What follows belongs to an exercise in optimizing a design on an open flow for small area, a short achievable clock period and few clock cycles; a production flow would make more cautious choices.
RTL that was checked went through simulation tests only; none was proved equivalent to the original.
The series may have gaps, and a smaller design here may also do less where the tests do not look.
For run 10, only the layout was checked, not whether the RTL still works.

**Run 1: selected gate families**

Bar = 50 um.
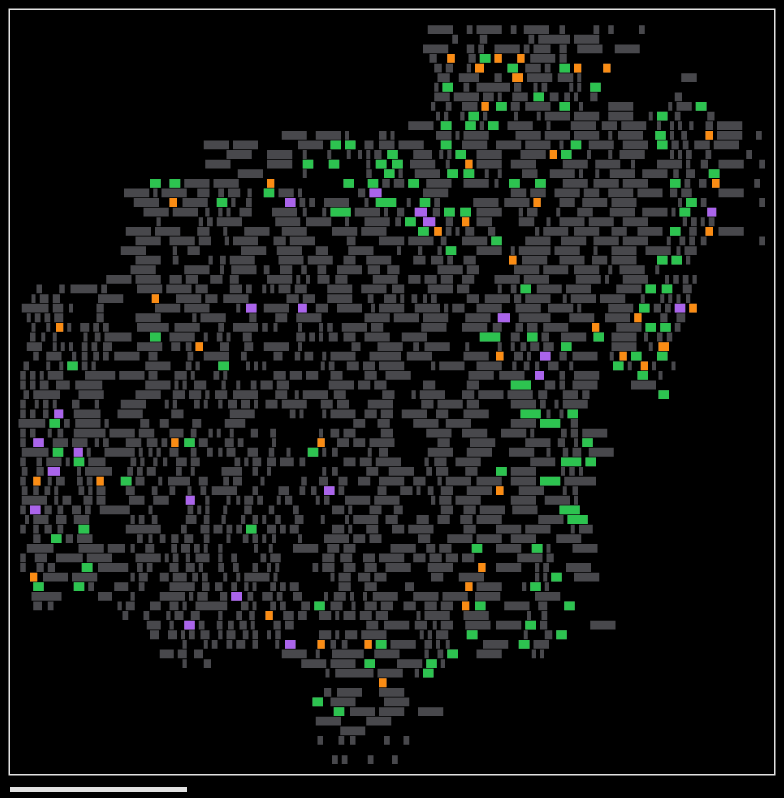
**Run 1: placed cells, one colour a class**

Bar = 50 um.
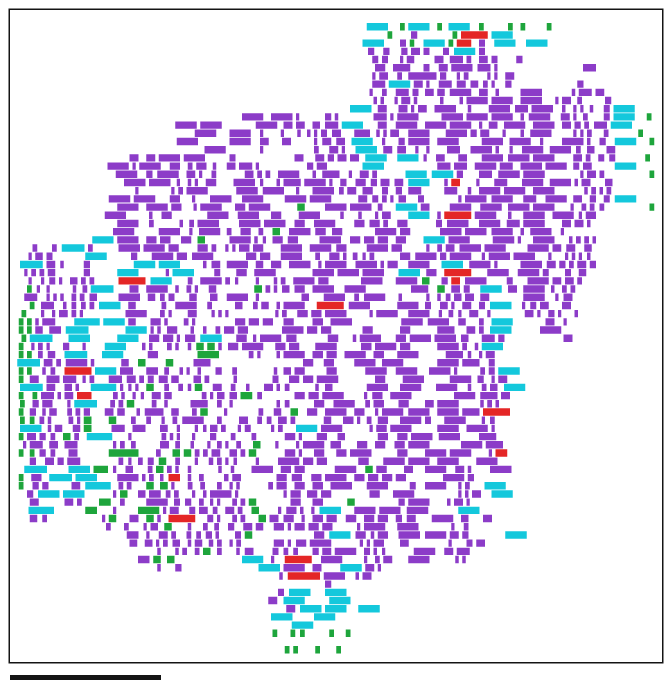
**Run 1: track usage over the die**

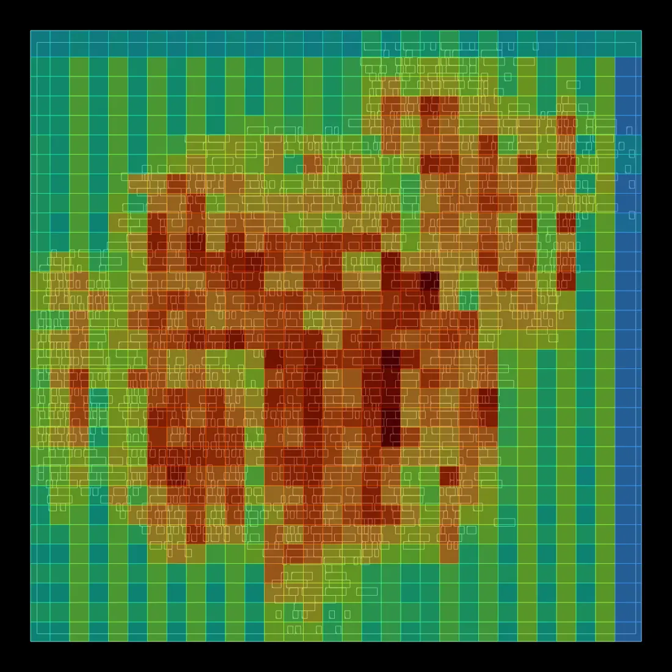
**Run 1: placement view**

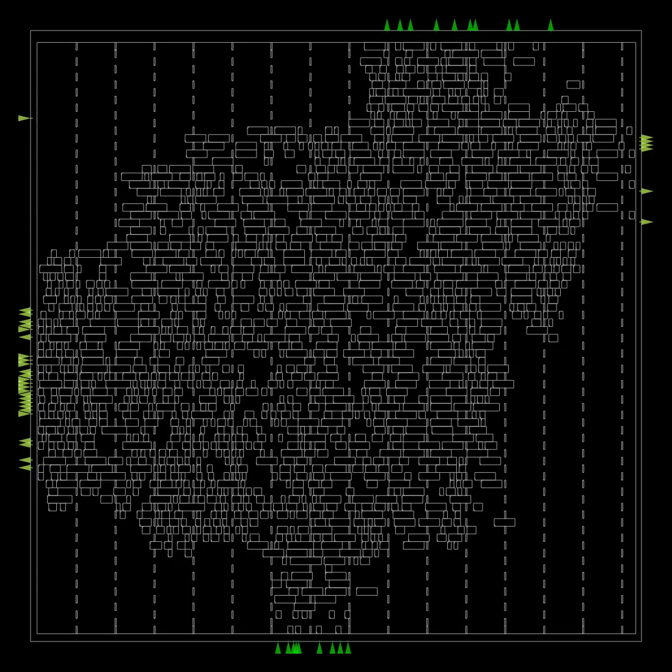
$ cat config.mk
export PLATFORM = sky130hd
export DESIGN_NAME = conv1_top
export DESIGN_NICKNAME = conv1_top
export VERILOG_FILES = /design/flow/design.v
export SDC_FILE = /design/flow/constraint.sdc
export NUM_CORES = 8
export LEC_CHECK = 0
export CAP_MARGIN = 20
export CELL_PAD_IN_SITES_DETAIL_PLACEMENT = 1
export CORE_MARGIN = 2
export CORE_UTILIZATION = 30
export SLEW_MARGIN = 20
export SYNTH_HIERARCHICAL = 1
$ cat constraint.sdc
create_clock -name core_clock -period 30.0 [get_ports {clk}]
set_input_delay 6.0000 -clock core_clock [delete_from_list [all_inputs] [get_ports {clk}]]
set_output_delay 6.0000 -clock core_clock [all_outputs]
set_load 0.01 [all_outputs]
$ cat design.v
`timescale 1ns / 1ps
module conv1_top #(
    parameter CONV_INPUT_SIZE = 23,
    parameter CONV_OUTPUT_SIZE = 22,
    parameter CONV_OUTPUT_FILTER = 20
)(
    input                     clk,
    input                     rst,
    input                     start,
    output reg         [4: 0] input_addra,
    input  wire signed [15:0] idata,
    output reg  signed [15:0] odata,
    output reg         [4: 0] output_filter,
    output reg         [4: 0] output_addra,
    output reg                done
);
    reg idir;    
    always @(posedge clk) begin
        if (rst) begin
            input_addra <= 5'd0;
            idir <= 1'b0;
        end else if (start) begin
            if (!idir) begin
                if (input_addra == 5'd22) begin
                    input_addra <= 5'd21;
                    idir <= 1'b1;
                end else begin
                    input_addra <= input_addra + 5'd1;
                end
            end else begin
                if (input_addra == 5'd0) begin
                    input_addra <= 5'd1;
                    idir <= 1'b0;
                end else begin
                    input_addra <= input_addra - 5'd1;
                end
            end
        end
    end
    always @(posedge clk) begin
        if (rst) begin
            output_filter <= 5'd31;
            output_addra <= 5'd5;
        end else if (start) begin
            if (!output_filter[0]) begin
                if (output_addra == 5'd21) output_filter <= output_filter + 5'd1;
                else output_addra <= output_addra + 5'd1;
            end else begin
                if (output_addra == 5'd0) output_filter <= output_filter + 5'd1;
                else output_addra <= output_addra - 5'd1;
            end
        end
    end
    always @(posedge clk) begin
        if (rst) done <= 1'b0;
        else if (output_filter == 5'd19 && output_addra == 5'd0) done <= 1'b1;
    end
    reg [4:0] fidx;
    wire near_end = output_filter[0] ? (output_addra <= 5'd2) : (output_addra >= 5'd19);
    always @(posedge clk) begin
        fidx <= output_filter + {4'd0, near_end};
    end
    reg signed [15:0] xn, xo;    
    always @(posedge clk) begin
        xn <= idata;
        xo <= xn;
    end
    wire [15:0] nxn = ~xn;
    wire [15:0] nxo = ~xo;
    wire [32:0] ctl;
    assign ctl[0] = (~fidx[1] & fidx[4]) | (~fidx[0] & fidx[4]) | (fidx[0] & fidx[1] & ~fidx[2] & ~fidx[3] & ~fidx[4]);
    assign ctl[1] = (fidx[0] & fidx[1] & fidx[2] & ~fidx[3]) | (~fidx[0] & fidx[1] & fidx[2] & fidx[3]) | (~fidx[0] & ~fidx[1] & ~fidx[2] & ~fidx[3] & ~fidx[4]);
    assign ctl[2] = (~fidx[0] & fidx[2] & ~fidx[3]) | (fidx[0] & fidx[1] & fidx[3]) | (fidx[0] & fidx[1] & fidx[4]) | (fidx[0] & fidx[2] & fidx[3]) | (~fidx[0] & ~fidx[1] & ~fidx[2] & fidx[3]);
    assign ctl[3] = (~fidx[0] & ~fidx[1] & fidx[4]) | (fidx[0] & fidx[1] & ~fidx[2] & fidx[3]) | (fidx[0] & fidx[1] & fidx[2] & ~fidx[3]) | (fidx[0] & ~fidx[1] & ~fidx[2] & ~fidx[3] & ~fidx[4]);
    assign ctl[4] = (~fidx[1] & ~fidx[2] & fidx[3]) | (fidx[1] & ~fidx[2] & ~fidx[3] & ~fidx[4]) | (fidx[0] & ~fidx[1] & fidx[4]) | (fidx[0] & ~fidx[1] & fidx[2] & ~fidx[3]);
    assign ctl[5] = (~fidx[0] & ~fidx[1] & ~fidx[3] & ~fidx[4]) | (~fidx[0] & fidx[1] & fidx[4]) | (fidx[0] & fidx[1] & fidx[2] & fidx[3]);
    assign ctl[6] = (~fidx[0] & fidx[1] & fidx[3]) | (fidx[1] & ~fidx[2] & ~fidx[3] & ~fidx[4]) | (~fidx[0] & ~fidx[1] & fidx[2] & ~fidx[3]) | (fidx[0] & ~fidx[1] & ~fidx[2] & fidx[3]);
    assign ctl[7] = (~fidx[1] & ~fidx[2] & ~fidx[3]) | (fidx[0] & fidx[4]) | (fidx[0] & fidx[1] & ~fidx[2] & fidx[3]) | (fidx[0] & ~fidx[1] & fidx[2] & fidx[3]);
    assign ctl[8] = (~fidx[0] & ~fidx[1] & ~fidx[2] & fidx[3]) | (~fidx[0] & fidx[1] & fidx[2] & ~fidx[3]);
    assign ctl[9] = (fidx[0] & fidx[1] & ~fidx[2] & fidx[3]) | (~fidx[0] & fidx[1] & fidx[2] & ~fidx[3]) | (~fidx[0] & ~fidx[1] & ~fidx[2] & ~fidx[3] & ~fidx[4]);
    assign ctl[10] = (fidx[0] & ~fidx[1] & fidx[3]) | (~fidx[0] & fidx[1] & ~fidx[2] & ~fidx[3]) | (fidx[0] & ~fidx[1] & fidx[4]) | (fidx[0] & fidx[1] & fidx[2] & ~fidx[3]);
    assign ctl[11] = (fidx[0] & fidx[1] & fidx[4]);
    assign ctl[12] = (fidx[0] & fidx[1] & fidx[2]) | (fidx[0] & fidx[1] & fidx[3]);
    assign ctl[13] = (fidx[0] & ~fidx[1] & fidx[4]);
    assign ctl[14] = (~fidx[1] & ~fidx[2] & fidx[3]) | (~fidx[0] & fidx[1] & ~fidx[3] & ~fidx[4]) | (fidx[0] & fidx[1] & fidx[4]) | (~fidx[0] & ~fidx[1] & ~fidx[2] & ~fidx[4]);
    assign ctl[15] = (fidx[0] & fidx[3]) | (~fidx[0] & fidx[1] & ~fidx[3]) | (~fidx[0] & ~fidx[1] & ~fidx[2] & ~fidx[4]) | (fidx[0] & fidx[1] & fidx[2]);
    assign ctl[16] = (fidx[0] & ~fidx[1] & fidx[4]);
    assign ctl[17] = (fidx[0] & fidx[1] & ~fidx[4]) | (fidx[1] & ~fidx[2] & ~fidx[4]) | (fidx[0] & ~fidx[2] & fidx[3]) | (fidx[0] & ~fidx[1] & fidx[4]);
    assign ctl[18] = (~fidx[1] & ~fidx[2] & ~fidx[3] & ~fidx[4]) | (fidx[0] & fidx[1] & fidx[4]) | (~fidx[0] & fidx[1] & fidx[2] & ~fidx[3]);
    assign ctl[19] = (~fidx[0] & fidx[1] & fidx[4]) | (~fidx[0] & ~fidx[1] & fidx[2] & ~fidx[3]) | (fidx[0] & ~fidx[1] & fidx[2] & fidx[3]) | (~fidx[0] & ~fidx[1] & ~fidx[2] & fidx[3]) | (~fidx[0] & fidx[1] & fidx[2] & fidx[3]);
    assign ctl[20] = (fidx[0] & ~fidx[1] & ~fidx[3]) | (~fidx[1] & fidx[4]) | (~fidx[1] & fidx[2] & ~fidx[3]) | (fidx[0] & fidx[2] & ~fidx[3]) | (fidx[0] & fidx[1] & ~fidx[2] & fidx[3]);
    assign ctl[21] = (~fidx[0] & fidx[1] & fidx[4]) | (~fidx[0] & ~fidx[1] & fidx[2] & fidx[3]) | (fidx[0] & ~fidx[1] & ~fidx[2] & fidx[3]);
    assign ctl[22] = (~fidx[0] & ~fidx[2] & fidx[3]) | (fidx[0] & fidx[1] & fidx[4]);
    assign ctl[23] = (fidx[0] & fidx[1] & fidx[4]) | (~fidx[0] & fidx[1] & ~fidx[2] & fidx[3]) | (~fidx[0] & ~fidx[1] & fidx[2] & fidx[3]);
    assign ctl[24] = (fidx[1] & fidx[2] & fidx[3]) | (fidx[0] & fidx[1] & fidx[2]) | (fidx[0] & ~fidx[1] & fidx[4]) | (fidx[0] & fidx[2] & fidx[3]) | (~fidx[0] & ~fidx[1] & fidx[2] & ~fidx[3]);
    assign ctl[25] = (~fidx[0] & fidx[1] & ~fidx[3] & ~fidx[4]) | (fidx[0] & fidx[1] & ~fidx[2] & fidx[3]) | (fidx[0] & ~fidx[1] & ~fidx[2] & ~fidx[3] & ~fidx[4]);
    assign ctl[26] = (fidx[0] & ~fidx[1] & fidx[2] & fidx[3]) | (fidx[0] & ~fidx[1] & ~fidx[2] & ~fidx[3] & ~fidx[4]);
    assign ctl[27] = (~fidx[0] & ~fidx[1] & ~fidx[3]) | (~fidx[0] & fidx[4]) | (~fidx[0] & fidx[2] & ~fidx[3]);
    assign ctl[28] = (fidx[0] & fidx[4]) | (~fidx[1] & ~fidx[2] & fidx[3]);
    assign ctl[29] = (fidx[0] & fidx[4]) | (~fidx[1] & ~fidx[2] & fidx[3]) | (fidx[0] & fidx[1] & fidx[2] & ~fidx[3]) | (~fidx[0] & fidx[1] & ~fidx[2] & ~fidx[3] & ~fidx[4]);
    assign ctl[30] = (~fidx[0] & fidx[2] & ~fidx[3]) | (fidx[0] & fidx[1] & fidx[3]) | (~fidx[0] & ~fidx[1] & ~fidx[3] & ~fidx[4]);
    assign ctl[31] = (~fidx[1] & ~fidx[2] & fidx[3]) | (fidx[0] & fidx[1] & fidx[3]) | (fidx[0] & fidx[1] & fidx[4]) | (~fidx[0] & fidx[1] & ~fidx[2] & ~fidx[3] & ~fidx[4]);
    assign ctl[32] = (fidx[0] & ~fidx[1] & fidx[2] & fidx[3]);
    wire [27:0] kn;
    assign kn[0] = (fidx[1] & ~fidx[2] & fidx[3]) | (~fidx[0] & fidx[1] & ~fidx[3] & ~fidx[4]) | (fidx[0] & ~fidx[1] & ~fidx[3] & ~fidx[4]) | (~fidx[0] & ~fidx[2] & fidx[3]) | (fidx[0] & fidx[1] & fidx[4]) | (fidx[0] & fidx[1] & fidx[3]);
    assign kn[1] = (fidx[0] & ~fidx[2]) | (~fidx[0] & fidx[1] & ~fidx[4]) | (~fidx[1] & fidx[4]) | (~fidx[0] & fidx[2] & fidx[3]);
    assign kn[2] = (fidx[4]) | (fidx[2] & fidx[3]) | (fidx[0] & ~fidx[1] & fidx[3]) | (~fidx[0] & ~fidx[1] & fidx[2]) | (~fidx[0] & fidx[1] & ~fidx[2] & ~fidx[3]);
    assign kn[3] = (~fidx[1] & ~fidx[3] & ~fidx[4]) | (fidx[0] & fidx[1] & ~fidx[3]) | (fidx[1] & fidx[2] & fidx[3]) | (~fidx[0] & ~fidx[1] & fidx[4]) | (~fidx[2] & ~fidx[3] & ~fidx[4]);
    assign kn[4] = (~fidx[0] & ~fidx[2] & fidx[3]) | (~fidx[1] & ~fidx[2] & ~fidx[3] & ~fidx[4]) | (~fidx[0] & fidx[1] & fidx[4]) | (fidx[0] & ~fidx[1] & fidx[2] & ~fidx[3]) | (~fidx[0] & fidx[1] & fidx[2] & ~fidx[3]) | (fidx[0] & ~fidx[2] & ~fidx[3] & ~fidx[4]);
    assign kn[5] = (~fidx[1] & fidx[2]) | (fidx[0] & fidx[1] & ~fidx[3]) | (~fidx[1] & fidx[4]) | (~fidx[0] & ~fidx[1] & ~fidx[3]) | (~fidx[0] & fidx[1] & ~fidx[2] & fidx[3]);
    assign kn[6] = (~fidx[0] & ~fidx[2] & ~fidx[3]) | (fidx[0] & ~fidx[2] & fidx[3]) | (fidx[0] & fidx[2] & ~fidx[3]) | (~fidx[1] & fidx[4]) | (~fidx[0] & fidx[1] & fidx[2] & fidx[3]);
    assign kn[7] = (~fidx[0] & ~fidx[1] & ~fidx[4]) | (fidx[1] & fidx[2] & fidx[3]) | (fidx[0] & fidx[2] & ~fidx[3]) | (fidx[0] & fidx[1] & ~fidx[3] & ~fidx[4]);
    assign kn[8] = (fidx[0] & ~fidx[2] & fidx[3]) | (fidx[0] & fidx[1] & fidx[2]) | (~fidx[1] & fidx[2] & ~fidx[3]) | (~fidx[0] & ~fidx[1] & fidx[4]) | (~fidx[0] & fidx[1] & ~fidx[2] & ~fidx[3] & ~fidx[4]);
    assign kn[9] = (~fidx[0] & ~fidx[3]) | (fidx[0] & fidx[3]) | (~fidx[1] & fidx[4]) | (~fidx[0] & ~fidx[1] & ~fidx[2]) | (fidx[1] & fidx[2] & fidx[3]) | (fidx[0] & fidx[1] & ~fidx[2] & ~fidx[4]);
    assign kn[10] = (fidx[4]) | (fidx[0] & fidx[3]) | (~fidx[1] & fidx[3]) | (fidx[0] & ~fidx[1] & ~fidx[2]) | (~fidx[0] & fidx[1] & fidx[2] & ~fidx[3]);
    assign kn[11] = (~fidx[0] & fidx[1] & ~fidx[3] & ~fidx[4]) | (fidx[0] & ~fidx[1] & fidx[4]) | (~fidx[0] & fidx[1] & ~fidx[2] & fidx[3]) | (fidx[1] & ~fidx[2] & ~fidx[3] & ~fidx[4]) | (fidx[0] & ~fidx[1] & ~fidx[2] & fidx[3]) | (fidx[0] & fidx[1] & fidx[2] & fidx[3]);
    assign kn[12] = (~fidx[1] & ~fidx[2] & ~fidx[4]) | (fidx[0] & fidx[1] & ~fidx[3]) | (fidx[1] & fidx[2] & fidx[3]) | (~fidx[0] & fidx[2] & fidx[3]);
    assign kn[13] = (~fidx[0] & ~fidx[1] & ~fidx[2]) | (~fidx[0] & fidx[1] & fidx[3]) | (~fidx[0] & fidx[2] & ~fidx[3]) | (fidx[0] & ~fidx[1] & fidx[2]) | (~fidx[1] & ~fidx[2] & fidx[3]) | (fidx[0] & fidx[1] & fidx[4]);
    assign kn[14] = (~fidx[0] & fidx[1] & ~fidx[3]) | (~fidx[1] & ~fidx[2] & fidx[3]) | (fidx[0] & ~fidx[2] & fidx[3]) | (fidx[0] & ~fidx[1] & fidx[3]) | (fidx[0] & ~fidx[1] & ~fidx[2] & ~fidx[4]);
    assign kn[15] = (fidx[0] & fidx[3]) | (~fidx[0] & ~fidx[1] & ~fidx[4]) | (fidx[0] & fidx[4]) | (fidx[1] & fidx[2] & ~fidx[3]);
    assign kn[16] = (~fidx[0] & fidx[2] & fidx[3]) | (fidx[0] & ~fidx[1] & fidx[3]) | (~fidx[0] & fidx[1] & fidx[2]) | (fidx[0] & ~fidx[1] & fidx[4]) | (fidx[0] & ~fidx[1] & fidx[2]);
    assign kn[17] = (~fidx[2] & ~fidx[3]) | (fidx[1] & fidx[3]) | (fidx[0] & ~fidx[3]) | (~fidx[0] & ~fidx[2]);
    assign kn[18] = (fidx[4]) | (fidx[1] & fidx[3]) | (fidx[2] & fidx[3]) | (fidx[0] & ~fidx[1] & ~fidx[2]) | (fidx[0] & fidx[1] & fidx[2]) | (~fidx[0] & fidx[1] & ~fidx[2]) | (~fidx[0] & ~fidx[1] & fidx[2]);
    assign kn[19] = (fidx[1] & fidx[3]) | (~fidx[1] & fidx[4]) | (fidx[0] & fidx[2] & ~fidx[3]) | (fidx[0] & ~fidx[2] & fidx[3]) | (~fidx[0] & fidx[2] & fidx[3]) | (~fidx[0] & fidx[1] & ~fidx[2] & ~fidx[4]);
    assign kn[20] = (fidx[0] & fidx[3]) | (fidx[0] & ~fidx[2] & ~fidx[4]) | (~fidx[0] & fidx[1] & ~fidx[2] & ~fidx[3]) | (fidx[0] & fidx[1] & fidx[2]) | (fidx[0] & ~fidx[1] & fidx[4]);
    assign kn[21] = (~fidx[0] & ~fidx[2]) | (fidx[0] & ~fidx[1] & ~fidx[4]) | (~fidx[0] & fidx[1]) | (~fidx[1] & fidx[3]) | (~fidx[2] & ~fidx[3] & ~fidx[4]);
    assign kn[22] = (fidx[0] & fidx[1] & fidx[4]) | (~fidx[0] & ~fidx[1] & fidx[2] & ~fidx[3]);
    assign kn[23] = 1'b1;
    assign kn[24] = 1'b0;
    assign kn[25] = 1'b1;
    assign kn[26] = 1'b0;
    assign kn[27] = 1'b1;
    wire pp0_0 = ~((ctl[0] & nxo[0]) | (ctl[1] & xo[0]));
    wire pp0_1;
    pp_aoi222 u_pp0_1 (.a1(ctl[0]), .a2(nxo[1]), .b1(ctl[1]), .b2(xo[1]), .c1(ctl[2]), .c2(xo[0]), .y(pp0_1));
    wire pp0_2;
    pp_aoi222 u_pp0_2 (.a1(ctl[0]), .a2(nxo[2]), .b1(ctl[1]), .b2(xo[2]), .c1(ctl[2]), .c2(xo[1]), .y(pp0_2));
    wire pp0_3;
    pp_aoi222 u_pp0_3 (.a1(ctl[0]), .a2(nxo[3]), .b1(ctl[1]), .b2(xo[3]), .c1(ctl[2]), .c2(xo[2]), .y(pp0_3));
    wire pp0_4;
    pp_aoi222 u_pp0_4 (.a1(ctl[0]), .a2(nxo[4]), .b1(ctl[1]), .b2(xo[4]), .c1(ctl[2]), .c2(xo[3]), .y(pp0_4));
    wire pp0_5;
    pp_aoi222 u_pp0_5 (.a1(ctl[0]), .a2(nxo[5]), .b1(ctl[1]), .b2(xo[5]), .c1(ctl[2]), .c2(xo[4]), .y(pp0_5));
    wire pp0_6;
    pp_aoi222 u_pp0_6 (.a1(ctl[0]), .a2(nxo[6]), .b1(ctl[1]), .b2(xo[6]), .c1(ctl[2]), .c2(xo[5]), .y(pp0_6));
    wire pp0_7;
    pp_aoi222 u_pp0_7 (.a1(ctl[0]), .a2(nxo[7]), .b1(ctl[1]), .b2(xo[7]), .c1(ctl[2]), .c2(xo[6]), .y(pp0_7));
    wire pp0_8;
    pp_aoi222 u_pp0_8 (.a1(ctl[0]), .a2(nxo[8]), .b1(ctl[1]), .b2(xo[8]), .c1(ctl[2]), .c2(xo[7]), .y(pp0_8));
    wire pp0_9;
    pp_aoi222 u_pp0_9 (.a1(ctl[0]), .a2(nxo[9]), .b1(ctl[1]), .b2(xo[9]), .c1(ctl[2]), .c2(xo[8]), .y(pp0_9));
    wire pp0_10;
    pp_aoi222 u_pp0_10 (.a1(ctl[0]), .a2(nxo[10]), .b1(ctl[1]), .b2(xo[10]), .c1(ctl[2]), .c2(xo[9]), .y(pp0_10));
    wire pp0_11;
    pp_aoi222 u_pp0_11 (.a1(ctl[0]), .a2(nxo[11]), .b1(ctl[1]), .b2(xo[11]), .c1(ctl[2]), .c2(xo[10]), .y(pp0_11));
    wire pp0_12;
    pp_aoi222 u_pp0_12 (.a1(ctl[0]), .a2(nxo[12]), .b1(ctl[1]), .b2(xo[12]), .c1(ctl[2]), .c2(xo[11]), .y(pp0_12));
    wire pp0_13;
    pp_aoi222 u_pp0_13 (.a1(ctl[0]), .a2(nxo[13]), .b1(ctl[1]), .b2(xo[13]), .c1(ctl[2]), .c2(xo[12]), .y(pp0_13));
    wire pp0_14;
    pp_aoi222 u_pp0_14 (.a1(ctl[0]), .a2(nxo[14]), .b1(ctl[1]), .b2(xo[14]), .c1(ctl[2]), .c2(xo[13]), .y(pp0_14));
    wire pp0_15;
    pp_aoi222 u_pp0_15 (.a1(ctl[0]), .a2(nxo[15]), .b1(ctl[1]), .b2(xo[15]), .c1(ctl[2]), .c2(xo[14]), .y(pp0_15));
    wire pp0_16 = (ctl[0] & nxo[15]) | (ctl[1] & xo[15]) | (ctl[2] & xo[15]);
    wire pp1_0 = ~((ctl[3] & nxo[0]) | (ctl[4] & xo[0]));
    wire pp1_1;
    pp_aoi222 u_pp1_1 (.a1(ctl[3]), .a2(nxo[1]), .b1(ctl[4]), .b2(xo[1]), .c1(ctl[5]), .c2(xo[0]), .y(pp1_1));
    wire pp1_2;
    pp_aoi222 u_pp1_2 (.a1(ctl[3]), .a2(nxo[2]), .b1(ctl[4]), .b2(xo[2]), .c1(ctl[5]), .c2(xo[1]), .y(pp1_2));
    wire pp1_3;
    pp_aoi222 u_pp1_3 (.a1(ctl[3]), .a2(nxo[3]), .b1(ctl[4]), .b2(xo[3]), .c1(ctl[5]), .c2(xo[2]), .y(pp1_3));
    wire pp1_4;
    pp_aoi222 u_pp1_4 (.a1(ctl[3]), .a2(nxo[4]), .b1(ctl[4]), .b2(xo[4]), .c1(ctl[5]), .c2(xo[3]), .y(pp1_4));
    wire pp1_5;
    pp_aoi222 u_pp1_5 (.a1(ctl[3]), .a2(nxo[5]), .b1(ctl[4]), .b2(xo[5]), .c1(ctl[5]), .c2(xo[4]), .y(pp1_5));
    wire pp1_6;
    pp_aoi222 u_pp1_6 (.a1(ctl[3]), .a2(nxo[6]), .b1(ctl[4]), .b2(xo[6]), .c1(ctl[5]), .c2(xo[5]), .y(pp1_6));
    wire pp1_7;
    pp_aoi222 u_pp1_7 (.a1(ctl[3]), .a2(nxo[7]), .b1(ctl[4]), .b2(xo[7]), .c1(ctl[5]), .c2(xo[6]), .y(pp1_7));
    wire pp1_8;
    pp_aoi222 u_pp1_8 (.a1(ctl[3]), .a2(nxo[8]), .b1(ctl[4]), .b2(xo[8]), .c1(ctl[5]), .c2(xo[7]), .y(pp1_8));
    wire pp1_9;
    pp_aoi222 u_pp1_9 (.a1(ctl[3]), .a2(nxo[9]), .b1(ctl[4]), .b2(xo[9]), .c1(ctl[5]), .c2(xo[8]), .y(pp1_9));
    wire pp1_10;
    pp_aoi222 u_pp1_10 (.a1(ctl[3]), .a2(nxo[10]), .b1(ctl[4]), .b2(xo[10]), .c1(ctl[5]), .c2(xo[9]), .y(pp1_10));
    wire pp1_11;
    pp_aoi222 u_pp1_11 (.a1(ctl[3]), .a2(nxo[11]), .b1(ctl[4]), .b2(xo[11]), .c1(ctl[5]), .c2(xo[10]), .y(pp1_11));
    wire pp1_12;
    pp_aoi222 u_pp1_12 (.a1(ctl[3]), .a2(nxo[12]), .b1(ctl[4]), .b2(xo[12]), .c1(ctl[5]), .c2(xo[11]), .y(pp1_12));
    wire pp1_13;
    pp_aoi222 u_pp1_13 (.a1(ctl[3]), .a2(nxo[13]), .b1(ctl[4]), .b2(xo[13]), .c1(ctl[5]), .c2(xo[12]), .y(pp1_13));
    wire pp1_14;
    pp_aoi222 u_pp1_14 (.a1(ctl[3]), .a2(nxo[14]), .b1(ctl[4]), .b2(xo[14]), .c1(ctl[5]), .c2(xo[13]), .y(pp1_14));
    wire pp1_15;
    pp_aoi222 u_pp1_15 (.a1(ctl[3]), .a2(nxo[15]), .b1(ctl[4]), .b2(xo[15]), .c1(ctl[5]), .c2(xo[14]), .y(pp1_15));
    wire pp1_16 = (ctl[3] & nxo[15]) | (ctl[4] & xo[15]) | (ctl[5] & xo[15]);
    wire pp2_0 = ~((ctl[6] & nxo[0]) | (ctl[7] & xo[0]));
    wire pp2_1;
    pp_aoi222 u_pp2_1 (.a1(ctl[6]), .a2(nxo[1]), .b1(ctl[7]), .b2(xo[1]), .c1(ctl[8]), .c2(xo[0]), .y(pp2_1));
    wire pp2_2;
    pp_aoi222 u_pp2_2 (.a1(ctl[6]), .a2(nxo[2]), .b1(ctl[7]), .b2(xo[2]), .c1(ctl[8]), .c2(xo[1]), .y(pp2_2));
    wire pp2_3;
    pp_aoi222 u_pp2_3 (.a1(ctl[6]), .a2(nxo[3]), .b1(ctl[7]), .b2(xo[3]), .c1(ctl[8]), .c2(xo[2]), .y(pp2_3));
    wire pp2_4;
    pp_aoi222 u_pp2_4 (.a1(ctl[6]), .a2(nxo[4]), .b1(ctl[7]), .b2(xo[4]), .c1(ctl[8]), .c2(xo[3]), .y(pp2_4));
    wire pp2_5;
    pp_aoi222 u_pp2_5 (.a1(ctl[6]), .a2(nxo[5]), .b1(ctl[7]), .b2(xo[5]), .c1(ctl[8]), .c2(xo[4]), .y(pp2_5));
    wire pp2_6;
    pp_aoi222 u_pp2_6 (.a1(ctl[6]), .a2(nxo[6]), .b1(ctl[7]), .b2(xo[6]), .c1(ctl[8]), .c2(xo[5]), .y(pp2_6));
    wire pp2_7;
    pp_aoi222 u_pp2_7 (.a1(ctl[6]), .a2(nxo[7]), .b1(ctl[7]), .b2(xo[7]), .c1(ctl[8]), .c2(xo[6]), .y(pp2_7));
    wire pp2_8;
    pp_aoi222 u_pp2_8 (.a1(ctl[6]), .a2(nxo[8]), .b1(ctl[7]), .b2(xo[8]), .c1(ctl[8]), .c2(xo[7]), .y(pp2_8));
    wire pp2_9;
    pp_aoi222 u_pp2_9 (.a1(ctl[6]), .a2(nxo[9]), .b1(ctl[7]), .b2(xo[9]), .c1(ctl[8]), .c2(xo[8]), .y(pp2_9));
    wire pp2_10;
    pp_aoi222 u_pp2_10 (.a1(ctl[6]), .a2(nxo[10]), .b1(ctl[7]), .b2(xo[10]), .c1(ctl[8]), .c2(xo[9]), .y(pp2_10));
    wire pp2_11;
    pp_aoi222 u_pp2_11 (.a1(ctl[6]), .a2(nxo[11]), .b1(ctl[7]), .b2(xo[11]), .c1(ctl[8]), .c2(xo[10]), .y(pp2_11));
    wire pp2_12;
    pp_aoi222 u_pp2_12 (.a1(ctl[6]), .a2(nxo[12]), .b1(ctl[7]), .b2(xo[12]), .c1(ctl[8]), .c2(xo[11]), .y(pp2_12));
    wire pp2_13;
    pp_aoi222 u_pp2_13 (.a1(ctl[6]), .a2(nxo[13]), .b1(ctl[7]), .b2(xo[13]), .c1(ctl[8]), .c2(xo[12]), .y(pp2_13));
    wire pp2_14;
    pp_aoi222 u_pp2_14 (.a1(ctl[6]), .a2(nxo[14]), .b1(ctl[7]), .b2(xo[14]), .c1(ctl[8]), .c2(xo[13]), .y(pp2_14));
    wire pp2_15;
    pp_aoi222 u_pp2_15 (.a1(ctl[6]), .a2(nxo[15]), .b1(ctl[7]), .b2(xo[15]), .c1(ctl[8]), .c2(xo[14]), .y(pp2_15));
    wire pp2_16 = (ctl[6] & nxo[15]) | (ctl[7] & xo[15]) | (ctl[8] & xo[15]);
    wire pp3_0 = ~((ctl[9] & nxo[0]) | (ctl[10] & xo[0]));
    wire pp3_1;
    pp_aoi222 u_pp3_1 (.a1(ctl[9]), .a2(nxo[1]), .b1(ctl[10]), .b2(xo[1]), .c1(ctl[11]), .c2(xo[0]), .y(pp3_1));
    wire pp3_2;
    pp_aoi222 u_pp3_2 (.a1(ctl[9]), .a2(nxo[2]), .b1(ctl[10]), .b2(xo[2]), .c1(ctl[11]), .c2(xo[1]), .y(pp3_2));
    wire pp3_3;
    pp_aoi222 u_pp3_3 (.a1(ctl[9]), .a2(nxo[3]), .b1(ctl[10]), .b2(xo[3]), .c1(ctl[11]), .c2(xo[2]), .y(pp3_3));
    wire pp3_4;
    pp_aoi222 u_pp3_4 (.a1(ctl[9]), .a2(nxo[4]), .b1(ctl[10]), .b2(xo[4]), .c1(ctl[11]), .c2(xo[3]), .y(pp3_4));
    wire pp3_5;
    pp_aoi222 u_pp3_5 (.a1(ctl[9]), .a2(nxo[5]), .b1(ctl[10]), .b2(xo[5]), .c1(ctl[11]), .c2(xo[4]), .y(pp3_5));
    wire pp3_6;
    pp_aoi222 u_pp3_6 (.a1(ctl[9]), .a2(nxo[6]), .b1(ctl[10]), .b2(xo[6]), .c1(ctl[11]), .c2(xo[5]), .y(pp3_6));
    wire pp3_7;
    pp_aoi222 u_pp3_7 (.a1(ctl[9]), .a2(nxo[7]), .b1(ctl[10]), .b2(xo[7]), .c1(ctl[11]), .c2(xo[6]), .y(pp3_7));
    wire pp3_8;
    pp_aoi222 u_pp3_8 (.a1(ctl[9]), .a2(nxo[8]), .b1(ctl[10]), .b2(xo[8]), .c1(ctl[11]), .c2(xo[7]), .y(pp3_8));
    wire pp3_9;
    pp_aoi222 u_pp3_9 (.a1(ctl[9]), .a2(nxo[9]), .b1(ctl[10]), .b2(xo[9]), .c1(ctl[11]), .c2(xo[8]), .y(pp3_9));
    wire pp3_10;
    pp_aoi222 u_pp3_10 (.a1(ctl[9]), .a2(nxo[10]), .b1(ctl[10]), .b2(xo[10]), .c1(ctl[11]), .c2(xo[9]), .y(pp3_10));
    wire pp3_11;
    pp_aoi222 u_pp3_11 (.a1(ctl[9]), .a2(nxo[11]), .b1(ctl[10]), .b2(xo[11]), .c1(ctl[11]), .c2(xo[10]), .y(pp3_11));
    wire pp3_12;
    pp_aoi222 u_pp3_12 (.a1(ctl[9]), .a2(nxo[12]), .b1(ctl[10]), .b2(xo[12]), .c1(ctl[11]), .c2(xo[11]), .y(pp3_12));
    wire pp3_13;
    pp_aoi222 u_pp3_13 (.a1(ctl[9]), .a2(nxo[13]), .b1(ctl[10]), .b2(xo[13]), .c1(ctl[11]), .c2(xo[12]), .y(pp3_13));
    wire pp3_14;
    pp_aoi222 u_pp3_14 (.a1(ctl[9]), .a2(nxo[14]), .b1(ctl[10]), .b2(xo[14]), .c1(ctl[11]), .c2(xo[13]), .y(pp3_14));
    wire pp3_15;
    pp_aoi222 u_pp3_15 (.a1(ctl[9]), .a2(nxo[15]), .b1(ctl[10]), .b2(xo[15]), .c1(ctl[11]), .c2(xo[14]), .y(pp3_15));
    wire pp3_16 = (ctl[9] & nxo[15]) | (ctl[10] & xo[15]) | (ctl[11] & xo[15]);
    wire pp4_0 = ~((ctl[12] & nxo[0]) | (ctl[13] & xo[0]));
    wire pp4_1;
    pp_aoi222 u_pp4_1 (.a1(ctl[12]), .a2(nxo[1]), .b1(ctl[13]), .b2(xo[1]), .c1(ctl[14]), .c2(xo[0]), .y(pp4_1));
    wire pp4_2;
    pp_aoi222 u_pp4_2 (.a1(ctl[12]), .a2(nxo[2]), .b1(ctl[13]), .b2(xo[2]), .c1(ctl[14]), .c2(xo[1]), .y(pp4_2));
    wire pp4_3;
    pp_aoi222 u_pp4_3 (.a1(ctl[12]), .a2(nxo[3]), .b1(ctl[13]), .b2(xo[3]), .c1(ctl[14]), .c2(xo[2]), .y(pp4_3));
    wire pp4_4;
    pp_aoi222 u_pp4_4 (.a1(ctl[12]), .a2(nxo[4]), .b1(ctl[13]), .b2(xo[4]), .c1(ctl[14]), .c2(xo[3]), .y(pp4_4));
    wire pp4_5;
    pp_aoi222 u_pp4_5 (.a1(ctl[12]), .a2(nxo[5]), .b1(ctl[13]), .b2(xo[5]), .c1(ctl[14]), .c2(xo[4]), .y(pp4_5));
    wire pp4_6;
    pp_aoi222 u_pp4_6 (.a1(ctl[12]), .a2(nxo[6]), .b1(ctl[13]), .b2(xo[6]), .c1(ctl[14]), .c2(xo[5]), .y(pp4_6));
    wire pp4_7;
    pp_aoi222 u_pp4_7 (.a1(ctl[12]), .a2(nxo[7]), .b1(ctl[13]), .b2(xo[7]), .c1(ctl[14]), .c2(xo[6]), .y(pp4_7));
    wire pp4_8;
    pp_aoi222 u_pp4_8 (.a1(ctl[12]), .a2(nxo[8]), .b1(ctl[13]), .b2(xo[8]), .c1(ctl[14]), .c2(xo[7]), .y(pp4_8));
    wire pp4_9;
    pp_aoi222 u_pp4_9 (.a1(ctl[12]), .a2(nxo[9]), .b1(ctl[13]), .b2(xo[9]), .c1(ctl[14]), .c2(xo[8]), .y(pp4_9));
    wire pp4_10;
    pp_aoi222 u_pp4_10 (.a1(ctl[12]), .a2(nxo[10]), .b1(ctl[13]), .b2(xo[10]), .c1(ctl[14]), .c2(xo[9]), .y(pp4_10));
    wire pp4_11;
    pp_aoi222 u_pp4_11 (.a1(ctl[12]), .a2(nxo[11]), .b1(ctl[13]), .b2(xo[11]), .c1(ctl[14]), .c2(xo[10]), .y(pp4_11));
    wire pp4_12;
    pp_aoi222 u_pp4_12 (.a1(ctl[12]), .a2(nxo[12]), .b1(ctl[13]), .b2(xo[12]), .c1(ctl[14]), .c2(xo[11]), .y(pp4_12));
    wire pp4_13;
    pp_aoi222 u_pp4_13 (.a1(ctl[12]), .a2(nxo[13]), .b1(ctl[13]), .b2(xo[13]), .c1(ctl[14]), .c2(xo[12]), .y(pp4_13));
    wire pp4_14;
    pp_aoi222 u_pp4_14 (.a1(ctl[12]), .a2(nxo[14]), .b1(ctl[13]), .b2(xo[14]), .c1(ctl[14]), .c2(xo[13]), .y(pp4_14));
    wire pp4_15;
    pp_aoi222 u_pp4_15 (.a1(ctl[12]), .a2(nxo[15]), .b1(ctl[13]), .b2(xo[15]), .c1(ctl[14]), .c2(xo[14]), .y(pp4_15));
    wire pp4_16 = (ctl[12] & nxo[15]) | (ctl[13] & xo[15]) | (ctl[14] & xo[15]);
    wire pp5_0 = ~((ctl[15] & nxo[0]) | ctl[16]);
    wire pp5_1 = ~((ctl[15] & nxo[1]) | (ctl[16] & nxo[0]));
    wire pp5_2 = ~((ctl[15] & nxo[2]) | (ctl[16] & nxo[1]));
    wire pp5_3 = ~((ctl[15] & nxo[3]) | (ctl[16] & nxo[2]));
    wire pp5_4 = ~((ctl[15] & nxo[4]) | (ctl[16] & nxo[3]));
    wire pp5_5 = ~((ctl[15] & nxo[5]) | (ctl[16] & nxo[4]));
    wire pp5_6 = ~((ctl[15] & nxo[6]) | (ctl[16] & nxo[5]));
    wire pp5_7 = ~((ctl[15] & nxo[7]) | (ctl[16] & nxo[6]));
    wire pp5_8 = ~((ctl[15] & nxo[8]) | (ctl[16] & nxo[7]));
    wire pp5_9 = ~((ctl[15] & nxo[9]) | (ctl[16] & nxo[8]));
    wire pp5_10 = ~((ctl[15] & nxo[10]) | (ctl[16] & nxo[9]));
    wire pp5_11 = ~((ctl[15] & nxo[11]) | (ctl[16] & nxo[10]));
    wire pp5_12 = ~((ctl[15] & nxo[12]) | (ctl[16] & nxo[11]));
    wire pp5_13 = ~((ctl[15] & nxo[13]) | (ctl[16] & nxo[12]));
    wire pp5_14 = ~((ctl[15] & nxo[14]) | (ctl[16] & nxo[13]));
    wire pp5_15 = ~((ctl[15] & nxo[15]) | (ctl[16] & nxo[14]));
    wire pp5_16 = (ctl[15] & nxo[15]) | (ctl[16] & nxo[15]);
    wire pp6_0 = ~((ctl[17] & nxn[0]) | (ctl[18] & xn[0]));
    wire pp6_1;
    pp_aoi222 u_pp6_1 (.a1(ctl[17]), .a2(nxn[1]), .b1(ctl[18]), .b2(xn[1]), .c1(ctl[19]), .c2(xn[0]), .y(pp6_1));
    wire pp6_2;
    pp_aoi222 u_pp6_2 (.a1(ctl[17]), .a2(nxn[2]), .b1(ctl[18]), .b2(xn[2]), .c1(ctl[19]), .c2(xn[1]), .y(pp6_2));
    wire pp6_3;
    pp_aoi222 u_pp6_3 (.a1(ctl[17]), .a2(nxn[3]), .b1(ctl[18]), .b2(xn[3]), .c1(ctl[19]), .c2(xn[2]), .y(pp6_3));
    wire pp6_4;
    pp_aoi222 u_pp6_4 (.a1(ctl[17]), .a2(nxn[4]), .b1(ctl[18]), .b2(xn[4]), .c1(ctl[19]), .c2(xn[3]), .y(pp6_4));
    wire pp6_5;
    pp_aoi222 u_pp6_5 (.a1(ctl[17]), .a2(nxn[5]), .b1(ctl[18]), .b2(xn[5]), .c1(ctl[19]), .c2(xn[4]), .y(pp6_5));
    wire pp6_6;
    pp_aoi222 u_pp6_6 (.a1(ctl[17]), .a2(nxn[6]), .b1(ctl[18]), .b2(xn[6]), .c1(ctl[19]), .c2(xn[5]), .y(pp6_6));
    wire pp6_7;
    pp_aoi222 u_pp6_7 (.a1(ctl[17]), .a2(nxn[7]), .b1(ctl[18]), .b2(xn[7]), .c1(ctl[19]), .c2(xn[6]), .y(pp6_7));
    wire pp6_8;
    pp_aoi222 u_pp6_8 (.a1(ctl[17]), .a2(nxn[8]), .b1(ctl[18]), .b2(xn[8]), .c1(ctl[19]), .c2(xn[7]), .y(pp6_8));
    wire pp6_9;
    pp_aoi222 u_pp6_9 (.a1(ctl[17]), .a2(nxn[9]), .b1(ctl[18]), .b2(xn[9]), .c1(ctl[19]), .c2(xn[8]), .y(pp6_9));
    wire pp6_10;
    pp_aoi222 u_pp6_10 (.a1(ctl[17]), .a2(nxn[10]), .b1(ctl[18]), .b2(xn[10]), .c1(ctl[19]), .c2(xn[9]), .y(pp6_10));
    wire pp6_11;
    pp_aoi222 u_pp6_11 (.a1(ctl[17]), .a2(nxn[11]), .b1(ctl[18]), .b2(xn[11]), .c1(ctl[19]), .c2(xn[10]), .y(pp6_11));
    wire pp6_12;
    pp_aoi222 u_pp6_12 (.a1(ctl[17]), .a2(nxn[12]), .b1(ctl[18]), .b2(xn[12]), .c1(ctl[19]), .c2(xn[11]), .y(pp6_12));
    wire pp6_13;
    pp_aoi222 u_pp6_13 (.a1(ctl[17]), .a2(nxn[13]), .b1(ctl[18]), .b2(xn[13]), .c1(ctl[19]), .c2(xn[12]), .y(pp6_13));
    wire pp6_14;
    pp_aoi222 u_pp6_14 (.a1(ctl[17]), .a2(nxn[14]), .b1(ctl[18]), .b2(xn[14]), .c1(ctl[19]), .c2(xn[13]), .y(pp6_14));
    wire pp6_15;
    pp_aoi222 u_pp6_15 (.a1(ctl[17]), .a2(nxn[15]), .b1(ctl[18]), .b2(xn[15]), .c1(ctl[19]), .c2(xn[14]), .y(pp6_15));
    wire pp6_16 = (ctl[17] & nxn[15]) | (ctl[18] & xn[15]) | (ctl[19] & xn[15]);
    wire pp7_0 = ~((ctl[20] & nxn[0]) | (ctl[21] & xn[0]));
    wire pp7_1;
    pp_aoi222 u_pp7_1 (.a1(ctl[20]), .a2(nxn[1]), .b1(ctl[21]), .b2(xn[1]), .c1(ctl[22]), .c2(xn[0]), .y(pp7_1));
    wire pp7_2;
    pp_aoi222 u_pp7_2 (.a1(ctl[20]), .a2(nxn[2]), .b1(ctl[21]), .b2(xn[2]), .c1(ctl[22]), .c2(xn[1]), .y(pp7_2));
    wire pp7_3;
    pp_aoi222 u_pp7_3 (.a1(ctl[20]), .a2(nxn[3]), .b1(ctl[21]), .b2(xn[3]), .c1(ctl[22]), .c2(xn[2]), .y(pp7_3));
    wire pp7_4;
    pp_aoi222 u_pp7_4 (.a1(ctl[20]), .a2(nxn[4]), .b1(ctl[21]), .b2(xn[4]), .c1(ctl[22]), .c2(xn[3]), .y(pp7_4));
    wire pp7_5;
    pp_aoi222 u_pp7_5 (.a1(ctl[20]), .a2(nxn[5]), .b1(ctl[21]), .b2(xn[5]), .c1(ctl[22]), .c2(xn[4]), .y(pp7_5));
    wire pp7_6;
    pp_aoi222 u_pp7_6 (.a1(ctl[20]), .a2(nxn[6]), .b1(ctl[21]), .b2(xn[6]), .c1(ctl[22]), .c2(xn[5]), .y(pp7_6));
    wire pp7_7;
    pp_aoi222 u_pp7_7 (.a1(ctl[20]), .a2(nxn[7]), .b1(ctl[21]), .b2(xn[7]), .c1(ctl[22]), .c2(xn[6]), .y(pp7_7));
    wire pp7_8;
    pp_aoi222 u_pp7_8 (.a1(ctl[20]), .a2(nxn[8]), .b1(ctl[21]), .b2(xn[8]), .c1(ctl[22]), .c2(xn[7]), .y(pp7_8));
    wire pp7_9;
    pp_aoi222 u_pp7_9 (.a1(ctl[20]), .a2(nxn[9]), .b1(ctl[21]), .b2(xn[9]), .c1(ctl[22]), .c2(xn[8]), .y(pp7_9));
    wire pp7_10;
    pp_aoi222 u_pp7_10 (.a1(ctl[20]), .a2(nxn[10]), .b1(ctl[21]), .b2(xn[10]), .c1(ctl[22]), .c2(xn[9]), .y(pp7_10));
    wire pp7_11;
    pp_aoi222 u_pp7_11 (.a1(ctl[20]), .a2(nxn[11]), .b1(ctl[21]), .b2(xn[11]), .c1(ctl[22]), .c2(xn[10]), .y(pp7_11));
    wire pp7_12;
    pp_aoi222 u_pp7_12 (.a1(ctl[20]), .a2(nxn[12]), .b1(ctl[21]), .b2(xn[12]), .c1(ctl[22]), .c2(xn[11]), .y(pp7_12));
    wire pp7_13;
    pp_aoi222 u_pp7_13 (.a1(ctl[20]), .a2(nxn[13]), .b1(ctl[21]), .b2(xn[13]), .c1(ctl[22]), .c2(xn[12]), .y(pp7_13));
    wire pp7_14;
    pp_aoi222 u_pp7_14 (.a1(ctl[20]), .a2(nxn[14]), .b1(ctl[21]), .b2(xn[14]), .c1(ctl[22]), .c2(xn[13]), .y(pp7_14));
    wire pp7_15;
    pp_aoi222 u_pp7_15 (.a1(ctl[20]), .a2(nxn[15]), .b1(ctl[21]), .b2(xn[15]), .c1(ctl[22]), .c2(xn[14]), .y(pp7_15));
    wire pp7_16 = (ctl[20] & nxn[15]) | (ctl[21] & xn[15]) | (ctl[22] & xn[15]);
    wire pp8_0 = ~((ctl[23] & nxn[0]) | (ctl[24] & xn[0]));
    wire pp8_1;
    pp_aoi222 u_pp8_1 (.a1(ctl[23]), .a2(nxn[1]), .b1(ctl[24]), .b2(xn[1]), .c1(ctl[25]), .c2(xn[0]), .y(pp8_1));
    wire pp8_2;
    pp_aoi222 u_pp8_2 (.a1(ctl[23]), .a2(nxn[2]), .b1(ctl[24]), .b2(xn[2]), .c1(ctl[25]), .c2(xn[1]), .y(pp8_2));
    wire pp8_3;
    pp_aoi222 u_pp8_3 (.a1(ctl[23]), .a2(nxn[3]), .b1(ctl[24]), .b2(xn[3]), .c1(ctl[25]), .c2(xn[2]), .y(pp8_3));
    wire pp8_4;
    pp_aoi222 u_pp8_4 (.a1(ctl[23]), .a2(nxn[4]), .b1(ctl[24]), .b2(xn[4]), .c1(ctl[25]), .c2(xn[3]), .y(pp8_4));
    wire pp8_5;
    pp_aoi222 u_pp8_5 (.a1(ctl[23]), .a2(nxn[5]), .b1(ctl[24]), .b2(xn[5]), .c1(ctl[25]), .c2(xn[4]), .y(pp8_5));
    wire pp8_6;
    pp_aoi222 u_pp8_6 (.a1(ctl[23]), .a2(nxn[6]), .b1(ctl[24]), .b2(xn[6]), .c1(ctl[25]), .c2(xn[5]), .y(pp8_6));
    wire pp8_7;
    pp_aoi222 u_pp8_7 (.a1(ctl[23]), .a2(nxn[7]), .b1(ctl[24]), .b2(xn[7]), .c1(ctl[25]), .c2(xn[6]), .y(pp8_7));
    wire pp8_8;
    pp_aoi222 u_pp8_8 (.a1(ctl[23]), .a2(nxn[8]), .b1(ctl[24]), .b2(xn[8]), .c1(ctl[25]), .c2(xn[7]), .y(pp8_8));
    wire pp8_9;
    pp_aoi222 u_pp8_9 (.a1(ctl[23]), .a2(nxn[9]), .b1(ctl[24]), .b2(xn[9]), .c1(ctl[25]), .c2(xn[8]), .y(pp8_9));
    wire pp8_10;
    pp_aoi222 u_pp8_10 (.a1(ctl[23]), .a2(nxn[10]), .b1(ctl[24]), .b2(xn[10]), .c1(ctl[25]), .c2(xn[9]), .y(pp8_10));
    wire pp8_11;
    pp_aoi222 u_pp8_11 (.a1(ctl[23]), .a2(nxn[11]), .b1(ctl[24]), .b2(xn[11]), .c1(ctl[25]), .c2(xn[10]), .y(pp8_11));
    wire pp8_12;
    pp_aoi222 u_pp8_12 (.a1(ctl[23]), .a2(nxn[12]), .b1(ctl[24]), .b2(xn[12]), .c1(ctl[25]), .c2(xn[11]), .y(pp8_12));
    wire pp8_13;
    pp_aoi222 u_pp8_13 (.a1(ctl[23]), .a2(nxn[13]), .b1(ctl[24]), .b2(xn[13]), .c1(ctl[25]), .c2(xn[12]), .y(pp8_13));
    wire pp8_14;
    pp_aoi222 u_pp8_14 (.a1(ctl[23]), .a2(nxn[14]), .b1(ctl[24]), .b2(xn[14]), .c1(ctl[25]), .c2(xn[13]), .y(pp8_14));
    wire pp8_15;
    pp_aoi222 u_pp8_15 (.a1(ctl[23]), .a2(nxn[15]), .b1(ctl[24]), .b2(xn[15]), .c1(ctl[25]), .c2(xn[14]), .y(pp8_15));
    wire pp8_16 = (ctl[23] & nxn[15]) | (ctl[24] & xn[15]) | (ctl[25] & xn[15]);
    wire pp9_0 = ~((ctl[26] & nxn[0]) | (ctl[27] & xn[0]));
    wire pp9_1;
    pp_aoi222 u_pp9_1 (.a1(ctl[26]), .a2(nxn[1]), .b1(ctl[27]), .b2(xn[1]), .c1(ctl[28]), .c2(xn[0]), .y(pp9_1));
    wire pp9_2;
    pp_aoi222 u_pp9_2 (.a1(ctl[26]), .a2(nxn[2]), .b1(ctl[27]), .b2(xn[2]), .c1(ctl[28]), .c2(xn[1]), .y(pp9_2));
    wire pp9_3;
    pp_aoi222 u_pp9_3 (.a1(ctl[26]), .a2(nxn[3]), .b1(ctl[27]), .b2(xn[3]), .c1(ctl[28]), .c2(xn[2]), .y(pp9_3));
    wire pp9_4;
    pp_aoi222 u_pp9_4 (.a1(ctl[26]), .a2(nxn[4]), .b1(ctl[27]), .b2(xn[4]), .c1(ctl[28]), .c2(xn[3]), .y(pp9_4));
    wire pp9_5;
    pp_aoi222 u_pp9_5 (.a1(ctl[26]), .a2(nxn[5]), .b1(ctl[27]), .b2(xn[5]), .c1(ctl[28]), .c2(xn[4]), .y(pp9_5));
    wire pp9_6;
    pp_aoi222 u_pp9_6 (.a1(ctl[26]), .a2(nxn[6]), .b1(ctl[27]), .b2(xn[6]), .c1(ctl[28]), .c2(xn[5]), .y(pp9_6));
    wire pp9_7;
    pp_aoi222 u_pp9_7 (.a1(ctl[26]), .a2(nxn[7]), .b1(ctl[27]), .b2(xn[7]), .c1(ctl[28]), .c2(xn[6]), .y(pp9_7));
    wire pp9_8;
    pp_aoi222 u_pp9_8 (.a1(ctl[26]), .a2(nxn[8]), .b1(ctl[27]), .b2(xn[8]), .c1(ctl[28]), .c2(xn[7]), .y(pp9_8));
    wire pp9_9;
    pp_aoi222 u_pp9_9 (.a1(ctl[26]), .a2(nxn[9]), .b1(ctl[27]), .b2(xn[9]), .c1(ctl[28]), .c2(xn[8]), .y(pp9_9));
    wire pp9_10;
    pp_aoi222 u_pp9_10 (.a1(ctl[26]), .a2(nxn[10]), .b1(ctl[27]), .b2(xn[10]), .c1(ctl[28]), .c2(xn[9]), .y(pp9_10));
    wire pp9_11;
    pp_aoi222 u_pp9_11 (.a1(ctl[26]), .a2(nxn[11]), .b1(ctl[27]), .b2(xn[11]), .c1(ctl[28]), .c2(xn[10]), .y(pp9_11));
    wire pp9_12;
    pp_aoi222 u_pp9_12 (.a1(ctl[26]), .a2(nxn[12]), .b1(ctl[27]), .b2(xn[12]), .c1(ctl[28]), .c2(xn[11]), .y(pp9_12));
    wire pp9_13;
    pp_aoi222 u_pp9_13 (.a1(ctl[26]), .a2(nxn[13]), .b1(ctl[27]), .b2(xn[13]), .c1(ctl[28]), .c2(xn[12]), .y(pp9_13));
    wire pp9_14;
    pp_aoi222 u_pp9_14 (.a1(ctl[26]), .a2(nxn[14]), .b1(ctl[27]), .b2(xn[14]), .c1(ctl[28]), .c2(xn[13]), .y(pp9_14));
    wire pp9_15;
    pp_aoi222 u_pp9_15 (.a1(ctl[26]), .a2(nxn[15]), .b1(ctl[27]), .b2(xn[15]), .c1(ctl[28]), .c2(xn[14]), .y(pp9_15));
    wire pp9_16 = (ctl[26] & nxn[15]) | (ctl[27] & xn[15]) | (ctl[28] & xn[15]);
    wire pp10_0 = ~((ctl[29] & xn[0]));
    wire pp10_1 = ~((ctl[29] & xn[1]) | (ctl[30] & xn[0]));
    wire pp10_2 = ~((ctl[29] & xn[2]) | (ctl[30] & xn[1]));
    wire pp10_3 = ~((ctl[29] & xn[3]) | (ctl[30] & xn[2]));
    wire pp10_4 = ~((ctl[29] & xn[4]) | (ctl[30] & xn[3]));
    wire pp10_5 = ~((ctl[29] & xn[5]) | (ctl[30] & xn[4]));
    wire pp10_6 = ~((ctl[29] & xn[6]) | (ctl[30] & xn[5]));
    wire pp10_7 = ~((ctl[29] & xn[7]) | (ctl[30] & xn[6]));
    wire pp10_8 = ~((ctl[29] & xn[8]) | (ctl[30] & xn[7]));
    wire pp10_9 = ~((ctl[29] & xn[9]) | (ctl[30] & xn[8]));
    wire pp10_10 = ~((ctl[29] & xn[10]) | (ctl[30] & xn[9]));
    wire pp10_11 = ~((ctl[29] & xn[11]) | (ctl[30] & xn[10]));
    wire pp10_12 = ~((ctl[29] & xn[12]) | (ctl[30] & xn[11]));
    wire pp10_13 = ~((ctl[29] & xn[13]) | (ctl[30] & xn[12]));
    wire pp10_14 = ~((ctl[29] & xn[14]) | (ctl[30] & xn[13]));
    wire pp10_15 = ~((ctl[29] & xn[15]) | (ctl[30] & xn[14]));
    wire pp10_16 = (ctl[29] & xn[15]) | (ctl[30] & xn[15]);
    wire pp11_0 = ~((ctl[31] & nxn[0]) | (ctl[32] & xn[0]));
    wire pp11_1 = ~((ctl[31] & nxn[1]) | (ctl[32] & xn[1]));
    wire pp11_2 = ~((ctl[31] & nxn[2]) | (ctl[32] & xn[2]));
    wire pp11_3 = ~((ctl[31] & nxn[3]) | (ctl[32] & xn[3]));
    wire pp11_4 = ~((ctl[31] & nxn[4]) | (ctl[32] & xn[4]));
    wire pp11_5 = ~((ctl[31] & nxn[5]) | (ctl[32] & xn[5]));
    wire pp11_6 = ~((ctl[31] & nxn[6]) | (ctl[32] & xn[6]));
    wire pp11_7 = ~((ctl[31] & nxn[7]) | (ctl[32] & xn[7]));
    wire pp11_8 = ~((ctl[31] & nxn[8]) | (ctl[32] & xn[8]));
    wire pp11_9 = ~((ctl[31] & nxn[9]) | (ctl[32] & xn[9]));
    wire pp11_10 = ~((ctl[31] & nxn[10]) | (ctl[32] & xn[10]));
    wire pp11_11 = ~((ctl[31] & nxn[11]) | (ctl[32] & xn[11]));
    wire pp11_12 = ~((ctl[31] & nxn[12]) | (ctl[32] & xn[12]));
    wire pp11_13 = ~((ctl[31] & nxn[13]) | (ctl[32] & xn[13]));
    wire pp11_14 = ~((ctl[31] & nxn[14]) | (ctl[32] & xn[14]));
    wire pp11_15 = ~((ctl[31] & nxn[15]) | (ctl[32] & xn[15]));
    wire pp11_16 = (ctl[31] & nxn[15]) | (ctl[32] & xn[15]);
    wire m0, m1;
    csa_fa u_m0 (.a(pp0_8), .b(pp1_6), .c(pp2_4), .s(m0), .co(m1));
    wire m2, m3;
    csa_fa u_m2 (.a(pp0_9), .b(pp1_7), .c(pp2_5), .s(m2), .co(m3));
    wire m4, m5;
    csa_xnor2 u_m4 (.a(pp3_3), .b(pp4_1), .y(m4));
    csa_or2 u_m5 (.a(pp3_3), .b(pp4_1), .y(m5));
    wire m6, m7;
    csa_fa u_m6 (.a(pp0_10), .b(pp1_8), .c(pp2_6), .s(m6), .co(m7));
    wire m8, m9;
    csa_fa u_m8 (.a(pp3_4), .b(pp4_2), .c(pp5_0), .s(m8), .co(m9));
    wire m10, m11;
    csa_fa u_m10 (.a(pp6_10), .b(pp7_8), .c(pp8_6), .s(m10), .co(m11));
    wire m12, m13;
    csa_fa u_m12 (.a(pp0_11), .b(pp1_9), .c(pp2_7), .s(m12), .co(m13));
    wire m14, m15;
    csa_fa u_m14 (.a(pp3_5), .b(pp4_3), .c(pp5_1), .s(m14), .co(m15));
    wire m16, m17;
    csa_fa u_m16 (.a(pp6_11), .b(pp7_9), .c(pp8_7), .s(m16), .co(m17));
    wire m18, m19;
    csa_xnor2 u_m18 (.a(pp9_5), .b(pp10_3), .y(m18));
    csa_or2 u_m19 (.a(pp9_5), .b(pp10_3), .y(m19));
    wire m20, m21;
    csa_fa u_m20 (.a(pp0_12), .b(pp1_10), .c(pp2_8), .s(m20), .co(m21));
    wire m22, m23;
    csa_fa u_m22 (.a(pp3_6), .b(pp4_4), .c(pp5_2), .s(m22), .co(m23));
    wire m24, m25;
    csa_fa u_m24 (.a(pp6_12), .b(pp7_10), .c(pp8_8), .s(m24), .co(m25));
    wire m26, m27;
    csa_fa u_m26 (.a(pp9_6), .b(pp10_4), .c(pp11_2), .s(m26), .co(m27));
    wire m28, m29;
    csa_fa u_m28 (.a(pp0_13), .b(pp1_11), .c(pp2_9), .s(m28), .co(m29));
    wire m30, m31;
    csa_fa u_m30 (.a(pp3_7), .b(pp4_5), .c(pp5_3), .s(m30), .co(m31));
    wire m32, m33;
    csa_fa u_m32 (.a(pp6_13), .b(pp7_11), .c(pp8_9), .s(m32), .co(m33));
    wire m34, m35;
    csa_fa u_m34 (.a(pp9_7), .b(pp10_5), .c(pp11_3), .s(m34), .co(m35));
    wire m36, m37;
    csa_fa u_m36 (.a(pp0_14), .b(pp1_12), .c(pp2_10), .s(m36), .co(m37));
    wire m38, m39;
    csa_fa u_m38 (.a(pp3_8), .b(pp4_6), .c(pp5_4), .s(m38), .co(m39));
    wire m40, m41;
    csa_fa u_m40 (.a(pp6_14), .b(pp7_12), .c(pp8_10), .s(m40), .co(m41));
    wire m42, m43;
    csa_fa u_m42 (.a(pp9_8), .b(pp10_6), .c(pp11_4), .s(m42), .co(m43));
    wire m44, m45;
    csa_fa u_m44 (.a(pp0_15), .b(pp1_13), .c(pp2_11), .s(m44), .co(m45));
    wire m46, m47;
    csa_fa u_m46 (.a(pp3_9), .b(pp4_7), .c(pp5_5), .s(m46), .co(m47));
    wire m48, m49;
    csa_fa u_m48 (.a(pp6_15), .b(pp7_13), .c(pp8_11), .s(m48), .co(m49));
    wire m50, m51;
    csa_fa u_m50 (.a(pp9_9), .b(pp10_7), .c(pp11_5), .s(m50), .co(m51));
    wire m52, m53;
    csa_fa u_m52 (.a(pp0_16), .b(pp1_14), .c(pp2_12), .s(m52), .co(m53));
    wire m54, m55;
    csa_fa u_m54 (.a(pp3_10), .b(pp4_8), .c(pp5_6), .s(m54), .co(m55));
    wire m56, m57;
    csa_fa u_m56 (.a(pp6_16), .b(pp7_14), .c(pp8_12), .s(m56), .co(m57));
    wire m58, m59;
    csa_fa u_m58 (.a(pp9_10), .b(pp10_8), .c(pp11_6), .s(m58), .co(m59));
    wire m60, m61;
    csa_fa u_m60 (.a(pp1_15), .b(pp2_13), .c(pp3_11), .s(m60), .co(m61));
    wire m62, m63;
    csa_fa u_m62 (.a(pp4_9), .b(pp5_7), .c(pp7_15), .s(m62), .co(m63));
    wire m64, m65;
    csa_fa u_m64 (.a(pp8_13), .b(pp9_11), .c(pp10_9), .s(m64), .co(m65));
    wire m66, m67;
    csa_fa u_m66 (.a(pp1_16), .b(pp2_14), .c(pp3_12), .s(m66), .co(m67));
    wire m68, m69;
    csa_fa u_m68 (.a(pp4_10), .b(pp5_8), .c(pp7_16), .s(m68), .co(m69));
    wire m70, m71;
    csa_xnor2 u_m70 (.a(pp8_14), .b(pp9_12), .y(m70));
    csa_or2 u_m71 (.a(pp8_14), .b(pp9_12), .y(m71));
    wire m72, m73;
    csa_fa u_m72 (.a(pp2_15), .b(pp3_13), .c(pp4_11), .s(m72), .co(m73));
    wire m74, m75;
    csa_xnor2 u_m74 (.a(pp5_9), .b(pp8_15), .y(m74));
    csa_or2 u_m75 (.a(pp5_9), .b(pp8_15), .y(m75));
    wire m76, m77;
    csa_fa u_m76 (.a(pp2_16), .b(pp3_14), .c(pp4_12), .s(m76), .co(m77));
    wire m78, m79;
    csa_xnor2 u_m78 (.a(pp0_4), .b(pp1_2), .y(m78));
    csa_or2 u_m79 (.a(pp0_4), .b(pp1_2), .y(m79));
    wire m80, m81;
    csa_fa u_m80 (.a(pp0_5), .b(pp1_3), .c(pp2_1), .s(m80), .co(m81));
    wire m82, m83;
    csa_fa u_m82 (.a(pp0_6), .b(pp1_4), .c(pp2_2), .s(m82), .co(m83));
    wire m84, m85;
    csa_fa u_m84 (.a(pp3_0), .b(pp6_6), .c(pp7_4), .s(m84), .co(m85));
    wire m86, m87;
    csa_fa u_m86 (.a(pp0_7), .b(pp1_5), .c(pp2_3), .s(m86), .co(m87));
    wire m88, m89;
    csa_fa u_m88 (.a(pp3_1), .b(pp6_7), .c(pp7_5), .s(m88), .co(m89));
    wire m90, m91;
    csa_xnor2 u_m90 (.a(pp8_3), .b(pp9_1), .y(m90));
    csa_or2 u_m91 (.a(pp8_3), .b(pp9_1), .y(m91));
    wire m92, m93;
    csa_fa u_m92 (.a(m0), .b(pp3_2), .c(pp4_0), .s(m92), .co(m93));
    wire m94, m95;
    csa_fa u_m94 (.a(pp6_8), .b(pp7_6), .c(pp8_4), .s(m94), .co(m95));
    wire m96, m97;
    csa_fa u_m96 (.a(pp9_2), .b(pp10_0), .c(kn[8]), .s(m96), .co(m97));
    wire m98, m99;
    csa_fa u_m98 (.a(m2), .b(m4), .c(pp6_9), .s(m98), .co(m99));
    wire m100, m101;
    csa_fa u_m100 (.a(pp7_7), .b(pp8_5), .c(pp9_3), .s(m100), .co(m101));
    wire m102, m103;
    csa_fa u_m102 (.a(pp10_1), .b(kn[9]), .c(m1), .s(m102), .co(m103));
    wire m104, m105;
    csa_fa u_m104 (.a(m6), .b(m8), .c(m10), .s(m104), .co(m105));
    wire m106, m107;
    csa_fa u_m106 (.a(pp9_4), .b(pp10_2), .c(pp11_0), .s(m106), .co(m107));
    wire m108, m109;
    csa_fa u_m108 (.a(kn[10]), .b(m3), .c(m5), .s(m108), .co(m109));
    wire m110, m111;
    csa_fa u_m110 (.a(m12), .b(m14), .c(m16), .s(m110), .co(m111));
    wire m112, m113;
    csa_fa u_m112 (.a(m18), .b(pp11_1), .c(kn[11]), .s(m112), .co(m113));
    wire m114, m115;
    csa_fa u_m114 (.a(m7), .b(m9), .c(m11), .s(m114), .co(m115));
    wire m116, m117;
    csa_fa u_m116 (.a(m20), .b(m22), .c(m24), .s(m116), .co(m117));
    wire m118, m119;
    csa_fa u_m118 (.a(m26), .b(kn[12]), .c(m13), .s(m118), .co(m119));
    wire m120, m121;
    csa_fa u_m120 (.a(m15), .b(m17), .c(m19), .s(m120), .co(m121));
    wire m122, m123;
    csa_fa u_m122 (.a(m28), .b(m30), .c(m32), .s(m122), .co(m123));
    wire m124, m125;
    csa_fa u_m124 (.a(m34), .b(kn[13]), .c(m21), .s(m124), .co(m125));
    wire m126, m127;
    csa_fa u_m126 (.a(m23), .b(m25), .c(m27), .s(m126), .co(m127));
    wire m128, m129;
    csa_fa u_m128 (.a(m36), .b(m38), .c(m40), .s(m128), .co(m129));
    wire m130, m131;
    csa_fa u_m130 (.a(m42), .b(kn[14]), .c(m29), .s(m130), .co(m131));
    wire m132, m133;
    csa_fa u_m132 (.a(m31), .b(m33), .c(m35), .s(m132), .co(m133));
    wire m134, m135;
    csa_fa u_m134 (.a(m44), .b(m46), .c(m48), .s(m134), .co(m135));
    wire m136, m137;
    csa_fa u_m136 (.a(m50), .b(kn[15]), .c(m37), .s(m136), .co(m137));
    wire m138, m139;
    csa_fa u_m138 (.a(m39), .b(m41), .c(m43), .s(m138), .co(m139));
    wire m140, m141;
    csa_fa u_m140 (.a(m52), .b(m54), .c(m56), .s(m140), .co(m141));
    wire m142, m143;
    csa_fa u_m142 (.a(m58), .b(kn[16]), .c(m45), .s(m142), .co(m143));
    wire m144, m145;
    csa_fa u_m144 (.a(m47), .b(m49), .c(m51), .s(m144), .co(m145));
    wire m146, m147;
    csa_fa u_m146 (.a(m60), .b(m62), .c(m64), .s(m146), .co(m147));
    wire m148, m149;
    csa_fa u_m148 (.a(pp11_7), .b(kn[17]), .c(m53), .s(m148), .co(m149));
    wire m150, m151;
    csa_fa u_m150 (.a(m55), .b(m57), .c(m59), .s(m150), .co(m151));
    wire m152, m153;
    csa_fa u_m152 (.a(m66), .b(m68), .c(m70), .s(m152), .co(m153));
    wire m154, m155;
    csa_fa u_m154 (.a(pp10_10), .b(pp11_8), .c(kn[18]), .s(m154), .co(m155));
    wire m156, m157;
    csa_fa u_m156 (.a(m61), .b(m63), .c(m65), .s(m156), .co(m157));
    wire m158, m159;
    csa_fa u_m158 (.a(m72), .b(m74), .c(pp9_13), .s(m158), .co(m159));
    wire m160, m161;
    csa_fa u_m160 (.a(pp10_11), .b(pp11_9), .c(kn[19]), .s(m160), .co(m161));
    wire m162, m163;
    csa_fa u_m162 (.a(m67), .b(m69), .c(m71), .s(m162), .co(m163));
    wire m164, m165;
    csa_fa u_m164 (.a(m76), .b(pp5_10), .c(pp8_16), .s(m164), .co(m165));
    wire m166, m167;
    csa_fa u_m166 (.a(pp9_14), .b(pp10_12), .c(pp11_10), .s(m166), .co(m167));
    wire m168, m169;
    csa_fa u_m168 (.a(kn[20]), .b(m73), .c(m75), .s(m168), .co(m169));
    wire m170, m171;
    csa_fa u_m170 (.a(pp3_15), .b(pp4_13), .c(pp5_11), .s(m170), .co(m171));
    wire m172, m173;
    csa_fa u_m172 (.a(pp9_15), .b(pp10_13), .c(pp11_11), .s(m172), .co(m173));
    wire m174, m175;
    csa_xnor2 u_m174 (.a(kn[21]), .b(m77), .y(m174));
    csa_or2 u_m175 (.a(kn[21]), .b(m77), .y(m175));
    wire m176, m177;
    csa_fa u_m176 (.a(pp3_16), .b(pp4_14), .c(pp5_12), .s(m176), .co(m177));
    wire m178, m179;
    csa_fa u_m178 (.a(pp9_16), .b(pp10_14), .c(pp11_12), .s(m178), .co(m179));
    wire m180, m181;
    csa_xnor2 u_m180 (.a(pp0_2), .b(pp1_0), .y(m180));
    csa_or2 u_m181 (.a(pp0_2), .b(pp1_0), .y(m181));
    wire m182, m183;
    csa_fa u_m182 (.a(pp0_3), .b(pp1_1), .c(pp6_3), .s(m182), .co(m183));
    wire m184, m185;
    csa_fa u_m184 (.a(m78), .b(pp2_0), .c(pp6_4), .s(m184), .co(m185));
    wire m186, m187;
    csa_xnor2 u_m186 (.a(pp7_2), .b(pp8_0), .y(m186));
    csa_or2 u_m187 (.a(pp7_2), .b(pp8_0), .y(m187));
    wire m188, m189;
    csa_fa u_m188 (.a(m80), .b(pp6_5), .c(pp7_3), .s(m188), .co(m189));
    wire m190, m191;
    csa_fa u_m190 (.a(pp8_1), .b(kn[5]), .c(m79), .s(m190), .co(m191));
    wire m192, m193;
    csa_fa u_m192 (.a(m82), .b(m84), .c(pp8_2), .s(m192), .co(m193));
    wire m194, m195;
    csa_fa u_m194 (.a(pp9_0), .b(kn[6]), .c(m81), .s(m194), .co(m195));
    wire m196, m197;
    csa_fa u_m196 (.a(m86), .b(m88), .c(m90), .s(m196), .co(m197));
    wire m198, m199;
    csa_fa u_m198 (.a(kn[7]), .b(m83), .c(m85), .s(m198), .co(m199));
    wire m200, m201;
    csa_fa u_m200 (.a(m92), .b(m94), .c(m96), .s(m200), .co(m201));
    wire m202, m203;
    csa_fa u_m202 (.a(m87), .b(m89), .c(m91), .s(m202), .co(m203));
    wire m204, m205;
    csa_fa u_m204 (.a(m98), .b(m100), .c(m102), .s(m204), .co(m205));
    wire m206, m207;
    csa_fa u_m206 (.a(m93), .b(m95), .c(m97), .s(m206), .co(m207));
    wire m208, m209;
    csa_fa u_m208 (.a(m104), .b(m106), .c(m108), .s(m208), .co(m209));
    wire m210, m211;
    csa_fa u_m210 (.a(m99), .b(m101), .c(m103), .s(m210), .co(m211));
    wire m212, m213;
    csa_fa u_m212 (.a(m110), .b(m112), .c(m114), .s(m212), .co(m213));
    wire m214, m215;
    csa_fa u_m214 (.a(m105), .b(m107), .c(m109), .s(m214), .co(m215));
    wire m216, m217;
    csa_fa u_m216 (.a(m116), .b(m118), .c(m120), .s(m216), .co(m217));
    wire m218, m219;
    csa_fa u_m218 (.a(m111), .b(m113), .c(m115), .s(m218), .co(m219));
    wire m220, m221;
    csa_fa u_m220 (.a(m122), .b(m124), .c(m126), .s(m220), .co(m221));
    wire m222, m223;
    csa_fa u_m222 (.a(m117), .b(m119), .c(m121), .s(m222), .co(m223));
    wire m224, m225;
    csa_fa u_m224 (.a(m128), .b(m130), .c(m132), .s(m224), .co(m225));
    wire m226, m227;
    csa_fa u_m226 (.a(m123), .b(m125), .c(m127), .s(m226), .co(m227));
    wire m228, m229;
    csa_fa u_m228 (.a(m134), .b(m136), .c(m138), .s(m228), .co(m229));
    wire m230, m231;
    csa_fa u_m230 (.a(m129), .b(m131), .c(m133), .s(m230), .co(m231));
    wire m232, m233;
    csa_fa u_m232 (.a(m140), .b(m142), .c(m144), .s(m232), .co(m233));
    wire m234, m235;
    csa_fa u_m234 (.a(m135), .b(m137), .c(m139), .s(m234), .co(m235));
    wire m236, m237;
    csa_fa u_m236 (.a(m146), .b(m148), .c(m150), .s(m236), .co(m237));
    wire m238, m239;
    csa_fa u_m238 (.a(m141), .b(m143), .c(m145), .s(m238), .co(m239));
    wire m240, m241;
    csa_fa u_m240 (.a(m152), .b(m154), .c(m156), .s(m240), .co(m241));
    wire m242, m243;
    csa_fa u_m242 (.a(m147), .b(m149), .c(m151), .s(m242), .co(m243));
    wire m244, m245;
    csa_fa u_m244 (.a(m158), .b(m160), .c(m162), .s(m244), .co(m245));
    wire m246, m247;
    csa_fa u_m246 (.a(m153), .b(m155), .c(m157), .s(m246), .co(m247));
    wire m248, m249;
    csa_fa u_m248 (.a(m164), .b(m166), .c(m168), .s(m248), .co(m249));
    wire m250, m251;
    csa_fa u_m250 (.a(m159), .b(m161), .c(m163), .s(m250), .co(m251));
    wire m252, m253;
    csa_fa u_m252 (.a(m170), .b(m172), .c(m174), .s(m252), .co(m253));
    wire m254, m255;
    csa_fa u_m254 (.a(m165), .b(m167), .c(m169), .s(m254), .co(m255));
    wire m256, m257;
    csa_fa u_m256 (.a(m176), .b(m178), .c(kn[22]), .s(m256), .co(m257));
    wire m258, m259;
    csa_fa u_m258 (.a(m171), .b(m173), .c(m175), .s(m258), .co(m259));
    wire m260, m261;
    csa_fa u_m260 (.a(pp4_15), .b(pp5_13), .c(pp10_15), .s(m260), .co(m261));
    wire m262, m263;
    csa_fa u_m262 (.a(pp11_13), .b(m177), .c(m179), .s(m262), .co(m263));
    wire m264, m265;
    csa_ha u_m264 (.a(pp4_16), .b(pp5_14), .s(m264), .co(m265));
    wire m266, m267;
    csa_xnor2 u_m266 (.a(pp10_16), .b(pp11_14), .y(m266));
    csa_or2 u_m267 (.a(pp10_16), .b(pp11_14), .y(m267));
    wire m268, m269;
    csa_xnor2 u_m268 (.a(m180), .b(pp6_2), .y(m268));
    csa_or2 u_m269 (.a(m180), .b(pp6_2), .y(m269));
    wire m270, m271;
    csa_fa u_m270 (.a(m182), .b(pp7_1), .c(kn[3]), .s(m270), .co(m271));
    wire m272, m273;
    csa_fa u_m272 (.a(m184), .b(m186), .c(kn[4]), .s(m272), .co(m273));
    wire m274, m275;
    csa_fa u_m274 (.a(m188), .b(m190), .c(m185), .s(m274), .co(m275));
    wire m276, m277;
    csa_fa u_m276 (.a(m192), .b(m194), .c(m189), .s(m276), .co(m277));
    wire m278, m279;
    csa_fa u_m278 (.a(m196), .b(m198), .c(m193), .s(m278), .co(m279));
    wire m280, m281;
    csa_fa u_m280 (.a(m200), .b(m202), .c(m197), .s(m280), .co(m281));
    wire m282, m283;
    csa_fa u_m282 (.a(m204), .b(m206), .c(m201), .s(m282), .co(m283));
    wire m284, m285;
    csa_fa u_m284 (.a(m208), .b(m210), .c(m205), .s(m284), .co(m285));
    wire m286, m287;
    csa_fa u_m286 (.a(m212), .b(m214), .c(m209), .s(m286), .co(m287));
    wire m288, m289;
    csa_fa u_m288 (.a(m216), .b(m218), .c(m213), .s(m288), .co(m289));
    wire m290, m291;
    csa_fa u_m290 (.a(m220), .b(m222), .c(m217), .s(m290), .co(m291));
    wire m292, m293;
    csa_fa u_m292 (.a(m224), .b(m226), .c(m221), .s(m292), .co(m293));
    wire m294, m295;
    csa_fa u_m294 (.a(m228), .b(m230), .c(m225), .s(m294), .co(m295));
    wire m296, m297;
    csa_fa u_m296 (.a(m232), .b(m234), .c(m229), .s(m296), .co(m297));
    wire m298, m299;
    csa_fa u_m298 (.a(m236), .b(m238), .c(m233), .s(m298), .co(m299));
    wire m300, m301;
    csa_fa u_m300 (.a(m240), .b(m242), .c(m237), .s(m300), .co(m301));
    wire m302, m303;
    csa_fa u_m302 (.a(m244), .b(m246), .c(m241), .s(m302), .co(m303));
    wire m304, m305;
    csa_fa u_m304 (.a(m248), .b(m250), .c(m245), .s(m304), .co(m305));
    wire m306, m307;
    csa_fa u_m306 (.a(m252), .b(m254), .c(m249), .s(m306), .co(m307));
    wire m308, m309;
    csa_fa u_m308 (.a(m256), .b(m258), .c(m253), .s(m308), .co(m309));
    wire m310, m311;
    csa_fa u_m310 (.a(m260), .b(m262), .c(m257), .s(m310), .co(m311));
    wire m312, m313;
    csa_fa u_m312 (.a(m264), .b(m266), .c(m261), .s(m312), .co(m313));
    wire m314, m315;
    csa_fa u_m314 (.a(pp5_15), .b(pp11_15), .c(m265), .s(m314), .co(m315));
    wire m316 = ~pp5_16;
    wire m317, m318;
    csa_xnor2 u_m317 (.a(pp0_0), .b(pp6_0), .y(m317));
    csa_or2 u_m318 (.a(pp0_0), .b(pp6_0), .y(m318));
    wire m319, m320;
    csa_fa u_m319 (.a(pp0_1), .b(pp6_1), .c(kn[1]), .s(m319), .co(m320));
    wire m321, m322;
    csa_fa u_m321 (.a(m268), .b(pp7_0), .c(kn[2]), .s(m321), .co(m322));
    wire m323, m324;
    csa_fa u_m323 (.a(m270), .b(m181), .c(m269), .s(m323), .co(m324));
    wire m325, m326;
    csa_fa u_m325 (.a(m272), .b(m183), .c(m271), .s(m325), .co(m326));
    wire m327, m328;
    csa_fa u_m327 (.a(m274), .b(m187), .c(m273), .s(m327), .co(m328));
    wire m329, m330;
    csa_fa u_m329 (.a(m276), .b(m191), .c(m275), .s(m329), .co(m330));
    wire m331, m332;
    csa_fa u_m331 (.a(m278), .b(m195), .c(m277), .s(m331), .co(m332));
    wire m333, m334;
    csa_fa u_m333 (.a(m280), .b(m199), .c(m279), .s(m333), .co(m334));
    wire m335, m336;
    csa_fa u_m335 (.a(m282), .b(m203), .c(m281), .s(m335), .co(m336));
    wire m337, m338;
    csa_fa u_m337 (.a(m284), .b(m207), .c(m283), .s(m337), .co(m338));
    wire m339, m340;
    csa_fa u_m339 (.a(m286), .b(m211), .c(m285), .s(m339), .co(m340));
    wire m341, m342;
    csa_fa u_m341 (.a(m288), .b(m215), .c(m287), .s(m341), .co(m342));
    wire m343, m344;
    csa_fa u_m343 (.a(m290), .b(m219), .c(m289), .s(m343), .co(m344));
    wire m345, m346;
    csa_fa u_m345 (.a(m292), .b(m223), .c(m291), .s(m345), .co(m346));
    wire m347, m348;
    csa_fa u_m347 (.a(m294), .b(m227), .c(m293), .s(m347), .co(m348));
    wire m349, m350;
    csa_fa u_m349 (.a(m296), .b(m231), .c(m295), .s(m349), .co(m350));
    wire m351, m352;
    csa_fa u_m351 (.a(m298), .b(m235), .c(m297), .s(m351), .co(m352));
    wire m353, m354;
    csa_fa u_m353 (.a(m300), .b(m239), .c(m299), .s(m353), .co(m354));
    wire m355, m356;
    csa_fa u_m355 (.a(m302), .b(m243), .c(m301), .s(m355), .co(m356));
    wire m357, m358;
    csa_fa u_m357 (.a(m304), .b(m247), .c(m303), .s(m357), .co(m358));
    wire m359, m360;
    csa_fa u_m359 (.a(m306), .b(m251), .c(m305), .s(m359), .co(m360));
    wire m361, m362;
    csa_fa u_m361 (.a(m308), .b(m255), .c(m307), .s(m361), .co(m362));
    wire m363, m364;
    csa_fa u_m363 (.a(m310), .b(m259), .c(m309), .s(m363), .co(m364));
    wire m365, m366;
    csa_fa u_m365 (.a(m312), .b(m263), .c(m311), .s(m365), .co(m366));
    wire m367, m368;
    csa_fa u_m367 (.a(m314), .b(m267), .c(m313), .s(m367), .co(m368));
    wire m369, m370;
    csa_fa u_m369 (.a(m316), .b(pp11_16), .c(m315), .s(m369), .co(m370));
    wire [27:0] ma_p, ma_gn;
    csa_xor2 u_ma_p0 (.a(m317), .b(kn[0]), .y(ma_p[0]));
    csa_nand2 u_ma_g0 (.a(m317), .b(kn[0]), .y(ma_gn[0]));
    csa_xor2 u_ma_p1 (.a(m319), .b(m318), .y(ma_p[1]));
    csa_nand2 u_ma_g1 (.a(m319), .b(m318), .y(ma_gn[1]));
    csa_xor2 u_ma_p2 (.a(m321), .b(m320), .y(ma_p[2]));
    csa_nand2 u_ma_g2 (.a(m321), .b(m320), .y(ma_gn[2]));
    csa_xor2 u_ma_p3 (.a(m323), .b(m322), .y(ma_p[3]));
    csa_nand2 u_ma_g3 (.a(m323), .b(m322), .y(ma_gn[3]));
    csa_xor2 u_ma_p4 (.a(m325), .b(m324), .y(ma_p[4]));
    csa_nand2 u_ma_g4 (.a(m325), .b(m324), .y(ma_gn[4]));
    csa_xor2 u_ma_p5 (.a(m327), .b(m326), .y(ma_p[5]));
    csa_nand2 u_ma_g5 (.a(m327), .b(m326), .y(ma_gn[5]));
    csa_xor2 u_ma_p6 (.a(m329), .b(m328), .y(ma_p[6]));
    csa_nand2 u_ma_g6 (.a(m329), .b(m328), .y(ma_gn[6]));
    csa_xor2 u_ma_p7 (.a(m331), .b(m330), .y(ma_p[7]));
    csa_nand2 u_ma_g7 (.a(m331), .b(m330), .y(ma_gn[7]));
    csa_xor2 u_ma_p8 (.a(m333), .b(m332), .y(ma_p[8]));
    csa_nand2 u_ma_g8 (.a(m333), .b(m332), .y(ma_gn[8]));
    csa_xor2 u_ma_p9 (.a(m335), .b(m334), .y(ma_p[9]));
    csa_nand2 u_ma_g9 (.a(m335), .b(m334), .y(ma_gn[9]));
    csa_xor2 u_ma_p10 (.a(m337), .b(m336), .y(ma_p[10]));
    csa_nand2 u_ma_g10 (.a(m337), .b(m336), .y(ma_gn[10]));
    csa_xor2 u_ma_p11 (.a(m339), .b(m338), .y(ma_p[11]));
    csa_nand2 u_ma_g11 (.a(m339), .b(m338), .y(ma_gn[11]));
    csa_xor2 u_ma_p12 (.a(m341), .b(m340), .y(ma_p[12]));
    csa_nand2 u_ma_g12 (.a(m341), .b(m340), .y(ma_gn[12]));
    csa_xor2 u_ma_p13 (.a(m343), .b(m342), .y(ma_p[13]));
    csa_nand2 u_ma_g13 (.a(m343), .b(m342), .y(ma_gn[13]));
    csa_xor2 u_ma_p14 (.a(m345), .b(m344), .y(ma_p[14]));
    csa_nand2 u_ma_g14 (.a(m345), .b(m344), .y(ma_gn[14]));
    csa_xor2 u_ma_p15 (.a(m347), .b(m346), .y(ma_p[15]));
    csa_nand2 u_ma_g15 (.a(m347), .b(m346), .y(ma_gn[15]));
    csa_xor2 u_ma_p16 (.a(m349), .b(m348), .y(ma_p[16]));
    csa_nand2 u_ma_g16 (.a(m349), .b(m348), .y(ma_gn[16]));
    csa_xor2 u_ma_p17 (.a(m351), .b(m350), .y(ma_p[17]));
    csa_nand2 u_ma_g17 (.a(m351), .b(m350), .y(ma_gn[17]));
    csa_xor2 u_ma_p18 (.a(m353), .b(m352), .y(ma_p[18]));
    csa_nand2 u_ma_g18 (.a(m353), .b(m352), .y(ma_gn[18]));
    csa_xor2 u_ma_p19 (.a(m355), .b(m354), .y(ma_p[19]));
    csa_nand2 u_ma_g19 (.a(m355), .b(m354), .y(ma_gn[19]));
    csa_xor2 u_ma_p20 (.a(m357), .b(m356), .y(ma_p[20]));
    csa_nand2 u_ma_g20 (.a(m357), .b(m356), .y(ma_gn[20]));
    csa_xor2 u_ma_p21 (.a(m359), .b(m358), .y(ma_p[21]));
    csa_nand2 u_ma_g21 (.a(m359), .b(m358), .y(ma_gn[21]));
    csa_xor2 u_ma_p22 (.a(m361), .b(m360), .y(ma_p[22]));
    csa_nand2 u_ma_g22 (.a(m361), .b(m360), .y(ma_gn[22]));
    csa_xor2 u_ma_p23 (.a(m363), .b(m362), .y(ma_p[23]));
    csa_nand2 u_ma_g23 (.a(m363), .b(m362), .y(ma_gn[23]));
    csa_xor2 u_ma_p24 (.a(m365), .b(m364), .y(ma_p[24]));
    csa_nand2 u_ma_g24 (.a(m365), .b(m364), .y(ma_gn[24]));
    csa_xor2 u_ma_p25 (.a(m367), .b(m366), .y(ma_p[25]));
    csa_nand2 u_ma_g25 (.a(m367), .b(m366), .y(ma_gn[25]));
    csa_xor2 u_ma_p26 (.a(m369), .b(m368), .y(ma_p[26]));
    csa_nand2 u_ma_g26 (.a(m369), .b(m368), .y(ma_gn[26]));
    csa_xor2 u_ma_p27 (.a(pp5_16), .b(m370), .y(ma_p[27]));
    csa_nand2 u_ma_g27 (.a(pp5_16), .b(m370), .y(ma_gn[27]));
    wire ma_G0 = ~ma_gn[1] | (ma_p[1] & (~ma_gn[0] | ma_p[0]));
    wire ma_P0 = ma_p[1] & ma_p[0];
    wire ma_G1 = ~ma_gn[3] | (ma_p[3] & ~ma_gn[2]);
    wire ma_P1 = ma_p[3] & ma_p[2];
    wire ma_G2 = ~ma_gn[5] | (ma_p[5] & ~ma_gn[4]);
    wire ma_P2 = ma_p[5] & ma_p[4];
    wire ma_G3 = ~ma_gn[7] | (ma_p[7] & ~ma_gn[6]);
    wire ma_P3 = ma_p[7] & ma_p[6];
    wire ma_G4 = ~ma_gn[9] | (ma_p[9] & ~ma_gn[8]);
    wire ma_P4 = ma_p[9] & ma_p[8];
    wire ma_G5 = ~ma_gn[11] | (ma_p[11] & ~ma_gn[10]);
    wire ma_P5 = ma_p[11] & ma_p[10];
    wire ma_G6 = ~ma_gn[13] | (ma_p[13] & ~ma_gn[12]);
    wire ma_P6 = ma_p[13] & ma_p[12];
    wire ma_G7 = ~ma_gn[15] | (ma_p[15] & ~ma_gn[14]);
    wire ma_P7 = ma_p[15] & ma_p[14];
    wire ma_G8 = ~ma_gn[17] | (ma_p[17] & ~ma_gn[16]);
    wire ma_P8 = ma_p[17] & ma_p[16];
    wire ma_G9 = ~ma_gn[19] | (ma_p[19] & ~ma_gn[18]);
    wire ma_P9 = ma_p[19] & ma_p[18];
    wire ma_G10 = ~ma_gn[21] | (ma_p[21] & ~ma_gn[20]);
    wire ma_P10 = ma_p[21] & ma_p[20];
    wire ma_G11 = ~ma_gn[23] | (ma_p[23] & ~ma_gn[22]);
    wire ma_P11 = ma_p[23] & ma_p[22];
    wire ma_G12 = ~ma_gn[25] | (ma_p[25] & ~ma_gn[24]);
    wire ma_P12 = ma_p[25] & ma_p[24];
    wire ma_G13 = ~ma_gn[27] | (ma_p[27] & ~ma_gn[26]);
    wire ma_P13 = ma_p[27] & ma_p[26];
    wire ma_G14 = ~ma_gn[2] | (ma_p[2] & ma_G0);
    wire ma_P14 = ma_p[2] & ma_P0;
    wire ma_G15 = ma_G1 | (ma_P1 & ma_G0);
    wire ma_P15 = ma_P1 & ma_P0;
    wire ma_G16 = ~ma_gn[6] | (ma_p[6] & ma_G2);
    wire ma_P16 = ma_p[6] & ma_P2;
    wire ma_G17 = ma_G3 | (ma_P3 & ma_G2);
    wire ma_P17 = ma_P3 & ma_P2;
    wire ma_G18 = ~ma_gn[10] | (ma_p[10] & ma_G4);
    wire ma_P18 = ma_p[10] & ma_P4;
    wire ma_G19 = ma_G5 | (ma_P5 & ma_G4);
    wire ma_P19 = ma_P5 & ma_P4;
    wire ma_G20 = ~ma_gn[14] | (ma_p[14] & ma_G6);
    wire ma_P20 = ma_p[14] & ma_P6;
    wire ma_G21 = ma_G7 | (ma_P7 & ma_G6);
    wire ma_P21 = ma_P7 & ma_P6;
    wire ma_G22 = ~ma_gn[18] | (ma_p[18] & ma_G8);
    wire ma_P22 = ma_p[18] & ma_P8;
    wire ma_G23 = ma_G9 | (ma_P9 & ma_G8);
    wire ma_P23 = ma_P9 & ma_P8;
    wire ma_G24 = ~ma_gn[22] | (ma_p[22] & ma_G10);
    wire ma_P24 = ma_p[22] & ma_P10;
    wire ma_G25 = ma_G11 | (ma_P11 & ma_G10);
    wire ma_P25 = ma_P11 & ma_P10;
    wire ma_G26 = ~ma_gn[26] | (ma_p[26] & ma_G12);
    wire ma_P26 = ma_p[26] & ma_P12;
    wire ma_G27 = ma_G13 | (ma_P13 & ma_G12);
    wire ma_P27 = ma_P13 & ma_P12;
    wire ma_G28 = ~ma_gn[4] | (ma_p[4] & ma_G15);
    wire ma_P28 = ma_p[4] & ma_P15;
    wire ma_G29 = ma_G2 | (ma_P2 & ma_G15);
    wire ma_P29 = ma_P2 & ma_P15;
    wire ma_G30 = ma_G16 | (ma_P16 & ma_G15);
    wire ma_P30 = ma_P16 & ma_P15;
    wire ma_G31 = ma_G17 | (ma_P17 & ma_G15);
    wire ma_P31 = ma_P17 & ma_P15;
    wire ma_G32 = ~ma_gn[12] | (ma_p[12] & ma_G19);
    wire ma_P32 = ma_p[12] & ma_P19;
    wire ma_G33 = ma_G6 | (ma_P6 & ma_G19);
    wire ma_P33 = ma_P6 & ma_P19;
    wire ma_G34 = ma_G20 | (ma_P20 & ma_G19);
    wire ma_P34 = ma_P20 & ma_P19;
    wire ma_G35 = ma_G21 | (ma_P21 & ma_G19);
    wire ma_P35 = ma_P21 & ma_P19;
    wire ma_G36 = ~ma_gn[20] | (ma_p[20] & ma_G23);
    wire ma_P36 = ma_p[20] & ma_P23;
    wire ma_G37 = ma_G10 | (ma_P10 & ma_G23);
    wire ma_P37 = ma_P10 & ma_P23;
    wire ma_G38 = ma_G24 | (ma_P24 & ma_G23);
    wire ma_P38 = ma_P24 & ma_P23;
    wire ma_G39 = ma_G25 | (ma_P25 & ma_G23);
    wire ma_P39 = ma_P25 & ma_P23;
    wire ma_G40 = ~ma_gn[8] | (ma_p[8] & ma_G31);
    wire ma_P40 = ma_p[8] & ma_P31;
    wire ma_G41 = ma_G4 | (ma_P4 & ma_G31);
    wire ma_P41 = ma_P4 & ma_P31;
    wire ma_G42 = ma_G18 | (ma_P18 & ma_G31);
    wire ma_P42 = ma_P18 & ma_P31;
    wire ma_G43 = ma_G19 | (ma_P19 & ma_G31);
    wire ma_P43 = ma_P19 & ma_P31;
    wire ma_G44 = ma_G32 | (ma_P32 & ma_G31);
    wire ma_P44 = ma_P32 & ma_P31;
    wire ma_G45 = ma_G33 | (ma_P33 & ma_G31);
    wire ma_P45 = ma_P33 & ma_P31;
    wire ma_G46 = ma_G34 | (ma_P34 & ma_G31);
    wire ma_P46 = ma_P34 & ma_P31;
    wire ma_G47 = ma_G35 | (ma_P35 & ma_G31);
    wire ma_P47 = ma_P35 & ma_P31;
    wire ma_G48 = ~ma_gn[24] | (ma_p[24] & ma_G39);
    wire ma_P48 = ma_p[24] & ma_P39;
    wire ma_G49 = ma_G12 | (ma_P12 & ma_G39);
    wire ma_P49 = ma_P12 & ma_P39;
    wire ma_G50 = ma_G26 | (ma_P26 & ma_G39);
    wire ma_P50 = ma_P26 & ma_P39;
    wire ma_G51 = ma_G27 | (ma_P27 & ma_G39);
    wire ma_P51 = ma_P27 & ma_P39;
    wire ma_G52 = ~ma_gn[16] | (ma_p[16] & ma_G47);
    wire ma_P52 = ma_p[16] & ma_P47;
    wire ma_G53 = ma_G8 | (ma_P8 & ma_G47);
    wire ma_P53 = ma_P8 & ma_P47;
    wire ma_G54 = ma_G22 | (ma_P22 & ma_G47);
    wire ma_P54 = ma_P22 & ma_P47;
    wire ma_G55 = ma_G23 | (ma_P23 & ma_G47);
    wire ma_P55 = ma_P23 & ma_P47;
    wire ma_G56 = ma_G36 | (ma_P36 & ma_G47);
    wire ma_P56 = ma_P36 & ma_P47;
    wire ma_G57 = ma_G37 | (ma_P37 & ma_G47);
    wire ma_P57 = ma_P37 & ma_P47;
    wire ma_G58 = ma_G38 | (ma_P38 & ma_G47);
    wire ma_P58 = ma_P38 & ma_P47;
    wire ma_G59 = ma_G39 | (ma_P39 & ma_G47);
    wire ma_P59 = ma_P39 & ma_P47;
    wire ma_G60 = ma_G48 | (ma_P48 & ma_G47);
    wire ma_P60 = ma_P48 & ma_P47;
    wire ma_G61 = ma_G49 | (ma_P49 & ma_G47);
    wire ma_P61 = ma_P49 & ma_P47;
    wire ma_G62 = ma_G50 | (ma_P50 & ma_G47);
    wire ma_P62 = ma_P50 & ma_P47;
    wire ma_G63 = ma_G51 | (ma_P51 & ma_G47);
    wire ma_P63 = ma_P51 & ma_P47;
    wire [27:0] sn;    
    assign sn[2:0] = 3'd0;
    assign sn[3] = (ma_p[3] ^ ma_G14);
    assign sn[4] = (ma_p[4] ^ ma_G15);
    assign sn[5] = (ma_p[5] ^ ma_G28);
    assign sn[6] = (ma_p[6] ^ ma_G29);
    assign sn[7] = (ma_p[7] ^ ma_G30);
    assign sn[8] = (ma_p[8] ^ ma_G31);
    assign sn[9] = (ma_p[9] ^ ma_G40);
    assign sn[10] = (ma_p[10] ^ ma_G41);
    assign sn[11] = (ma_p[11] ^ ma_G42);
    assign sn[12] = (ma_p[12] ^ ma_G43);
    assign sn[13] = (ma_p[13] ^ ma_G44);
    assign sn[14] = (ma_p[14] ^ ma_G45);
    assign sn[15] = (ma_p[15] ^ ma_G46);
    assign sn[16] = (ma_p[16] ^ ma_G47);
    assign sn[17] = (ma_p[17] ^ ma_G52);
    assign sn[18] = (ma_p[18] ^ ma_G53);
    assign sn[19] = (ma_p[19] ^ ma_G54);
    assign sn[20] = (ma_p[20] ^ ma_G55);
    assign sn[21] = (ma_p[21] ^ ma_G56);
    assign sn[22] = (ma_p[22] ^ ma_G57);
    assign sn[23] = (ma_p[23] ^ ma_G58);
    assign sn[24] = (ma_p[24] ^ ma_G59);
    assign sn[25] = (ma_p[25] ^ ma_G60);
    assign sn[26] = (ma_p[26] ^ ma_G61);
    assign sn[27] = (ma_p[27] ^ ma_G62);
    reg [23:0] srn;      
    reg        spos;     
    always @(posedge clk) begin
        srn <= sn[26:3];
        spos <= sn[27];
    end
    wire [23:0] sr = ~srn;
    wire d0, d1;
    csa_xnor2 u_d0 (.a(sr[19]), .b(sr[15]), .y(d0));
    csa_or2 u_d1 (.a(sr[19]), .b(sr[15]), .y(d1));
    wire d2, d3;
    csa_fa u_d2 (.a(sr[20]), .b(sr[16]), .c(srn[13]), .s(d2), .co(d3));
    wire d4, d5;
    csa_fa u_d4 (.a(sr[21]), .b(sr[17]), .c(srn[14]), .s(d4), .co(d5));
    wire d6, d7;
    csa_ha u_d6 (.a(sr[22]), .b(sr[18]), .s(d6), .co(d7));
    wire d8, d9;
    csa_xnor2 u_d8 (.a(srn[15]), .b(srn[13]), .y(d8));
    csa_or2 u_d9 (.a(srn[15]), .b(srn[13]), .y(d9));
    wire d10, d11;
    csa_fa u_d10 (.a(sr[23]), .b(sr[19]), .c(srn[16]), .s(d10), .co(d11));
    wire d12, d13;
    csa_fa u_d12 (.a(srn[14]), .b(srn[11]), .c(sr[7]), .s(d12), .co(d13));
    wire d14, d15;
    csa_ha u_d14 (.a(sr[20]), .b(srn[17]), .s(d14), .co(d15));
    wire d16, d17;
    csa_fa u_d16 (.a(srn[15]), .b(srn[12]), .c(sr[8]), .s(d16), .co(d17));
    wire d18, d19;
    csa_ha u_d18 (.a(sr[21]), .b(srn[18]), .s(d18), .co(d19));
    wire d20, d21;
    csa_fa u_d20 (.a(srn[16]), .b(srn[13]), .c(sr[9]), .s(d20), .co(d21));
    wire d22, d23;
    csa_ha u_d22 (.a(sr[22]), .b(srn[19]), .s(d22), .co(d23));
    wire d24, d25;
    csa_fa u_d24 (.a(srn[17]), .b(srn[14]), .c(sr[10]), .s(d24), .co(d25));
    wire d26, d27;
    csa_ha u_d26 (.a(sr[23]), .b(srn[20]), .s(d26), .co(d27));
    wire d28, d29;
    csa_fa u_d28 (.a(srn[18]), .b(srn[15]), .c(sr[11]), .s(d28), .co(d29));
    wire d30, d31;
    csa_fa u_d30 (.a(srn[21]), .b(srn[19]), .c(srn[16]), .s(d30), .co(d31));
    wire d32, d33;
    csa_ha u_d32 (.a(srn[22]), .b(srn[20]), .s(d32), .co(d33));
    wire d34, d35;
    csa_ha u_d34 (.a(srn[23]), .b(srn[21]), .s(d34), .co(d35));
    wire d36 = ~srn[22];
    wire d37 = ~srn[23];
    wire d38, d39;
    csa_fa u_d38 (.a(d0), .b(srn[12]), .c(srn[10]), .s(d38), .co(d39));
    wire d40, d41;
    csa_fa u_d40 (.a(d2), .b(srn[11]), .c(srn[8]), .s(d40), .co(d41));
    wire d42, d43;
    csa_xnor2 u_d42 (.a(sr[4]), .b(srn[2]), .y(d42));
    csa_or2 u_d43 (.a(sr[4]), .b(srn[2]), .y(d43));
    wire d44, d45;
    csa_fa u_d44 (.a(d4), .b(srn[12]), .c(srn[9]), .s(d44), .co(d45));
    wire d46, d47;
    csa_fa u_d46 (.a(sr[5]), .b(srn[3]), .c(d3), .s(d46), .co(d47));
    wire d48, d49;
    csa_fa u_d48 (.a(d6), .b(d8), .c(srn[10]), .s(d48), .co(d49));
    wire d50, d51;
    csa_fa u_d50 (.a(sr[6]), .b(srn[4]), .c(d5), .s(d50), .co(d51));
    wire d52, d53;
    csa_fa u_d52 (.a(d10), .b(d12), .c(srn[5]), .s(d52), .co(d53));
    wire d54, d55;
    csa_fa u_d54 (.a(srn[0]), .b(d7), .c(d9), .s(d54), .co(d55));
    wire d56, d57;
    csa_fa u_d56 (.a(d14), .b(d16), .c(srn[6]), .s(d56), .co(d57));
    wire d58, d59;
    csa_fa u_d58 (.a(srn[1]), .b(d11), .c(d13), .s(d58), .co(d59));
    wire d60, d61;
    csa_fa u_d60 (.a(d18), .b(d20), .c(srn[7]), .s(d60), .co(d61));
    wire d62, d63;
    csa_fa u_d62 (.a(srn[2]), .b(d15), .c(d17), .s(d62), .co(d63));
    wire d64, d65;
    csa_fa u_d64 (.a(d22), .b(d24), .c(srn[8]), .s(d64), .co(d65));
    wire d66, d67;
    csa_fa u_d66 (.a(srn[3]), .b(d19), .c(d21), .s(d66), .co(d67));
    wire d68, d69;
    csa_fa u_d68 (.a(d26), .b(d28), .c(srn[9]), .s(d68), .co(d69));
    wire d70, d71;
    csa_fa u_d70 (.a(srn[4]), .b(d23), .c(d25), .s(d70), .co(d71));
    wire d72, d73;
    csa_fa u_d72 (.a(d30), .b(sr[12]), .c(srn[10]), .s(d72), .co(d73));
    wire d74, d75;
    csa_fa u_d74 (.a(srn[5]), .b(d27), .c(d29), .s(d74), .co(d75));
    wire d76, d77;
    csa_fa u_d76 (.a(d32), .b(srn[17]), .c(sr[13]), .s(d76), .co(d77));
    wire d78, d79;
    csa_fa u_d78 (.a(srn[11]), .b(srn[6]), .c(d31), .s(d78), .co(d79));
    wire d80, d81;
    csa_fa u_d80 (.a(d34), .b(srn[18]), .c(sr[14]), .s(d80), .co(d81));
    wire d82, d83;
    csa_fa u_d82 (.a(srn[12]), .b(srn[7]), .c(d33), .s(d82), .co(d83));
    wire d84, d85;
    csa_fa u_d84 (.a(d36), .b(srn[19]), .c(sr[15]), .s(d84), .co(d85));
    wire d86, d87;
    csa_fa u_d86 (.a(srn[13]), .b(srn[8]), .c(d35), .s(d86), .co(d87));
    wire d88, d89;
    csa_fa u_d88 (.a(d37), .b(srn[20]), .c(sr[16]), .s(d88), .co(d89));
    wire d90, d91;
    csa_fa u_d90 (.a(srn[14]), .b(srn[9]), .c(srn[22]), .s(d90), .co(d91));
    wire d92, d93;
    csa_ha u_d92 (.a(srn[21]), .b(sr[17]), .s(d92), .co(d93));
    wire d94, d95;
    csa_fa u_d94 (.a(srn[15]), .b(srn[10]), .c(srn[23]), .s(d94), .co(d95));
    wire d96, d97;
    csa_ha u_d96 (.a(srn[22]), .b(sr[18]), .s(d96), .co(d97));
    wire d98, d99;
    csa_xnor2 u_d98 (.a(srn[16]), .b(srn[11]), .y(d98));
    csa_or2 u_d99 (.a(srn[16]), .b(srn[11]), .y(d99));
    wire d100, d101;
    csa_ha u_d100 (.a(srn[23]), .b(sr[19]), .s(d100), .co(d101));
    wire d102, d103;
    csa_xnor2 u_d102 (.a(srn[17]), .b(srn[12]), .y(d102));
    csa_or2 u_d103 (.a(srn[17]), .b(srn[12]), .y(d103));
    wire d104, d105;
    csa_ha u_d104 (.a(sr[20]), .b(srn[18]), .s(d104), .co(d105));
    wire d106 = ~sr[21];
    wire d107 = ~sr[22];
    wire d108 = ~sr[23];
    wire d109, d110;
    csa_xnor2 u_d109 (.a(d38), .b(srn[7]), .y(d109));
    csa_or2 u_d110 (.a(d38), .b(srn[7]), .y(d110));
    wire d111, d112;
    csa_fa u_d111 (.a(d40), .b(d42), .c(d1), .s(d111), .co(d112));
    wire d113, d114;
    csa_fa u_d113 (.a(d44), .b(d46), .c(d41), .s(d113), .co(d114));
    wire d115, d116;
    csa_fa u_d115 (.a(d48), .b(d50), .c(d45), .s(d115), .co(d116));
    wire d117, d118;
    csa_fa u_d117 (.a(d52), .b(d54), .c(d49), .s(d117), .co(d118));
    wire d119, d120;
    csa_fa u_d119 (.a(d56), .b(d58), .c(d53), .s(d119), .co(d120));
    wire d121, d122;
    csa_fa u_d121 (.a(d60), .b(d62), .c(d57), .s(d121), .co(d122));
    wire d123, d124;
    csa_fa u_d123 (.a(d64), .b(d66), .c(d61), .s(d123), .co(d124));
    wire d125, d126;
    csa_fa u_d125 (.a(d68), .b(d70), .c(d65), .s(d125), .co(d126));
    wire d127, d128;
    csa_fa u_d127 (.a(d72), .b(d74), .c(d69), .s(d127), .co(d128));
    wire d129, d130;
    csa_fa u_d129 (.a(d76), .b(d78), .c(d73), .s(d129), .co(d130));
    wire d131, d132;
    csa_fa u_d131 (.a(d80), .b(d82), .c(d77), .s(d131), .co(d132));
    wire d133, d134;
    csa_fa u_d133 (.a(d84), .b(d86), .c(d81), .s(d133), .co(d134));
    wire d135, d136;
    csa_fa u_d135 (.a(d88), .b(d90), .c(d85), .s(d135), .co(d136));
    wire d137, d138;
    csa_fa u_d137 (.a(d92), .b(d94), .c(d89), .s(d137), .co(d138));
    wire d139, d140;
    csa_fa u_d139 (.a(d96), .b(d98), .c(d93), .s(d139), .co(d140));
    wire d141, d142;
    csa_fa u_d141 (.a(d100), .b(d102), .c(d97), .s(d141), .co(d142));
    wire d143, d144;
    csa_fa u_d143 (.a(d104), .b(srn[13]), .c(d101), .s(d143), .co(d144));
    wire d145, d146;
    csa_fa u_d145 (.a(d106), .b(srn[19]), .c(srn[14]), .s(d145), .co(d146));
    wire d147, d148;
    csa_fa u_d147 (.a(d107), .b(srn[20]), .c(srn[15]), .s(d147), .co(d148));
    wire d149, d150;
    csa_fa u_d149 (.a(d108), .b(srn[21]), .c(srn[16]), .s(d149), .co(d150));
    wire d151, d152;
    csa_xnor2 u_d151 (.a(srn[22]), .b(srn[17]), .y(d151));
    csa_or2 u_d152 (.a(srn[22]), .b(srn[17]), .y(d152));
    wire d153 = ~srn[23];
    wire d154, d155;
    csa_xnor2 u_d154 (.a(d109), .b(sr[3]), .y(d154));
    csa_or2 u_d155 (.a(d109), .b(sr[3]), .y(d155));
    wire d156, d157;
    csa_fa u_d156 (.a(d111), .b(d39), .c(d110), .s(d156), .co(d157));
    wire d158, d159;
    csa_fa u_d158 (.a(d113), .b(d43), .c(d112), .s(d158), .co(d159));
    wire d160, d161;
    csa_fa u_d160 (.a(d115), .b(d47), .c(d114), .s(d160), .co(d161));
    wire d162, d163;
    csa_fa u_d162 (.a(d117), .b(d51), .c(d116), .s(d162), .co(d163));
    wire d164, d165;
    csa_fa u_d164 (.a(d119), .b(d55), .c(d118), .s(d164), .co(d165));
    wire d166, d167;
    csa_fa u_d166 (.a(d121), .b(d59), .c(d120), .s(d166), .co(d167));
    wire d168, d169;
    csa_fa u_d168 (.a(d123), .b(d63), .c(d122), .s(d168), .co(d169));
    wire d170, d171;
    csa_fa u_d170 (.a(d125), .b(d67), .c(d124), .s(d170), .co(d171));
    wire d172, d173;
    csa_fa u_d172 (.a(d127), .b(d71), .c(d126), .s(d172), .co(d173));
    wire d174, d175;
    csa_fa u_d174 (.a(d129), .b(d75), .c(d128), .s(d174), .co(d175));
    wire d176, d177;
    csa_fa u_d176 (.a(d131), .b(d79), .c(d130), .s(d176), .co(d177));
    wire d178, d179;
    csa_fa u_d178 (.a(d133), .b(d83), .c(d132), .s(d178), .co(d179));
    wire d180, d181;
    csa_fa u_d180 (.a(d135), .b(d87), .c(d134), .s(d180), .co(d181));
    wire d182, d183;
    csa_fa u_d182 (.a(d137), .b(d91), .c(d136), .s(d182), .co(d183));
    wire d184, d185;
    csa_fa u_d184 (.a(d139), .b(d95), .c(d138), .s(d184), .co(d185));
    wire d186, d187;
    csa_fa u_d186 (.a(d141), .b(d99), .c(d140), .s(d186), .co(d187));
    wire d188, d189;
    csa_fa u_d188 (.a(d143), .b(d103), .c(d142), .s(d188), .co(d189));
    wire d190, d191;
    csa_fa u_d190 (.a(d145), .b(d105), .c(d144), .s(d190), .co(d191));
    wire d192, d193;
    csa_fa u_d192 (.a(d147), .b(sr[21]), .c(d146), .s(d192), .co(d193));
    wire d194, d195;
    csa_fa u_d194 (.a(d149), .b(sr[22]), .c(d148), .s(d194), .co(d195));
    wire d196, d197;
    csa_fa u_d196 (.a(d151), .b(sr[23]), .c(d150), .s(d196), .co(d197));
    wire d198, d199;
    csa_fa u_d198 (.a(d153), .b(srn[18]), .c(d152), .s(d198), .co(d199));
    wire d200, d201;
    csa_ha u_d200 (.a(srn[19]), .b(srn[23]), .s(d200), .co(d201));
    wire d202 = ~srn[20];
    wire d203 = ~srn[21];
    wire d204 = ~srn[22];
    wire [26:0] da_p, da_gn;
    csa_xor2 u_da_p0 (.a(d154), .b(srn[1]), .y(da_p[0]));
    csa_nand2 u_da_g0 (.a(d154), .b(srn[1]), .y(da_gn[0]));
    csa_xor2 u_da_p1 (.a(d156), .b(d155), .y(da_p[1]));
    csa_nand2 u_da_g1 (.a(d156), .b(d155), .y(da_gn[1]));
    csa_xor2 u_da_p2 (.a(d158), .b(d157), .y(da_p[2]));
    csa_nand2 u_da_g2 (.a(d158), .b(d157), .y(da_gn[2]));
    csa_xor2 u_da_p3 (.a(d160), .b(d159), .y(da_p[3]));
    csa_nand2 u_da_g3 (.a(d160), .b(d159), .y(da_gn[3]));
    csa_xor2 u_da_p4 (.a(d162), .b(d161), .y(da_p[4]));
    csa_nand2 u_da_g4 (.a(d162), .b(d161), .y(da_gn[4]));
    csa_xor2 u_da_p5 (.a(d164), .b(d163), .y(da_p[5]));
    csa_nand2 u_da_g5 (.a(d164), .b(d163), .y(da_gn[5]));
    csa_xor2 u_da_p6 (.a(d166), .b(d165), .y(da_p[6]));
    csa_nand2 u_da_g6 (.a(d166), .b(d165), .y(da_gn[6]));
    csa_xor2 u_da_p7 (.a(d168), .b(d167), .y(da_p[7]));
    csa_nand2 u_da_g7 (.a(d168), .b(d167), .y(da_gn[7]));
    csa_xor2 u_da_p8 (.a(d170), .b(d169), .y(da_p[8]));
    csa_nand2 u_da_g8 (.a(d170), .b(d169), .y(da_gn[8]));
    csa_xor2 u_da_p9 (.a(d172), .b(d171), .y(da_p[9]));
    csa_nand2 u_da_g9 (.a(d172), .b(d171), .y(da_gn[9]));
    csa_xor2 u_da_p10 (.a(d174), .b(d173), .y(da_p[10]));
    csa_nand2 u_da_g10 (.a(d174), .b(d173), .y(da_gn[10]));
    csa_xor2 u_da_p11 (.a(d176), .b(d175), .y(da_p[11]));
    csa_nand2 u_da_g11 (.a(d176), .b(d175), .y(da_gn[11]));
    csa_xor2 u_da_p12 (.a(d178), .b(d177), .y(da_p[12]));
    csa_nand2 u_da_g12 (.a(d178), .b(d177), .y(da_gn[12]));
    csa_xor2 u_da_p13 (.a(d180), .b(d179), .y(da_p[13]));
    csa_nand2 u_da_g13 (.a(d180), .b(d179), .y(da_gn[13]));
    csa_xor2 u_da_p14 (.a(d182), .b(d181), .y(da_p[14]));
    csa_nand2 u_da_g14 (.a(d182), .b(d181), .y(da_gn[14]));
    csa_xor2 u_da_p15 (.a(d184), .b(d183), .y(da_p[15]));
    csa_nand2 u_da_g15 (.a(d184), .b(d183), .y(da_gn[15]));
    csa_xor2 u_da_p16 (.a(d186), .b(d185), .y(da_p[16]));
    csa_nand2 u_da_g16 (.a(d186), .b(d185), .y(da_gn[16]));
    csa_xor2 u_da_p17 (.a(d188), .b(d187), .y(da_p[17]));
    csa_nand2 u_da_g17 (.a(d188), .b(d187), .y(da_gn[17]));
    csa_xor2 u_da_p18 (.a(d190), .b(d189), .y(da_p[18]));
    csa_nand2 u_da_g18 (.a(d190), .b(d189), .y(da_gn[18]));
    csa_xor2 u_da_p19 (.a(d192), .b(d191), .y(da_p[19]));
    csa_nand2 u_da_g19 (.a(d192), .b(d191), .y(da_gn[19]));
    csa_xor2 u_da_p20 (.a(d194), .b(d193), .y(da_p[20]));
    csa_nand2 u_da_g20 (.a(d194), .b(d193), .y(da_gn[20]));
    csa_xor2 u_da_p21 (.a(d196), .b(d195), .y(da_p[21]));
    csa_nand2 u_da_g21 (.a(d196), .b(d195), .y(da_gn[21]));
    csa_xor2 u_da_p22 (.a(d198), .b(d197), .y(da_p[22]));
    csa_nand2 u_da_g22 (.a(d198), .b(d197), .y(da_gn[22]));
    csa_xor2 u_da_p23 (.a(d200), .b(d199), .y(da_p[23]));
    csa_nand2 u_da_g23 (.a(d200), .b(d199), .y(da_gn[23]));
    csa_xor2 u_da_p24 (.a(d202), .b(d201), .y(da_p[24]));
    csa_nand2 u_da_g24 (.a(d202), .b(d201), .y(da_gn[24]));
    csa_xor2 u_da_p25 (.a(d203), .b(srn[20]), .y(da_p[25]));
    csa_nand2 u_da_g25 (.a(d203), .b(srn[20]), .y(da_gn[25]));
    csa_xor2 u_da_p26 (.a(d204), .b(srn[21]), .y(da_p[26]));
    csa_nand2 u_da_g26 (.a(d204), .b(srn[21]), .y(da_gn[26]));
    wire da_G0 = ~da_gn[1] | (da_p[1] & (~da_gn[0] | da_p[0]));
    wire da_P0 = da_p[1] & da_p[0];
    wire da_G1 = ~da_gn[3] | (da_p[3] & ~da_gn[2]);
    wire da_P1 = da_p[3] & da_p[2];
    wire da_G2 = ~da_gn[5] | (da_p[5] & ~da_gn[4]);
    wire da_P2 = da_p[5] & da_p[4];
    wire da_G3 = ~da_gn[7] | (da_p[7] & ~da_gn[6]);
    wire da_P3 = da_p[7] & da_p[6];
    wire da_G4 = ~da_gn[9] | (da_p[9] & ~da_gn[8]);
    wire da_P4 = da_p[9] & da_p[8];
    wire da_G5 = ~da_gn[11] | (da_p[11] & ~da_gn[10]);
    wire da_P5 = da_p[11] & da_p[10];
    wire da_G6 = ~da_gn[13] | (da_p[13] & ~da_gn[12]);
    wire da_P6 = da_p[13] & da_p[12];
    wire da_G7 = ~da_gn[15] | (da_p[15] & ~da_gn[14]);
    wire da_P7 = da_p[15] & da_p[14];
    wire da_G8 = ~da_gn[17] | (da_p[17] & ~da_gn[16]);
    wire da_P8 = da_p[17] & da_p[16];
    wire da_G9 = ~da_gn[19] | (da_p[19] & ~da_gn[18]);
    wire da_P9 = da_p[19] & da_p[18];
    wire da_G10 = ~da_gn[21] | (da_p[21] & ~da_gn[20]);
    wire da_P10 = da_p[21] & da_p[20];
    wire da_G11 = ~da_gn[23] | (da_p[23] & ~da_gn[22]);
    wire da_P11 = da_p[23] & da_p[22];
    wire da_G12 = ~da_gn[25] | (da_p[25] & ~da_gn[24]);
    wire da_P12 = da_p[25] & da_p[24];
    wire da_G13 = da_G1 | (da_P1 & da_G0);
    wire da_P13 = da_P1 & da_P0;
    wire da_G14 = da_G3 | (da_P3 & da_G2);
    wire da_P14 = da_P3 & da_P2;
    wire da_G15 = da_G5 | (da_P5 & da_G4);
    wire da_P15 = da_P5 & da_P4;
    wire da_G16 = da_G7 | (da_P7 & da_G6);
    wire da_P16 = da_P7 & da_P6;
    wire da_G17 = da_G9 | (da_P9 & da_G8);
    wire da_P17 = da_P9 & da_P8;
    wire da_G18 = da_G11 | (da_P11 & da_G10);
    wire da_P18 = da_P11 & da_P10;
    wire da_G19 = da_G14 | (da_P14 & da_G13);
    wire da_P19 = da_P14 & da_P13;
    wire da_G20 = da_G16 | (da_P16 & da_G15);
    wire da_P20 = da_P16 & da_P15;
    wire da_G21 = da_G18 | (da_P18 & da_G17);
    wire da_P21 = da_P18 & da_P17;
    wire da_G22 = da_G20 | (da_P20 & da_G19);
    wire da_P22 = da_P20 & da_P19;
    wire da_G23 = da_G21 | (da_P21 & da_G22);
    wire da_P23 = da_P21 & da_P22;
    wire da_G24 = da_G15 | (da_P15 & da_G19);
    wire da_P24 = da_P15 & da_P19;
    wire da_G25 = da_G17 | (da_P17 & da_G22);
    wire da_P25 = da_P17 & da_P22;
    wire da_G26 = da_G2 | (da_P2 & da_G13);
    wire da_P26 = da_P2 & da_P13;
    wire da_G27 = da_G4 | (da_P4 & da_G19);
    wire da_P27 = da_P4 & da_P19;
    wire da_G28 = da_G6 | (da_P6 & da_G24);
    wire da_P28 = da_P6 & da_P24;
    wire da_G29 = da_G8 | (da_P8 & da_G22);
    wire da_P29 = da_P8 & da_P22;
    wire da_G30 = da_G10 | (da_P10 & da_G25);
    wire da_P30 = da_P10 & da_P25;
    wire da_G31 = da_G12 | (da_P12 & da_G23);
    wire da_P31 = da_P12 & da_P23;
    wire da_G32 = ~da_gn[2] | (da_p[2] & da_G0);
    wire da_P32 = da_p[2] & da_P0;
    wire da_G33 = ~da_gn[4] | (da_p[4] & da_G13);
    wire da_P33 = da_p[4] & da_P13;
    wire da_G34 = ~da_gn[6] | (da_p[6] & da_G26);
    wire da_P34 = da_p[6] & da_P26;
    wire da_G35 = ~da_gn[8] | (da_p[8] & da_G19);
    wire da_P35 = da_p[8] & da_P19;
    wire da_G36 = ~da_gn[10] | (da_p[10] & da_G27);
    wire da_P36 = da_p[10] & da_P27;
    wire da_G37 = ~da_gn[12] | (da_p[12] & da_G24);
    wire da_P37 = da_p[12] & da_P24;
    wire da_G38 = ~da_gn[14] | (da_p[14] & da_G28);
    wire da_P38 = da_p[14] & da_P28;
    wire da_G39 = ~da_gn[16] | (da_p[16] & da_G22);
    wire da_P39 = da_p[16] & da_P22;
    wire da_G40 = ~da_gn[18] | (da_p[18] & da_G29);
    wire da_P40 = da_p[18] & da_P29;
    wire da_G41 = ~da_gn[20] | (da_p[20] & da_G25);
    wire da_P41 = da_p[20] & da_P25;
    wire da_G42 = ~da_gn[22] | (da_p[22] & da_G30);
    wire da_P42 = da_p[22] & da_P30;
    wire da_G43 = ~da_gn[24] | (da_p[24] & da_G23);
    wire da_P43 = da_p[24] & da_P23;
    wire da_G44 = ~da_gn[26] | (da_p[26] & da_G31);
    wire da_P44 = da_p[26] & da_P31;
    wire [15:0] q;
    assign q[0] = ~(da_p[11] ^ da_G36);
    assign q[1] = ~(da_p[12] ^ da_G24);
    assign q[2] = ~(da_p[13] ^ da_G37);
    assign q[3] = ~(da_p[14] ^ da_G28);
    assign q[4] = ~(da_p[15] ^ da_G38);
    assign q[5] = ~(da_p[16] ^ da_G22);
    assign q[6] = ~(da_p[17] ^ da_G39);
    assign q[7] = ~(da_p[18] ^ da_G29);
    assign q[8] = ~(da_p[19] ^ da_G40);
    assign q[9] = ~(da_p[20] ^ da_G25);
    assign q[10] = ~(da_p[21] ^ da_G41);
    assign q[11] = ~(da_p[22] ^ da_G30);
    assign q[12] = ~(da_p[23] ^ da_G42);
    assign q[13] = ~(da_p[24] ^ da_G23);
    assign q[14] = ~(da_p[25] ^ da_G43);
    assign q[15] = ~(da_p[26] ^ da_G31);
    always @(posedge clk) begin
        odata <= spos ? q : 16'sd0;
    end
endmodule
module csa_fa(input a, input b, input c, output s, output co);
    assign s = a ^ b ^ c;
    assign co = (a & b) | (a & c) | (b & c);
endmodule
module pp_aoi222(input a1, input a2, input b1, input b2, input c1, input c2, output y);
    assign y = ~((a1 & a2) | (b1 & b2) | (c1 & c2));
endmodule
module csa_xnor2(input a, input b, output y);
    assign y = ~(a ^ b);
endmodule
module csa_xor2(input a, input b, output y);
    assign y = a ^ b;
endmodule
module csa_nand2(input a, input b, output y);
    assign y = ~(a & b);
endmodule
module csa_or2(input a, input b, output y);
    assign y = a | b;
endmodule
module csa_ha(input a, input b, output s, output co);
    assign s = a ^ b;
    assign co = a & b;
endmodule
$ cat standard.sh
#!/bin/bash
# synth_recipe.tcl (not shown) runs the flow's synth.tcl, then flattens the netlist and writes it again
# the make line also repeats each setting of config.mk as NAME=value (left out here)
make -C /OpenROAD-flow-scripts/flow DESIGN_CONFIG=/design/flow/config.mk WORK_HOME=/design/flow/orfs CLKGATE_MAP_FILE= SYNTH_SCRIPT=/design/flow/synth_recipe.tcl "${@:-finish}"
$ cat flow/make_args.txt
SETUP_SLACK_MARGIN=23.0
BUFFER_PORTS_ARGS=-buffer_cell sky130_fd_sc_hd__buf_2
$ cat flow/run.sh
#!/bin/bash
# Standard ORFS layout (standard.sh), with extra ORFS settings from
# flow/make_args.txt (one NAME=value per line): repair_timing is asked for
# extra setup margin so that it sizes the critical paths for a shorter period
# than the clock's, and the port buffers are plain buffers.
set -uo pipefail
HERE="$(cd "$(dirname "$0")" && pwd)"
ARGS=()
while IFS= read -r line; do
    [[ -n "$line" && "$line" != \#* ]] && ARGS+=("$line")
done < "$HERE/make_args.txt"
bash standard.sh synth > synth.log 2>&1 || exit 1
bash standard.sh "${ARGS[@]}" finish > layout.log 2>&1 || exit 1
==> results.toml, run 1 <==
[yosys]
synth_common_cells = "fa_1, a222oi_1, nand2_1"
synthXorXnorAreaFrac = 0.0738
synth_top_area_cell = "fa_1"
ys_warn_count = 7
yosysSeqAreaShare = 0.141
synth_most_common_cell = "fa_1"
ys_types = 64
yosys-top-cells-area = "fa_1, dfxtp_1, a222oi_1"
synth_ff_type = "dfxtp_1"
async_flop_share = 0
synthSimpleGateAreaFrac = 0.118
netlist_area_um2 = 13500
synth_fp_nets = 1689
synth_top_family_by_area = "adder cells"

[clocking]
cts_tree = "yes"
root_buffer = "clkbuf_16"
numCtsBuffers = 9
htreeDepth = 3
clock_sinks = 95

[hold_path]
hold_path.class = "reg2reg"

[placed_design]
gp_congestion = 0.907
dp_hpwl_mm = 37.1
postPlaceCellArea_um2 = 14600
io_buffers = 50

[worst_setup_path]
critical_path_class = "reg2out"
crit_required_ns = 24.00
worst_setup_path_start_kind = "flop"
crit_path_end_kind = "output pin"
critical-path-max-stage-delay_ns = 0.41
crit_path_max_fanout = 4
critPathBufInv = 1
critical_path.cell_chain = "buf_2"

[layout]
layout.nets = 1758
layout-drive-gt1-share = 0.127

[timing]
holdWs_ns = 0.479
skew_ns = 0.0145
period_needed_ns = 6.96
drv_slew = 0
setup_viol = 0
rsz0062_at_grt = "yes"
worst_pin_slew_ns = 0.908
period_share = 0.232

[job]
drv_cap = 0

[grt]
grt_max_degree = 52
grt_pass1_wl_mm = 76.8
grt_overflow = 0
antenna_found_initial = 0

[floorplan]
die_y_um = 216
initial_core_util = 0.305

[route]
viasPerCell = 5.97
vias = 12300
drc = 0
drt_iter0_drc = 2344
drt_pass1_iterations = 13

[status]
outcome = "complete, no violations"
Testbench counts for the RTL of run 1, summed over its fixed seeds: cycles 21,504.
Notes on 'selected gate families' above:
AND and OR gates: marked orange, cells 42, where all over the die. XOR/XNOR gates: marked green, cells 114, where all over the die. AND-OR and OR-AND gates: marked purple, cells 21.
final std cells w/o fill: 2051
multi-input gate share of the layout cell area: 0.737
commonest non-fill, non-tap cell in the layout: fa_1

Notes on 'placed cells, one colour a class' above:
all other logic: marked purple, cells 1251. flops: marked cyan, cells 95. clock drivers and dummy loads: marked red, cells 16. other buffers and delay cells: marked green, cells 97.

Notes on 'track usage over the die' above:
routed len/inst: 24.1 um
met3 GRT Util: 0.0573
Total Routing Usage GR: 0.212

Notes on 'placement view' above:
sequential share of cell area: 0.126
row cnt: 77
tap cells: 592

==> run 1: placed cells by master (no fill, tap or decap), types with 6 or more instances in the layout <==
cell       instances
xnor2_1           48
buf_2             50
o211ai_1           6
nor2_1            85
or2_1             20
fa_1             251
xor2_1            56
xor2_2            10
dfxtp_2           11
nand4_1            6
nor3_1            16
nor2b_1           20
ha_1              34
a21oi_1           67
nand2_1          131
clkbuf_16          9
a222oi_1         135
buf_4             40
nand2b_1          14
and2_1             8
dfxtp_1           79
o21bai_1           6
a22oi_1           21
a211oi_1           7
o21ai_0           79
nand3_1           15
a31oi_1           13
inv_1             90
mux2i_1            7
or3_1              6
==> run 1: timing repair <==
| item | CTS | global route |
|---|---|---|
| cloned | 0 | 0 |
| resized for setup | 42 | 29 |
| setup endpoints to repair | 32 | 14 |
| pin swaps | 2 | 8 |
| setup buffers | 18 | 7 |
==> run 1: path summary, 6_finish.rpt <==
kind                       to              from  depth (start not counted)
max          output_filter[4]  output_filter[4]                          1
min                      done              done                          2
max reg2reg              spos           fidx[2]                         22
min reg2reg              done              done                          2
==> run 1: registers in the layout, indices dropped and copies added (netlist names) <==
register       cells
srn               24
odata             16
xn                16
xo                16
fidx               5
input_addra        5
output_addra       5
output_filter      5
done               1
idir               1
spos               1
==> run 1: per-stage QoR <==
stage	setup WS, ns	std cells	utilization
6_report	23.04	2051	0.347
5_1_grt	22.89	2051	0.347
4_1_cts	22.97	2044	0.342
3_3_place_gp	22.00	2010	0.328
2_1_floorplan	23.25	1385	-
3_5_place_dp	21.99	2010	0.328
==> run 1: kinds of logic (layout without fill, tap and decap cells) <==
group / count (synthesis) / count (layout)
and+or+nand+nor: 348 / 348
muxes: 8 / 8
AOI/OAI and AO/OA: 399 / 399
xor gates and xnor gates: 114 / 114
DFF: 95 / 95
adders and majority gates: 285 / 285
buffers and inverters: 136 / 210
==> run 1: tightest hold or removal path, cell delays in order, from the launching register on <==
cell,delay (ns)
dfxtp_1,0.33
a31oi_1,0.05
nor2_1,0.07
==> run 1: layout make-up <==
type	count	area, um^2	area share
clock buffer	11	253	0.0164
multi-input combinational	1154	11400	0.737
inverter	97	383	0.0249
clock inverter	5	70.1	0.00455
sequential	95	1930	0.126
tap	592	741	0.0481
timing repair buffer	97	666	0.0432
==> run 1: Yosys stat by module (local to each module, per instance), excerpt <==
module,times used,flip-flops and latches,area (um^2),cells
csa_nand2,53,0,3.75,1
csa_xor2,55,0,8.76,1
csa_or2,20,0,6.26,1
conv1_top,1,95,6030,839
csa_xnor2,20,0,8.76,1
csa_ha,13,0,12.5,1
==> run 1: layer usage <==
layer,share of wire,vias to the layer above,global-route usage
met4,0.047,0,0.0977
met3,0.11,146,0.0573
met1,0.37,6133,0.259
li1,-,5198,-
met2,0.47,775,0.349
met5,0,-,0
**Run 1: signal wires on met3**

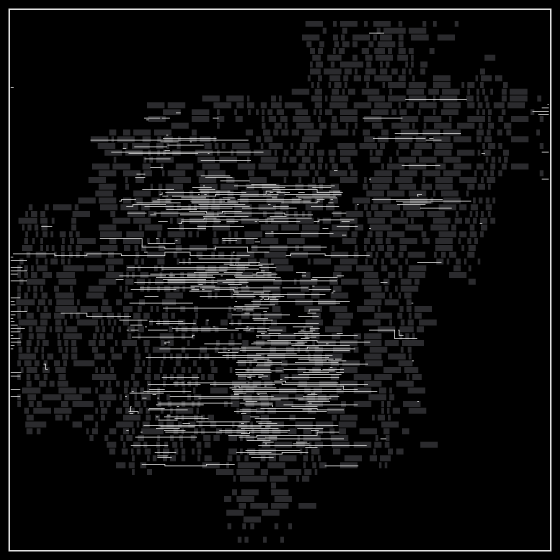

--- run 2: outline of the changes from run 1 ---
design.v: 1475 -> 1459 lines; modules unchanged: 7
  conv1_top: edited, 1451 -> 1435 lines
**Run 2: signal wires on met3**

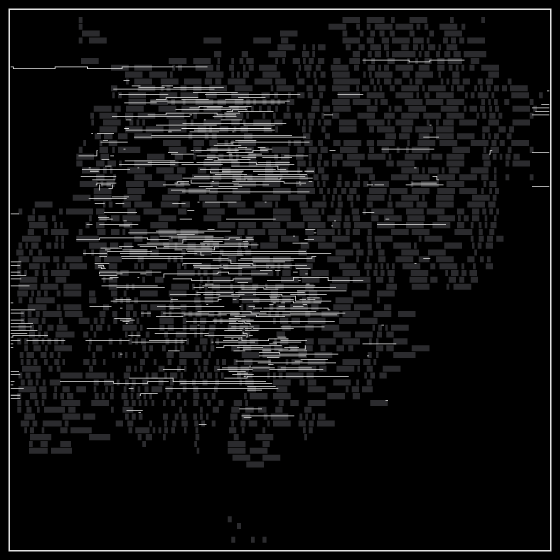
233 nets have wire on it. The longest straight run is 68.1 um. The wires run mostly horizontal.

**Run 2: placement view**

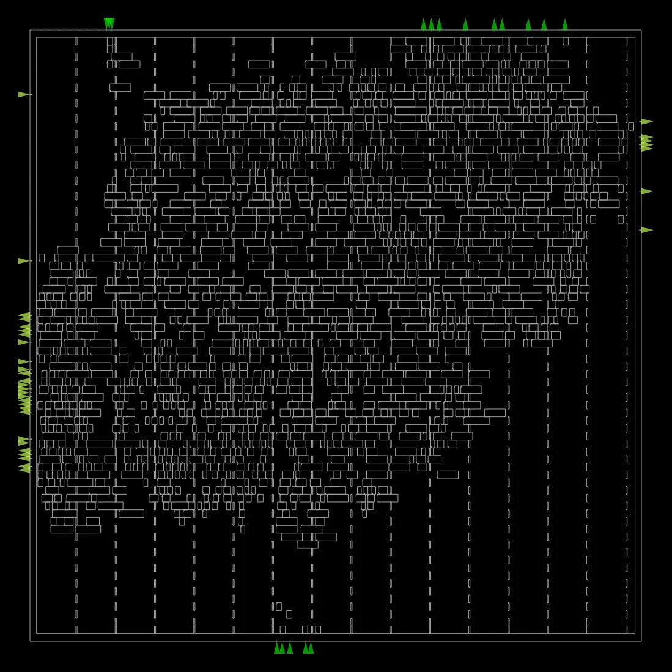
Seq cells: 95
core area: 44000 um^2
final std cells w/o fill: 2000
Fillers: 5051

==> results.toml, run 2 <==
[yosys]
ys_warn_count = 7
synthAdderAreaFrac = 0.414
synth_ff_type = "dfxtp_1"
synth_most_common_cell = "fa_1"
async_flop_share = 0
yosysTopAreaCellShare = 0.377
synth_top_family_by_area = "adder cells"
netlist_area_um2 = 13300
synth_mux_area_frac = 0.00526
ys_ff_latch = 95
syn_avg_cell_area_um2 = 9.86
yosysSeqAreaShare = 0.143
yosys-top-cells-area = "fa_1, dfxtp_1, a222oi_1"
synthCells = 1352
synth_common_cells = "fa_1, nand2_1, a222oi_1"
synthXorXnorAreaFrac = 0.0743
synthSimpleGateAreaFrac = 0.117
ys_types = 61
synth-edff-count = 0
synth_fp_nets = 1661
synth_compound_gate_area_share = 0.210
synth_top_area_cell = "fa_1"

[worst_setup_path]
cp-endpoint = "input_addra[1]"
critPathArrivalTime_ns = 0.95
critical_path_class = "reg2out"
crit_path_end_kind = "output pin"
crit_required_ns = 24.00
rr_worst_depth = 21
critPathBufInv = 1
crit_path_max_fanout = 6
timing.rr.start = "fidx[2]"
startpoint = "input_addra[1]"
critical_path.cell_chain = "buf_2"
cp.depth = 1
critical-path-max-stage-delay_ns = 0.40
r2r_end = "spos"
crit_family = "flip-flops"
rrSetupSlack_ns = 23.37
slowest_stage = "dfxtp_2"
worst_setup_path_start_kind = "flop"

[timing]
holdWs_ns = 0.476
period_share = 0.232
fmax_mhz = 144
rsz0062_at_grt = "yes"
period_needed_ns = 6.95
worst_pin_slew_ns = 1.04
skew_ns = 0.0134
drv_slew = 0
setup_viol = 0
setup-tns-final_ns = 0
maxSlewHeadroom = 0.300
hold_viol = 0

[route]
vias = 11900
viasPerCell = 5.94
antenna_left = 0
drt_iter0_drc = 2243
wl_mm = 47.3
drt_pass1_iterations = 11
drc = 0
wl_per_cell_um = 23.6

[placed_design]
postPlaceCellArea_um2 = 14400
io_buffers = 50
dp_hpwl_mm = 36.8
gp_congestion = 0.958

[clocking]
cts_hold_buf = 0
numCtsBuffers = 9
path_clk_slew_ns = 0.08
htreeDepth = 3
cts_tree = "yes"
clock_latency_ns = 0.40
clock_path_buffers = 2
clock_sinks = 95
root_buffer = "clkbuf_16"

[layout]
design_area_um2 = 14900
layout_common_cells = "fa_1, nand2_1, a222oi_1"
layout-drive-gt1-share = 0.104
fin_util = 0.338
insertedDiodeCount = 0
largest_reg_flops = 24
syn_to_final_growth_pct = 11.6
layout.nets = 1712
regMostFlops = "srn"
final_common_cell = "fa_1"

[grt]
grt_pass1_wl_mm = 74.2
grt_util_all_layers = 0.207
antenna_found_initial = 0
grt_pass1_vias = 12800
grt_max_degree = 57
grt_overflow = 0

[status]
outcome = "complete, no violations"

[floorplan]
ioPinCount = 51
die-width_um = 215
fp-row-count = 77
die_area_um2 = 46100
die_y_um = 215
initial_core_util = 0.303

[hold_path]
hold_path.class = "reg2reg"

[job]
drv_cap = 0
Testbench counts for the RTL of run 2, summed over its fixed seeds: cycles 21,504.
[run 2: cell count changes in the layout (fill, tap and decap cells not counted), sizes merged, moves of 5 or more]
cell    delta
a211oi     -5
a22oi      -6
buf       -21
ha         +5
nand2     +10
nor2       -8
[run 2: area by class of cell]
class                   instances  area, um^2  area share
multi-input cells            1128       11000       0.743
clock inverters                 7         114     0.00765
clock buffers                   9         225      0.0151
well taps                     592         741      0.0498
flip-flops and latches         95        1940       0.130
repair buffers                 76         455      0.0306
inverters                      93         355      0.0239
[run 2: repair_timing]
| item | in CTS | in global routing |
|---|---|---|
| endpoints found under the setup margin | 20 | 18 |
| setup buffers | 1 | 3 |
| endpoints found under the hold margin | 0 | 0 |
| pin swaps | 0 | 4 |
| resized for setup | 19 | 32 |
[run 2: layer usage]
metal	GRT usage	routed length, um	up-vias
li1	-	-	5024
met2	0.344	22800	709
met4	0.0968	1970	0
met3	0.0524	4860	122
met1	0.251	17700	6017
met5	0	0	-
[run 2: per-module statistics from Yosys (local to each module, per instance)]
module / times used / area [um^2] / flops+latches
csa_or2: 17 / 6.26 / 0
conv1_top: 1 / 5840 / 95
csa_ha: 17 / 12.5 / 0
csa_xnor2: 17 / 8.76 / 0
csa_fa: 249 / 20.0 / 0
pp_aoi222: 135 / 10.0 / 0
csa_nand2: 53 / 3.75 / 0
csa_xor2: 55 / 8.76 / 0
[run 2: worst min-delay path by stage]
stage                   startpoint             end  slack, ns  cells after the start
finish              input_addra[0]  input_addra[0]       0.48                      1
CTS                 input_addra[0]  input_addra[0]       0.48                      1
floorplan                   xn[15]          xo[15]       0.38                      0
global route        input_addra[0]  input_addra[0]       0.51                      1
detailed placement            done            done       0.50                      2
global placement              done            done       0.46                      2
[run 2: kinds of logic (layout without fill, tap and decap cells)]
family,after synthesis,count (layout)
AOI/OAI and AO/OA,375,375
and+or+nand+nor,343,343
adders and majority gates,290,290
buffers and inverters,129,185
xor gates and xnor gates,113,113
DFF,95,95
muxes,7,7
[run 2: per-stage QoR]
stage | setup WS [ns] | std cells
3_3_place_gp | 22.57 | 1979
4_1_cts | 22.93 | 1997
3_5_place_dp | 22.58 | 1980
2_1_floorplan | 23.37 | 1352
5_1_grt | 22.97 | 2000
6_report | 23.05 | 2000
**Run 2: nets reached from selected ports**

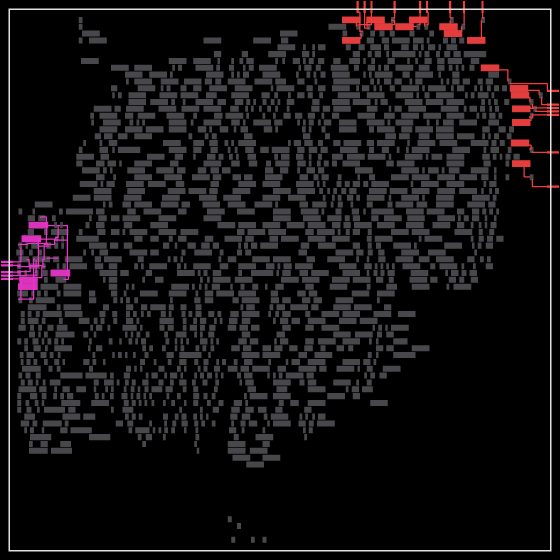

==> run 2 -> run 3 <==
--- a/design.v
+++ b/design.v
@@ -45,5 +45,12 @@
     reg [4:0] fidx;
-    wire near_end = output_filter[0] ? (output_addra <= 5'd2) : (output_addra >= 5'd19);
+    wire ftrig = output_filter[0] ? (output_addra == 5'd2) : (output_addra == 5'd19);
+    wire [4:0] fsucc;
+    assign fsucc[0] = (fidx[1] & fidx[2] & ~fidx[4]) | (~fidx[2] & fidx[3] & fidx[4]) | (fidx[2] & ~fidx[3] & ~fidx[4]) | (fidx[0] & fidx[2] & ~fidx[3]) | (~fidx[0] & ~fidx[1] & ~fidx[2] & fidx[4]);
+    assign fsucc[1] = (~fidx[1] & ~fidx[3] & fidx[4]) | (~fidx[1] & ~fidx[2] & fidx[3] & ~fidx[4]) | (fidx[0] & ~fidx[3]) | (~fidx[0] & ~fidx[1] & fidx[3] & ~fidx[4]);
+    assign fsucc[2] = (~fidx[0] & fidx[1] & fidx[3]) | (~fidx[0] & ~fidx[1] & fidx[4]) | (~fidx[1] & fidx[2] & fidx[3]) | (fidx[1] & ~fidx[3] & ~fidx[4]) | (~fidx[2] & ~fidx[3] & ~fidx[4]);
+    assign fsucc[3] = (fidx[0] & ~fidx[1]) | (~fidx[3] & ~fidx[4]) | (fidx[0] & ~fidx[2]) | (~fidx[1] & fidx[2] & ~fidx[3]) | (~fidx[0] & fidx[1] & fidx[2] & ~fidx[4]);
+    assign fsucc[4] = (~fidx[0] & ~fidx[1] & ~fidx[4]) | (~fidx[0] & ~fidx[2] & fidx[3]) | (fidx[0] & ~fidx[2] & ~fidx[3]) | (fidx[1] & fidx[2] & fidx[4]) | (fidx[0] & fidx[1] & fidx[2] & fidx[3]);
     always @(posedge clk) begin
-        fidx <= output_filter + {4'd0, near_end};
+        if (hold) fidx <= 5'd17;
+        else if (ftrig) fidx <= fsucc;
     end
@@ -57,58 +64,58 @@
     wire [32:0] ctl;
-    assign ctl[0] = (~fidx[1] & fidx[4]) | (~fidx[0] & fidx[4]) | (fidx[0] & fidx[1] & ~fidx[2] & ~fidx[3] & ~fidx[4]);
-    assign ctl[1] = (fidx[0] & fidx[1] & fidx[2] & ~fidx[3]) | (~fidx[0] & fidx[1] & fidx[2] & fidx[3]) | (~fidx[0] & ~fidx[1] & ~fidx[2] & ~fidx[3] & ~fidx[4]);
-    assign ctl[2] = (~fidx[0] & fidx[2] & ~fidx[3]) | (fidx[0] & fidx[1] & fidx[3]) | (fidx[0] & fidx[1] & fidx[4]) | (fidx[0] & fidx[2] & fidx[3]) | (~fidx[0] & ~fidx[1] & ~fidx[2] & fidx[3]);
-    assign ctl[3] = (~fidx[0] & ~fidx[1] & fidx[4]) | (fidx[0] & fidx[1] & ~fidx[2] & fidx[3]) | (fidx[0] & fidx[1] & fidx[2] & ~fidx[3]) | (fidx[0] & ~fidx[1] & ~fidx[2] & ~fidx[3] & ~fidx[4]);
-    assign ctl[4] = (~fidx[1] & ~fidx[2] & fidx[3]) | (fidx[1] & ~fidx[2] & ~fidx[3] & ~fidx[4]) | (fidx[0] & ~fidx[1] & fidx[4]) | (fidx[0] & ~fidx[1] & fidx[2] & ~fidx[3]);
-    assign ctl[5] = (~fidx[0] & ~fidx[1] & ~fidx[3] & ~fidx[4]) | (~fidx[0] & fidx[1] & fidx[4]) | (fidx[0] & fidx[1] & fidx[2] & fidx[3]);
-    assign ctl[6] = (~fidx[0] & fidx[1] & fidx[3]) | (fidx[1] & ~fidx[2] & ~fidx[3] & ~fidx[4]) | (~fidx[0] & ~fidx[1] & fidx[2] & ~fidx[3]) | (fidx[0] & ~fidx[1] & ~fidx[2] & fidx[3]);
-    assign ctl[7] = (~fidx[1] & ~fidx[2] & ~fidx[3]) | (fidx[0] & fidx[4]) | (fidx[0] & fidx[1] & ~fidx[2] & fidx[3]) | (fidx[0] & ~fidx[1] & fidx[2] & fidx[3]);
-    assign ctl[8] = (~fidx[0] & ~fidx[1] & ~fidx[2] & fidx[3]) | (~fidx[0] & fidx[1] & fidx[2] & ~fidx[3]);
-    assign ctl[9] = (fidx[0] & fidx[1] & ~fidx[2] & fidx[3]) | (~fidx[0] & fidx[1] & fidx[2] & ~fidx[3]) | (~fidx[0] & ~fidx[1] & ~fidx[2] & ~fidx[3] & ~fidx[4]);
-    assign ctl[10] = (fidx[0] & ~fidx[1] & fidx[3]) | (~fidx[0] & fidx[1] & ~fidx[2] & ~fidx[3]) | (fidx[0] & ~fidx[1] & fidx[4]) | (fidx[0] & fidx[1] & fidx[2] & ~fidx[3]);
-    assign ctl[11] = (fidx[0] & fidx[1] & fidx[4]);
-    assign ctl[12] = (fidx[0] & fidx[1] & fidx[2]) | (fidx[0] & fidx[1] & fidx[3]);
-    assign ctl[13] = (fidx[0] & ~fidx[1] & fidx[4]);
-    assign ctl[14] = (~fidx[1] & ~fidx[2] & fidx[3]) | (~fidx[0] & fidx[1] & ~fidx[3] & ~fidx[4]) | (fidx[0] & fidx[1] & fidx[4]) | (~fidx[0] & ~fidx[1] & ~fidx[2] & ~fidx[4]);
-    assign ctl[15] = (fidx[0] & fidx[3]) | (~fidx[0] & fidx[1] & ~fidx[3]) | (~fidx[0] & ~fidx[1] & ~fidx[2] & ~fidx[4]) | (fidx[0] & fidx[1] & fidx[2]);
-    assign ctl[16] = (fidx[0] & ~fidx[1] & fidx[4]);
-    assign ctl[17] = (fidx[0] & fidx[1] & ~fidx[4]) | (fidx[1] & ~fidx[2] & ~fidx[4]) | (fidx[0] & ~fidx[2] & fidx[3]) | (fidx[0] & ~fidx[1] & fidx[4]);
-    assign ctl[18] = (~fidx[1] & ~fidx[2] & ~fidx[3] & ~fidx[4]) | (fidx[0] & fidx[1] & fidx[4]) | (~fidx[0] & fidx[1] & fidx[2] & ~fidx[3]);
-    assign ctl[19] = (~fidx[0] & fidx[1] & fidx[4]) | (~fidx[0] & ~fidx[1] & fidx[2] & ~fidx[3]) | (fidx[0] & ~fidx[1] & fidx[2] & fidx[3]) | (~fidx[0] & ~fidx[1] & ~fidx[2] & fidx[3]) | (~fidx[0] & fidx[1] & fidx[2] & fidx[3]);
-    assign ctl[20] = (fidx[0] & ~fidx[1] & ~fidx[3]) | (~fidx[1] & fidx[4]) | (~fidx[1] & fidx[2] & ~fidx[3]) | (fidx[0] & fidx[2] & ~fidx[3]) | (fidx[0] & fidx[1] & ~fidx[2] & fidx[3]);
-    assign ctl[21] = (~fidx[0] & fidx[1] & fidx[4]) | (~fidx[0] & ~fidx[1] & fidx[2] & fidx[3]) | (fidx[0] & ~fidx[1] & ~fidx[2] & fidx[3]);
-    assign ctl[22] = (~fidx[0] & ~fidx[2] & fidx[3]) | (fidx[0] & fidx[1] & fidx[4]);
-    assign ctl[23] = (fidx[0] & fidx[1] & fidx[4]) | (~fidx[0] & fidx[1] & ~fidx[2] & fidx[3]) | (~fidx[0] & ~fidx[1] & fidx[2] & fidx[3]);
-    assign ctl[24] = (fidx[1] & fidx[2] & fidx[3]) | (fidx[0] & fidx[1] & fidx[2]) | (fidx[0] & ~fidx[1] & fidx[4]) | (fidx[0] & fidx[2] & fidx[3]) | (~fidx[0] & ~fidx[1] & fidx[2] & ~fidx[3]);
-    assign ctl[25] = (~fidx[0] & fidx[1] & ~fidx[3] & ~fidx[4]) | (fidx[0] & fidx[1] & ~fidx[2] & fidx[3]) | (fidx[0] & ~fidx[1] & ~fidx[2] & ~fidx[3] & ~fidx[4]);
-    assign ctl[26] = (fidx[0] & ~fidx[1] & fidx[2] & fidx[3]) | (fidx[0] & ~fidx[1] & ~fidx[2] & ~fidx[3] & ~fidx[4]);
-    assign ctl[27] = (~fidx[0] & ~fidx[1] & ~fidx[3]) | (~fidx[0] & fidx[4]) | (~fidx[0] & fidx[2] & ~fidx[3]);
-    assign ctl[28] = (fidx[0] & fidx[4]) | (~fidx[1] & ~fidx[2] & fidx[3]);
-    assign ctl[29] = (fidx[0] & fidx[4]) | (~fidx[1] & ~fidx[2] & fidx[3]) | (fidx[0] & fidx[1] & fidx[2] & ~fidx[3]) | (~fidx[0] & fidx[1] & ~fidx[2] & ~fidx[3] & ~fidx[4]);
-    assign ctl[30] = (~fidx[0] & fidx[2] & ~fidx[3]) | (fidx[0] & fidx[1] & fidx[3]) | (~fidx[0] & ~fidx[1] & ~fidx[3] & ~fidx[4]);
-    assign ctl[31] = (~fidx[1] & ~fidx[2] & fidx[3]) | (fidx[0] & fidx[1] & fidx[3]) | (fidx[0] & fidx[1] & fidx[4]) | (~fidx[0] & fidx[1] & ~fidx[2] & ~fidx[3] & ~fidx[4]);
-    assign ctl[32] = (fidx[0] & ~fidx[1] & fidx[2] & fidx[3]);
+    assign ctl[0] = (fidx[0] & fidx[1] & fidx[2]) | (~fidx[0] & ~fidx[1] & ~fidx[2] & fidx[3]) | (~fidx[0] & ~fidx[1] & ~fidx[2] & fidx[4]);
+    assign ctl[1] = (~fidx[0] & ~fidx[1] & fidx[2] & ~fidx[4]) | (fidx[1] & fidx[3] & fidx[4]);
+    assign ctl[2] = (~fidx[0] & fidx[2] & fidx[4]) | (fidx[0] & ~fidx[2] & fidx[4]) | (fidx[1] & ~fidx[2] & ~fidx[3]) | (fidx[0] & ~fidx[1] & fidx[2] & ~fidx[4]);
+    assign ctl[3] = (~fidx[1] & fidx[2] & ~fidx[3]) | (~fidx[0] & ~fidx[1] & ~fidx[3] & fidx[4]);
+    assign ctl[4] = (~fidx[1] & ~fidx[2] & fidx[3]) | (fidx[0] & ~fidx[2] & fidx[3]) | (fidx[1] & ~fidx[3] & ~fidx[4]) | (~fidx[1] & ~fidx[2] & ~fidx[4]);
+    assign ctl[5] = (fidx[1] & fidx[4]) | (fidx[0] & fidx[1] & fidx[2] & fidx[3]);
+    assign ctl[6] = (~fidx[2] & fidx[3] & ~fidx[4]) | (fidx[1] & ~fidx[2] & ~fidx[3]) | (~fidx[0] & ~fidx[1] & fidx[3] & ~fidx[4]);
+    assign ctl[7] = (~fidx[1] & ~fidx[3] & fidx[4]) | (fidx[0] & ~fidx[3]) | (fidx[0] & ~fidx[1] & fidx[2]) | (fidx[1] & fidx[3] & fidx[4]);
+    assign ctl[8] = (~fidx[1] & fidx[3] & fidx[4]);
+    assign ctl[9] = (~fidx[0] & fidx[3] & fidx[4]) | (~fidx[0] & ~fidx[1] & fidx[2] & fidx[4]);
+    assign ctl[10] = (fidx[0] & ~fidx[4]) | (fidx[2] & ~fidx[3] & ~fidx[4]);
+    assign ctl[11] = (fidx[0] & ~fidx[2] & ~fidx[3]);
+    assign ctl[12] = (~fidx[0] & fidx[2] & ~fidx[3]);
+    assign ctl[13] = (fidx[1] & ~fidx[3] & ~fidx[4]);
+    assign ctl[14] = (fidx[0] & ~fidx[2]) | (fidx[3] & fidx[4]);
+    assign ctl[15] = (fidx[0] & fidx[3]) | (~fidx[0] & fidx[2] & ~fidx[3]) | (fidx[3] & fidx[4]);
+    assign ctl[16] = (fidx[1] & ~fidx[3] & ~fidx[4]);
+    assign ctl[17] = (~fidx[2] & fidx[3] & ~fidx[4]) | (~fidx[0] & fidx[2] & ~fidx[3]) | (fidx[1] & ~fidx[3] & ~fidx[4]);
+    assign ctl[18] = (fidx[0] & ~fidx[1] & ~fidx[3]) | (~fidx[0] & fidx[3] & fidx[4]);
+    assign ctl[19] = (fidx[0] & fidx[2] & fidx[3]) | (fidx[1] & ~fidx[2] & ~fidx[3]) | (fidx[0] & fidx[3] & fidx[4]) | (~fidx[1] & fidx[2] & fidx[3] & ~fidx[4]);
+    assign ctl[20] = (~fidx[0] & ~fidx[1] & ~fidx[3]) | (fidx[0] & fidx[2] & ~fidx[3]) | (fidx[1] & ~fidx[2] & ~fidx[3]);
+    assign ctl[21] = (fidx[1] & fidx[2] & fidx[3]) | (fidx[0] & ~fidx[1] & ~fidx[2] & ~fidx[4]);
+    assign ctl[22] = (fidx[0] & ~fidx[2] & fidx[4]) | (~fidx[0] & fidx[1] & ~fidx[2] & ~fidx[4]);
+    assign ctl[23] = (~fidx[0] & fidx[1] & ~fidx[4]) | (fidx[0] & ~fidx[2] & ~fidx[3]);
+    assign ctl[24] = (fidx[1] & ~fidx[3]) | (~fidx[1] & fidx[2] & ~fidx[4]);
+    assign ctl[25] = (~fidx[1] & fidx[2] & fidx[4]) | (fidx[0] & fidx[1] & ~fidx[2]);
+    assign ctl[26] = (fidx[0] & ~fidx[1] & fidx[2]);
+    assign ctl[27] = (~fidx[0] & ~fidx[2] & fidx[4]) | (~fidx[0] & fidx[3] & fidx[4]) | (fidx[0] & fidx[1] & fidx[2] & fidx[3]);
+    assign ctl[28] = (fidx[0] & ~fidx[1] & ~fidx[2]) | (fidx[1] & ~fidx[3] & ~fidx[4]);
+    assign ctl[29] = (fidx[0] & ~fidx[2]) | (fidx[2] & ~fidx[3] & ~fidx[4]);
+    assign ctl[30] = (fidx[1] & fidx[4]) | (~fidx[0] & fidx[2] & fidx[4]);
+    assign ctl[31] = (fidx[0] & ~fidx[2]) | (~fidx[0] & fidx[2] & ~fidx[3] & fidx[4]);
+    assign ctl[32] = (fidx[0] & ~fidx[1] & fidx[2] & ~fidx[4]);
     wire [27:0] kn;
-    assign kn[0] = (fidx[1] & ~fidx[2] & fidx[3]) | (~fidx[0] & fidx[1] & ~fidx[3] & ~fidx[4]) | (fidx[0] & ~fidx[1] & ~fidx[3] & ~fidx[4]) | (~fidx[0] & ~fidx[2] & fidx[3]) | (fidx[0] & fidx[1] & fidx[4]) | (fidx[0] & fidx[1] & fidx[3]);
-    assign kn[1] = (fidx[0] & ~fidx[2]) | (~fidx[0] & fidx[1] & ~fidx[4]) | (~fidx[1] & fidx[4]) | (~fidx[0] & fidx[2] & fidx[3]);
-    assign kn[2] = (fidx[0] & ~fidx[3] & ~fidx[4]) | (fidx[1] & ~fidx[2] & fidx[3]) | (~fidx[0] & ~fidx[1] & ~fidx[2] & ~fidx[4]) | (fidx[1] & fidx[2] & ~fidx[3]);
-    assign kn[3] = (fidx[0] & ~fidx[1]) | (fidx[0] & ~fidx[3] & ~fidx[4]) | (~fidx[0] & fidx[1] & fidx[4]) | (~fidx[1] & fidx[2] & fidx[3]) | (~fidx[1] & ~fidx[2] & ~fidx[3] & ~fidx[4]);
-    assign kn[4] = (~fidx[0] & ~fidx[3]) | (~fidx[0] & fidx[1]) | (fidx[1] & ~fidx[2] & ~fidx[3]) | (~fidx[1] & ~fidx[3] & ~fidx[4]) | (~fidx[0] & ~fidx[2]) | (fidx[1] & fidx[2] & fidx[3]);
-    assign kn[5] = (~fidx[1] & fidx[2]) | (fidx[0] & fidx[1] & ~fidx[3]) | (~fidx[1] & fidx[4]) | (~fidx[0] & ~fidx[1] & ~fidx[3]) | (~fidx[0] & fidx[1] & ~fidx[2] & fidx[3]);
-    assign kn[6] = (~fidx[0] & ~fidx[2] & ~fidx[3]) | (fidx[0] & ~fidx[2] & fidx[3]) | (fidx[0] & fidx[2] & ~fidx[3]) | (~fidx[1] & fidx[4]) | (~fidx[0] & fidx[1] & fidx[2] & fidx[3]);
-    assign kn[7] = (~fidx[0] & ~fidx[1] & ~fidx[4]) | (fidx[1] & fidx[2] & fidx[3]) | (fidx[0] & fidx[2] & ~fidx[3]) | (fidx[0] & fidx[1] & ~fidx[3] & ~fidx[4]);
-    assign kn[8] = (fidx[0] & ~fidx[2] & fidx[3]) | (fidx[0] & fidx[1] & fidx[2]) | (~fidx[1] & fidx[2] & ~fidx[3]) | (~fidx[0] & ~fidx[1] & fidx[4]) | (~fidx[0] & fidx[1] & ~fidx[2] & ~fidx[3] & ~fidx[4]);
-    assign kn[9] = (~fidx[0] & ~fidx[3]) | (fidx[0] & fidx[3]) | (~fidx[1] & fidx[4]) | (~fidx[0] & ~fidx[1] & ~fidx[2]) | (fidx[1] & fidx[2] & fidx[3]) | (fidx[0] & fidx[1] & ~fidx[2] & ~fidx[4]);
-    assign kn[10] = (fidx[4]) | (fidx[0] & fidx[3]) | (~fidx[1] & fidx[3]) | (fidx[0] & ~fidx[1] & ~fidx[2]) | (~fidx[0] & fidx[1] & fidx[2] & ~fidx[3]);
-    assign kn[11] = (~fidx[0] & fidx[1] & ~fidx[3] & ~fidx[4]) | (fidx[0] & ~fidx[1] & fidx[4]) | (~fidx[0] & fidx[1] & ~fidx[2] & fidx[3]) | (fidx[1] & ~fidx[2] & ~fidx[3] & ~fidx[4]) | (fidx[0] & ~fidx[1] & ~fidx[2] & fidx[3]) | (fidx[0] & fidx[1] & fidx[2] & fidx[3]);
-    assign kn[12] = (~fidx[1] & ~fidx[2] & ~fidx[4]) | (fidx[0] & fidx[1] & ~fidx[3]) | (fidx[1] & fidx[2] & fidx[3]) | (~fidx[0] & fidx[2] & fidx[3]);
-    assign kn[13] = (~fidx[0] & ~fidx[1] & ~fidx[2]) | (~fidx[0] & fidx[1] & fidx[3]) | (~fidx[0] & fidx[2] & ~fidx[3]) | (fidx[0] & ~fidx[1] & fidx[2]) | (~fidx[1] & ~fidx[2] & fidx[3]) | (fidx[0] & fidx[1] & fidx[4]);
-    assign kn[14] = (~fidx[0] & fidx[1] & ~fidx[3]) | (~fidx[1] & ~fidx[2] & fidx[3]) | (fidx[0] & ~fidx[2] & fidx[3]) | (fidx[0] & ~fidx[1] & fidx[3]) | (fidx[0] & ~fidx[1] & ~fidx[2] & ~fidx[4]);
-    assign kn[15] = (fidx[0] & fidx[3]) | (~fidx[0] & ~fidx[1] & ~fidx[4]) | (fidx[0] & fidx[4]) | (fidx[1] & fidx[2] & ~fidx[3]);
-    assign kn[16] = (~fidx[0] & fidx[2] & fidx[3]) | (fidx[0] & ~fidx[1] & fidx[3]) | (~fidx[0] & fidx[1] & fidx[2]) | (fidx[0] & ~fidx[1] & fidx[4]) | (fidx[0] & ~fidx[1] & fidx[2]);
-    assign kn[17] = (~fidx[2] & ~fidx[3]) | (fidx[1] & fidx[3]) | (fidx[0] & ~fidx[3]) | (~fidx[0] & ~fidx[2]);
-    assign kn[18] = (~fidx[0] & ~fidx[1] & ~fidx[2] & ~fidx[4]) | (fidx[0] & ~fidx[1] & fidx[2] & ~fidx[3]) | (~fidx[0] & fidx[1] & fidx[2] & ~fidx[3]) | (fidx[0] & fidx[1] & ~fidx[2] & ~fidx[3] & ~fidx[4]);
-    assign kn[19] = (fidx[1] & fidx[4]) | (~fidx[1] & fidx[2] & ~fidx[3]) | (fidx[0] & ~fidx[1] & fidx[2]) | (fidx[0] & ~fidx[1] & ~fidx[3] & ~fidx[4]);
-    assign kn[20] = (~fidx[0] & fidx[4]) | (~fidx[0] & fidx[1] & fidx[3]) | (~fidx[1] & fidx[2] & fidx[3]) | (fidx[0] & ~fidx[2] & ~fidx[3] & ~fidx[4]);
-    assign kn[21] = (fidx[0] & fidx[1] & fidx[4]) | (~fidx[0] & ~fidx[1] & fidx[2] & ~fidx[3]) | (fidx[0] & ~fidx[1] & ~fidx[2] & fidx[3]) | (~fidx[0] & fidx[1] & ~fidx[2] & ~fidx[3] & ~fidx[4]);
+    assign kn[0] = (fidx[2] & fidx[4]) | (fidx[0] & fidx[4]) | (fidx[1] & ~fidx[2] & ~fidx[4]) | (~fidx[2] & ~fidx[3] & ~fidx[4]);
+    assign kn[1] = (~fidx[1] & ~fidx[3] & fidx[4]) | (~fidx[2] & fidx[3] & ~fidx[4]) | (~fidx[0] & fidx[2] & fidx[3]) | (fidx[0] & ~fidx[3]);
+    assign kn[2] = (fidx[3] & fidx[4]) | (~fidx[0] & ~fidx[2] & ~fidx[4]) | (~fidx[1] & fidx[2] & ~fidx[3]);
+    assign kn[3] = (fidx[0] & fidx[2]) | (~fidx[1] & ~fidx[2] & ~fidx[4]) | (~fidx[3] & ~fidx[4]) | (fidx[1] & fidx[2] & fidx[3]) | (fidx[1] & fidx[3] & fidx[4]);
+    assign kn[4] = (~fidx[0] & ~fidx[2]) | (fidx[0] & fidx[4]) | (fidx[0] & fidx[1] & fidx[3]) | (~fidx[0] & ~fidx[1] & fidx[3]) | (fidx[1] & fidx[4]);
+    assign kn[5] = (~fidx[0] & ~fidx[2]) | (~fidx[3] & ~fidx[4]) | (~fidx[2] & ~fidx[3]) | (~fidx[0] & fidx[1] & fidx[3]) | (fidx[0] & ~fidx[1] & fidx[2] & ~fidx[4]);
+    assign kn[6] = (~fidx[0] & ~fidx[1] & ~fidx[3]) | (fidx[0] & fidx[1]) | (fidx[0] & ~fidx[2] & ~fidx[4]) | (fidx[1] & fidx[3] & fidx[4]) | (~fidx[0] & ~fidx[1] & fidx[2] & ~fidx[4]);
+    assign kn[7] = (~fidx[0] & ~fidx[1] & ~fidx[4]) | (fidx[1] & fidx[4]) | (fidx[0] & fidx[3] & fidx[4]) | (~fidx[0] & fidx[1] & fidx[2]);
+    assign kn[8] = (~fidx[0] & ~fidx[3]) | (fidx[0] & ~fidx[2] & ~fidx[4]);
+    assign kn[9] = (~fidx[1] & fidx[3]) | (~fidx[0] & fidx[4]) | (fidx[0] & ~fidx[4]);
+    assign kn[10] = (~fidx[1] & fidx[4]) | (fidx[1] & fidx[2]) | (fidx[0] & ~fidx[1]);
+    assign kn[11] = (~fidx[2] & fidx[3] & ~fidx[4]) | (fidx[1] & fidx[2] & ~fidx[3]) | (fidx[2] & fidx[3] & fidx[4]);
+    assign kn[12] = (fidx[0] & fidx[4]) | (~fidx[0] & fidx[2] & ~fidx[4]) | (~fidx[1] & ~fidx[2] & fidx[3]) | (fidx[1] & fidx[3] & fidx[4]) | (fidx[1] & fidx[2] & fidx[4]);
+    assign kn[13] = (~fidx[2] & fidx[4]) | (~fidx[1] & fidx[2] & fidx[3]) | (~fidx[2] & ~fidx[3]) | (~fidx[0] & fidx[1] & ~fidx[2]) | (fidx[0] & ~fidx[1] & ~fidx[2]);
+    assign kn[14] = (fidx[0] & fidx[3]) | (~fidx[1] & fidx[2] & fidx[4]);
+    assign kn[15] = (fidx[1] & ~fidx[3]) | (fidx[3] & fidx[4]) | (~fidx[0] & fidx[2] & ~fidx[3]) | (fidx[0] & ~fidx[1] & ~fidx[2]) | (~fidx[0] & fidx[1] & fidx[2]) | (fidx[0] & ~fidx[1] & fidx[3]);
+    assign kn[16] = (~fidx[0] & fidx[2] & fidx[3]) | (fidx[0] & ~fidx[1] & ~fidx[4]) | (fidx[1] & ~fidx[3] & ~fidx[4]) | (~fidx[2] & ~fidx[3] & ~fidx[4]);
+    assign kn[17] = (~fidx[1] & ~fidx[3]) | (fidx[0] & fidx[1]) | (~fidx[0] & ~fidx[2] & fidx[3]) | (fidx[0] & fidx[4]) | (fidx[2] & ~fidx[3]) | (~fidx[0] & ~fidx[1] & ~fidx[4]);
+    assign kn[18] = (fidx[3] & fidx[4]) | (~fidx[0] & ~fidx[1] & ~fidx[2] & ~fidx[4]);
+    assign kn[19] = (fidx[0] & ~fidx[1] & ~fidx[3]) | (fidx[0] & fidx[2] & fidx[3]) | (fidx[1] & ~fidx[2] & ~fidx[3]) | (~fidx[2] & ~fidx[3] & ~fidx[4]);
+    assign kn[20] = (fidx[2] & fidx[3] & ~fidx[4]) | (~fidx[0] & fidx[3] & ~fidx[4]) | (fidx[0] & ~fidx[1] & fidx[2]) | (~fidx[0] & ~fidx[1] & ~fidx[2] & fidx[4]);
+    assign kn[21] = (fidx[0] & ~fidx[2] & ~fidx[4]) | (fidx[1] & ~fidx[2] & ~fidx[3]) | (fidx[0] & ~fidx[2] & ~fidx[3]);
     assign kn[22] = 1'b1;
==> flow/make_args.txt (replaced) <==
SETUP_SLACK_MARGIN=23.1
BUFFER_PORTS_ARGS=-buffer_cell sky130_fd_sc_hd__buf_2
--- a/config.mk
+++ b/config.mk
@@ -10,3 +10,3 @@
 export CORE_MARGIN = 2
-export CORE_UTILIZATION = 30
+export CORE_UTILIZATION = 40
 export SLEW_MARGIN = 20
**Run 3: nets reached from selected ports**

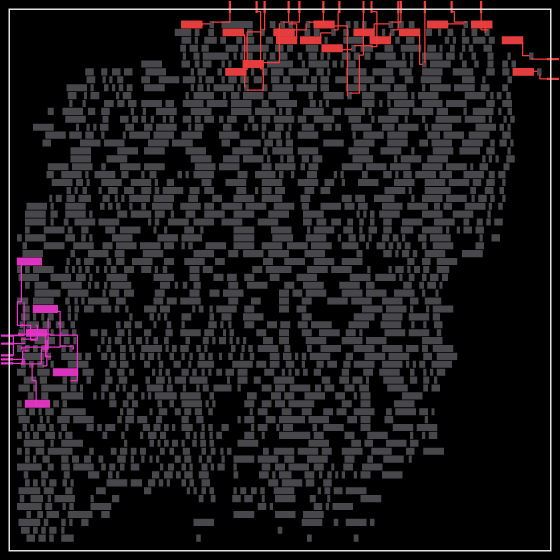
odata: marked red, bits 16, direction output, edge 14 north, 2 east, end cells 16, buffers 16, wire 349 um. input_addra: marked magenta, bits 5, direction output, edge west, end cells 5, buffers 5, wire 241 um.

**Run 3: track usage over the die**

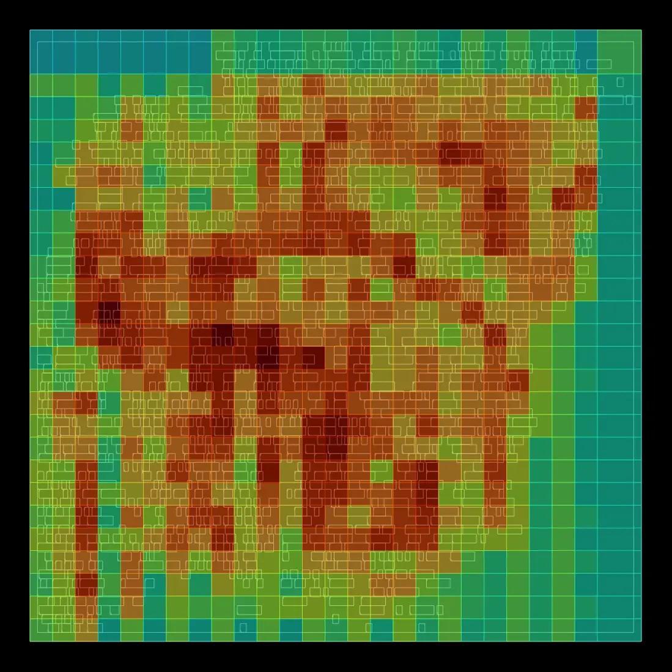
routed len/inst: 25.2 um
met1 Usage GRT: 0.346
met2 Usage GRT: 0.449

==> results.toml, run 3 <==
[timing]
skew_ns = 0.0213
period_needed_ns = 6.89
setup-tns-final_ns = 0
hold_viol = 0
worst_pin_slew_ns = 1.24
period_share = 0.230
setup_viol = 0
fmax_mhz = 145
rsz0062_at_grt = "yes"
drv_slew = 0
maxSlewHeadroom = 0.170

[worst_setup_path]
critPathArrivalTime_ns = 0.89
cp.depth = 1
crit_required_ns = 24.00
rr_worst_depth = 19
slowest_stage = "dfxtp_2"
startpoint = "output_filter[4]"
critPathBufInv = 1
critical_path_class = "reg2out"
critical_path.cell_chain = "buf_2"
worst_setup_path_start_kind = "flop"
timing.rr.start = "fidx[4]"
crit_path_max_fanout = 3
crit_path_end_kind = "output pin"
critical-path-max-stage-delay_ns = 0.37
crit_family = "flip-flops"

[yosys]
netlist_area_um2 = 13200
synth_top_area_cell = "fa_1"
synth_ff_type = "dfxtp_1"
yosysTopAreaCellShare = 0.380
synth_most_common_cell = "fa_1"
yosys-top-cells-area = "fa_1, dfxtp_1, a222oi_1"
synth-edff-count = 0
async_flop_share = 0
ys_ff_latch = 95
synthCells = 1331
yosysSeqAreaShare = 0.144
ys_types = 64
synth_fp_nets = 1635
syn_avg_cell_area_um2 = 9.94
ys_warn_count = 7
synth_common_cells = "fa_1, a222oi_1, nand2_1"

[layout]
insertedDiodeCount = 0
layout-drive-gt1-share = 0.118
regMostFlops = "srn"
final_common_cell = "fa_1"
layout.nets = 1698
largest_reg_flops = 24
syn_to_final_growth_pct = 11.8
layout_common_cells = "fa_1, a222oi_1, nand2_1"
nFillCells = 3695

[clocking]
clock_latency_ns = 0.39
cts_tree = "yes"
numCtsBuffers = 9
clock_path_buffers = 2
htreeDepth = 3
clock_sinks = 95
path_clk_slew_ns = 0.07
root_buffer = "clkbuf_16"
cts_hold_buf = 0

[floorplan]
die_area_um2 = 34500
ioPinCount = 51
initial_core_util = 0.407
die_y_um = 186
core_area_um2 = 32500
fp-row-count = 66
die-width_um = 186

[hold_path]
min-delay-start = "input_addra[0]"
whs_path_depth = 1
hold_path.class = "reg2reg"

[grt]
grt_max_degree = 49
antenna_found_initial = 0
grt_pass1_vias = 12600
grt_overflow = 0
grt_pass1_wl_mm = 71.7
grt_util_all_layers = 0.274

[job]
drv_cap = 0

[route]
viasPerCell = 6.37
vias = 11700
drt_iter0_drc = 2227
wl_mm = 46.3
drt_pass1_iterations = 14
antenna_left = 0
drc = 0

[status]
outcome = "complete, no violations"

[placed_design]
io_buffers = 50
gp_congestion = 0.973
dp_hpwl_mm = 35.0
Testbench counts for the RTL of run 3, summed over its fixed seeds: cycles 21,504.
run 3: cell families (layout without fill, tap and decap cells):
family / count (synthesis) / in the layout / share of synthesized area
flip-flops: 95 / 95 / 0.144
multiplexers: 9 / 9 / 0.00681
adder cells (fa/ha/maj): 285 / 285 / 0.412
AND/OR/NAND/NOR: 337 / 337 / 0.118
AO/OA/AOI/OAI: 366 / 366 / 0.211
buffers and inverters: 131 / 199 / 0.0373
XOR/XNOR: 108 / 108 / 0.0715
run 3: routing by layer:
metal | vias to the layer above | wire, um | global-route usage
met5 | - | 0 | 0
met4 | 0 | 2430 | 0.124
met3 | 134 | 4370 | 0.0622
met2 | 672 | 21600 | 0.449
met1 | 5930 | 17900 | 0.346
li1 | 4982 | - | -
run 3: path summary, 6_finish.rpt:
check	endpoint	slack, ns
worst min-delay path	input_addra[0]	0.49
worst max register to register	spos	23.28
worst min register to register	input_addra[0]	0.49
worst max-delay path	output_filter[4]	23.11
run 3: layout make-up:
cell class	count	area, um^2	area share
clock inverter	6	96.3	0.00651
multi-input combinational	1105	11000	0.742
timing repair buffer	90	618	0.0418
tap	442	553	0.0374
sequential	95	1940	0.131
inverter	91	355	0.0240
timing repair inverter	2	10.0	0.000677
clock buffer	10	239	0.0162
run 3: repair_timing:
item / CTS / global route
setup endpoints to repair: 28 / 20
pin swaps: 0 / 6
gates cloned: 0 / 2
gates resized for setup: 30 / 29
buffers inserted: 5 / 14
run 3: metrics by stage:
step                      cells  hold slack [ns]  setup slack, ns  area, um^2   util
after floorplan            1331            0.384            23.45       13200      -
after global placement     1804            0.457            22.70       14100  0.433
after detailed placement   1804            0.483            22.44       14100  0.433
after CTS                  1825            0.470            23.05       14500  0.446
after global routing       1841            0.495            23.03       14800  0.455
final                      1841            0.487            23.11       14800  0.455
run 3: Yosys stat by module, one instance, submodules excluded:
| module | copies in the design | cells inside |
|---|---|---|
| pp_aoi222 | 135 | 1 |
| csa_nand2 | 53 | 1 |
| csa_fa | 249 | 1 |
| conv1_top | 1 | 788 |
| csa_xor2 | 55 | 1 |
| csa_xnor2 | 17 | 1 |
| csa_or2 | 17 | 1 |
| csa_ha | 17 | 1 |
**Run 3: placed cells, one colour a class**

Bar = 50 um.
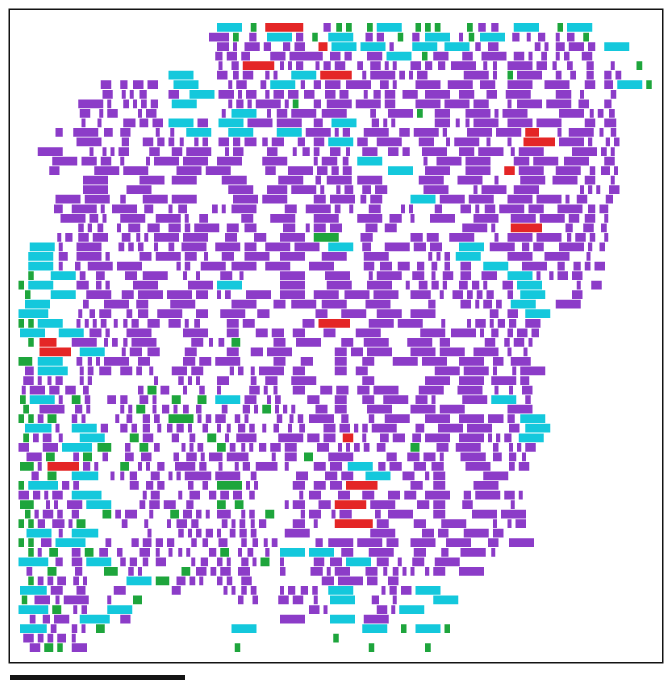

==> run 3 -> run 4 <==
--- a/config.mk
+++ b/config.mk
@@ -10,3 +10,3 @@
 export CORE_MARGIN = 2
-export CORE_UTILIZATION = 40
+export CORE_UTILIZATION = 25
 export SLEW_MARGIN = 20
**Run 4: placed cells, one colour a class**

Bar = 50 um.
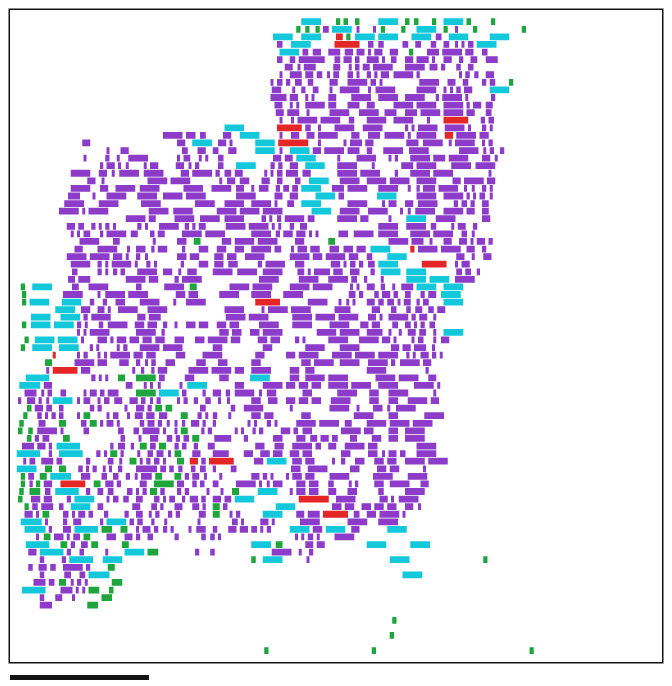
clock drivers and dummy loads: marked red, cells 16. flops: marked cyan, cells 95. other buffers and delay cells: marked green, cells 95. all other logic: marked purple, cells 1198.
sequential share of cell area: 0.129
post-layout util: 0.288
row cnt: 84

**Run 4: track usage over the die**

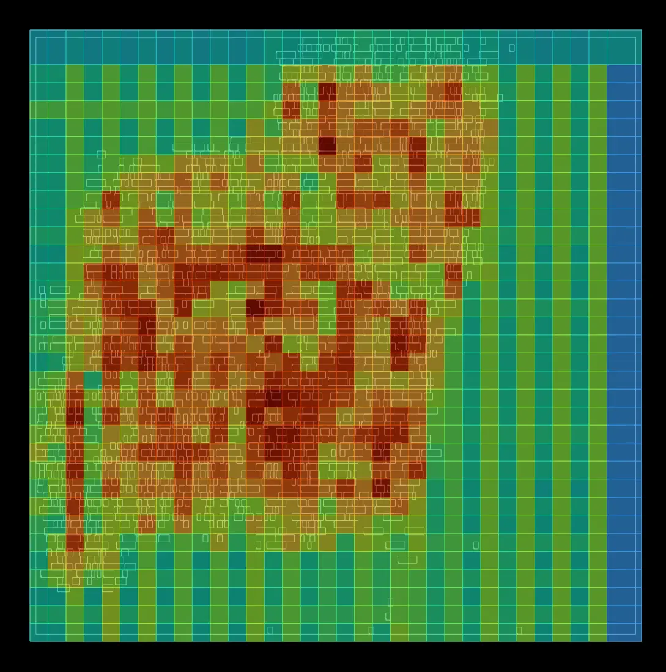
Total Routing Usage GR: 0.172
routed len/inst: 22.2 um
met1 Usage GRT: 0.209
global route hottest layer: met2
met2 Usage GRT: 0.277

==> results.toml, run 4 <==
[status]
outcome = "complete, no violations"

[yosys]
synth_ff_type = "dfxtp_1"
yosysTopAreaCellShare = 0.380
yosys-top-cells-area = "fa_1, dfxtp_1, a222oi_1"
syn_avg_cell_area_um2 = 9.94
synth_fp_nets = 1635
yosysSeqAreaShare = 0.144
ys_ff_latch = 95
synth_most_common_cell = "fa_1"
ys_warn_count = 7
synth_top_area_cell = "fa_1"
synth-edff-count = 0
netlist_area_um2 = 13200
async_flop_share = 0
synth_common_cells = "fa_1, a222oi_1, nand2_1"

[timing]
hold_viol = 0
skew_ns = 0.0143
worst_pin_slew_ns = 1.17
fmax_mhz = 146
setup-tns-final_ns = 0
period_needed_ns = 6.87
maxSlewHeadroom = 0.221
period_share = 0.229

[floorplan]
initial_core_util = 0.252
core_area_um2 = 52400
ioPinCount = 51
die-width_um = 234

[clocking]
root_buffer = "clkbuf_16"
clock_path_buffers = 2
clock_latency_ns = 0.39
htreeDepth = 3
cts_hold_buf = 0

[route]
wl_mm = 46.5
route.met3.wl_mm = 4.38
viasPerCell = 5.57
top_layer_used = "met4"
drt_pass1_iterations = 17
antenna_left = 0
vias = 11700
wl_met1_mm = 17.6
drc = 0

[worst_setup_path]
rr_worst_depth = 20
critPathArrivalTime_ns = 0.87
crit_family = "flip-flops"
timing.rr.start = "fidx[2]"
crit_path_max_fanout = 3
r2r_end = "spos"
worst_setup_path_start_kind = "flop"
crit_required_ns = 24.00
crit_path_end_kind = "output pin"
critical-path-max-stage-delay_ns = 0.35
slowest_stage = "dfxtp_2"

[layout]
seq_area_um2 = 1950
layout_common_cells = "fa_1, a222oi_1, nand2_1"
design_area_um2 = 15100
nFillCells = 5956
multi_input_area_um2 = 11000
regMostFlops = "srn"
layout-drive-gt1-share = 0.123
largest_reg_flops = 24

[grt]
grt_overflow = 0
grt_pass1_wl_mm = 71.6
grt_max_degree = 49

[placed_design]
postPlaceCellArea_um2 = 14400
dp_hpwl_mm = 35.7
gp_congestion = 0.945

[hold_path]
hold_path.class = "reg2reg"
==> run 4: cell types whose count changed in the layout (fill, tap and decap cells not counted), moves of 2 or more <==
cell	delta
buf_4	+6
o21ai_1	-4
o21ai_2	+4
buf_2	-2
nor2_1	-2
==> run 4: layer usage <==
layer	up-vias	GRT usage
met1	5887	0.209
met5	-	0
li1	4995	-
met4	0	0.0951
met3	133	0.0437
met2	645	0.277
==> run 4: logic make-up (layout without fill, tap and decap cells) <==
kind of cell | after synthesis | count (layout) | synth area share
AO/OA/AOI/OAI | 366 | 366 | 0.211
AND/OR/NAND/NOR | 337 | 337 | 0.118
adder cells (fa/ha/maj) | 285 | 285 | 0.412
buffers and inverters | 131 | 204 | 0.0373
XOR/XNOR | 108 | 108 | 0.0715
flip-flops | 95 | 95 | 0.144
multiplexers | 9 | 9 | 0.00681
==> run 4: metrics by stage <==
| step | cells | hold slack (ns) | utilization | worst slack, ns |
|---|---|---|---|---|
| 2_1_floorplan | 1331 | 0.384 | - | 23.45 |
| 3_3_place_gp | 2049 | 0.463 | 0.274 | 22.61 |
| 3_5_place_dp | 2049 | 0.478 | 0.274 | 22.32 |
| 4_1_cts | 2079 | 0.495 | 0.285 | 23.06 |
| 5_1_grt | 2092 | 0.528 | 0.288 | 23.09 |
| 6_report | 2092 | 0.487 | 0.288 | 23.13 |
==> run 4: per-module statistics from Yosys, one instance, submodules excluded <==
module / area (um^2) / flops+latches / cells inside / times used
csa_nand2: 3.75 / 0 / 1 / 53
csa_fa: 20.0 / 0 / 1 / 249
csa_or2: 6.26 / 0 / 1 / 17
csa_xor2: 8.76 / 0 / 1 / 55
pp_aoi222: 10.0 / 0 / 1 / 135
conv1_top: 5750 / 95 / 788 / 1
csa_xnor2: 8.76 / 0 / 1 / 17
csa_ha: 12.5 / 0 / 1 / 17
==> run 4: worst max-delay path by stage <==
stage | from | endpoint | slack (ns) | cells after the start
after global routing | output_filter[4] | output_filter[4] | 23.09 | 1
after CTS | fidx[1] | spos | 23.06 | 20
final | output_filter[4] | output_filter[4] | 23.13 | 1
after floorplan | rst | fidx[1] | 23.45 | 3
after global placement | fidx[4] | spos | 22.61 | 19
after detailed placement | fidx[4] | spos | 22.32 | 19
==> run 4: area by class of cell <==
cell class	instances	area share
multi-input cells	1105	0.725
clock inverters	6	0.00596
inverters	91	0.0237
flip-flops and latches	95	0.129
clock buffers	10	0.0151
repair inverters	2	0.000662
repair buffers	95	0.0439
well taps	688	0.0569
==> run 4: repair_timing <==
action                                  in CTS  in global routing
setup buffers                               14                 11
endpoints found under the hold margin        0                  0
pin swaps                                    1                  5
gates resized for setup                     41                 23
endpoints found under the setup margin      30                 15
cloned                                       0                  2
**Run 4: nets reached from selected ports**

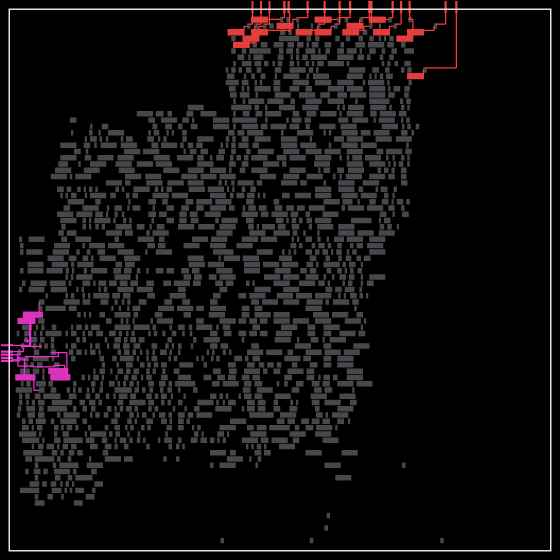

==> run 4 -> run 5 <==
--- a/config.mk
+++ b/config.mk
@@ -10,3 +10,3 @@
 export CORE_MARGIN = 2
-export CORE_UTILIZATION = 25
+export CORE_UTILIZATION = 30
 export SLEW_MARGIN = 20
**Run 5: nets reached from selected ports**

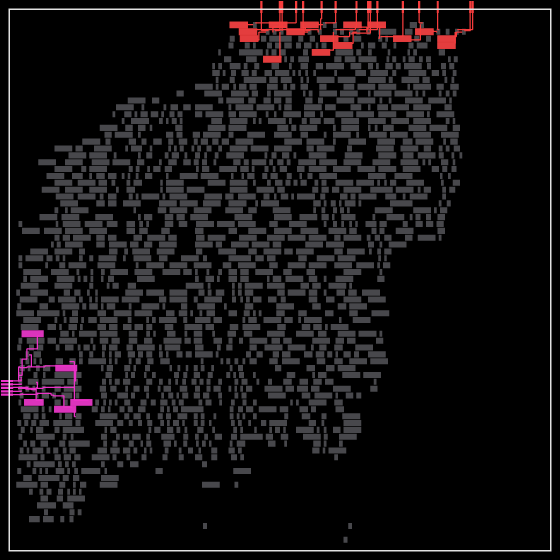
Top-Level Pins: 51
I/O Buffers: 50

**Run 5: placement view**

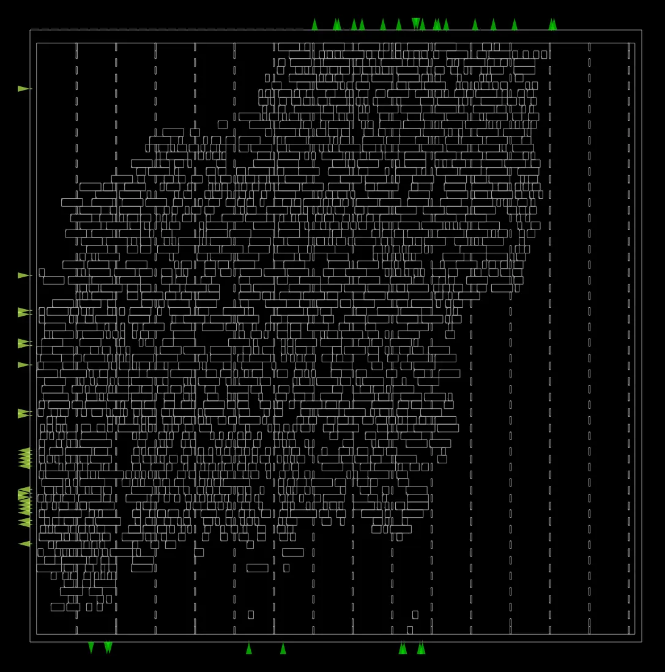
row cnt: 76
Fillers: 4994
sequential share of cell area: 0.131
core area: 43300 um^2
tap cells: 585

==> results.toml, run 5 <==
[floorplan]
die_y_um = 214
initial_core_util = 0.306
die-width_um = 214
die_area_um2 = 45800

[route]
antenna_left = 0
wl_mm = 45.5
viasPerCell = 5.95
drc = 0
drt_pass1_iterations = 15
vias = 11800
wl_per_cell_um = 23.0

[yosys]
async_flop_share = 0
synth_most_common_cell = "fa_1"
synth_common_cells = "fa_1, a222oi_1, nand2_1"
synth_fp_nets = 1635
synthCells = 1331
synth_top_area_cell = "fa_1"
synth_ff_type = "dfxtp_1"
ys_ff_latch = 95
netlist_area_um2 = 13200
yosysSeqAreaShare = 0.144
yosys-top-cells-area = "fa_1, dfxtp_1, a222oi_1"
ys_types = 64
synth-edff-count = 0
yosysTopAreaCellShare = 0.380
ys_warn_count = 7
syn_avg_cell_area_um2 = 9.94

[clocking]
clock_latency_ns = 0.38
numCtsBuffers = 9
cts_tree = "yes"
clock_path_buffers = 2
root_buffer = "clkbuf_16"
clock_sinks = 95
htreeDepth = 3
cts_hold_buf = 0

[placed_design]
dp_hpwl_mm = 35.1
gp_congestion = 0.946
dp.cells = 1951

[layout]
layout-drive-gt1-share = 0.114
insertedDiodeCount = 0
layout.nets = 1696
final_cell_count_no_fill = 1982
syn_to_final_growth_pct = 12.0
layout_common_cells = "fa_1, a222oi_1, nand2_1"
largest_reg_flops = 24
final_common_cell = "fa_1"
regMostFlops = "srn"

[timing]
skew_ns = 0.0135
period_needed_ns = 6.87
setup_viol = 0
setup-tns-final_ns = 0
rsz0062_at_grt = "yes"
fmax_mhz = 146
hold_viol = 0
holdWs_ns = 0.500
worst_pin_slew_ns = 0.849
maxSlewHeadroom = 0.430
period_share = 0.229

[grt]
grt_max_degree = 49
grt_pass1_vias = 12600
grt_overflow = 0
antenna_found_initial = 0
grt_util_all_layers = 0.197
grt_pass1_wl_mm = 71.2

[worst_setup_path]
worst_setup_path_start_kind = "flop"
cp.depth = 1
slowest_stage = "dfxtp_2"
crit_family = "flip-flops"
crit_required_ns = 24.00
crit_path_end_kind = "output pin"
rr_worst_depth = 21
critPathArrivalTime_ns = 0.87
crit_path_max_fanout = 4
critical_path.cell_chain = "buf_2"
critical-path-max-stage-delay_ns = 0.36

[hold_path]
hold_path.class = "reg2reg"

[job]
drv_cap = 0

[status]
outcome = "complete, no violations"
## run 5: cell count changes in the layout (fill, tap and decap cells not counted), moves of 3 or more
cell / previous run / this run
o21ai_1: 4 / 9
buf_2: 45 / 49
buf_6: 7 / 3
o21ai_2: 4 / 0
buf_12: 3 / 0
buf_4: 40 / 37
## run 5: final timing paths
check	startpoint	to	slack (ns)
hold reg to reg	done	done	0.50
setup reg to reg	fidx[4]	spos	23.43
setup / recovery	output_filter[3]	output_filter[3]	23.13
hold / removal	done	done	0.50
## run 5: per-module statistics from Yosys, one instance, submodules excluded
module     flip-flops and latches  area (um^2)  times used  cells inside
conv1_top                      95         5750           1           788
csa_fa                          0         20.0         249             1
csa_xnor2                       0         8.76          17             1
csa_xor2                        0         8.76          55             1
csa_nand2                       0         3.75          53             1
csa_or2                         0         6.26          17             1
csa_ha                          0         12.5          17             1
pp_aoi222                       0         10.0         135             1
## run 5: layout make-up
| cell class | count | area, um^2 | share of cell area |
|---|---|---|---|
| Multi-Input combinational cell | 1105 | 10900 | 0.737 |
| Sequential cell | 95 | 1940 | 0.131 |
| Tap cell | 585 | 732 | 0.0494 |
| Timing Repair Buffer | 89 | 557 | 0.0376 |
| Inverter | 91 | 355 | 0.0240 |
| Clock buffer | 9 | 225 | 0.0152 |
| Clock inverter | 7 | 78.8 | 0.00532 |
| Timing Repair inverter | 1 | 5.00 | 0.000338 |
## run 5: kinds of logic (layout without fill, tap and decap cells)
group,after synthesis,count (layout),synth area share
compound gates,366,366,0.211
xor+xnor,108,108,0.0715
fa+ha+maj,285,285,0.412
buf+inv,131,197,0.0373
flops,95,95,0.144
mux,9,9,0.00681
simple gates,337,337,0.118
## run 5: repair_timing
action,in CTS,in global routing
buffers inserted,7,7
cloned,0,1
setup endpoints to repair,28,18
pin swaps,0,7
resized for setup,26,28
## run 5: per-stage QoR
| step | setup WS [ns] | instance area (um^2) | utilization |
|---|---|---|---|
| 6_report | 23.13 | 14800 | 0.343 |
| 3_3_place_gp | 22.83 | 14300 | 0.330 |
| 3_5_place_dp | 22.59 | 14300 | 0.330 |
| 5_1_grt | 23.07 | 14800 | 0.343 |
| 4_1_cts | 23.04 | 14700 | 0.339 |
| 2_1_floorplan | 23.45 | 13200 | - |
## run 5: layer usage
layer / GRT usage / vias up / wire [um]
met1: 0.245 / 5969 / 17600
met5: 0 / - / 0
met2: 0.322 / 680 / 21500
met3: 0.0356 / 151 / 3820
li1: - / 4990 / -
met4: 0.113 / 0 / 2560
**Run 5: track usage over the die**

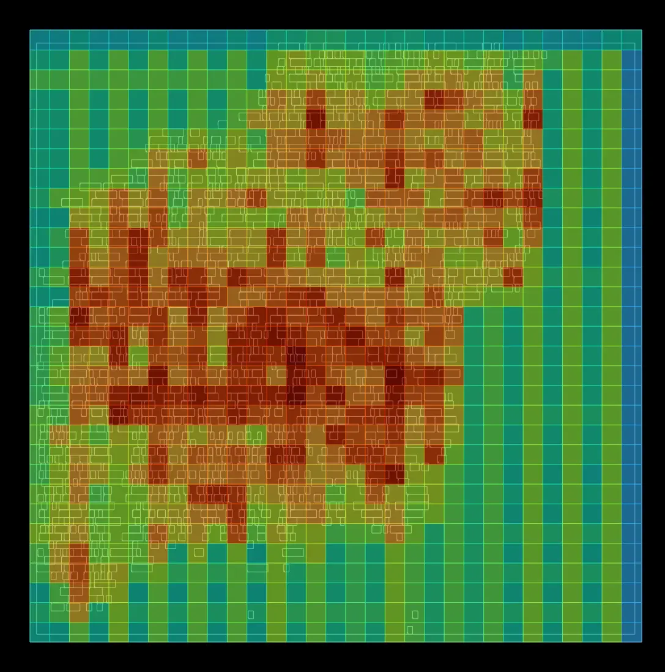

==> run 5 -> run 6 <==
==> flow/make_args.txt (replaced) <==
SETUP_SLACK_MARGIN=23.2
BUFFER_PORTS_ARGS=-buffer_cell sky130_fd_sc_hd__buf_2
**Run 6: track usage over the die**

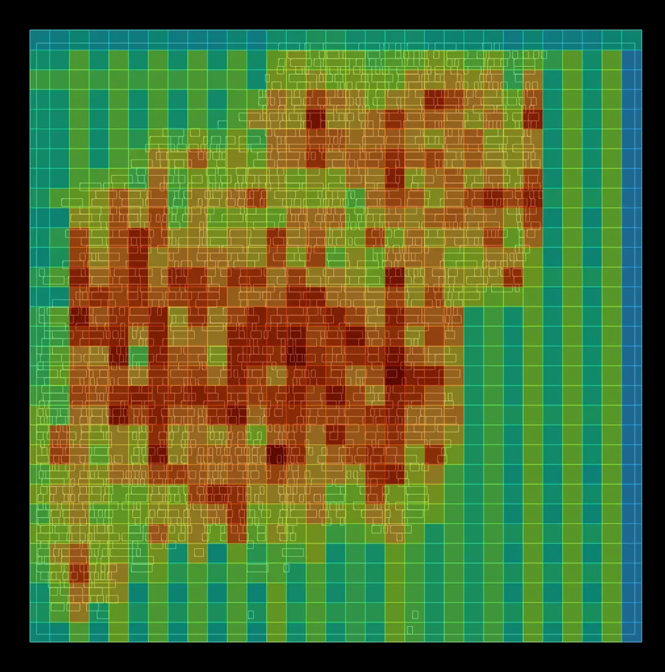
met1 Usage GRT: 0.246
routed len/inst: 23.0 um
Total Routing Usage GR: 0.199
met2 Usage GRT: 0.327

**Run 6: selected gate families**

Bar = 50 um.
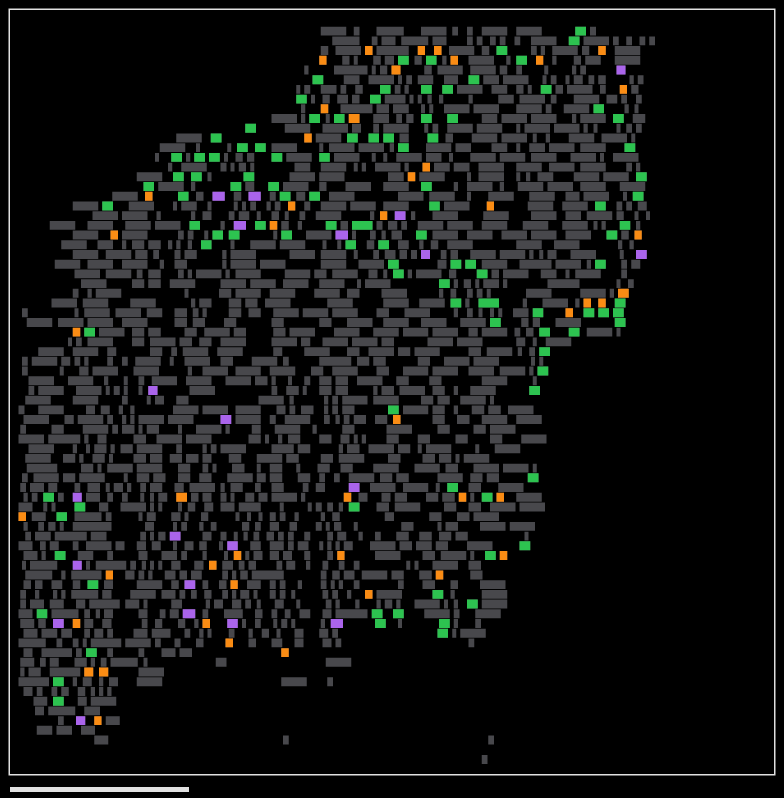
XOR/XNOR gates: marked green, cells 108, where all over the die. AND-OR and OR-AND gates: marked purple, cells 21. AND and OR gates: marked orange, cells 47, where all over the die.

==> results.toml, run 6 <==
[worst_setup_path]
rr_worst_depth = 19
critical_path.cell_chain = "buf_6"
critPathBufInv = 1
worst_setup_path_start_kind = "flop"
crit_path_max_fanout = 2
critical-path-max-stage-delay_ns = 0.36
crit_required_ns = 24.00
rrSetupSlack_ns = 23.50
slowest_stage = "dfxtp_4"
timing.rr.start = "fidx[0]"
critical_path_class = "reg2out"
crit_family = "flip-flops"
crit_path_end_kind = "output pin"
r2r_end = "spos"
critPathArrivalTime_ns = 0.85

[placed_design]
gp_congestion = 0.946
dp_slack_ns = 22.59
io_buffers = 50
dp_hpwl_mm = 35.1
dp.cells = 1951

[layout]
layout-drive-gt1-share = 0.125
regMostFlops = "srn"
syn_to_final_growth_pct = 13.6
largest_reg_flops = 24
layout.nets = 1705
layout_common_cells = "fa_1, a222oi_1, nand2_1"
fin_util = 0.347
final_cell_count_no_fill = 1991
nFillCells = 4991
final_common_cell = "fa_1"
insertedDiodeCount = 0

[yosys]
yosysTopAreaCellShare = 0.380
synthAdderAreaFrac = 0.412
synth_compound_gate_area_share = 0.211
synth_top_area_cell = "fa_1"
synth_common_cells = "fa_1, a222oi_1, nand2_1"
synth_mux_area_frac = 0.00681
yosys-top-cells-area = "fa_1, dfxtp_1, a222oi_1"
yosysSeqAreaShare = 0.144
synth_fp_nets = 1635
synthXorXnorAreaFrac = 0.0715
ys_types = 64
netlist_area_um2 = 13200
synthCells = 1331
syn_avg_cell_area_um2 = 9.94
async_flop_share = 0
synth-edff-count = 0
synth_top_family_by_area = "adder cells"
synth_most_common_cell = "fa_1"
synthSimpleGateAreaFrac = 0.118
ys_warn_count = 7
ys_ff_latch = 95
synth_ff_type = "dfxtp_1"

[route]
viasPerCell = 5.93
antenna_left = 0
drt_iter0_drc = 2202
drt_pass1_iterations = 14
drc = 0
vias = 11800
wl_mm = 45.9

[grt]
grt_pass1_vias = 12800
antenna_found_initial = 0
grt_pass1_wl_mm = 71.9
grt_max_degree = 49
grt_overflow = 0

[timing]
setup-tns-final_ns = 0
layout_setup_ws_ns = 23.15
maxSlewHeadroom = 0.441
skew_ns = 0.0121
setup_viol = 0
rsz0062_at_grt = "yes"
period_share = 0.228
drv_slew = 0
hold_viol = 0
fmax_mhz = 146
period_needed_ns = 6.85
worst_pin_slew_ns = 0.834

[hold_path]
hold_path.class = "reg2reg"
whs_path_depth = 2
hold_end = "done"
min-delay-start = "done"

[clocking]
clock_sinks = 95
clock_latency_ns = 0.38
cts_hold_buf = 0
path_clk_slew_ns = 0.08
htreeDepth = 3
clock_path_buffers = 2
numCtsBuffers = 9
cts_tree = "yes"
root_buffer = "clkbuf_16"

[floorplan]
fp-row-count = 76
initial_core_util = 0.306
die_y_um = 214
die-width_um = 214
die_area_um2 = 45800
ioPinCount = 51
core_area_um2 = 43300

[job]
drv_cap = 0

[status]
outcome = "complete, no violations"
==> run 6: cell counts after synthesis <==
Identical to the previous run, type by type.
==> run 6: worst register-to-register path: stages (launching register included) <==
cell	delay, ns
dfxtp_1	0.36
buf_8	0.28
inv_1	0.23
nand2_1	0.22
o21ai_1	0.26
a222oi_1	0.70
fa_1	0.57
fa_1	0.46
fa_1	0.45
fa_1	0.46
fa_1	0.54
xor2_1	0.33
and2_1	0.20
nand3_1	0.11
nor4_1	0.20
nand2_1	0.13
a41o_1	0.29
a211oi_1	0.30
a31oi_1	0.15
xnor2_1	0.15
==> run 6: stage by stage <==
step / instance area [um^2] / hold WS [ns]
final: 15000 / 0.504
after global placement: 14300 / 0.462
after detailed placement: 14300 / 0.482
after CTS: 14900 / 0.502
after floorplan: 13200 / 0.384
after global routing: 15000 / 0.522
==> run 6: area by class of cell <==
class / count / area, um^2 / area share
inverters: 91 / 355 / 0.0236
clock inverters: 7 / 78.8 / 0.00524
multi-input cells: 1105 / 10900 / 0.728
repair buffers: 98 / 752 / 0.0500
repair inverters: 1 / 5.00 / 0.000333
well taps: 585 / 732 / 0.0487
clock buffers: 9 / 225 / 0.0150
flip-flops and latches: 95 / 1950 / 0.129
==> run 6: logic make-up (layout without fill, tap and decap cells) <==
logic type | Yosys count | after routing
AND/OR/NAND/NOR | 337 | 337
AO/OA/AOI/OAI | 366 | 366
buffers and inverters | 131 | 206
adder cells (fa/ha/maj) | 285 | 285
flip-flops | 95 | 95
XOR/XNOR | 108 | 108
multiplexers | 9 | 9
==> run 6: worst max path at each step <==
| stage | start | endpoint | slack [ns] | cells past startpoint |
|---|---|---|---|---|
| 6_report | output_addra[4] | output_addra[4] | 23.15 | 1 |
| 5_1_grt | input_addra[4] | input_addra[4] | 23.12 | 1 |
| 4_1_cts | input_addra[4] | input_addra[4] | 23.12 | 1 |
| 3_5_place_dp | fidx[4] | spos | 22.59 | 19 |
| 3_3_place_gp | fidx[4] | spos | 22.83 | 19 |
| 2_1_floorplan | rst | fidx[1] | 23.45 | 3 |
==> run 6: metal layers <==
| metal | routed length [um] | global-route usage | up-vias | share of wire |
|---|---|---|---|---|
| met5 | 0 | 0 | - | 0 |
| met4 | 2650 | 0.113 | 0 | 0.058 |
| met3 | 4090 | 0.0362 | 152 | 0.089 |
| met2 | 21700 | 0.327 | 725 | 0.47 |
| met1 | 17400 | 0.246 | 5917 | 0.38 |
| li1 | - | - | 5004 | - |
==> run 6: timing repair <==
action                     CTS  global route
cloned                       0             1
setup endpoints to repair   47            47
buffers inserted            15             8
resized for setup           50            34
pin swaps                    0             8
==> run 6: Yosys stat by module (local to each module, per instance) <==
| module | cell area, um^2 | cells inside | flops+latches |
|---|---|---|---|
| csa_xor2 | 8.76 | 1 | 0 |
| csa_nand2 | 3.75 | 1 | 0 |
| csa_fa | 20.0 | 1 | 0 |
| csa_ha | 12.5 | 1 | 0 |
| conv1_top | 5750 | 788 | 95 |
| csa_xnor2 | 8.76 | 1 | 0 |
| pp_aoi222 | 10.0 | 1 | 0 |
| csa_or2 | 6.26 | 1 | 0 |
**Run 6: placement view**

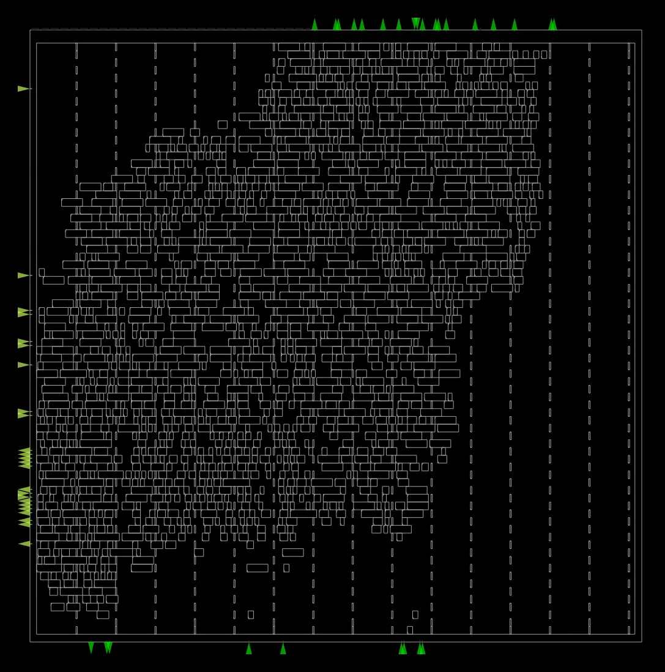

==> run 6 -> run 7 <==
==> flow/make_args.txt (replaced) <==
SETUP_SLACK_MARGIN=23.1
BUFFER_PORTS_ARGS=-buffer_cell sky130_fd_sc_hd__buf_2
--- a/config.mk
+++ b/config.mk
@@ -11,2 +11,3 @@
 export CORE_UTILIZATION = 30
+export GPL_ROUTABILITY_DRIVEN = 0
 export SLEW_MARGIN = 20
**Run 7: placement view**

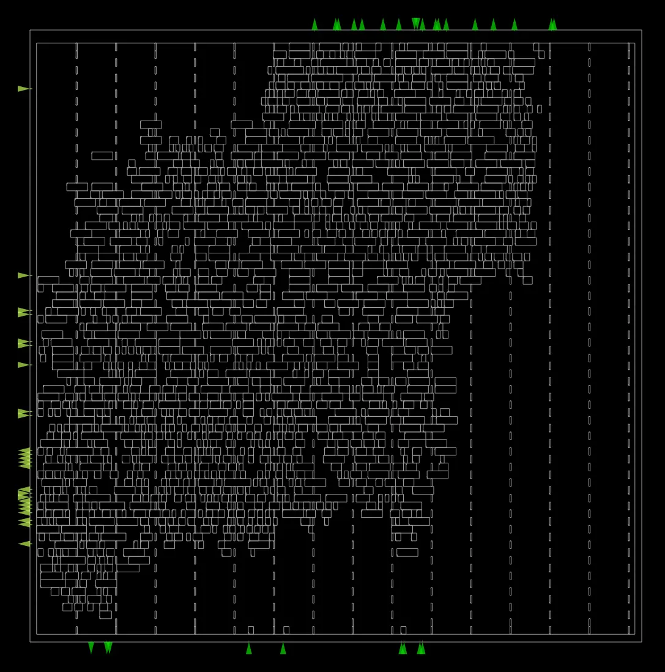
final std cells w/o fill: 1986
Fillers: 4946
sequential share of cell area: 0.131
post-layout util: 0.343

==> results.toml, run 7 <==
[status]
outcome = "complete, no violations"

[timing]
maxSlewHeadroom = 0.374
fmax_mhz = 146
drv_slew = 0
setup_viol = 0
rsz0062_at_grt = "yes"
skew_ns = 0.0141
setup-tns-final_ns = 0
hold_viol = 0
period_needed_ns = 6.87
worst_pin_slew_ns = 0.939
layout_setup_ws_ns = 23.13
period_share = 0.229

[floorplan]
initial_core_util = 0.306
die-width_um = 214
core_area_um2 = 43300
ioPinCount = 51
fp-row-count = 76
die_area_um2 = 45800
die_y_um = 214

[yosys]
yosys-top-cells-area = "fa_1, dfxtp_1, a222oi_1"
yosysSeqAreaShare = 0.144
ys_types = 64
netlist_area_um2 = 13200
synth_top_area_cell = "fa_1"
syn_avg_cell_area_um2 = 9.94
synthCells = 1331
ys_warn_count = 7
synth_fp_nets = 1635
synth_ff_type = "dfxtp_1"
yosysTopAreaCellShare = 0.380
synth-edff-count = 0
synth_most_common_cell = "fa_1"
synth_common_cells = "fa_1, a222oi_1, nand2_1"
ys_ff_latch = 95
async_flop_share = 0

[route]
drt_iter0_drc = 2349
drt_pass1_iterations = 15
wl_mm = 45.4
viasPerCell = 5.91
vias = 11700
wl_per_cell_um = 22.8
antenna_left = 0
drc = 0

[layout]
insertedDiodeCount = 0
final_common_cell = "fa_1"
largest_reg_flops = 24
regMostFlops = "srn"
layout.nets = 1701
layout_common_cells = "fa_1, a222oi_1, nand2_1"
layout-drive-gt1-share = 0.117
syn_to_final_growth_pct = 12.3

[clocking]
clock_sinks = 95
numCtsBuffers = 9
clock_latency_ns = 0.38
cts_tree = "yes"
root_buffer = "clkbuf_16"
cts_hold_buf = 0
htreeDepth = 3
path_clk_slew_ns = 0.07
clock_path_buffers = 2

[worst_setup_path]
critPathArrivalTime_ns = 0.87
worst_setup_path_start_kind = "flop"
critical_path.cell_chain = "buf_2"
crit_path_end_kind = "output pin"
cp-endpoint = "output_filter[2]"
critical-path-max-stage-delay_ns = 0.35
crit_family = "flip-flops"
crit_path_max_fanout = 2
timing.rr.start = "fidx[4]"
rrSetupSlack_ns = 23.39
rr_worst_depth = 19
cp.depth = 1
crit_required_ns = 24.00
startpoint = "output_filter[2]"
slowest_stage = "dfxtp_4"
critical_path_class = "reg2out"
r2r_end = "spos"
critPathBufInv = 1

[placed_design]
dp_hpwl_mm = 35.2
io_buffers = 50
dp.cells = 1951
dp_slack_ns = 22.49

[job]
drv_cap = 0

[grt]
grt_max_degree = 49
grt_util_all_layers = 0.199
grt_pass1_vias = 12800
grt_pass1_wl_mm = 71.9
grt_overflow = 0
antenna_found_initial = 0

[hold_path]
hold_path.class = "reg2reg"
**Run 7: selected gate families**

Bar = 50 um.
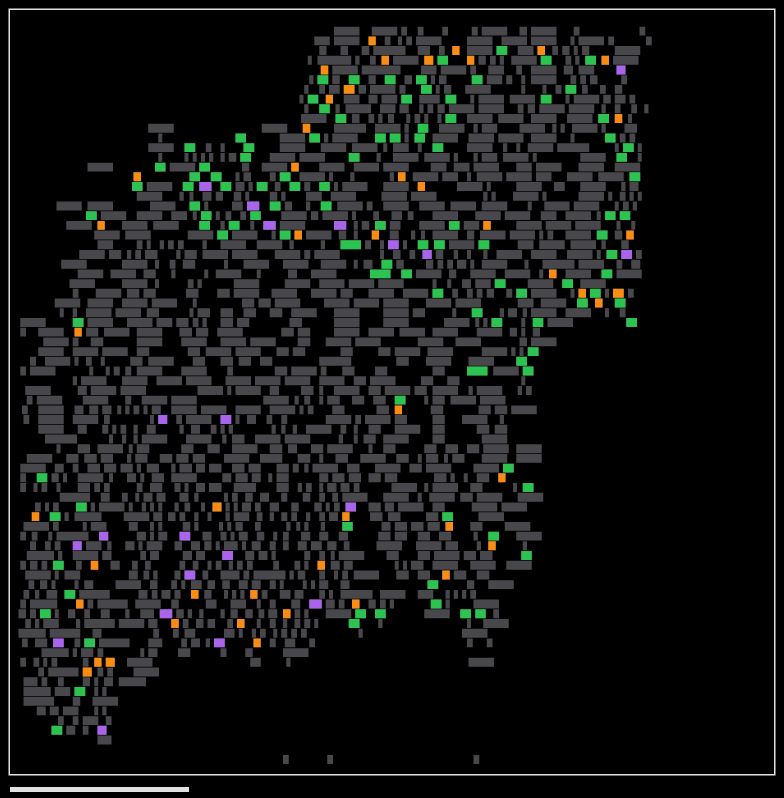
multi-input gate share of the layout cell area: 0.736

[run 7: routing by layer]
layer,global-route usage,up-vias,routed length (um)
li1,-,4990,-
met1,0.242,5862,17200
met2,0.327,728,21100
met3,0.0391,161,4060
met4,0.121,0,2980
met5,0,-,0
[run 7: worst min-delay path by stage]
stage | from | to | cells past startpoint
after floorplan | xn[0] | xo[0] | 0
after global placement | done | done | 2
after detailed placement | done | done | 2
after CTS | output_addra[0] | output_addra[0] | 1
after global routing | output_addra[0] | output_addra[0] | 1
final | done | done | 2
[run 7: area by class of cell]
class / count / area (um^2) / share of cell area
tap: 585 / 732 / 0.0493
clock buffer: 10 / 229 / 0.0154
clock inverter: 5 / 58.8 / 0.00396
timing repair buffer: 94 / 601 / 0.0404
inverter: 91 / 359 / 0.0242
multi-input combinational: 1105 / 10900 / 0.736
sequential: 95 / 1940 / 0.131
timing repair inverter: 1 / 5.00 / 0.000337
[run 7: kinds of logic (layout without fill, tap and decap cells)]
logic type / Yosys count / in the layout / synth area share
buffers and inverters: 131 / 201 / 0.0373
AO/OA/AOI/OAI: 366 / 366 / 0.211
flip-flops: 95 / 95 / 0.144
multiplexers: 9 / 9 / 0.00681
AND/OR/NAND/NOR: 337 / 337 / 0.118
XOR/XNOR: 108 / 108 / 0.0715
adder cells (fa/ha/maj): 285 / 285 / 0.412
[run 7: Yosys stat by module (local to each module, per instance)]
module | times used | cell area, um^2
csa_xor2 | 55 | 8.76
csa_nand2 | 53 | 3.75
conv1_top | 1 | 5750
csa_or2 | 17 | 6.26
csa_xnor2 | 17 | 8.76
csa_ha | 17 | 12.5
csa_fa | 249 | 20.0
pp_aoi222 | 135 | 10.0
[run 7: stage by stage]
step	hold WS (ns)	utilization	cell area (um^2)
floorplan	0.384	-	13200
global placement	0.462	0.330	14300
detailed placement	0.477	0.330	14300
CTS	0.492	0.339	14700
global route	0.520	0.343	14900
finish	0.487	0.343	14900
[run 7: timing repair]
| action | 4_1_cts | 5_1_grt |
|---|---|---|
| resized for setup | 26 | 27 |
| buffers inserted | 10 | 9 |
| endpoints found under the setup margin | 28 | 15 |
| hold endpoints to repair | 0 | 0 |
| cloned | 0 | 1 |
| pin swaps | 0 | 2 |
**Run 7: signal wires on met3**

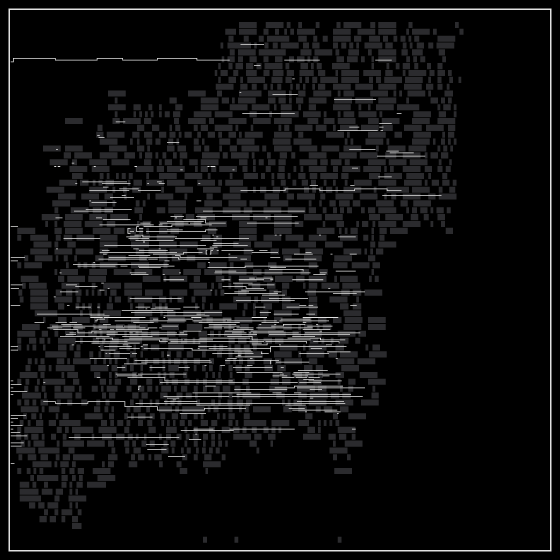

==> run 7 -> run 8 <==
--- a/config.mk
+++ b/config.mk
@@ -11,3 +11,3 @@
 export CORE_UTILIZATION = 30
-export GPL_ROUTABILITY_DRIVEN = 0
+export CTS_BUF_LIST = sky130_fd_sc_hd__clkbuf_8 sky130_fd_sc_hd__clkbuf_16
 export SLEW_MARGIN = 20
**Run 8: signal wires on met3**

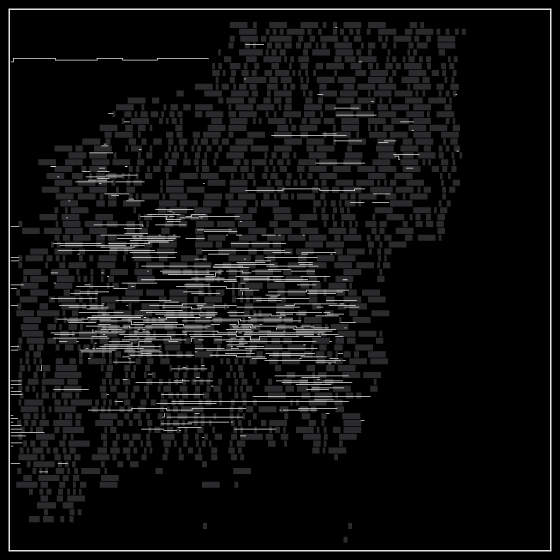
The layer holds 8.4% of the routed length. The layer carries 3820 um of wire. 212 nets have wire on it.
Vias: 11800
drt total wl: 45.5 mm
met3 GRT Util: 0.0356

==> results.toml, run 8 <==
[layout]
nFillCells = 4994
regMostFlops = "srn"
layout-drive-gt1-share = 0.114
syn_to_final_growth_pct = 12.0
final_common_cell = "fa_1"
insertedDiodeCount = 0
layout_common_cells = "fa_1, a222oi_1, nand2_1"
largest_reg_flops = 24

[timing]
layout_setup_ws_ns = 23.13
holdWs_ns = 0.500
skew_ns = 0.0135
hold_viol = 0
rsz0062_at_grt = "yes"
maxSlewHeadroom = 0.430
setup-tns-final_ns = 0
setup_viol = 0
fmax_mhz = 146
drv_slew = 0

[floorplan]
fp-row-count = 76
die-width_um = 214
initial_core_util = 0.306
ioPinCount = 51
die_y_um = 214

[yosys]
ys_ff_latch = 95
synth_top_area_cell = "fa_1"
synth_common_cells = "fa_1, a222oi_1, nand2_1"
yosysSeqAreaShare = 0.144
netlist_area_um2 = 13200
syn_avg_cell_area_um2 = 9.94
yosysTopAreaCellShare = 0.380
ys_types = 64
ys_warn_count = 7
synth_fp_nets = 1635
synthCells = 1331
synth_ff_type = "dfxtp_1"
yosys-top-cells-area = "fa_1, dfxtp_1, a222oi_1"
synth-edff-count = 0
synth_most_common_cell = "fa_1"
async_flop_share = 0

[worst_setup_path]
crit_path_max_fanout = 4
rr_worst_depth = 21
critPathArrivalTime_ns = 0.87
crit_family = "flip-flops"
rrSetupSlack_ns = 23.43
slowest_stage = "dfxtp_2"
crit_path_end_kind = "output pin"
critical_path.cell_chain = "buf_2"
worst_setup_path_start_kind = "flop"
critical-path-max-stage-delay_ns = 0.36
cp.depth = 1
critPathBufInv = 1
crit_required_ns = 24.00

[clocking]
path_clk_slew_ns = 0.07
numCtsBuffers = 9
clock_path_buffers = 2
clock_sinks = 95
root_buffer = "clkbuf_16"
cts_hold_buf = 0

[grt]
grt_pass1_wl_mm = 71.2
grt_util_all_layers = 0.197
antenna_found_initial = 0
grt_max_degree = 49

[status]
outcome = "complete, no violations"

[route]
drc = 0
drt_iter0_drc = 2313
wl_per_cell_um = 23.0

[job]
drv_cap = 0

[hold_path]
whs_path_depth = 2
hold_path.class = "reg2reg"

[placed_design]
dp_slack_ns = 22.59
**Run 8: placed cells, one colour a class**

Bar = 50 um.
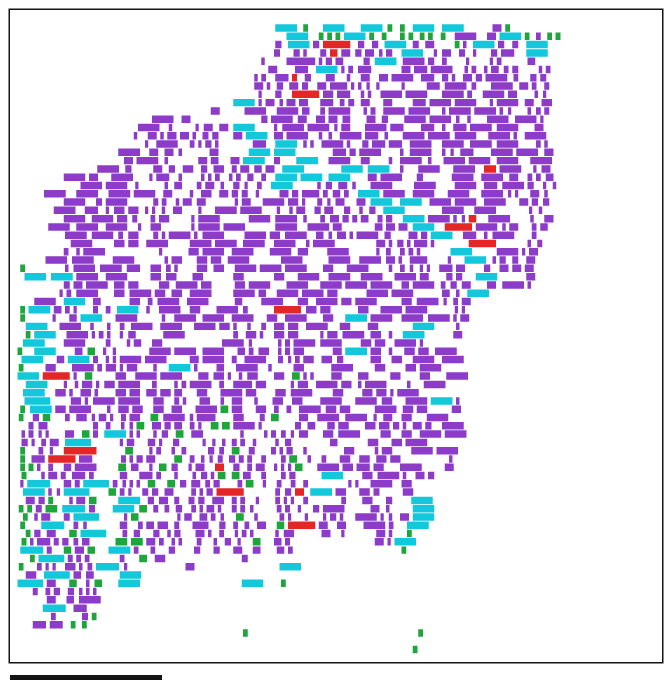
flops: marked cyan, cells 95. clock drivers and dummy loads: marked red, cells 16. other buffers and delay cells: marked green, cells 89. all other logic: marked purple, cells 1197.
post-layout util: 0.343
fin area: 14800 um^2
sequential share of cell area: 0.131

-- run 8: Yosys stat by module, one instance, submodules excluded --
module | flip-flops and latches | times used
csa_xor2 | 0 | 55
pp_aoi222 | 0 | 135
csa_fa | 0 | 249
csa_nand2 | 0 | 53
csa_or2 | 0 | 17
csa_xnor2 | 0 | 17
csa_ha | 0 | 17
conv1_top | 95 | 1
-- run 8: what timing repair did --
action	4_1_cts	5_1_grt
resized for setup	26	28
setup endpoints to repair	28	18
cloned	0	1
setup buffers	7	7
pin swaps	0	7
-- run 8: path summary, 6_finish.rpt --
| path | endpoint | from |
|---|---|---|
| setup / recovery | output_filter[3] | output_filter[3] |
| hold / removal | done | done |
| setup reg to reg | spos | fidx[4] |
| hold reg to reg | done | done |
-- run 8: logic make-up (layout without fill, tap and decap cells) --
family                     Yosys count  after routing  synth area share
DFF                                 95             95             0.144
AOI/OAI and AO/OA                  366            366             0.211
muxes                                9              9           0.00681
and+or+nand+nor                    337            337             0.118
adders and majority gates          285            285             0.412
xor gates and xnor gates           108            108            0.0715
buffers and inverters              131            197            0.0373
-- run 8: final cells by class --
| cell class | instances | area, um^2 | share of cell area |
|---|---|---|---|
| well taps | 585 | 732 | 0.0494 |
| clock inverters | 7 | 78.8 | 0.00532 |
| repair buffers | 89 | 557 | 0.0376 |
| inverters | 91 | 355 | 0.0240 |
| clock buffers | 9 | 225 | 0.0152 |
| repair inverters | 1 | 5.00 | 0.000338 |
| flip-flops and latches | 95 | 1940 | 0.131 |
| multi-input cells | 1105 | 10900 | 0.737 |
-- run 8: per-layer routing --
layer	share of wire	wire, um	track usage
met3	0.084	3820	0.0356
met5	0	0	0
met4	0.056	2560	0.113
met2	0.47	21500	0.322
met1	0.39	17600	0.245
-- run 8: stage by stage --
| stage | area, um^2 | instances |
|---|---|---|
| finish | 14800 | 1982 |
| CTS | 14700 | 1974 |
| floorplan | 13200 | 1331 |
| detailed placement | 14300 | 1951 |
| global placement | 14300 | 1951 |
| global route | 14800 | 1982 |
**Run 8: selected gate families**

Bar = 50 um.
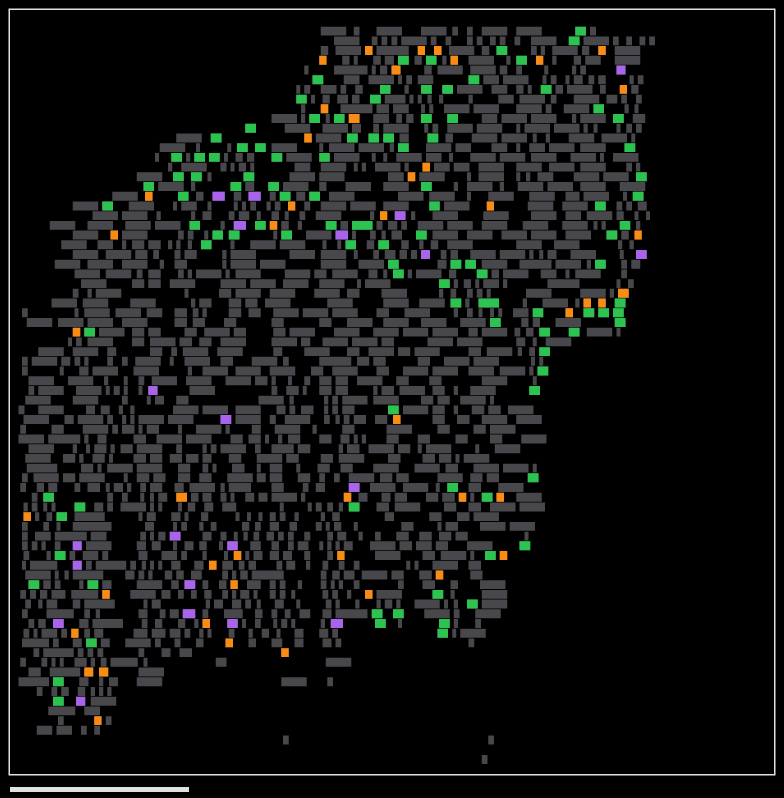

==> run 8 -> run 9 <==
==> run.sh (new file) <==
#!/bin/bash
# synth_recipe.tcl (not shown) runs the flow's synth.tcl, then flattens the netlist and writes it again
# the make line also repeats each setting of config.mk as NAME=value (left out here)
make -C /OpenROAD-flow-scripts/flow DESIGN_CONFIG=/design/flow/config.mk WORK_HOME=/design/flow/orfs CLKGATE_MAP_FILE= SYNTH_SCRIPT=/design/flow/synth_recipe.tcl finish
--- a/config.mk
+++ b/config.mk
@@ -11,3 +11,3 @@
 export CORE_UTILIZATION = 30
-export CTS_BUF_LIST = sky130_fd_sc_hd__clkbuf_8 sky130_fd_sc_hd__clkbuf_16
+export SETUP_SLACK_MARGIN = 5
 export SLEW_MARGIN = 20
removed: flow/run.sh
removed: flow/make_args.txt
removed: standard.sh
**Run 9: selected gate families**

Bar = 50 um.
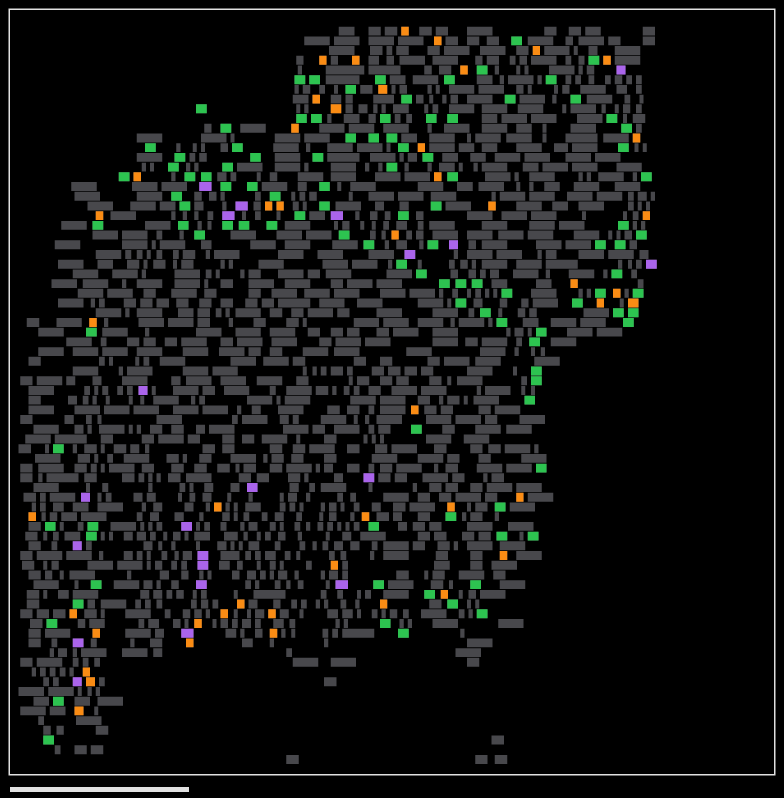
multi-input gate share of the layout cell area: 0.732
final std cells w/o fill: 1967

==> results.toml, run 9 <==
[yosys]
synth-edff-count = 0
synthXorXnorAreaFrac = 0.0715
synthCells = 1331
yosysSeqAreaShare = 0.144
netlist_area_um2 = 13200
synth_most_common_cell = "fa_1"
ys_warn_count = 7
syn_avg_cell_area_um2 = 9.94
synth_top_area_cell = "fa_1"
synthSimpleGateAreaFrac = 0.118
synth_ff_type = "dfxtp_1"
ys_ff_latch = 95
synth_common_cells = "fa_1, a222oi_1, nand2_1"
synth_top_family_by_area = "adder cells"
synth_mux_area_frac = 0.00681
yosys-top-cells-area = "fa_1, dfxtp_1, a222oi_1"
synth_fp_nets = 1635
yosysTopAreaCellShare = 0.380
synthAdderAreaFrac = 0.412
async_flop_share = 0
ys_types = 64
synth_compound_gate_area_share = 0.211

[worst_setup_path]
worst_path_most_repeated_cell = "fa_1"
critical_path_class = "reg2reg"
crit_path_end_kind = "flop"
slowest_stage = "nand3_1"
startpoint = "fidx[4]"
timing.rr.start = "fidx[4]"
crit_family = "adder cells"
critical_path.cell_chain = "buf_4 > inv_1 > nand3_1 > nand3_1 > a222oi_1 > fa_1 > fa_1 > fa_1 > fa_1 > fa_1 > xor2_1 > and2_1 > nand3_1 > nor4_1 > nand2_1 > a41o_1 > a211oi_1 > a31oi_1 > xnor2_1"
rrSetupSlack_ns = 22.29
critPathBufInv = 2
crit_required_ns = 30.27
critPathArrivalTime_ns = 7.99
crit_path_max_fanout = 35
worst_setup_path_start_kind = "flop"
critical-path-max-stage-delay_ns = 0.81

[placed_design]
dp_hpwl_mm = 34.7
io_buffers = 50
postPlaceCellArea_um2 = 14500
gp_congestion = 0.919
dp_slack_ns = 22.38

[route]
wl_per_cell_um = 22.6
vias = 11600
drc = 0
antenna_left = 0
wl_mm = 44.5
viasPerCell = 5.90
drt_pass1_iterations = 13
drt_iter0_drc = 2093

[layout]
syn_to_final_growth_pct = 12.1
fin_util = 0.343
insertedDiodeCount = 0
largest_reg_flops = 24
layout.nets = 1681
layout_common_cells = "fa_1, a222oi_1, nand2_1"
nFillCells = 4914
regMostFlops = "srn"
design_area_um2 = 14800
layout-drive-gt1-share = 0.0434
final_common_cell = "fa_1"

[clocking]
path_clk_slew_ns = 0.08
clock_sinks = 95
cts_hold_buf = 0
post-cts-setup-buffer-count = 0
htreeDepth = 3
cts_tree = "yes"
clock_latency_ns = 0.39
post_cts_resized = 0
numCtsBuffers = 9
clock_path_buffers = 2
root_buffer = "clkbuf_16"

[status]
outcome = "complete, no violations"

[timing]
layout_setup_ws_ns = 22.29
period_needed_ns = 7.71
period_share = 0.257
setup-tns-final_ns = 0
skew_ns = 0.0121
maxSlewHeadroom = 0.314
rsz0062_at_grt = "no"
fmax_mhz = 130
drv_slew = 0
hold_viol = 0
setup_viol = 0
holdWs_ns = 0.502
worst_pin_slew_ns = 1.02

[hold_path]
hold_path.class = "reg2reg"
min-delay-start = "done"

[grt]
grt_pass1_wl_mm = 70.2
grt_max_degree = 49
grt_pass1_vias = 12500
antenna_found_initial = 0
grt_overflow = 0
grt_util_all_layers = 0.195

[job]
drv_cap = 0

[floorplan]
die-width_um = 214
core_area_um2 = 43300
initial_core_util = 0.306
die_y_um = 214
fp-row-count = 76
die_area_um2 = 45800
ioPinCount = 51

[pwr]
**Run 9: nets reached from selected ports**

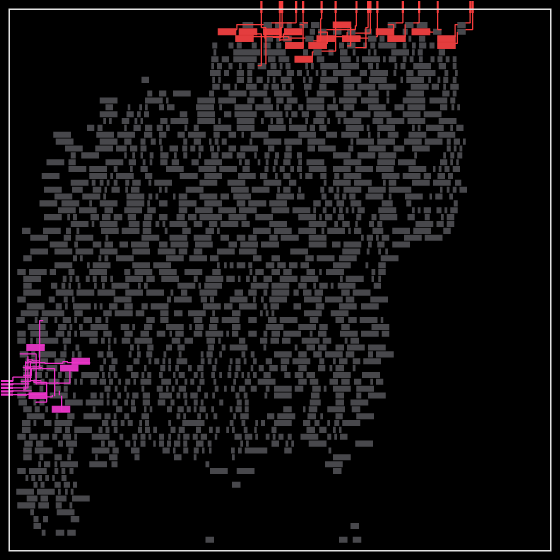

## run 9: cell count changes in the layout (fill, tap and decap cells not counted), moves of 4 or more
cell             before  now
buf_2                49    0
clkdlybuf4s50_1       0   50
nand2_2               4    0
nand2_1             124  128
nor2_1               79   83
clkinvlp_4            5    0
dfxtp_4               9    0
buf_4                37   24
dfxtp_2               6    0
dfxtp_1              80   95
## run 9: cell type report
type / count / area (um^2) / share of cell area
Tap cell: 585 / 732 / 0.0493
Multi-Input combinational cell: 1105 / 10900 / 0.732
Timing Repair Buffer: 75 / 696 / 0.0469
Inverter: 91 / 342 / 0.0230
Clock inverter: 7 / 85.1 / 0.00574
Sequential cell: 95 / 1900 / 0.128
Clock buffer: 9 / 225 / 0.0152
## run 9: kinds of logic after synthesis
family / Yosys count
compound gates: 366
xor+xnor: 108
fa+ha+maj: 285
buf+inv: 131
flops: 95
mux: 9
simple gates: 337
## run 9: metrics by stage
step | cells
2_1_floorplan | 1331
3_3_place_gp | 1950
3_5_place_dp | 1950
4_1_cts | 1966
5_1_grt | 1967
6_report | 1967
## run 9: Yosys stat by module, one instance, submodules excluded
module     times used  area, um^2  cells  flip-flops and latches
conv1_top           1        5750    788                      95
csa_fa            249        20.0      1                       0
csa_ha             17        12.5      1                       0
pp_aoi222         135        10.0      1                       0
csa_xnor2          17        8.76      1                       0
csa_xor2           55        8.76      1                       0
csa_or2            17        6.26      1                       0
csa_nand2          53        3.75      1                       0
## run 9: tightest hold or removal path, delay by kind of cell (launching register included)
kind	cells	cell delay, ns
compound gates	1	0.05
flops	1	0.35
simple gates	1	0.07
## run 9: path summary, 6_finish.rpt
| kind | depth (start not counted) | endpoint |
|---|---|---|
| max reg2reg | 19 | spos |
| min | 2 | done |
| min reg2reg | 2 | done |
| max | 19 | spos |
## run 9: metal layers
metal  global-route usage  part of all wire  up-vias
li1                     -                 -     4961
met1                0.242              0.38     5877
met2                0.326              0.48      628
met3               0.0342             0.086      134
met4                0.100             0.053        0
met5                    0                 0        -
**Run 9: track usage over the die**

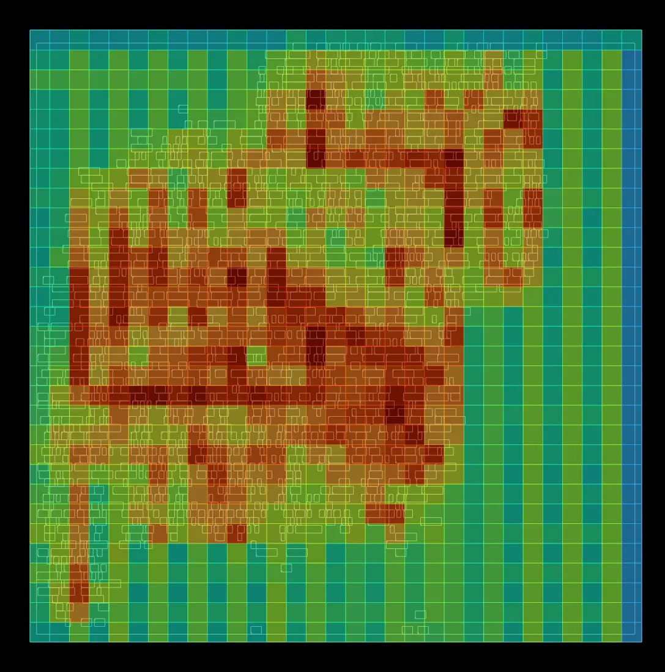

==> run 9 -> run 10 <==
--- a/design.v
+++ b/design.v
@@ -931,129 +931,97 @@
     wire ma_P13 = ma_p[27] & ma_p[26];
-    wire ma_G14 = ~ma_gn[2] | (ma_p[2] & ma_G0);
-    wire ma_P14 = ma_p[2] & ma_P0;
-    wire ma_G15 = ma_G1 | (ma_P1 & ma_G0);
-    wire ma_P15 = ma_P1 & ma_P0;
-    wire ma_G16 = ~ma_gn[6] | (ma_p[6] & ma_G2);
-    wire ma_P16 = ma_p[6] & ma_P2;
-    wire ma_G17 = ma_G3 | (ma_P3 & ma_G2);
-    wire ma_P17 = ma_P3 & ma_P2;
-    wire ma_G18 = ~ma_gn[10] | (ma_p[10] & ma_G4);
-    wire ma_P18 = ma_p[10] & ma_P4;
-    wire ma_G19 = ma_G5 | (ma_P5 & ma_G4);
-    wire ma_P19 = ma_P5 & ma_P4;
-    wire ma_G20 = ~ma_gn[14] | (ma_p[14] & ma_G6);
-    wire ma_P20 = ma_p[14] & ma_P6;
-    wire ma_G21 = ma_G7 | (ma_P7 & ma_G6);
-    wire ma_P21 = ma_P7 & ma_P6;
-    wire ma_G22 = ~ma_gn[18] | (ma_p[18] & ma_G8);
-    wire ma_P22 = ma_p[18] & ma_P8;
-    wire ma_G23 = ma_G9 | (ma_P9 & ma_G8);
-    wire ma_P23 = ma_P9 & ma_P8;
-    wire ma_G24 = ~ma_gn[22] | (ma_p[22] & ma_G10);
-    wire ma_P24 = ma_p[22] & ma_P10;
-    wire ma_G25 = ma_G11 | (ma_P11 & ma_G10);
-    wire ma_P25 = ma_P11 & ma_P10;
-    wire ma_G26 = ~ma_gn[26] | (ma_p[26] & ma_G12);
-    wire ma_P26 = ma_p[26] & ma_P12;
-    wire ma_G27 = ma_G13 | (ma_P13 & ma_G12);
-    wire ma_P27 = ma_P13 & ma_P12;
-    wire ma_G28 = ~ma_gn[4] | (ma_p[4] & ma_G15);
-    wire ma_P28 = ma_p[4] & ma_P15;
-    wire ma_G29 = ma_G2 | (ma_P2 & ma_G15);
-    wire ma_P29 = ma_P2 & ma_P15;
-    wire ma_G30 = ma_G16 | (ma_P16 & ma_G15);
-    wire ma_P30 = ma_P16 & ma_P15;
-    wire ma_G31 = ma_G17 | (ma_P17 & ma_G15);
-    wire ma_P31 = ma_P17 & ma_P15;
-    wire ma_G32 = ~ma_gn[12] | (ma_p[12] & ma_G19);
-    wire ma_P32 = ma_p[12] & ma_P19;
-    wire ma_G33 = ma_G6 | (ma_P6 & ma_G19);
-    wire ma_P33 = ma_P6 & ma_P19;
-    wire ma_G34 = ma_G20 | (ma_P20 & ma_G19);
-    wire ma_P34 = ma_P20 & ma_P19;
-    wire ma_G35 = ma_G21 | (ma_P21 & ma_G19);
-    wire ma_P35 = ma_P21 & ma_P19;
-    wire ma_G36 = ~ma_gn[20] | (ma_p[20] & ma_G23);
-    wire ma_P36 = ma_p[20] & ma_P23;
-    wire ma_G37 = ma_G10 | (ma_P10 & ma_G23);
-    wire ma_P37 = ma_P10 & ma_P23;
-    wire ma_G38 = ma_G24 | (ma_P24 & ma_G23);
-    wire ma_P38 = ma_P24 & ma_P23;
-    wire ma_G39 = ma_G25 | (ma_P25 & ma_G23);
-    wire ma_P39 = ma_P25 & ma_P23;
-    wire ma_G40 = ~ma_gn[8] | (ma_p[8] & ma_G31);
-    wire ma_P40 = ma_p[8] & ma_P31;
-    wire ma_G41 = ma_G4 | (ma_P4 & ma_G31);
-    wire ma_P41 = ma_P4 & ma_P31;
-    wire ma_G42 = ma_G18 | (ma_P18 & ma_G31);
-    wire ma_P42 = ma_P18 & ma_P31;
-    wire ma_G43 = ma_G19 | (ma_P19 & ma_G31);
-    wire ma_P43 = ma_P19 & ma_P31;
-    wire ma_G44 = ma_G32 | (ma_P32 & ma_G31);
-    wire ma_P44 = ma_P32 & ma_P31;
-    wire ma_G45 = ma_G33 | (ma_P33 & ma_G31);
-    wire ma_P45 = ma_P33 & ma_P31;
-    wire ma_G46 = ma_G34 | (ma_P34 & ma_G31);
-    wire ma_P46 = ma_P34 & ma_P31;
-    wire ma_G47 = ma_G35 | (ma_P35 & ma_G31);
-    wire ma_P47 = ma_P35 & ma_P31;
-    wire ma_G48 = ~ma_gn[24] | (ma_p[24] & ma_G39);
-    wire ma_P48 = ma_p[24] & ma_P39;
-    wire ma_G49 = ma_G12 | (ma_P12 & ma_G39);
-    wire ma_P49 = ma_P12 & ma_P39;
-    wire ma_G50 = ma_G26 | (ma_P26 & ma_G39);
-    wire ma_P50 = ma_P26 & ma_P39;
-    wire ma_G51 = ma_G27 | (ma_P27 & ma_G39);
-    wire ma_P51 = ma_P27 & ma_P39;
-    wire ma_G52 = ~ma_gn[16] | (ma_p[16] & ma_G47);
-    wire ma_P52 = ma_p[16] & ma_P47;
-    wire ma_G53 = ma_G8 | (ma_P8 & ma_G47);
-    wire ma_P53 = ma_P8 & ma_P47;
-    wire ma_G54 = ma_G22 | (ma_P22 & ma_G47);
-    wire ma_P54 = ma_P22 & ma_P47;
-    wire ma_G55 = ma_G23 | (ma_P23 & ma_G47);
-    wire ma_P55 = ma_P23 & ma_P47;
-    wire ma_G56 = ma_G36 | (ma_P36 & ma_G47);
-    wire ma_P56 = ma_P36 & ma_P47;
-    wire ma_G57 = ma_G37 | (ma_P37 & ma_G47);
-    wire ma_P57 = ma_P37 & ma_P47;
-    wire ma_G58 = ma_G38 | (ma_P38 & ma_G47);
-    wire ma_P58 = ma_P38 & ma_P47;
-    wire ma_G59 = ma_G39 | (ma_P39 & ma_G47);
-    wire ma_P59 = ma_P39 & ma_P47;
-    wire ma_G60 = ma_G48 | (ma_P48 & ma_G47);
-    wire ma_P60 = ma_P48 & ma_P47;
-    wire ma_G61 = ma_G49 | (ma_P49 & ma_G47);
-    wire ma_P61 = ma_P49 & ma_P47;
-    wire ma_G62 = ma_G50 | (ma_P50 & ma_G47);
-    wire ma_P62 = ma_P50 & ma_P47;
-    wire ma_G63 = ma_G51 | (ma_P51 & ma_G47);
-    wire ma_P63 = ma_P51 & ma_P47;
+    wire ma_G14 = ma_G1 | (ma_P1 & ma_G0);
+    wire ma_P14 = ma_P1 & ma_P0;
+    wire ma_G15 = ma_G3 | (ma_P3 & ma_G2);
+    wire ma_P15 = ma_P3 & ma_P2;
+    wire ma_G16 = ma_G5 | (ma_P5 & ma_G4);
+    wire ma_P16 = ma_P5 & ma_P4;
+    wire ma_G17 = ma_G7 | (ma_P7 & ma_G6);
+    wire ma_P17 = ma_P7 & ma_P6;
+    wire ma_G18 = ma_G9 | (ma_P9 & ma_G8);
+    wire ma_P18 = ma_P9 & ma_P8;
+    wire ma_G19 = ma_G11 | (ma_P11 & ma_G10);
+    wire ma_P19 = ma_P11 & ma_P10;
+    wire ma_G20 = ma_G13 | (ma_P13 & ma_G12);
+    wire ma_P20 = ma_P13 & ma_P12;
+    wire ma_G21 = ma_G15 | (ma_P15 & ma_G14);
+    wire ma_P21 = ma_P15 & ma_P14;
+    wire ma_G22 = ma_G17 | (ma_P17 & ma_G16);
+    wire ma_P22 = ma_P17 & ma_P16;
+    wire ma_G23 = ma_G19 | (ma_P19 & ma_G18);
+    wire ma_P23 = ma_P19 & ma_P18;
+    wire ma_G24 = ma_G22 | (ma_P22 & ma_G21);
+    wire ma_P24 = ma_P22 & ma_P21;
+    wire ma_G25 = ma_G23 | (ma_P23 & ma_G24);
+    wire ma_P25 = ma_P23 & ma_P24;
+    wire ma_G26 = ma_G16 | (ma_P16 & ma_G21);
+    wire ma_P26 = ma_P16 & ma_P21;
+    wire ma_G27 = ma_G18 | (ma_P18 & ma_G24);
+    wire ma_P27 = ma_P18 & ma_P24;
+    wire ma_G28 = ma_G20 | (ma_P20 & ma_G25);
+    wire ma_P28 = ma_P20 & ma_P25;
+    wire ma_G29 = ma_G2 | (ma_P2 & ma_G14);
+    wire ma_P29 = ma_P2 & ma_P14;
+    wire ma_G30 = ma_G4 | (ma_P4 & ma_G21);
+    wire ma_P30 = ma_P4 & ma_P21;
+    wire ma_G31 = ma_G6 | (ma_P6 & ma_G26);
+    wire ma_P31 = ma_P6 & ma_P26;
+    wire ma_G32 = ma_G8 | (ma_P8 & ma_G24);
+    wire ma_P32 = ma_P8 & ma_P24;
+    wire ma_G33 = ma_G10 | (ma_P10 & ma_G27);
+    wire ma_P33 = ma_P10 & ma_P27;
+    wire ma_G34 = ma_G12 | (ma_P12 & ma_G25);
+    wire ma_P34 = ma_P12 & ma_P25;
+    wire ma_G35 = ~ma_gn[2] | (ma_p[2] & ma_G0);
+    wire ma_P35 = ma_p[2] & ma_P0;
+    wire ma_G36 = ~ma_gn[4] | (ma_p[4] & ma_G14);
+    wire ma_P36 = ma_p[4] & ma_P14;
+    wire ma_G37 = ~ma_gn[6] | (ma_p[6] & ma_G29);
+    wire ma_P37 = ma_p[6] & ma_P29;
+    wire ma_G38 = ~ma_gn[8] | (ma_p[8] & ma_G21);
+    wire ma_P38 = ma_p[8] & ma_P21;
+    wire ma_G39 = ~ma_gn[10] | (ma_p[10] & ma_G30);
+    wire ma_P39 = ma_p[10] & ma_P30;
+    wire ma_G40 = ~ma_gn[12] | (ma_p[12] & ma_G26);
+    wire ma_P40 = ma_p[12] & ma_P26;
+    wire ma_G41 = ~ma_gn[14] | (ma_p[14] & ma_G31);
+    wire ma_P41 = ma_p[14] & ma_P31;
+    wire ma_G42 = ~ma_gn[16] | (ma_p[16] & ma_G24);
+    wire ma_P42 = ma_p[16] & ma_P24;
+    wire ma_G43 = ~ma_gn[18] | (ma_p[18] & ma_G32);
+    wire ma_P43 = ma_p[18] & ma_P32;
+    wire ma_G44 = ~ma_gn[20] | (ma_p[20] & ma_G27);
+    wire ma_P44 = ma_p[20] & ma_P27;
+    wire ma_G45 = ~ma_gn[22] | (ma_p[22] & ma_G33);
+    wire ma_P45 = ma_p[22] & ma_P33;
+    wire ma_G46 = ~ma_gn[24] | (ma_p[24] & ma_G25);
+    wire ma_P46 = ma_p[24] & ma_P25;
+    wire ma_G47 = ~ma_gn[26] | (ma_p[26] & ma_G34);
+    wire ma_P47 = ma_p[26] & ma_P34;
     wire [27:0] sn;    
     assign sn[2:0] = 3'd0;
-    assign sn[3] = (ma_p[3] ^ ma_G14);
-    assign sn[4] = (ma_p[4] ^ ma_G15);
-    assign sn[5] = (ma_p[5] ^ ma_G28);
+    assign sn[3] = (ma_p[3] ^ ma_G35);
+    assign sn[4] = (ma_p[4] ^ ma_G14);
+    assign sn[5] = (ma_p[5] ^ ma_G36);
     assign sn[6] = (ma_p[6] ^ ma_G29);
-    assign sn[7] = (ma_p[7] ^ ma_G30);
-    assign sn[8] = (ma_p[8] ^ ma_G31);
-    assign sn[9] = (ma_p[9] ^ ma_G40);
-    assign sn[10] = (ma_p[10] ^ ma_G41);
-    assign sn[11] = (ma_p[11] ^ ma_G42);
-    assign sn[12] = (ma_p[12] ^ ma_G43);
-    assign sn[13] = (ma_p[13] ^ ma_G44);
-    assign sn[14] = (ma_p[14] ^ ma_G45);
-    assign sn[15] = (ma_p[15] ^ ma_G46);
-    assign sn[16] = (ma_p[16] ^ ma_G47);
-    assign sn[17] = (ma_p[17] ^ ma_G52);
-    assign sn[18] = (ma_p[18] ^ ma_G53);
-    assign sn[19] = (ma_p[19] ^ ma_G54);
-    assign sn[20] = (ma_p[20] ^ ma_G55);
-    assign sn[21] = (ma_p[21] ^ ma_G56);
-    assign sn[22] = (ma_p[22] ^ ma_G57);
-    assign sn[23] = (ma_p[23] ^ ma_G58);
-    assign sn[24] = (ma_p[24] ^ ma_G59);
-    assign sn[25] = (ma_p[25] ^ ma_G60);
-    assign sn[26] = (ma_p[26] ^ ma_G61);
-    assign sn[27] = (ma_p[27] ^ ma_G62);
+    assign sn[7] = (ma_p[7] ^ ma_G37);
+    assign sn[8] = (ma_p[8] ^ ma_G21);
+    assign sn[9] = (ma_p[9] ^ ma_G38);
+    assign sn[10] = (ma_p[10] ^ ma_G30);
+    assign sn[11] = (ma_p[11] ^ ma_G39);
+    assign sn[12] = (ma_p[12] ^ ma_G26);
+    assign sn[13] = (ma_p[13] ^ ma_G40);
+    assign sn[14] = (ma_p[14] ^ ma_G31);
+    assign sn[15] = (ma_p[15] ^ ma_G41);
+    assign sn[16] = (ma_p[16] ^ ma_G24);
+    assign sn[17] = (ma_p[17] ^ ma_G42);
+    assign sn[18] = (ma_p[18] ^ ma_G32);
+    assign sn[19] = (ma_p[19] ^ ma_G43);
+    assign sn[20] = (ma_p[20] ^ ma_G27);
+    assign sn[21] = (ma_p[21] ^ ma_G44);
+    assign sn[22] = (ma_p[22] ^ ma_G33);
+    assign sn[23] = (ma_p[23] ^ ma_G45);
+    assign sn[24] = (ma_p[24] ^ ma_G25);
+    assign sn[25] = (ma_p[25] ^ ma_G46);
+    assign sn[26] = (ma_p[26] ^ ma_G34);
+    assign sn[27] = (ma_p[27] ^ ma_G47);
     reg [23:0] srn;      
==> flow/run.sh (new file) <==
#!/bin/bash
# Standard ORFS layout (standard.sh), with extra ORFS settings from
# flow/make_args.txt (one NAME=value per line): repair_timing is asked for
# extra setup margin so that it sizes the critical paths for a shorter period
# than the clock's, and the port buffers are plain buffers.
set -uo pipefail
HERE="$(cd "$(dirname "$0")" && pwd)"
ARGS=()
while IFS= read -r line; do
    [[ -n "$line" && "$line" != \#* ]] && ARGS+=("$line")
done < "$HERE/make_args.txt"
bash standard.sh synth > synth.log 2>&1 || exit 1
bash standard.sh "${ARGS[@]}" finish > layout.log 2>&1 || exit 1
==> flow/make_args.txt (new file) <==
SETUP_SLACK_MARGIN=23.1
BUFFER_PORTS_ARGS=-buffer_cell sky130_fd_sc_hd__buf_2
==> standard.sh (new file) <==
#!/bin/bash
# synth_recipe.tcl (not shown) runs the flow's synth.tcl, then flattens the netlist and writes it again
# the make line also repeats each setting of config.mk as NAME=value (left out here)
make -C /OpenROAD-flow-scripts/flow DESIGN_CONFIG=/design/flow/config.mk WORK_HOME=/design/flow/orfs CLKGATE_MAP_FILE= SYNTH_SCRIPT=/design/flow/synth_recipe.tcl "${@:-finish}"
--- a/config.mk
+++ b/config.mk
@@ -11,3 +11,2 @@
 export CORE_UTILIZATION = 30
-export SETUP_SLACK_MARGIN = 5
 export SLEW_MARGIN = 20
removed: run.sh
**Run 10: track usage over the die**

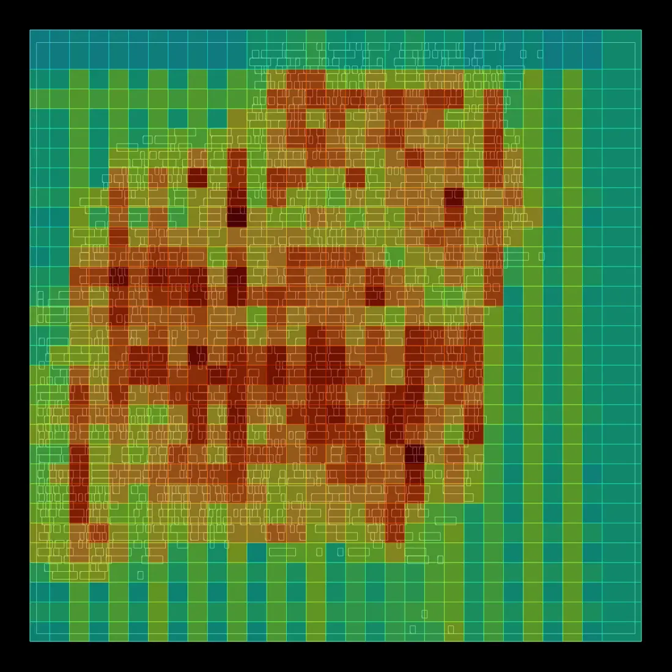
met2 Usage GRT: 0.350
met1 Usage GRT: 0.261

==> results.toml, run 10 <==
[layout]
layout_common_cells = "fa_1, a222oi_1, nand2_1"
multi_input_area_um2 = 10900
largest_reg_flops = 24
nFillCells = 4930
regMostFlops = "srn"
insertedDiodeCount = 0
layout-drive-gt1-share = 0.119
final_common_cell = "fa_1"
seq_area_um2 = 1950
layout.nets = 1703
syn_to_final_growth_pct = 13.0

[floorplan]
die-width_um = 214
die_area_um2 = 45700
fp-row-count = 76
ioPinCount = 51
die_y_um = 214
initial_core_util = 0.305
core_area_um2 = 43300

[clocking]
cts_hold_buf = 0
clock_sinks = 95
clock_path_buffers = 2
path_clk_slew_ns = 0.07
cts_tree = "yes"
clock_latency_ns = 0.38
numCtsBuffers = 9
htreeDepth = 3
root_buffer = "clkbuf_16"

[placed_design]
gp_congestion = 0.938
io_buffers = 50
postPlaceCellArea_um2 = 14300
dp_hpwl_mm = 35.0
dp_slack_ns = 22.39

[yosys]
synth_fp_nets = 1631
synth_ff_type = "dfxtp_1"
synthCells = 1318
synth_common_cells = "fa_1, a222oi_1, nand2_1"
ys_warn_count = 7
netlist_area_um2 = 13200
syn_avg_cell_area_um2 = 10.0
yosysTopAreaCellShare = 0.380
ys_ff_latch = 95
synth-edff-count = 0
synth_top_area_cell = "fa_1"
async_flop_share = 0
yosysSeqAreaShare = 0.144
synth_most_common_cell = "fa_1"
ys_types = 62
yosys-top-cells-area = "fa_1, dfxtp_1, a222oi_1"

[worst_setup_path]
crit_path_end_kind = "output pin"
critPathBufInv = 1
crit_family = "flip-flops"
critical_path.cell_chain = "buf_2"
critPathArrivalTime_ns = 0.88
crit_path_max_fanout = 3
critical_path_class = "reg2out"
crit_required_ns = 24.00
critical-path-max-stage-delay_ns = 0.37
worst_setup_path_start_kind = "flop"
slowest_stage = "dfxtp_2"

[timing]
hold_viol = 0
rsz0062_at_grt = "yes"
period_needed_ns = 6.88
layout_setup_ws_ns = 23.12
worst_pin_slew_ns = 1.06
fmax_mhz = 145
setup-tns-final_ns = 0
setup_viol = 0
drv_slew = 0
period_share = 0.229
skew_ns = 0.0102
maxSlewHeadroom = 0.296

[route]
wl_per_cell_um = 23.5
antenna_left = 0
drc = 0
wl_mm = 46.5
viasPerCell = 5.94
vias = 11800
drt_iter0_drc = 2174
drt_pass1_iterations = 16

[grt]
met3_usage = 0.0349
grt_overflow = 0
grt_max_degree = 50
grt_pass1_wl_mm = 73.3
antenna_found_initial = 0
top_usage_layer = "met2"
grt_pass1_vias = 12800
grt_util_all_layers = 0.210

[hold_path]
hold_path.class = "reg2reg"

[job]
drv_cap = 0

[status]
outcome = "complete, no violations"
**Run 10: placed cells, one colour a class**

Bar = 50 um.
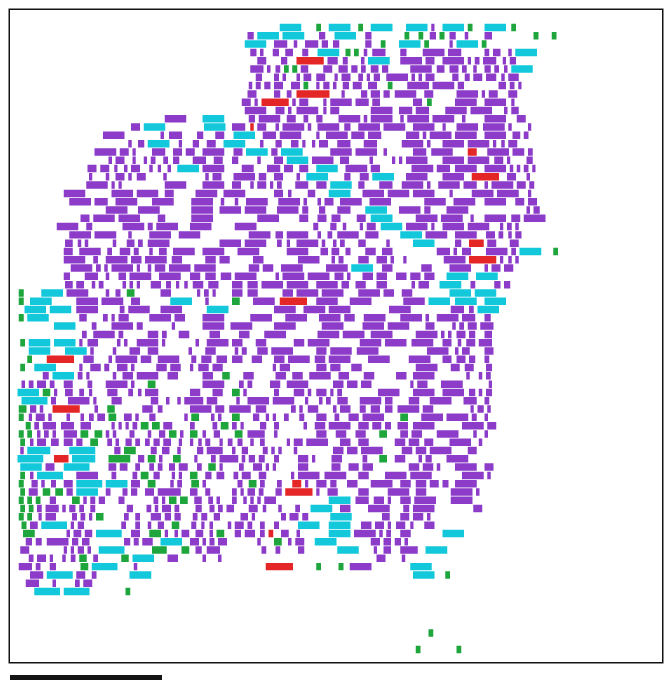
all other logic: marked purple, cells 1186. flops: marked cyan, cells 95. clock drivers and dummy loads: marked red, cells 16. other buffers and delay cells: marked green, cells 98.
fin area: 14900 um^2
sequential share of cell area: 0.131
post-layout util: 0.345

## run 10: cell types whose count changed in the layout (fill, tap and decap cells not counted), moves of 9 or more
cell / delta
clkdlybuf4s50_1: -50
buf_2: +49
buf_4: +20
dfxtp_1: -15
dfxtp_4: +13
ha_1: +9
## run 10: per-module statistics from Yosys, one instance, submodules excluded
module | cells | flip-flops and latches
conv1_top | 775 | 95
csa_nand2 | 1 | 0
csa_xor2 | 1 | 0
csa_xnor2 | 1 | 0
pp_aoi222 | 1 | 0
csa_or2 | 1 | 0
csa_ha | 1 | 0
csa_fa | 1 | 0
## run 10: per-layer routing
| layer | routed length [um] | part of all wire | up-vias |
|---|---|---|---|
| met2 | 22200 | 0.48 | 662 |
| met5 | 0 | 0 | - |
| met4 | 2360 | 0.051 | 0 |
| met1 | 18100 | 0.39 | 5994 |
| li1 | - | - | 4969 |
| met3 | 3790 | 0.082 | 130 |
## run 10: cells by family (layout without fill, tap and decap cells)
group / after synthesis / after routing / synth area share
muxes: 9 / 9 / 0.00682
xor gates and xnor gates: 98 / 98 / 0.0650
and+or+nand+nor: 338 / 338 / 0.119
AOI/OAI and AO/OA: 359 / 359 / 0.208
adders and majority gates: 294 / 294 / 0.421
buffers and inverters: 125 / 202 / 0.0360
DFF: 95 / 95 / 0.144
## run 10: final timing paths
kind,from,endpoint,slack [ns],cells past startpoint
setup reg to reg,fidx[2],spos,23.30,22
hold reg to reg,done,done,0.51,2
setup / recovery,output_filter[4],output_filter[4],23.12,1
hold / removal,done,done,0.51,2
## run 10: per-stage QoR
stage                     cells  hold WS, ns
after floorplan            1318        0.384
after global placement     1940        0.478
after detailed placement   1940        0.487
after CTS                  1964        0.497
after global routing       1980        0.538
final                      1980        0.511
## run 10: area by class of cell
type,instances,share of cell area
Inverter,88,0.0236
Tap cell,585,0.0490
Multi-Input combinational cell,1098,0.733
Timing Repair Buffer,98,0.0431
Clock buffer,12,0.0172
Clock inverter,4,0.00352
Sequential cell,95,0.131
## run 10: timing repair
action	CTS	global route
setup buffers	8	16
pin swaps	1	4
gates resized for setup	32	31
endpoints found under the setup margin	29	17

## what the ideal ports hide
Ports are ideal in the flow. The routed layouts listed here were re-timed in OpenROAD.
Step 1: set_driving_cell puts a clkbuf_16 on clk and a buf_2 on each other input, an assumption about the parent block.
Step 2 also shifts input and output timing later by t, the mid clock arrival at the registers, as if the neighbouring blocks saw the same clock.
Slacks: no drivers / after step 1 / after step 2; pairs: no drivers / after step 1.
run	t, ns	setup slack, ns	worst hold slack (ns)	latest minus earliest clock arrival (ns)	worst register clock-pin slew, ns
run 1	0.437	23.038 / 22.989 / 22.815	0.479 / 0.479 / 0.479	0.015 / 0.014	0.08 / 0.08
run 2	0.447	23.047 / 22.992 / 23.094	0.476 / 0.476 / 0.476	0.014 / 0.013	0.08 / 0.08
run 3	0.433	23.107 / 23.054 / 22.872	0.487 / 0.487 / 0.487	0.026 / 0.025	0.09 / 0.09
run 4	0.430	23.131 / 23.085 / 22.916	0.487 / 0.487 / 0.487	0.015 / 0.015	0.08 / 0.08
run 5	0.421	23.132 / 23.084 / 22.907	0.500 / 0.500 / 0.500	0.015 / 0.015	0.08 / 0.08
run 6	0.423	23.146 / 23.098 / 22.931	0.504 / 0.504 / 0.504	0.013 / 0.014	0.08 / 0.08
run 7	0.426	23.132 / 23.082 / 22.955	0.487 / 0.487 / 0.487	0.015 / 0.015	0.08 / 0.08
run 8	0.421	23.132 / 23.084 / 22.907	0.500 / 0.500 / 0.500	0.015 / 0.015	0.08 / 0.08
run 9	0.423	22.287 / 22.287 / 22.287	0.502 / 0.502 / 0.502	0.013 / 0.013	0.08 / 0.08
run 10	0.423	23.118 / 23.071 / 23.079	0.511 / 0.511 / 0.511	0.014 / 0.014	0.08 / 0.08
After both steps setup and hold are still met in every run listed. The setup slack of run 3, which loses most, moves by -0.053 ns with the drivers and by -0.235 ns with both steps.
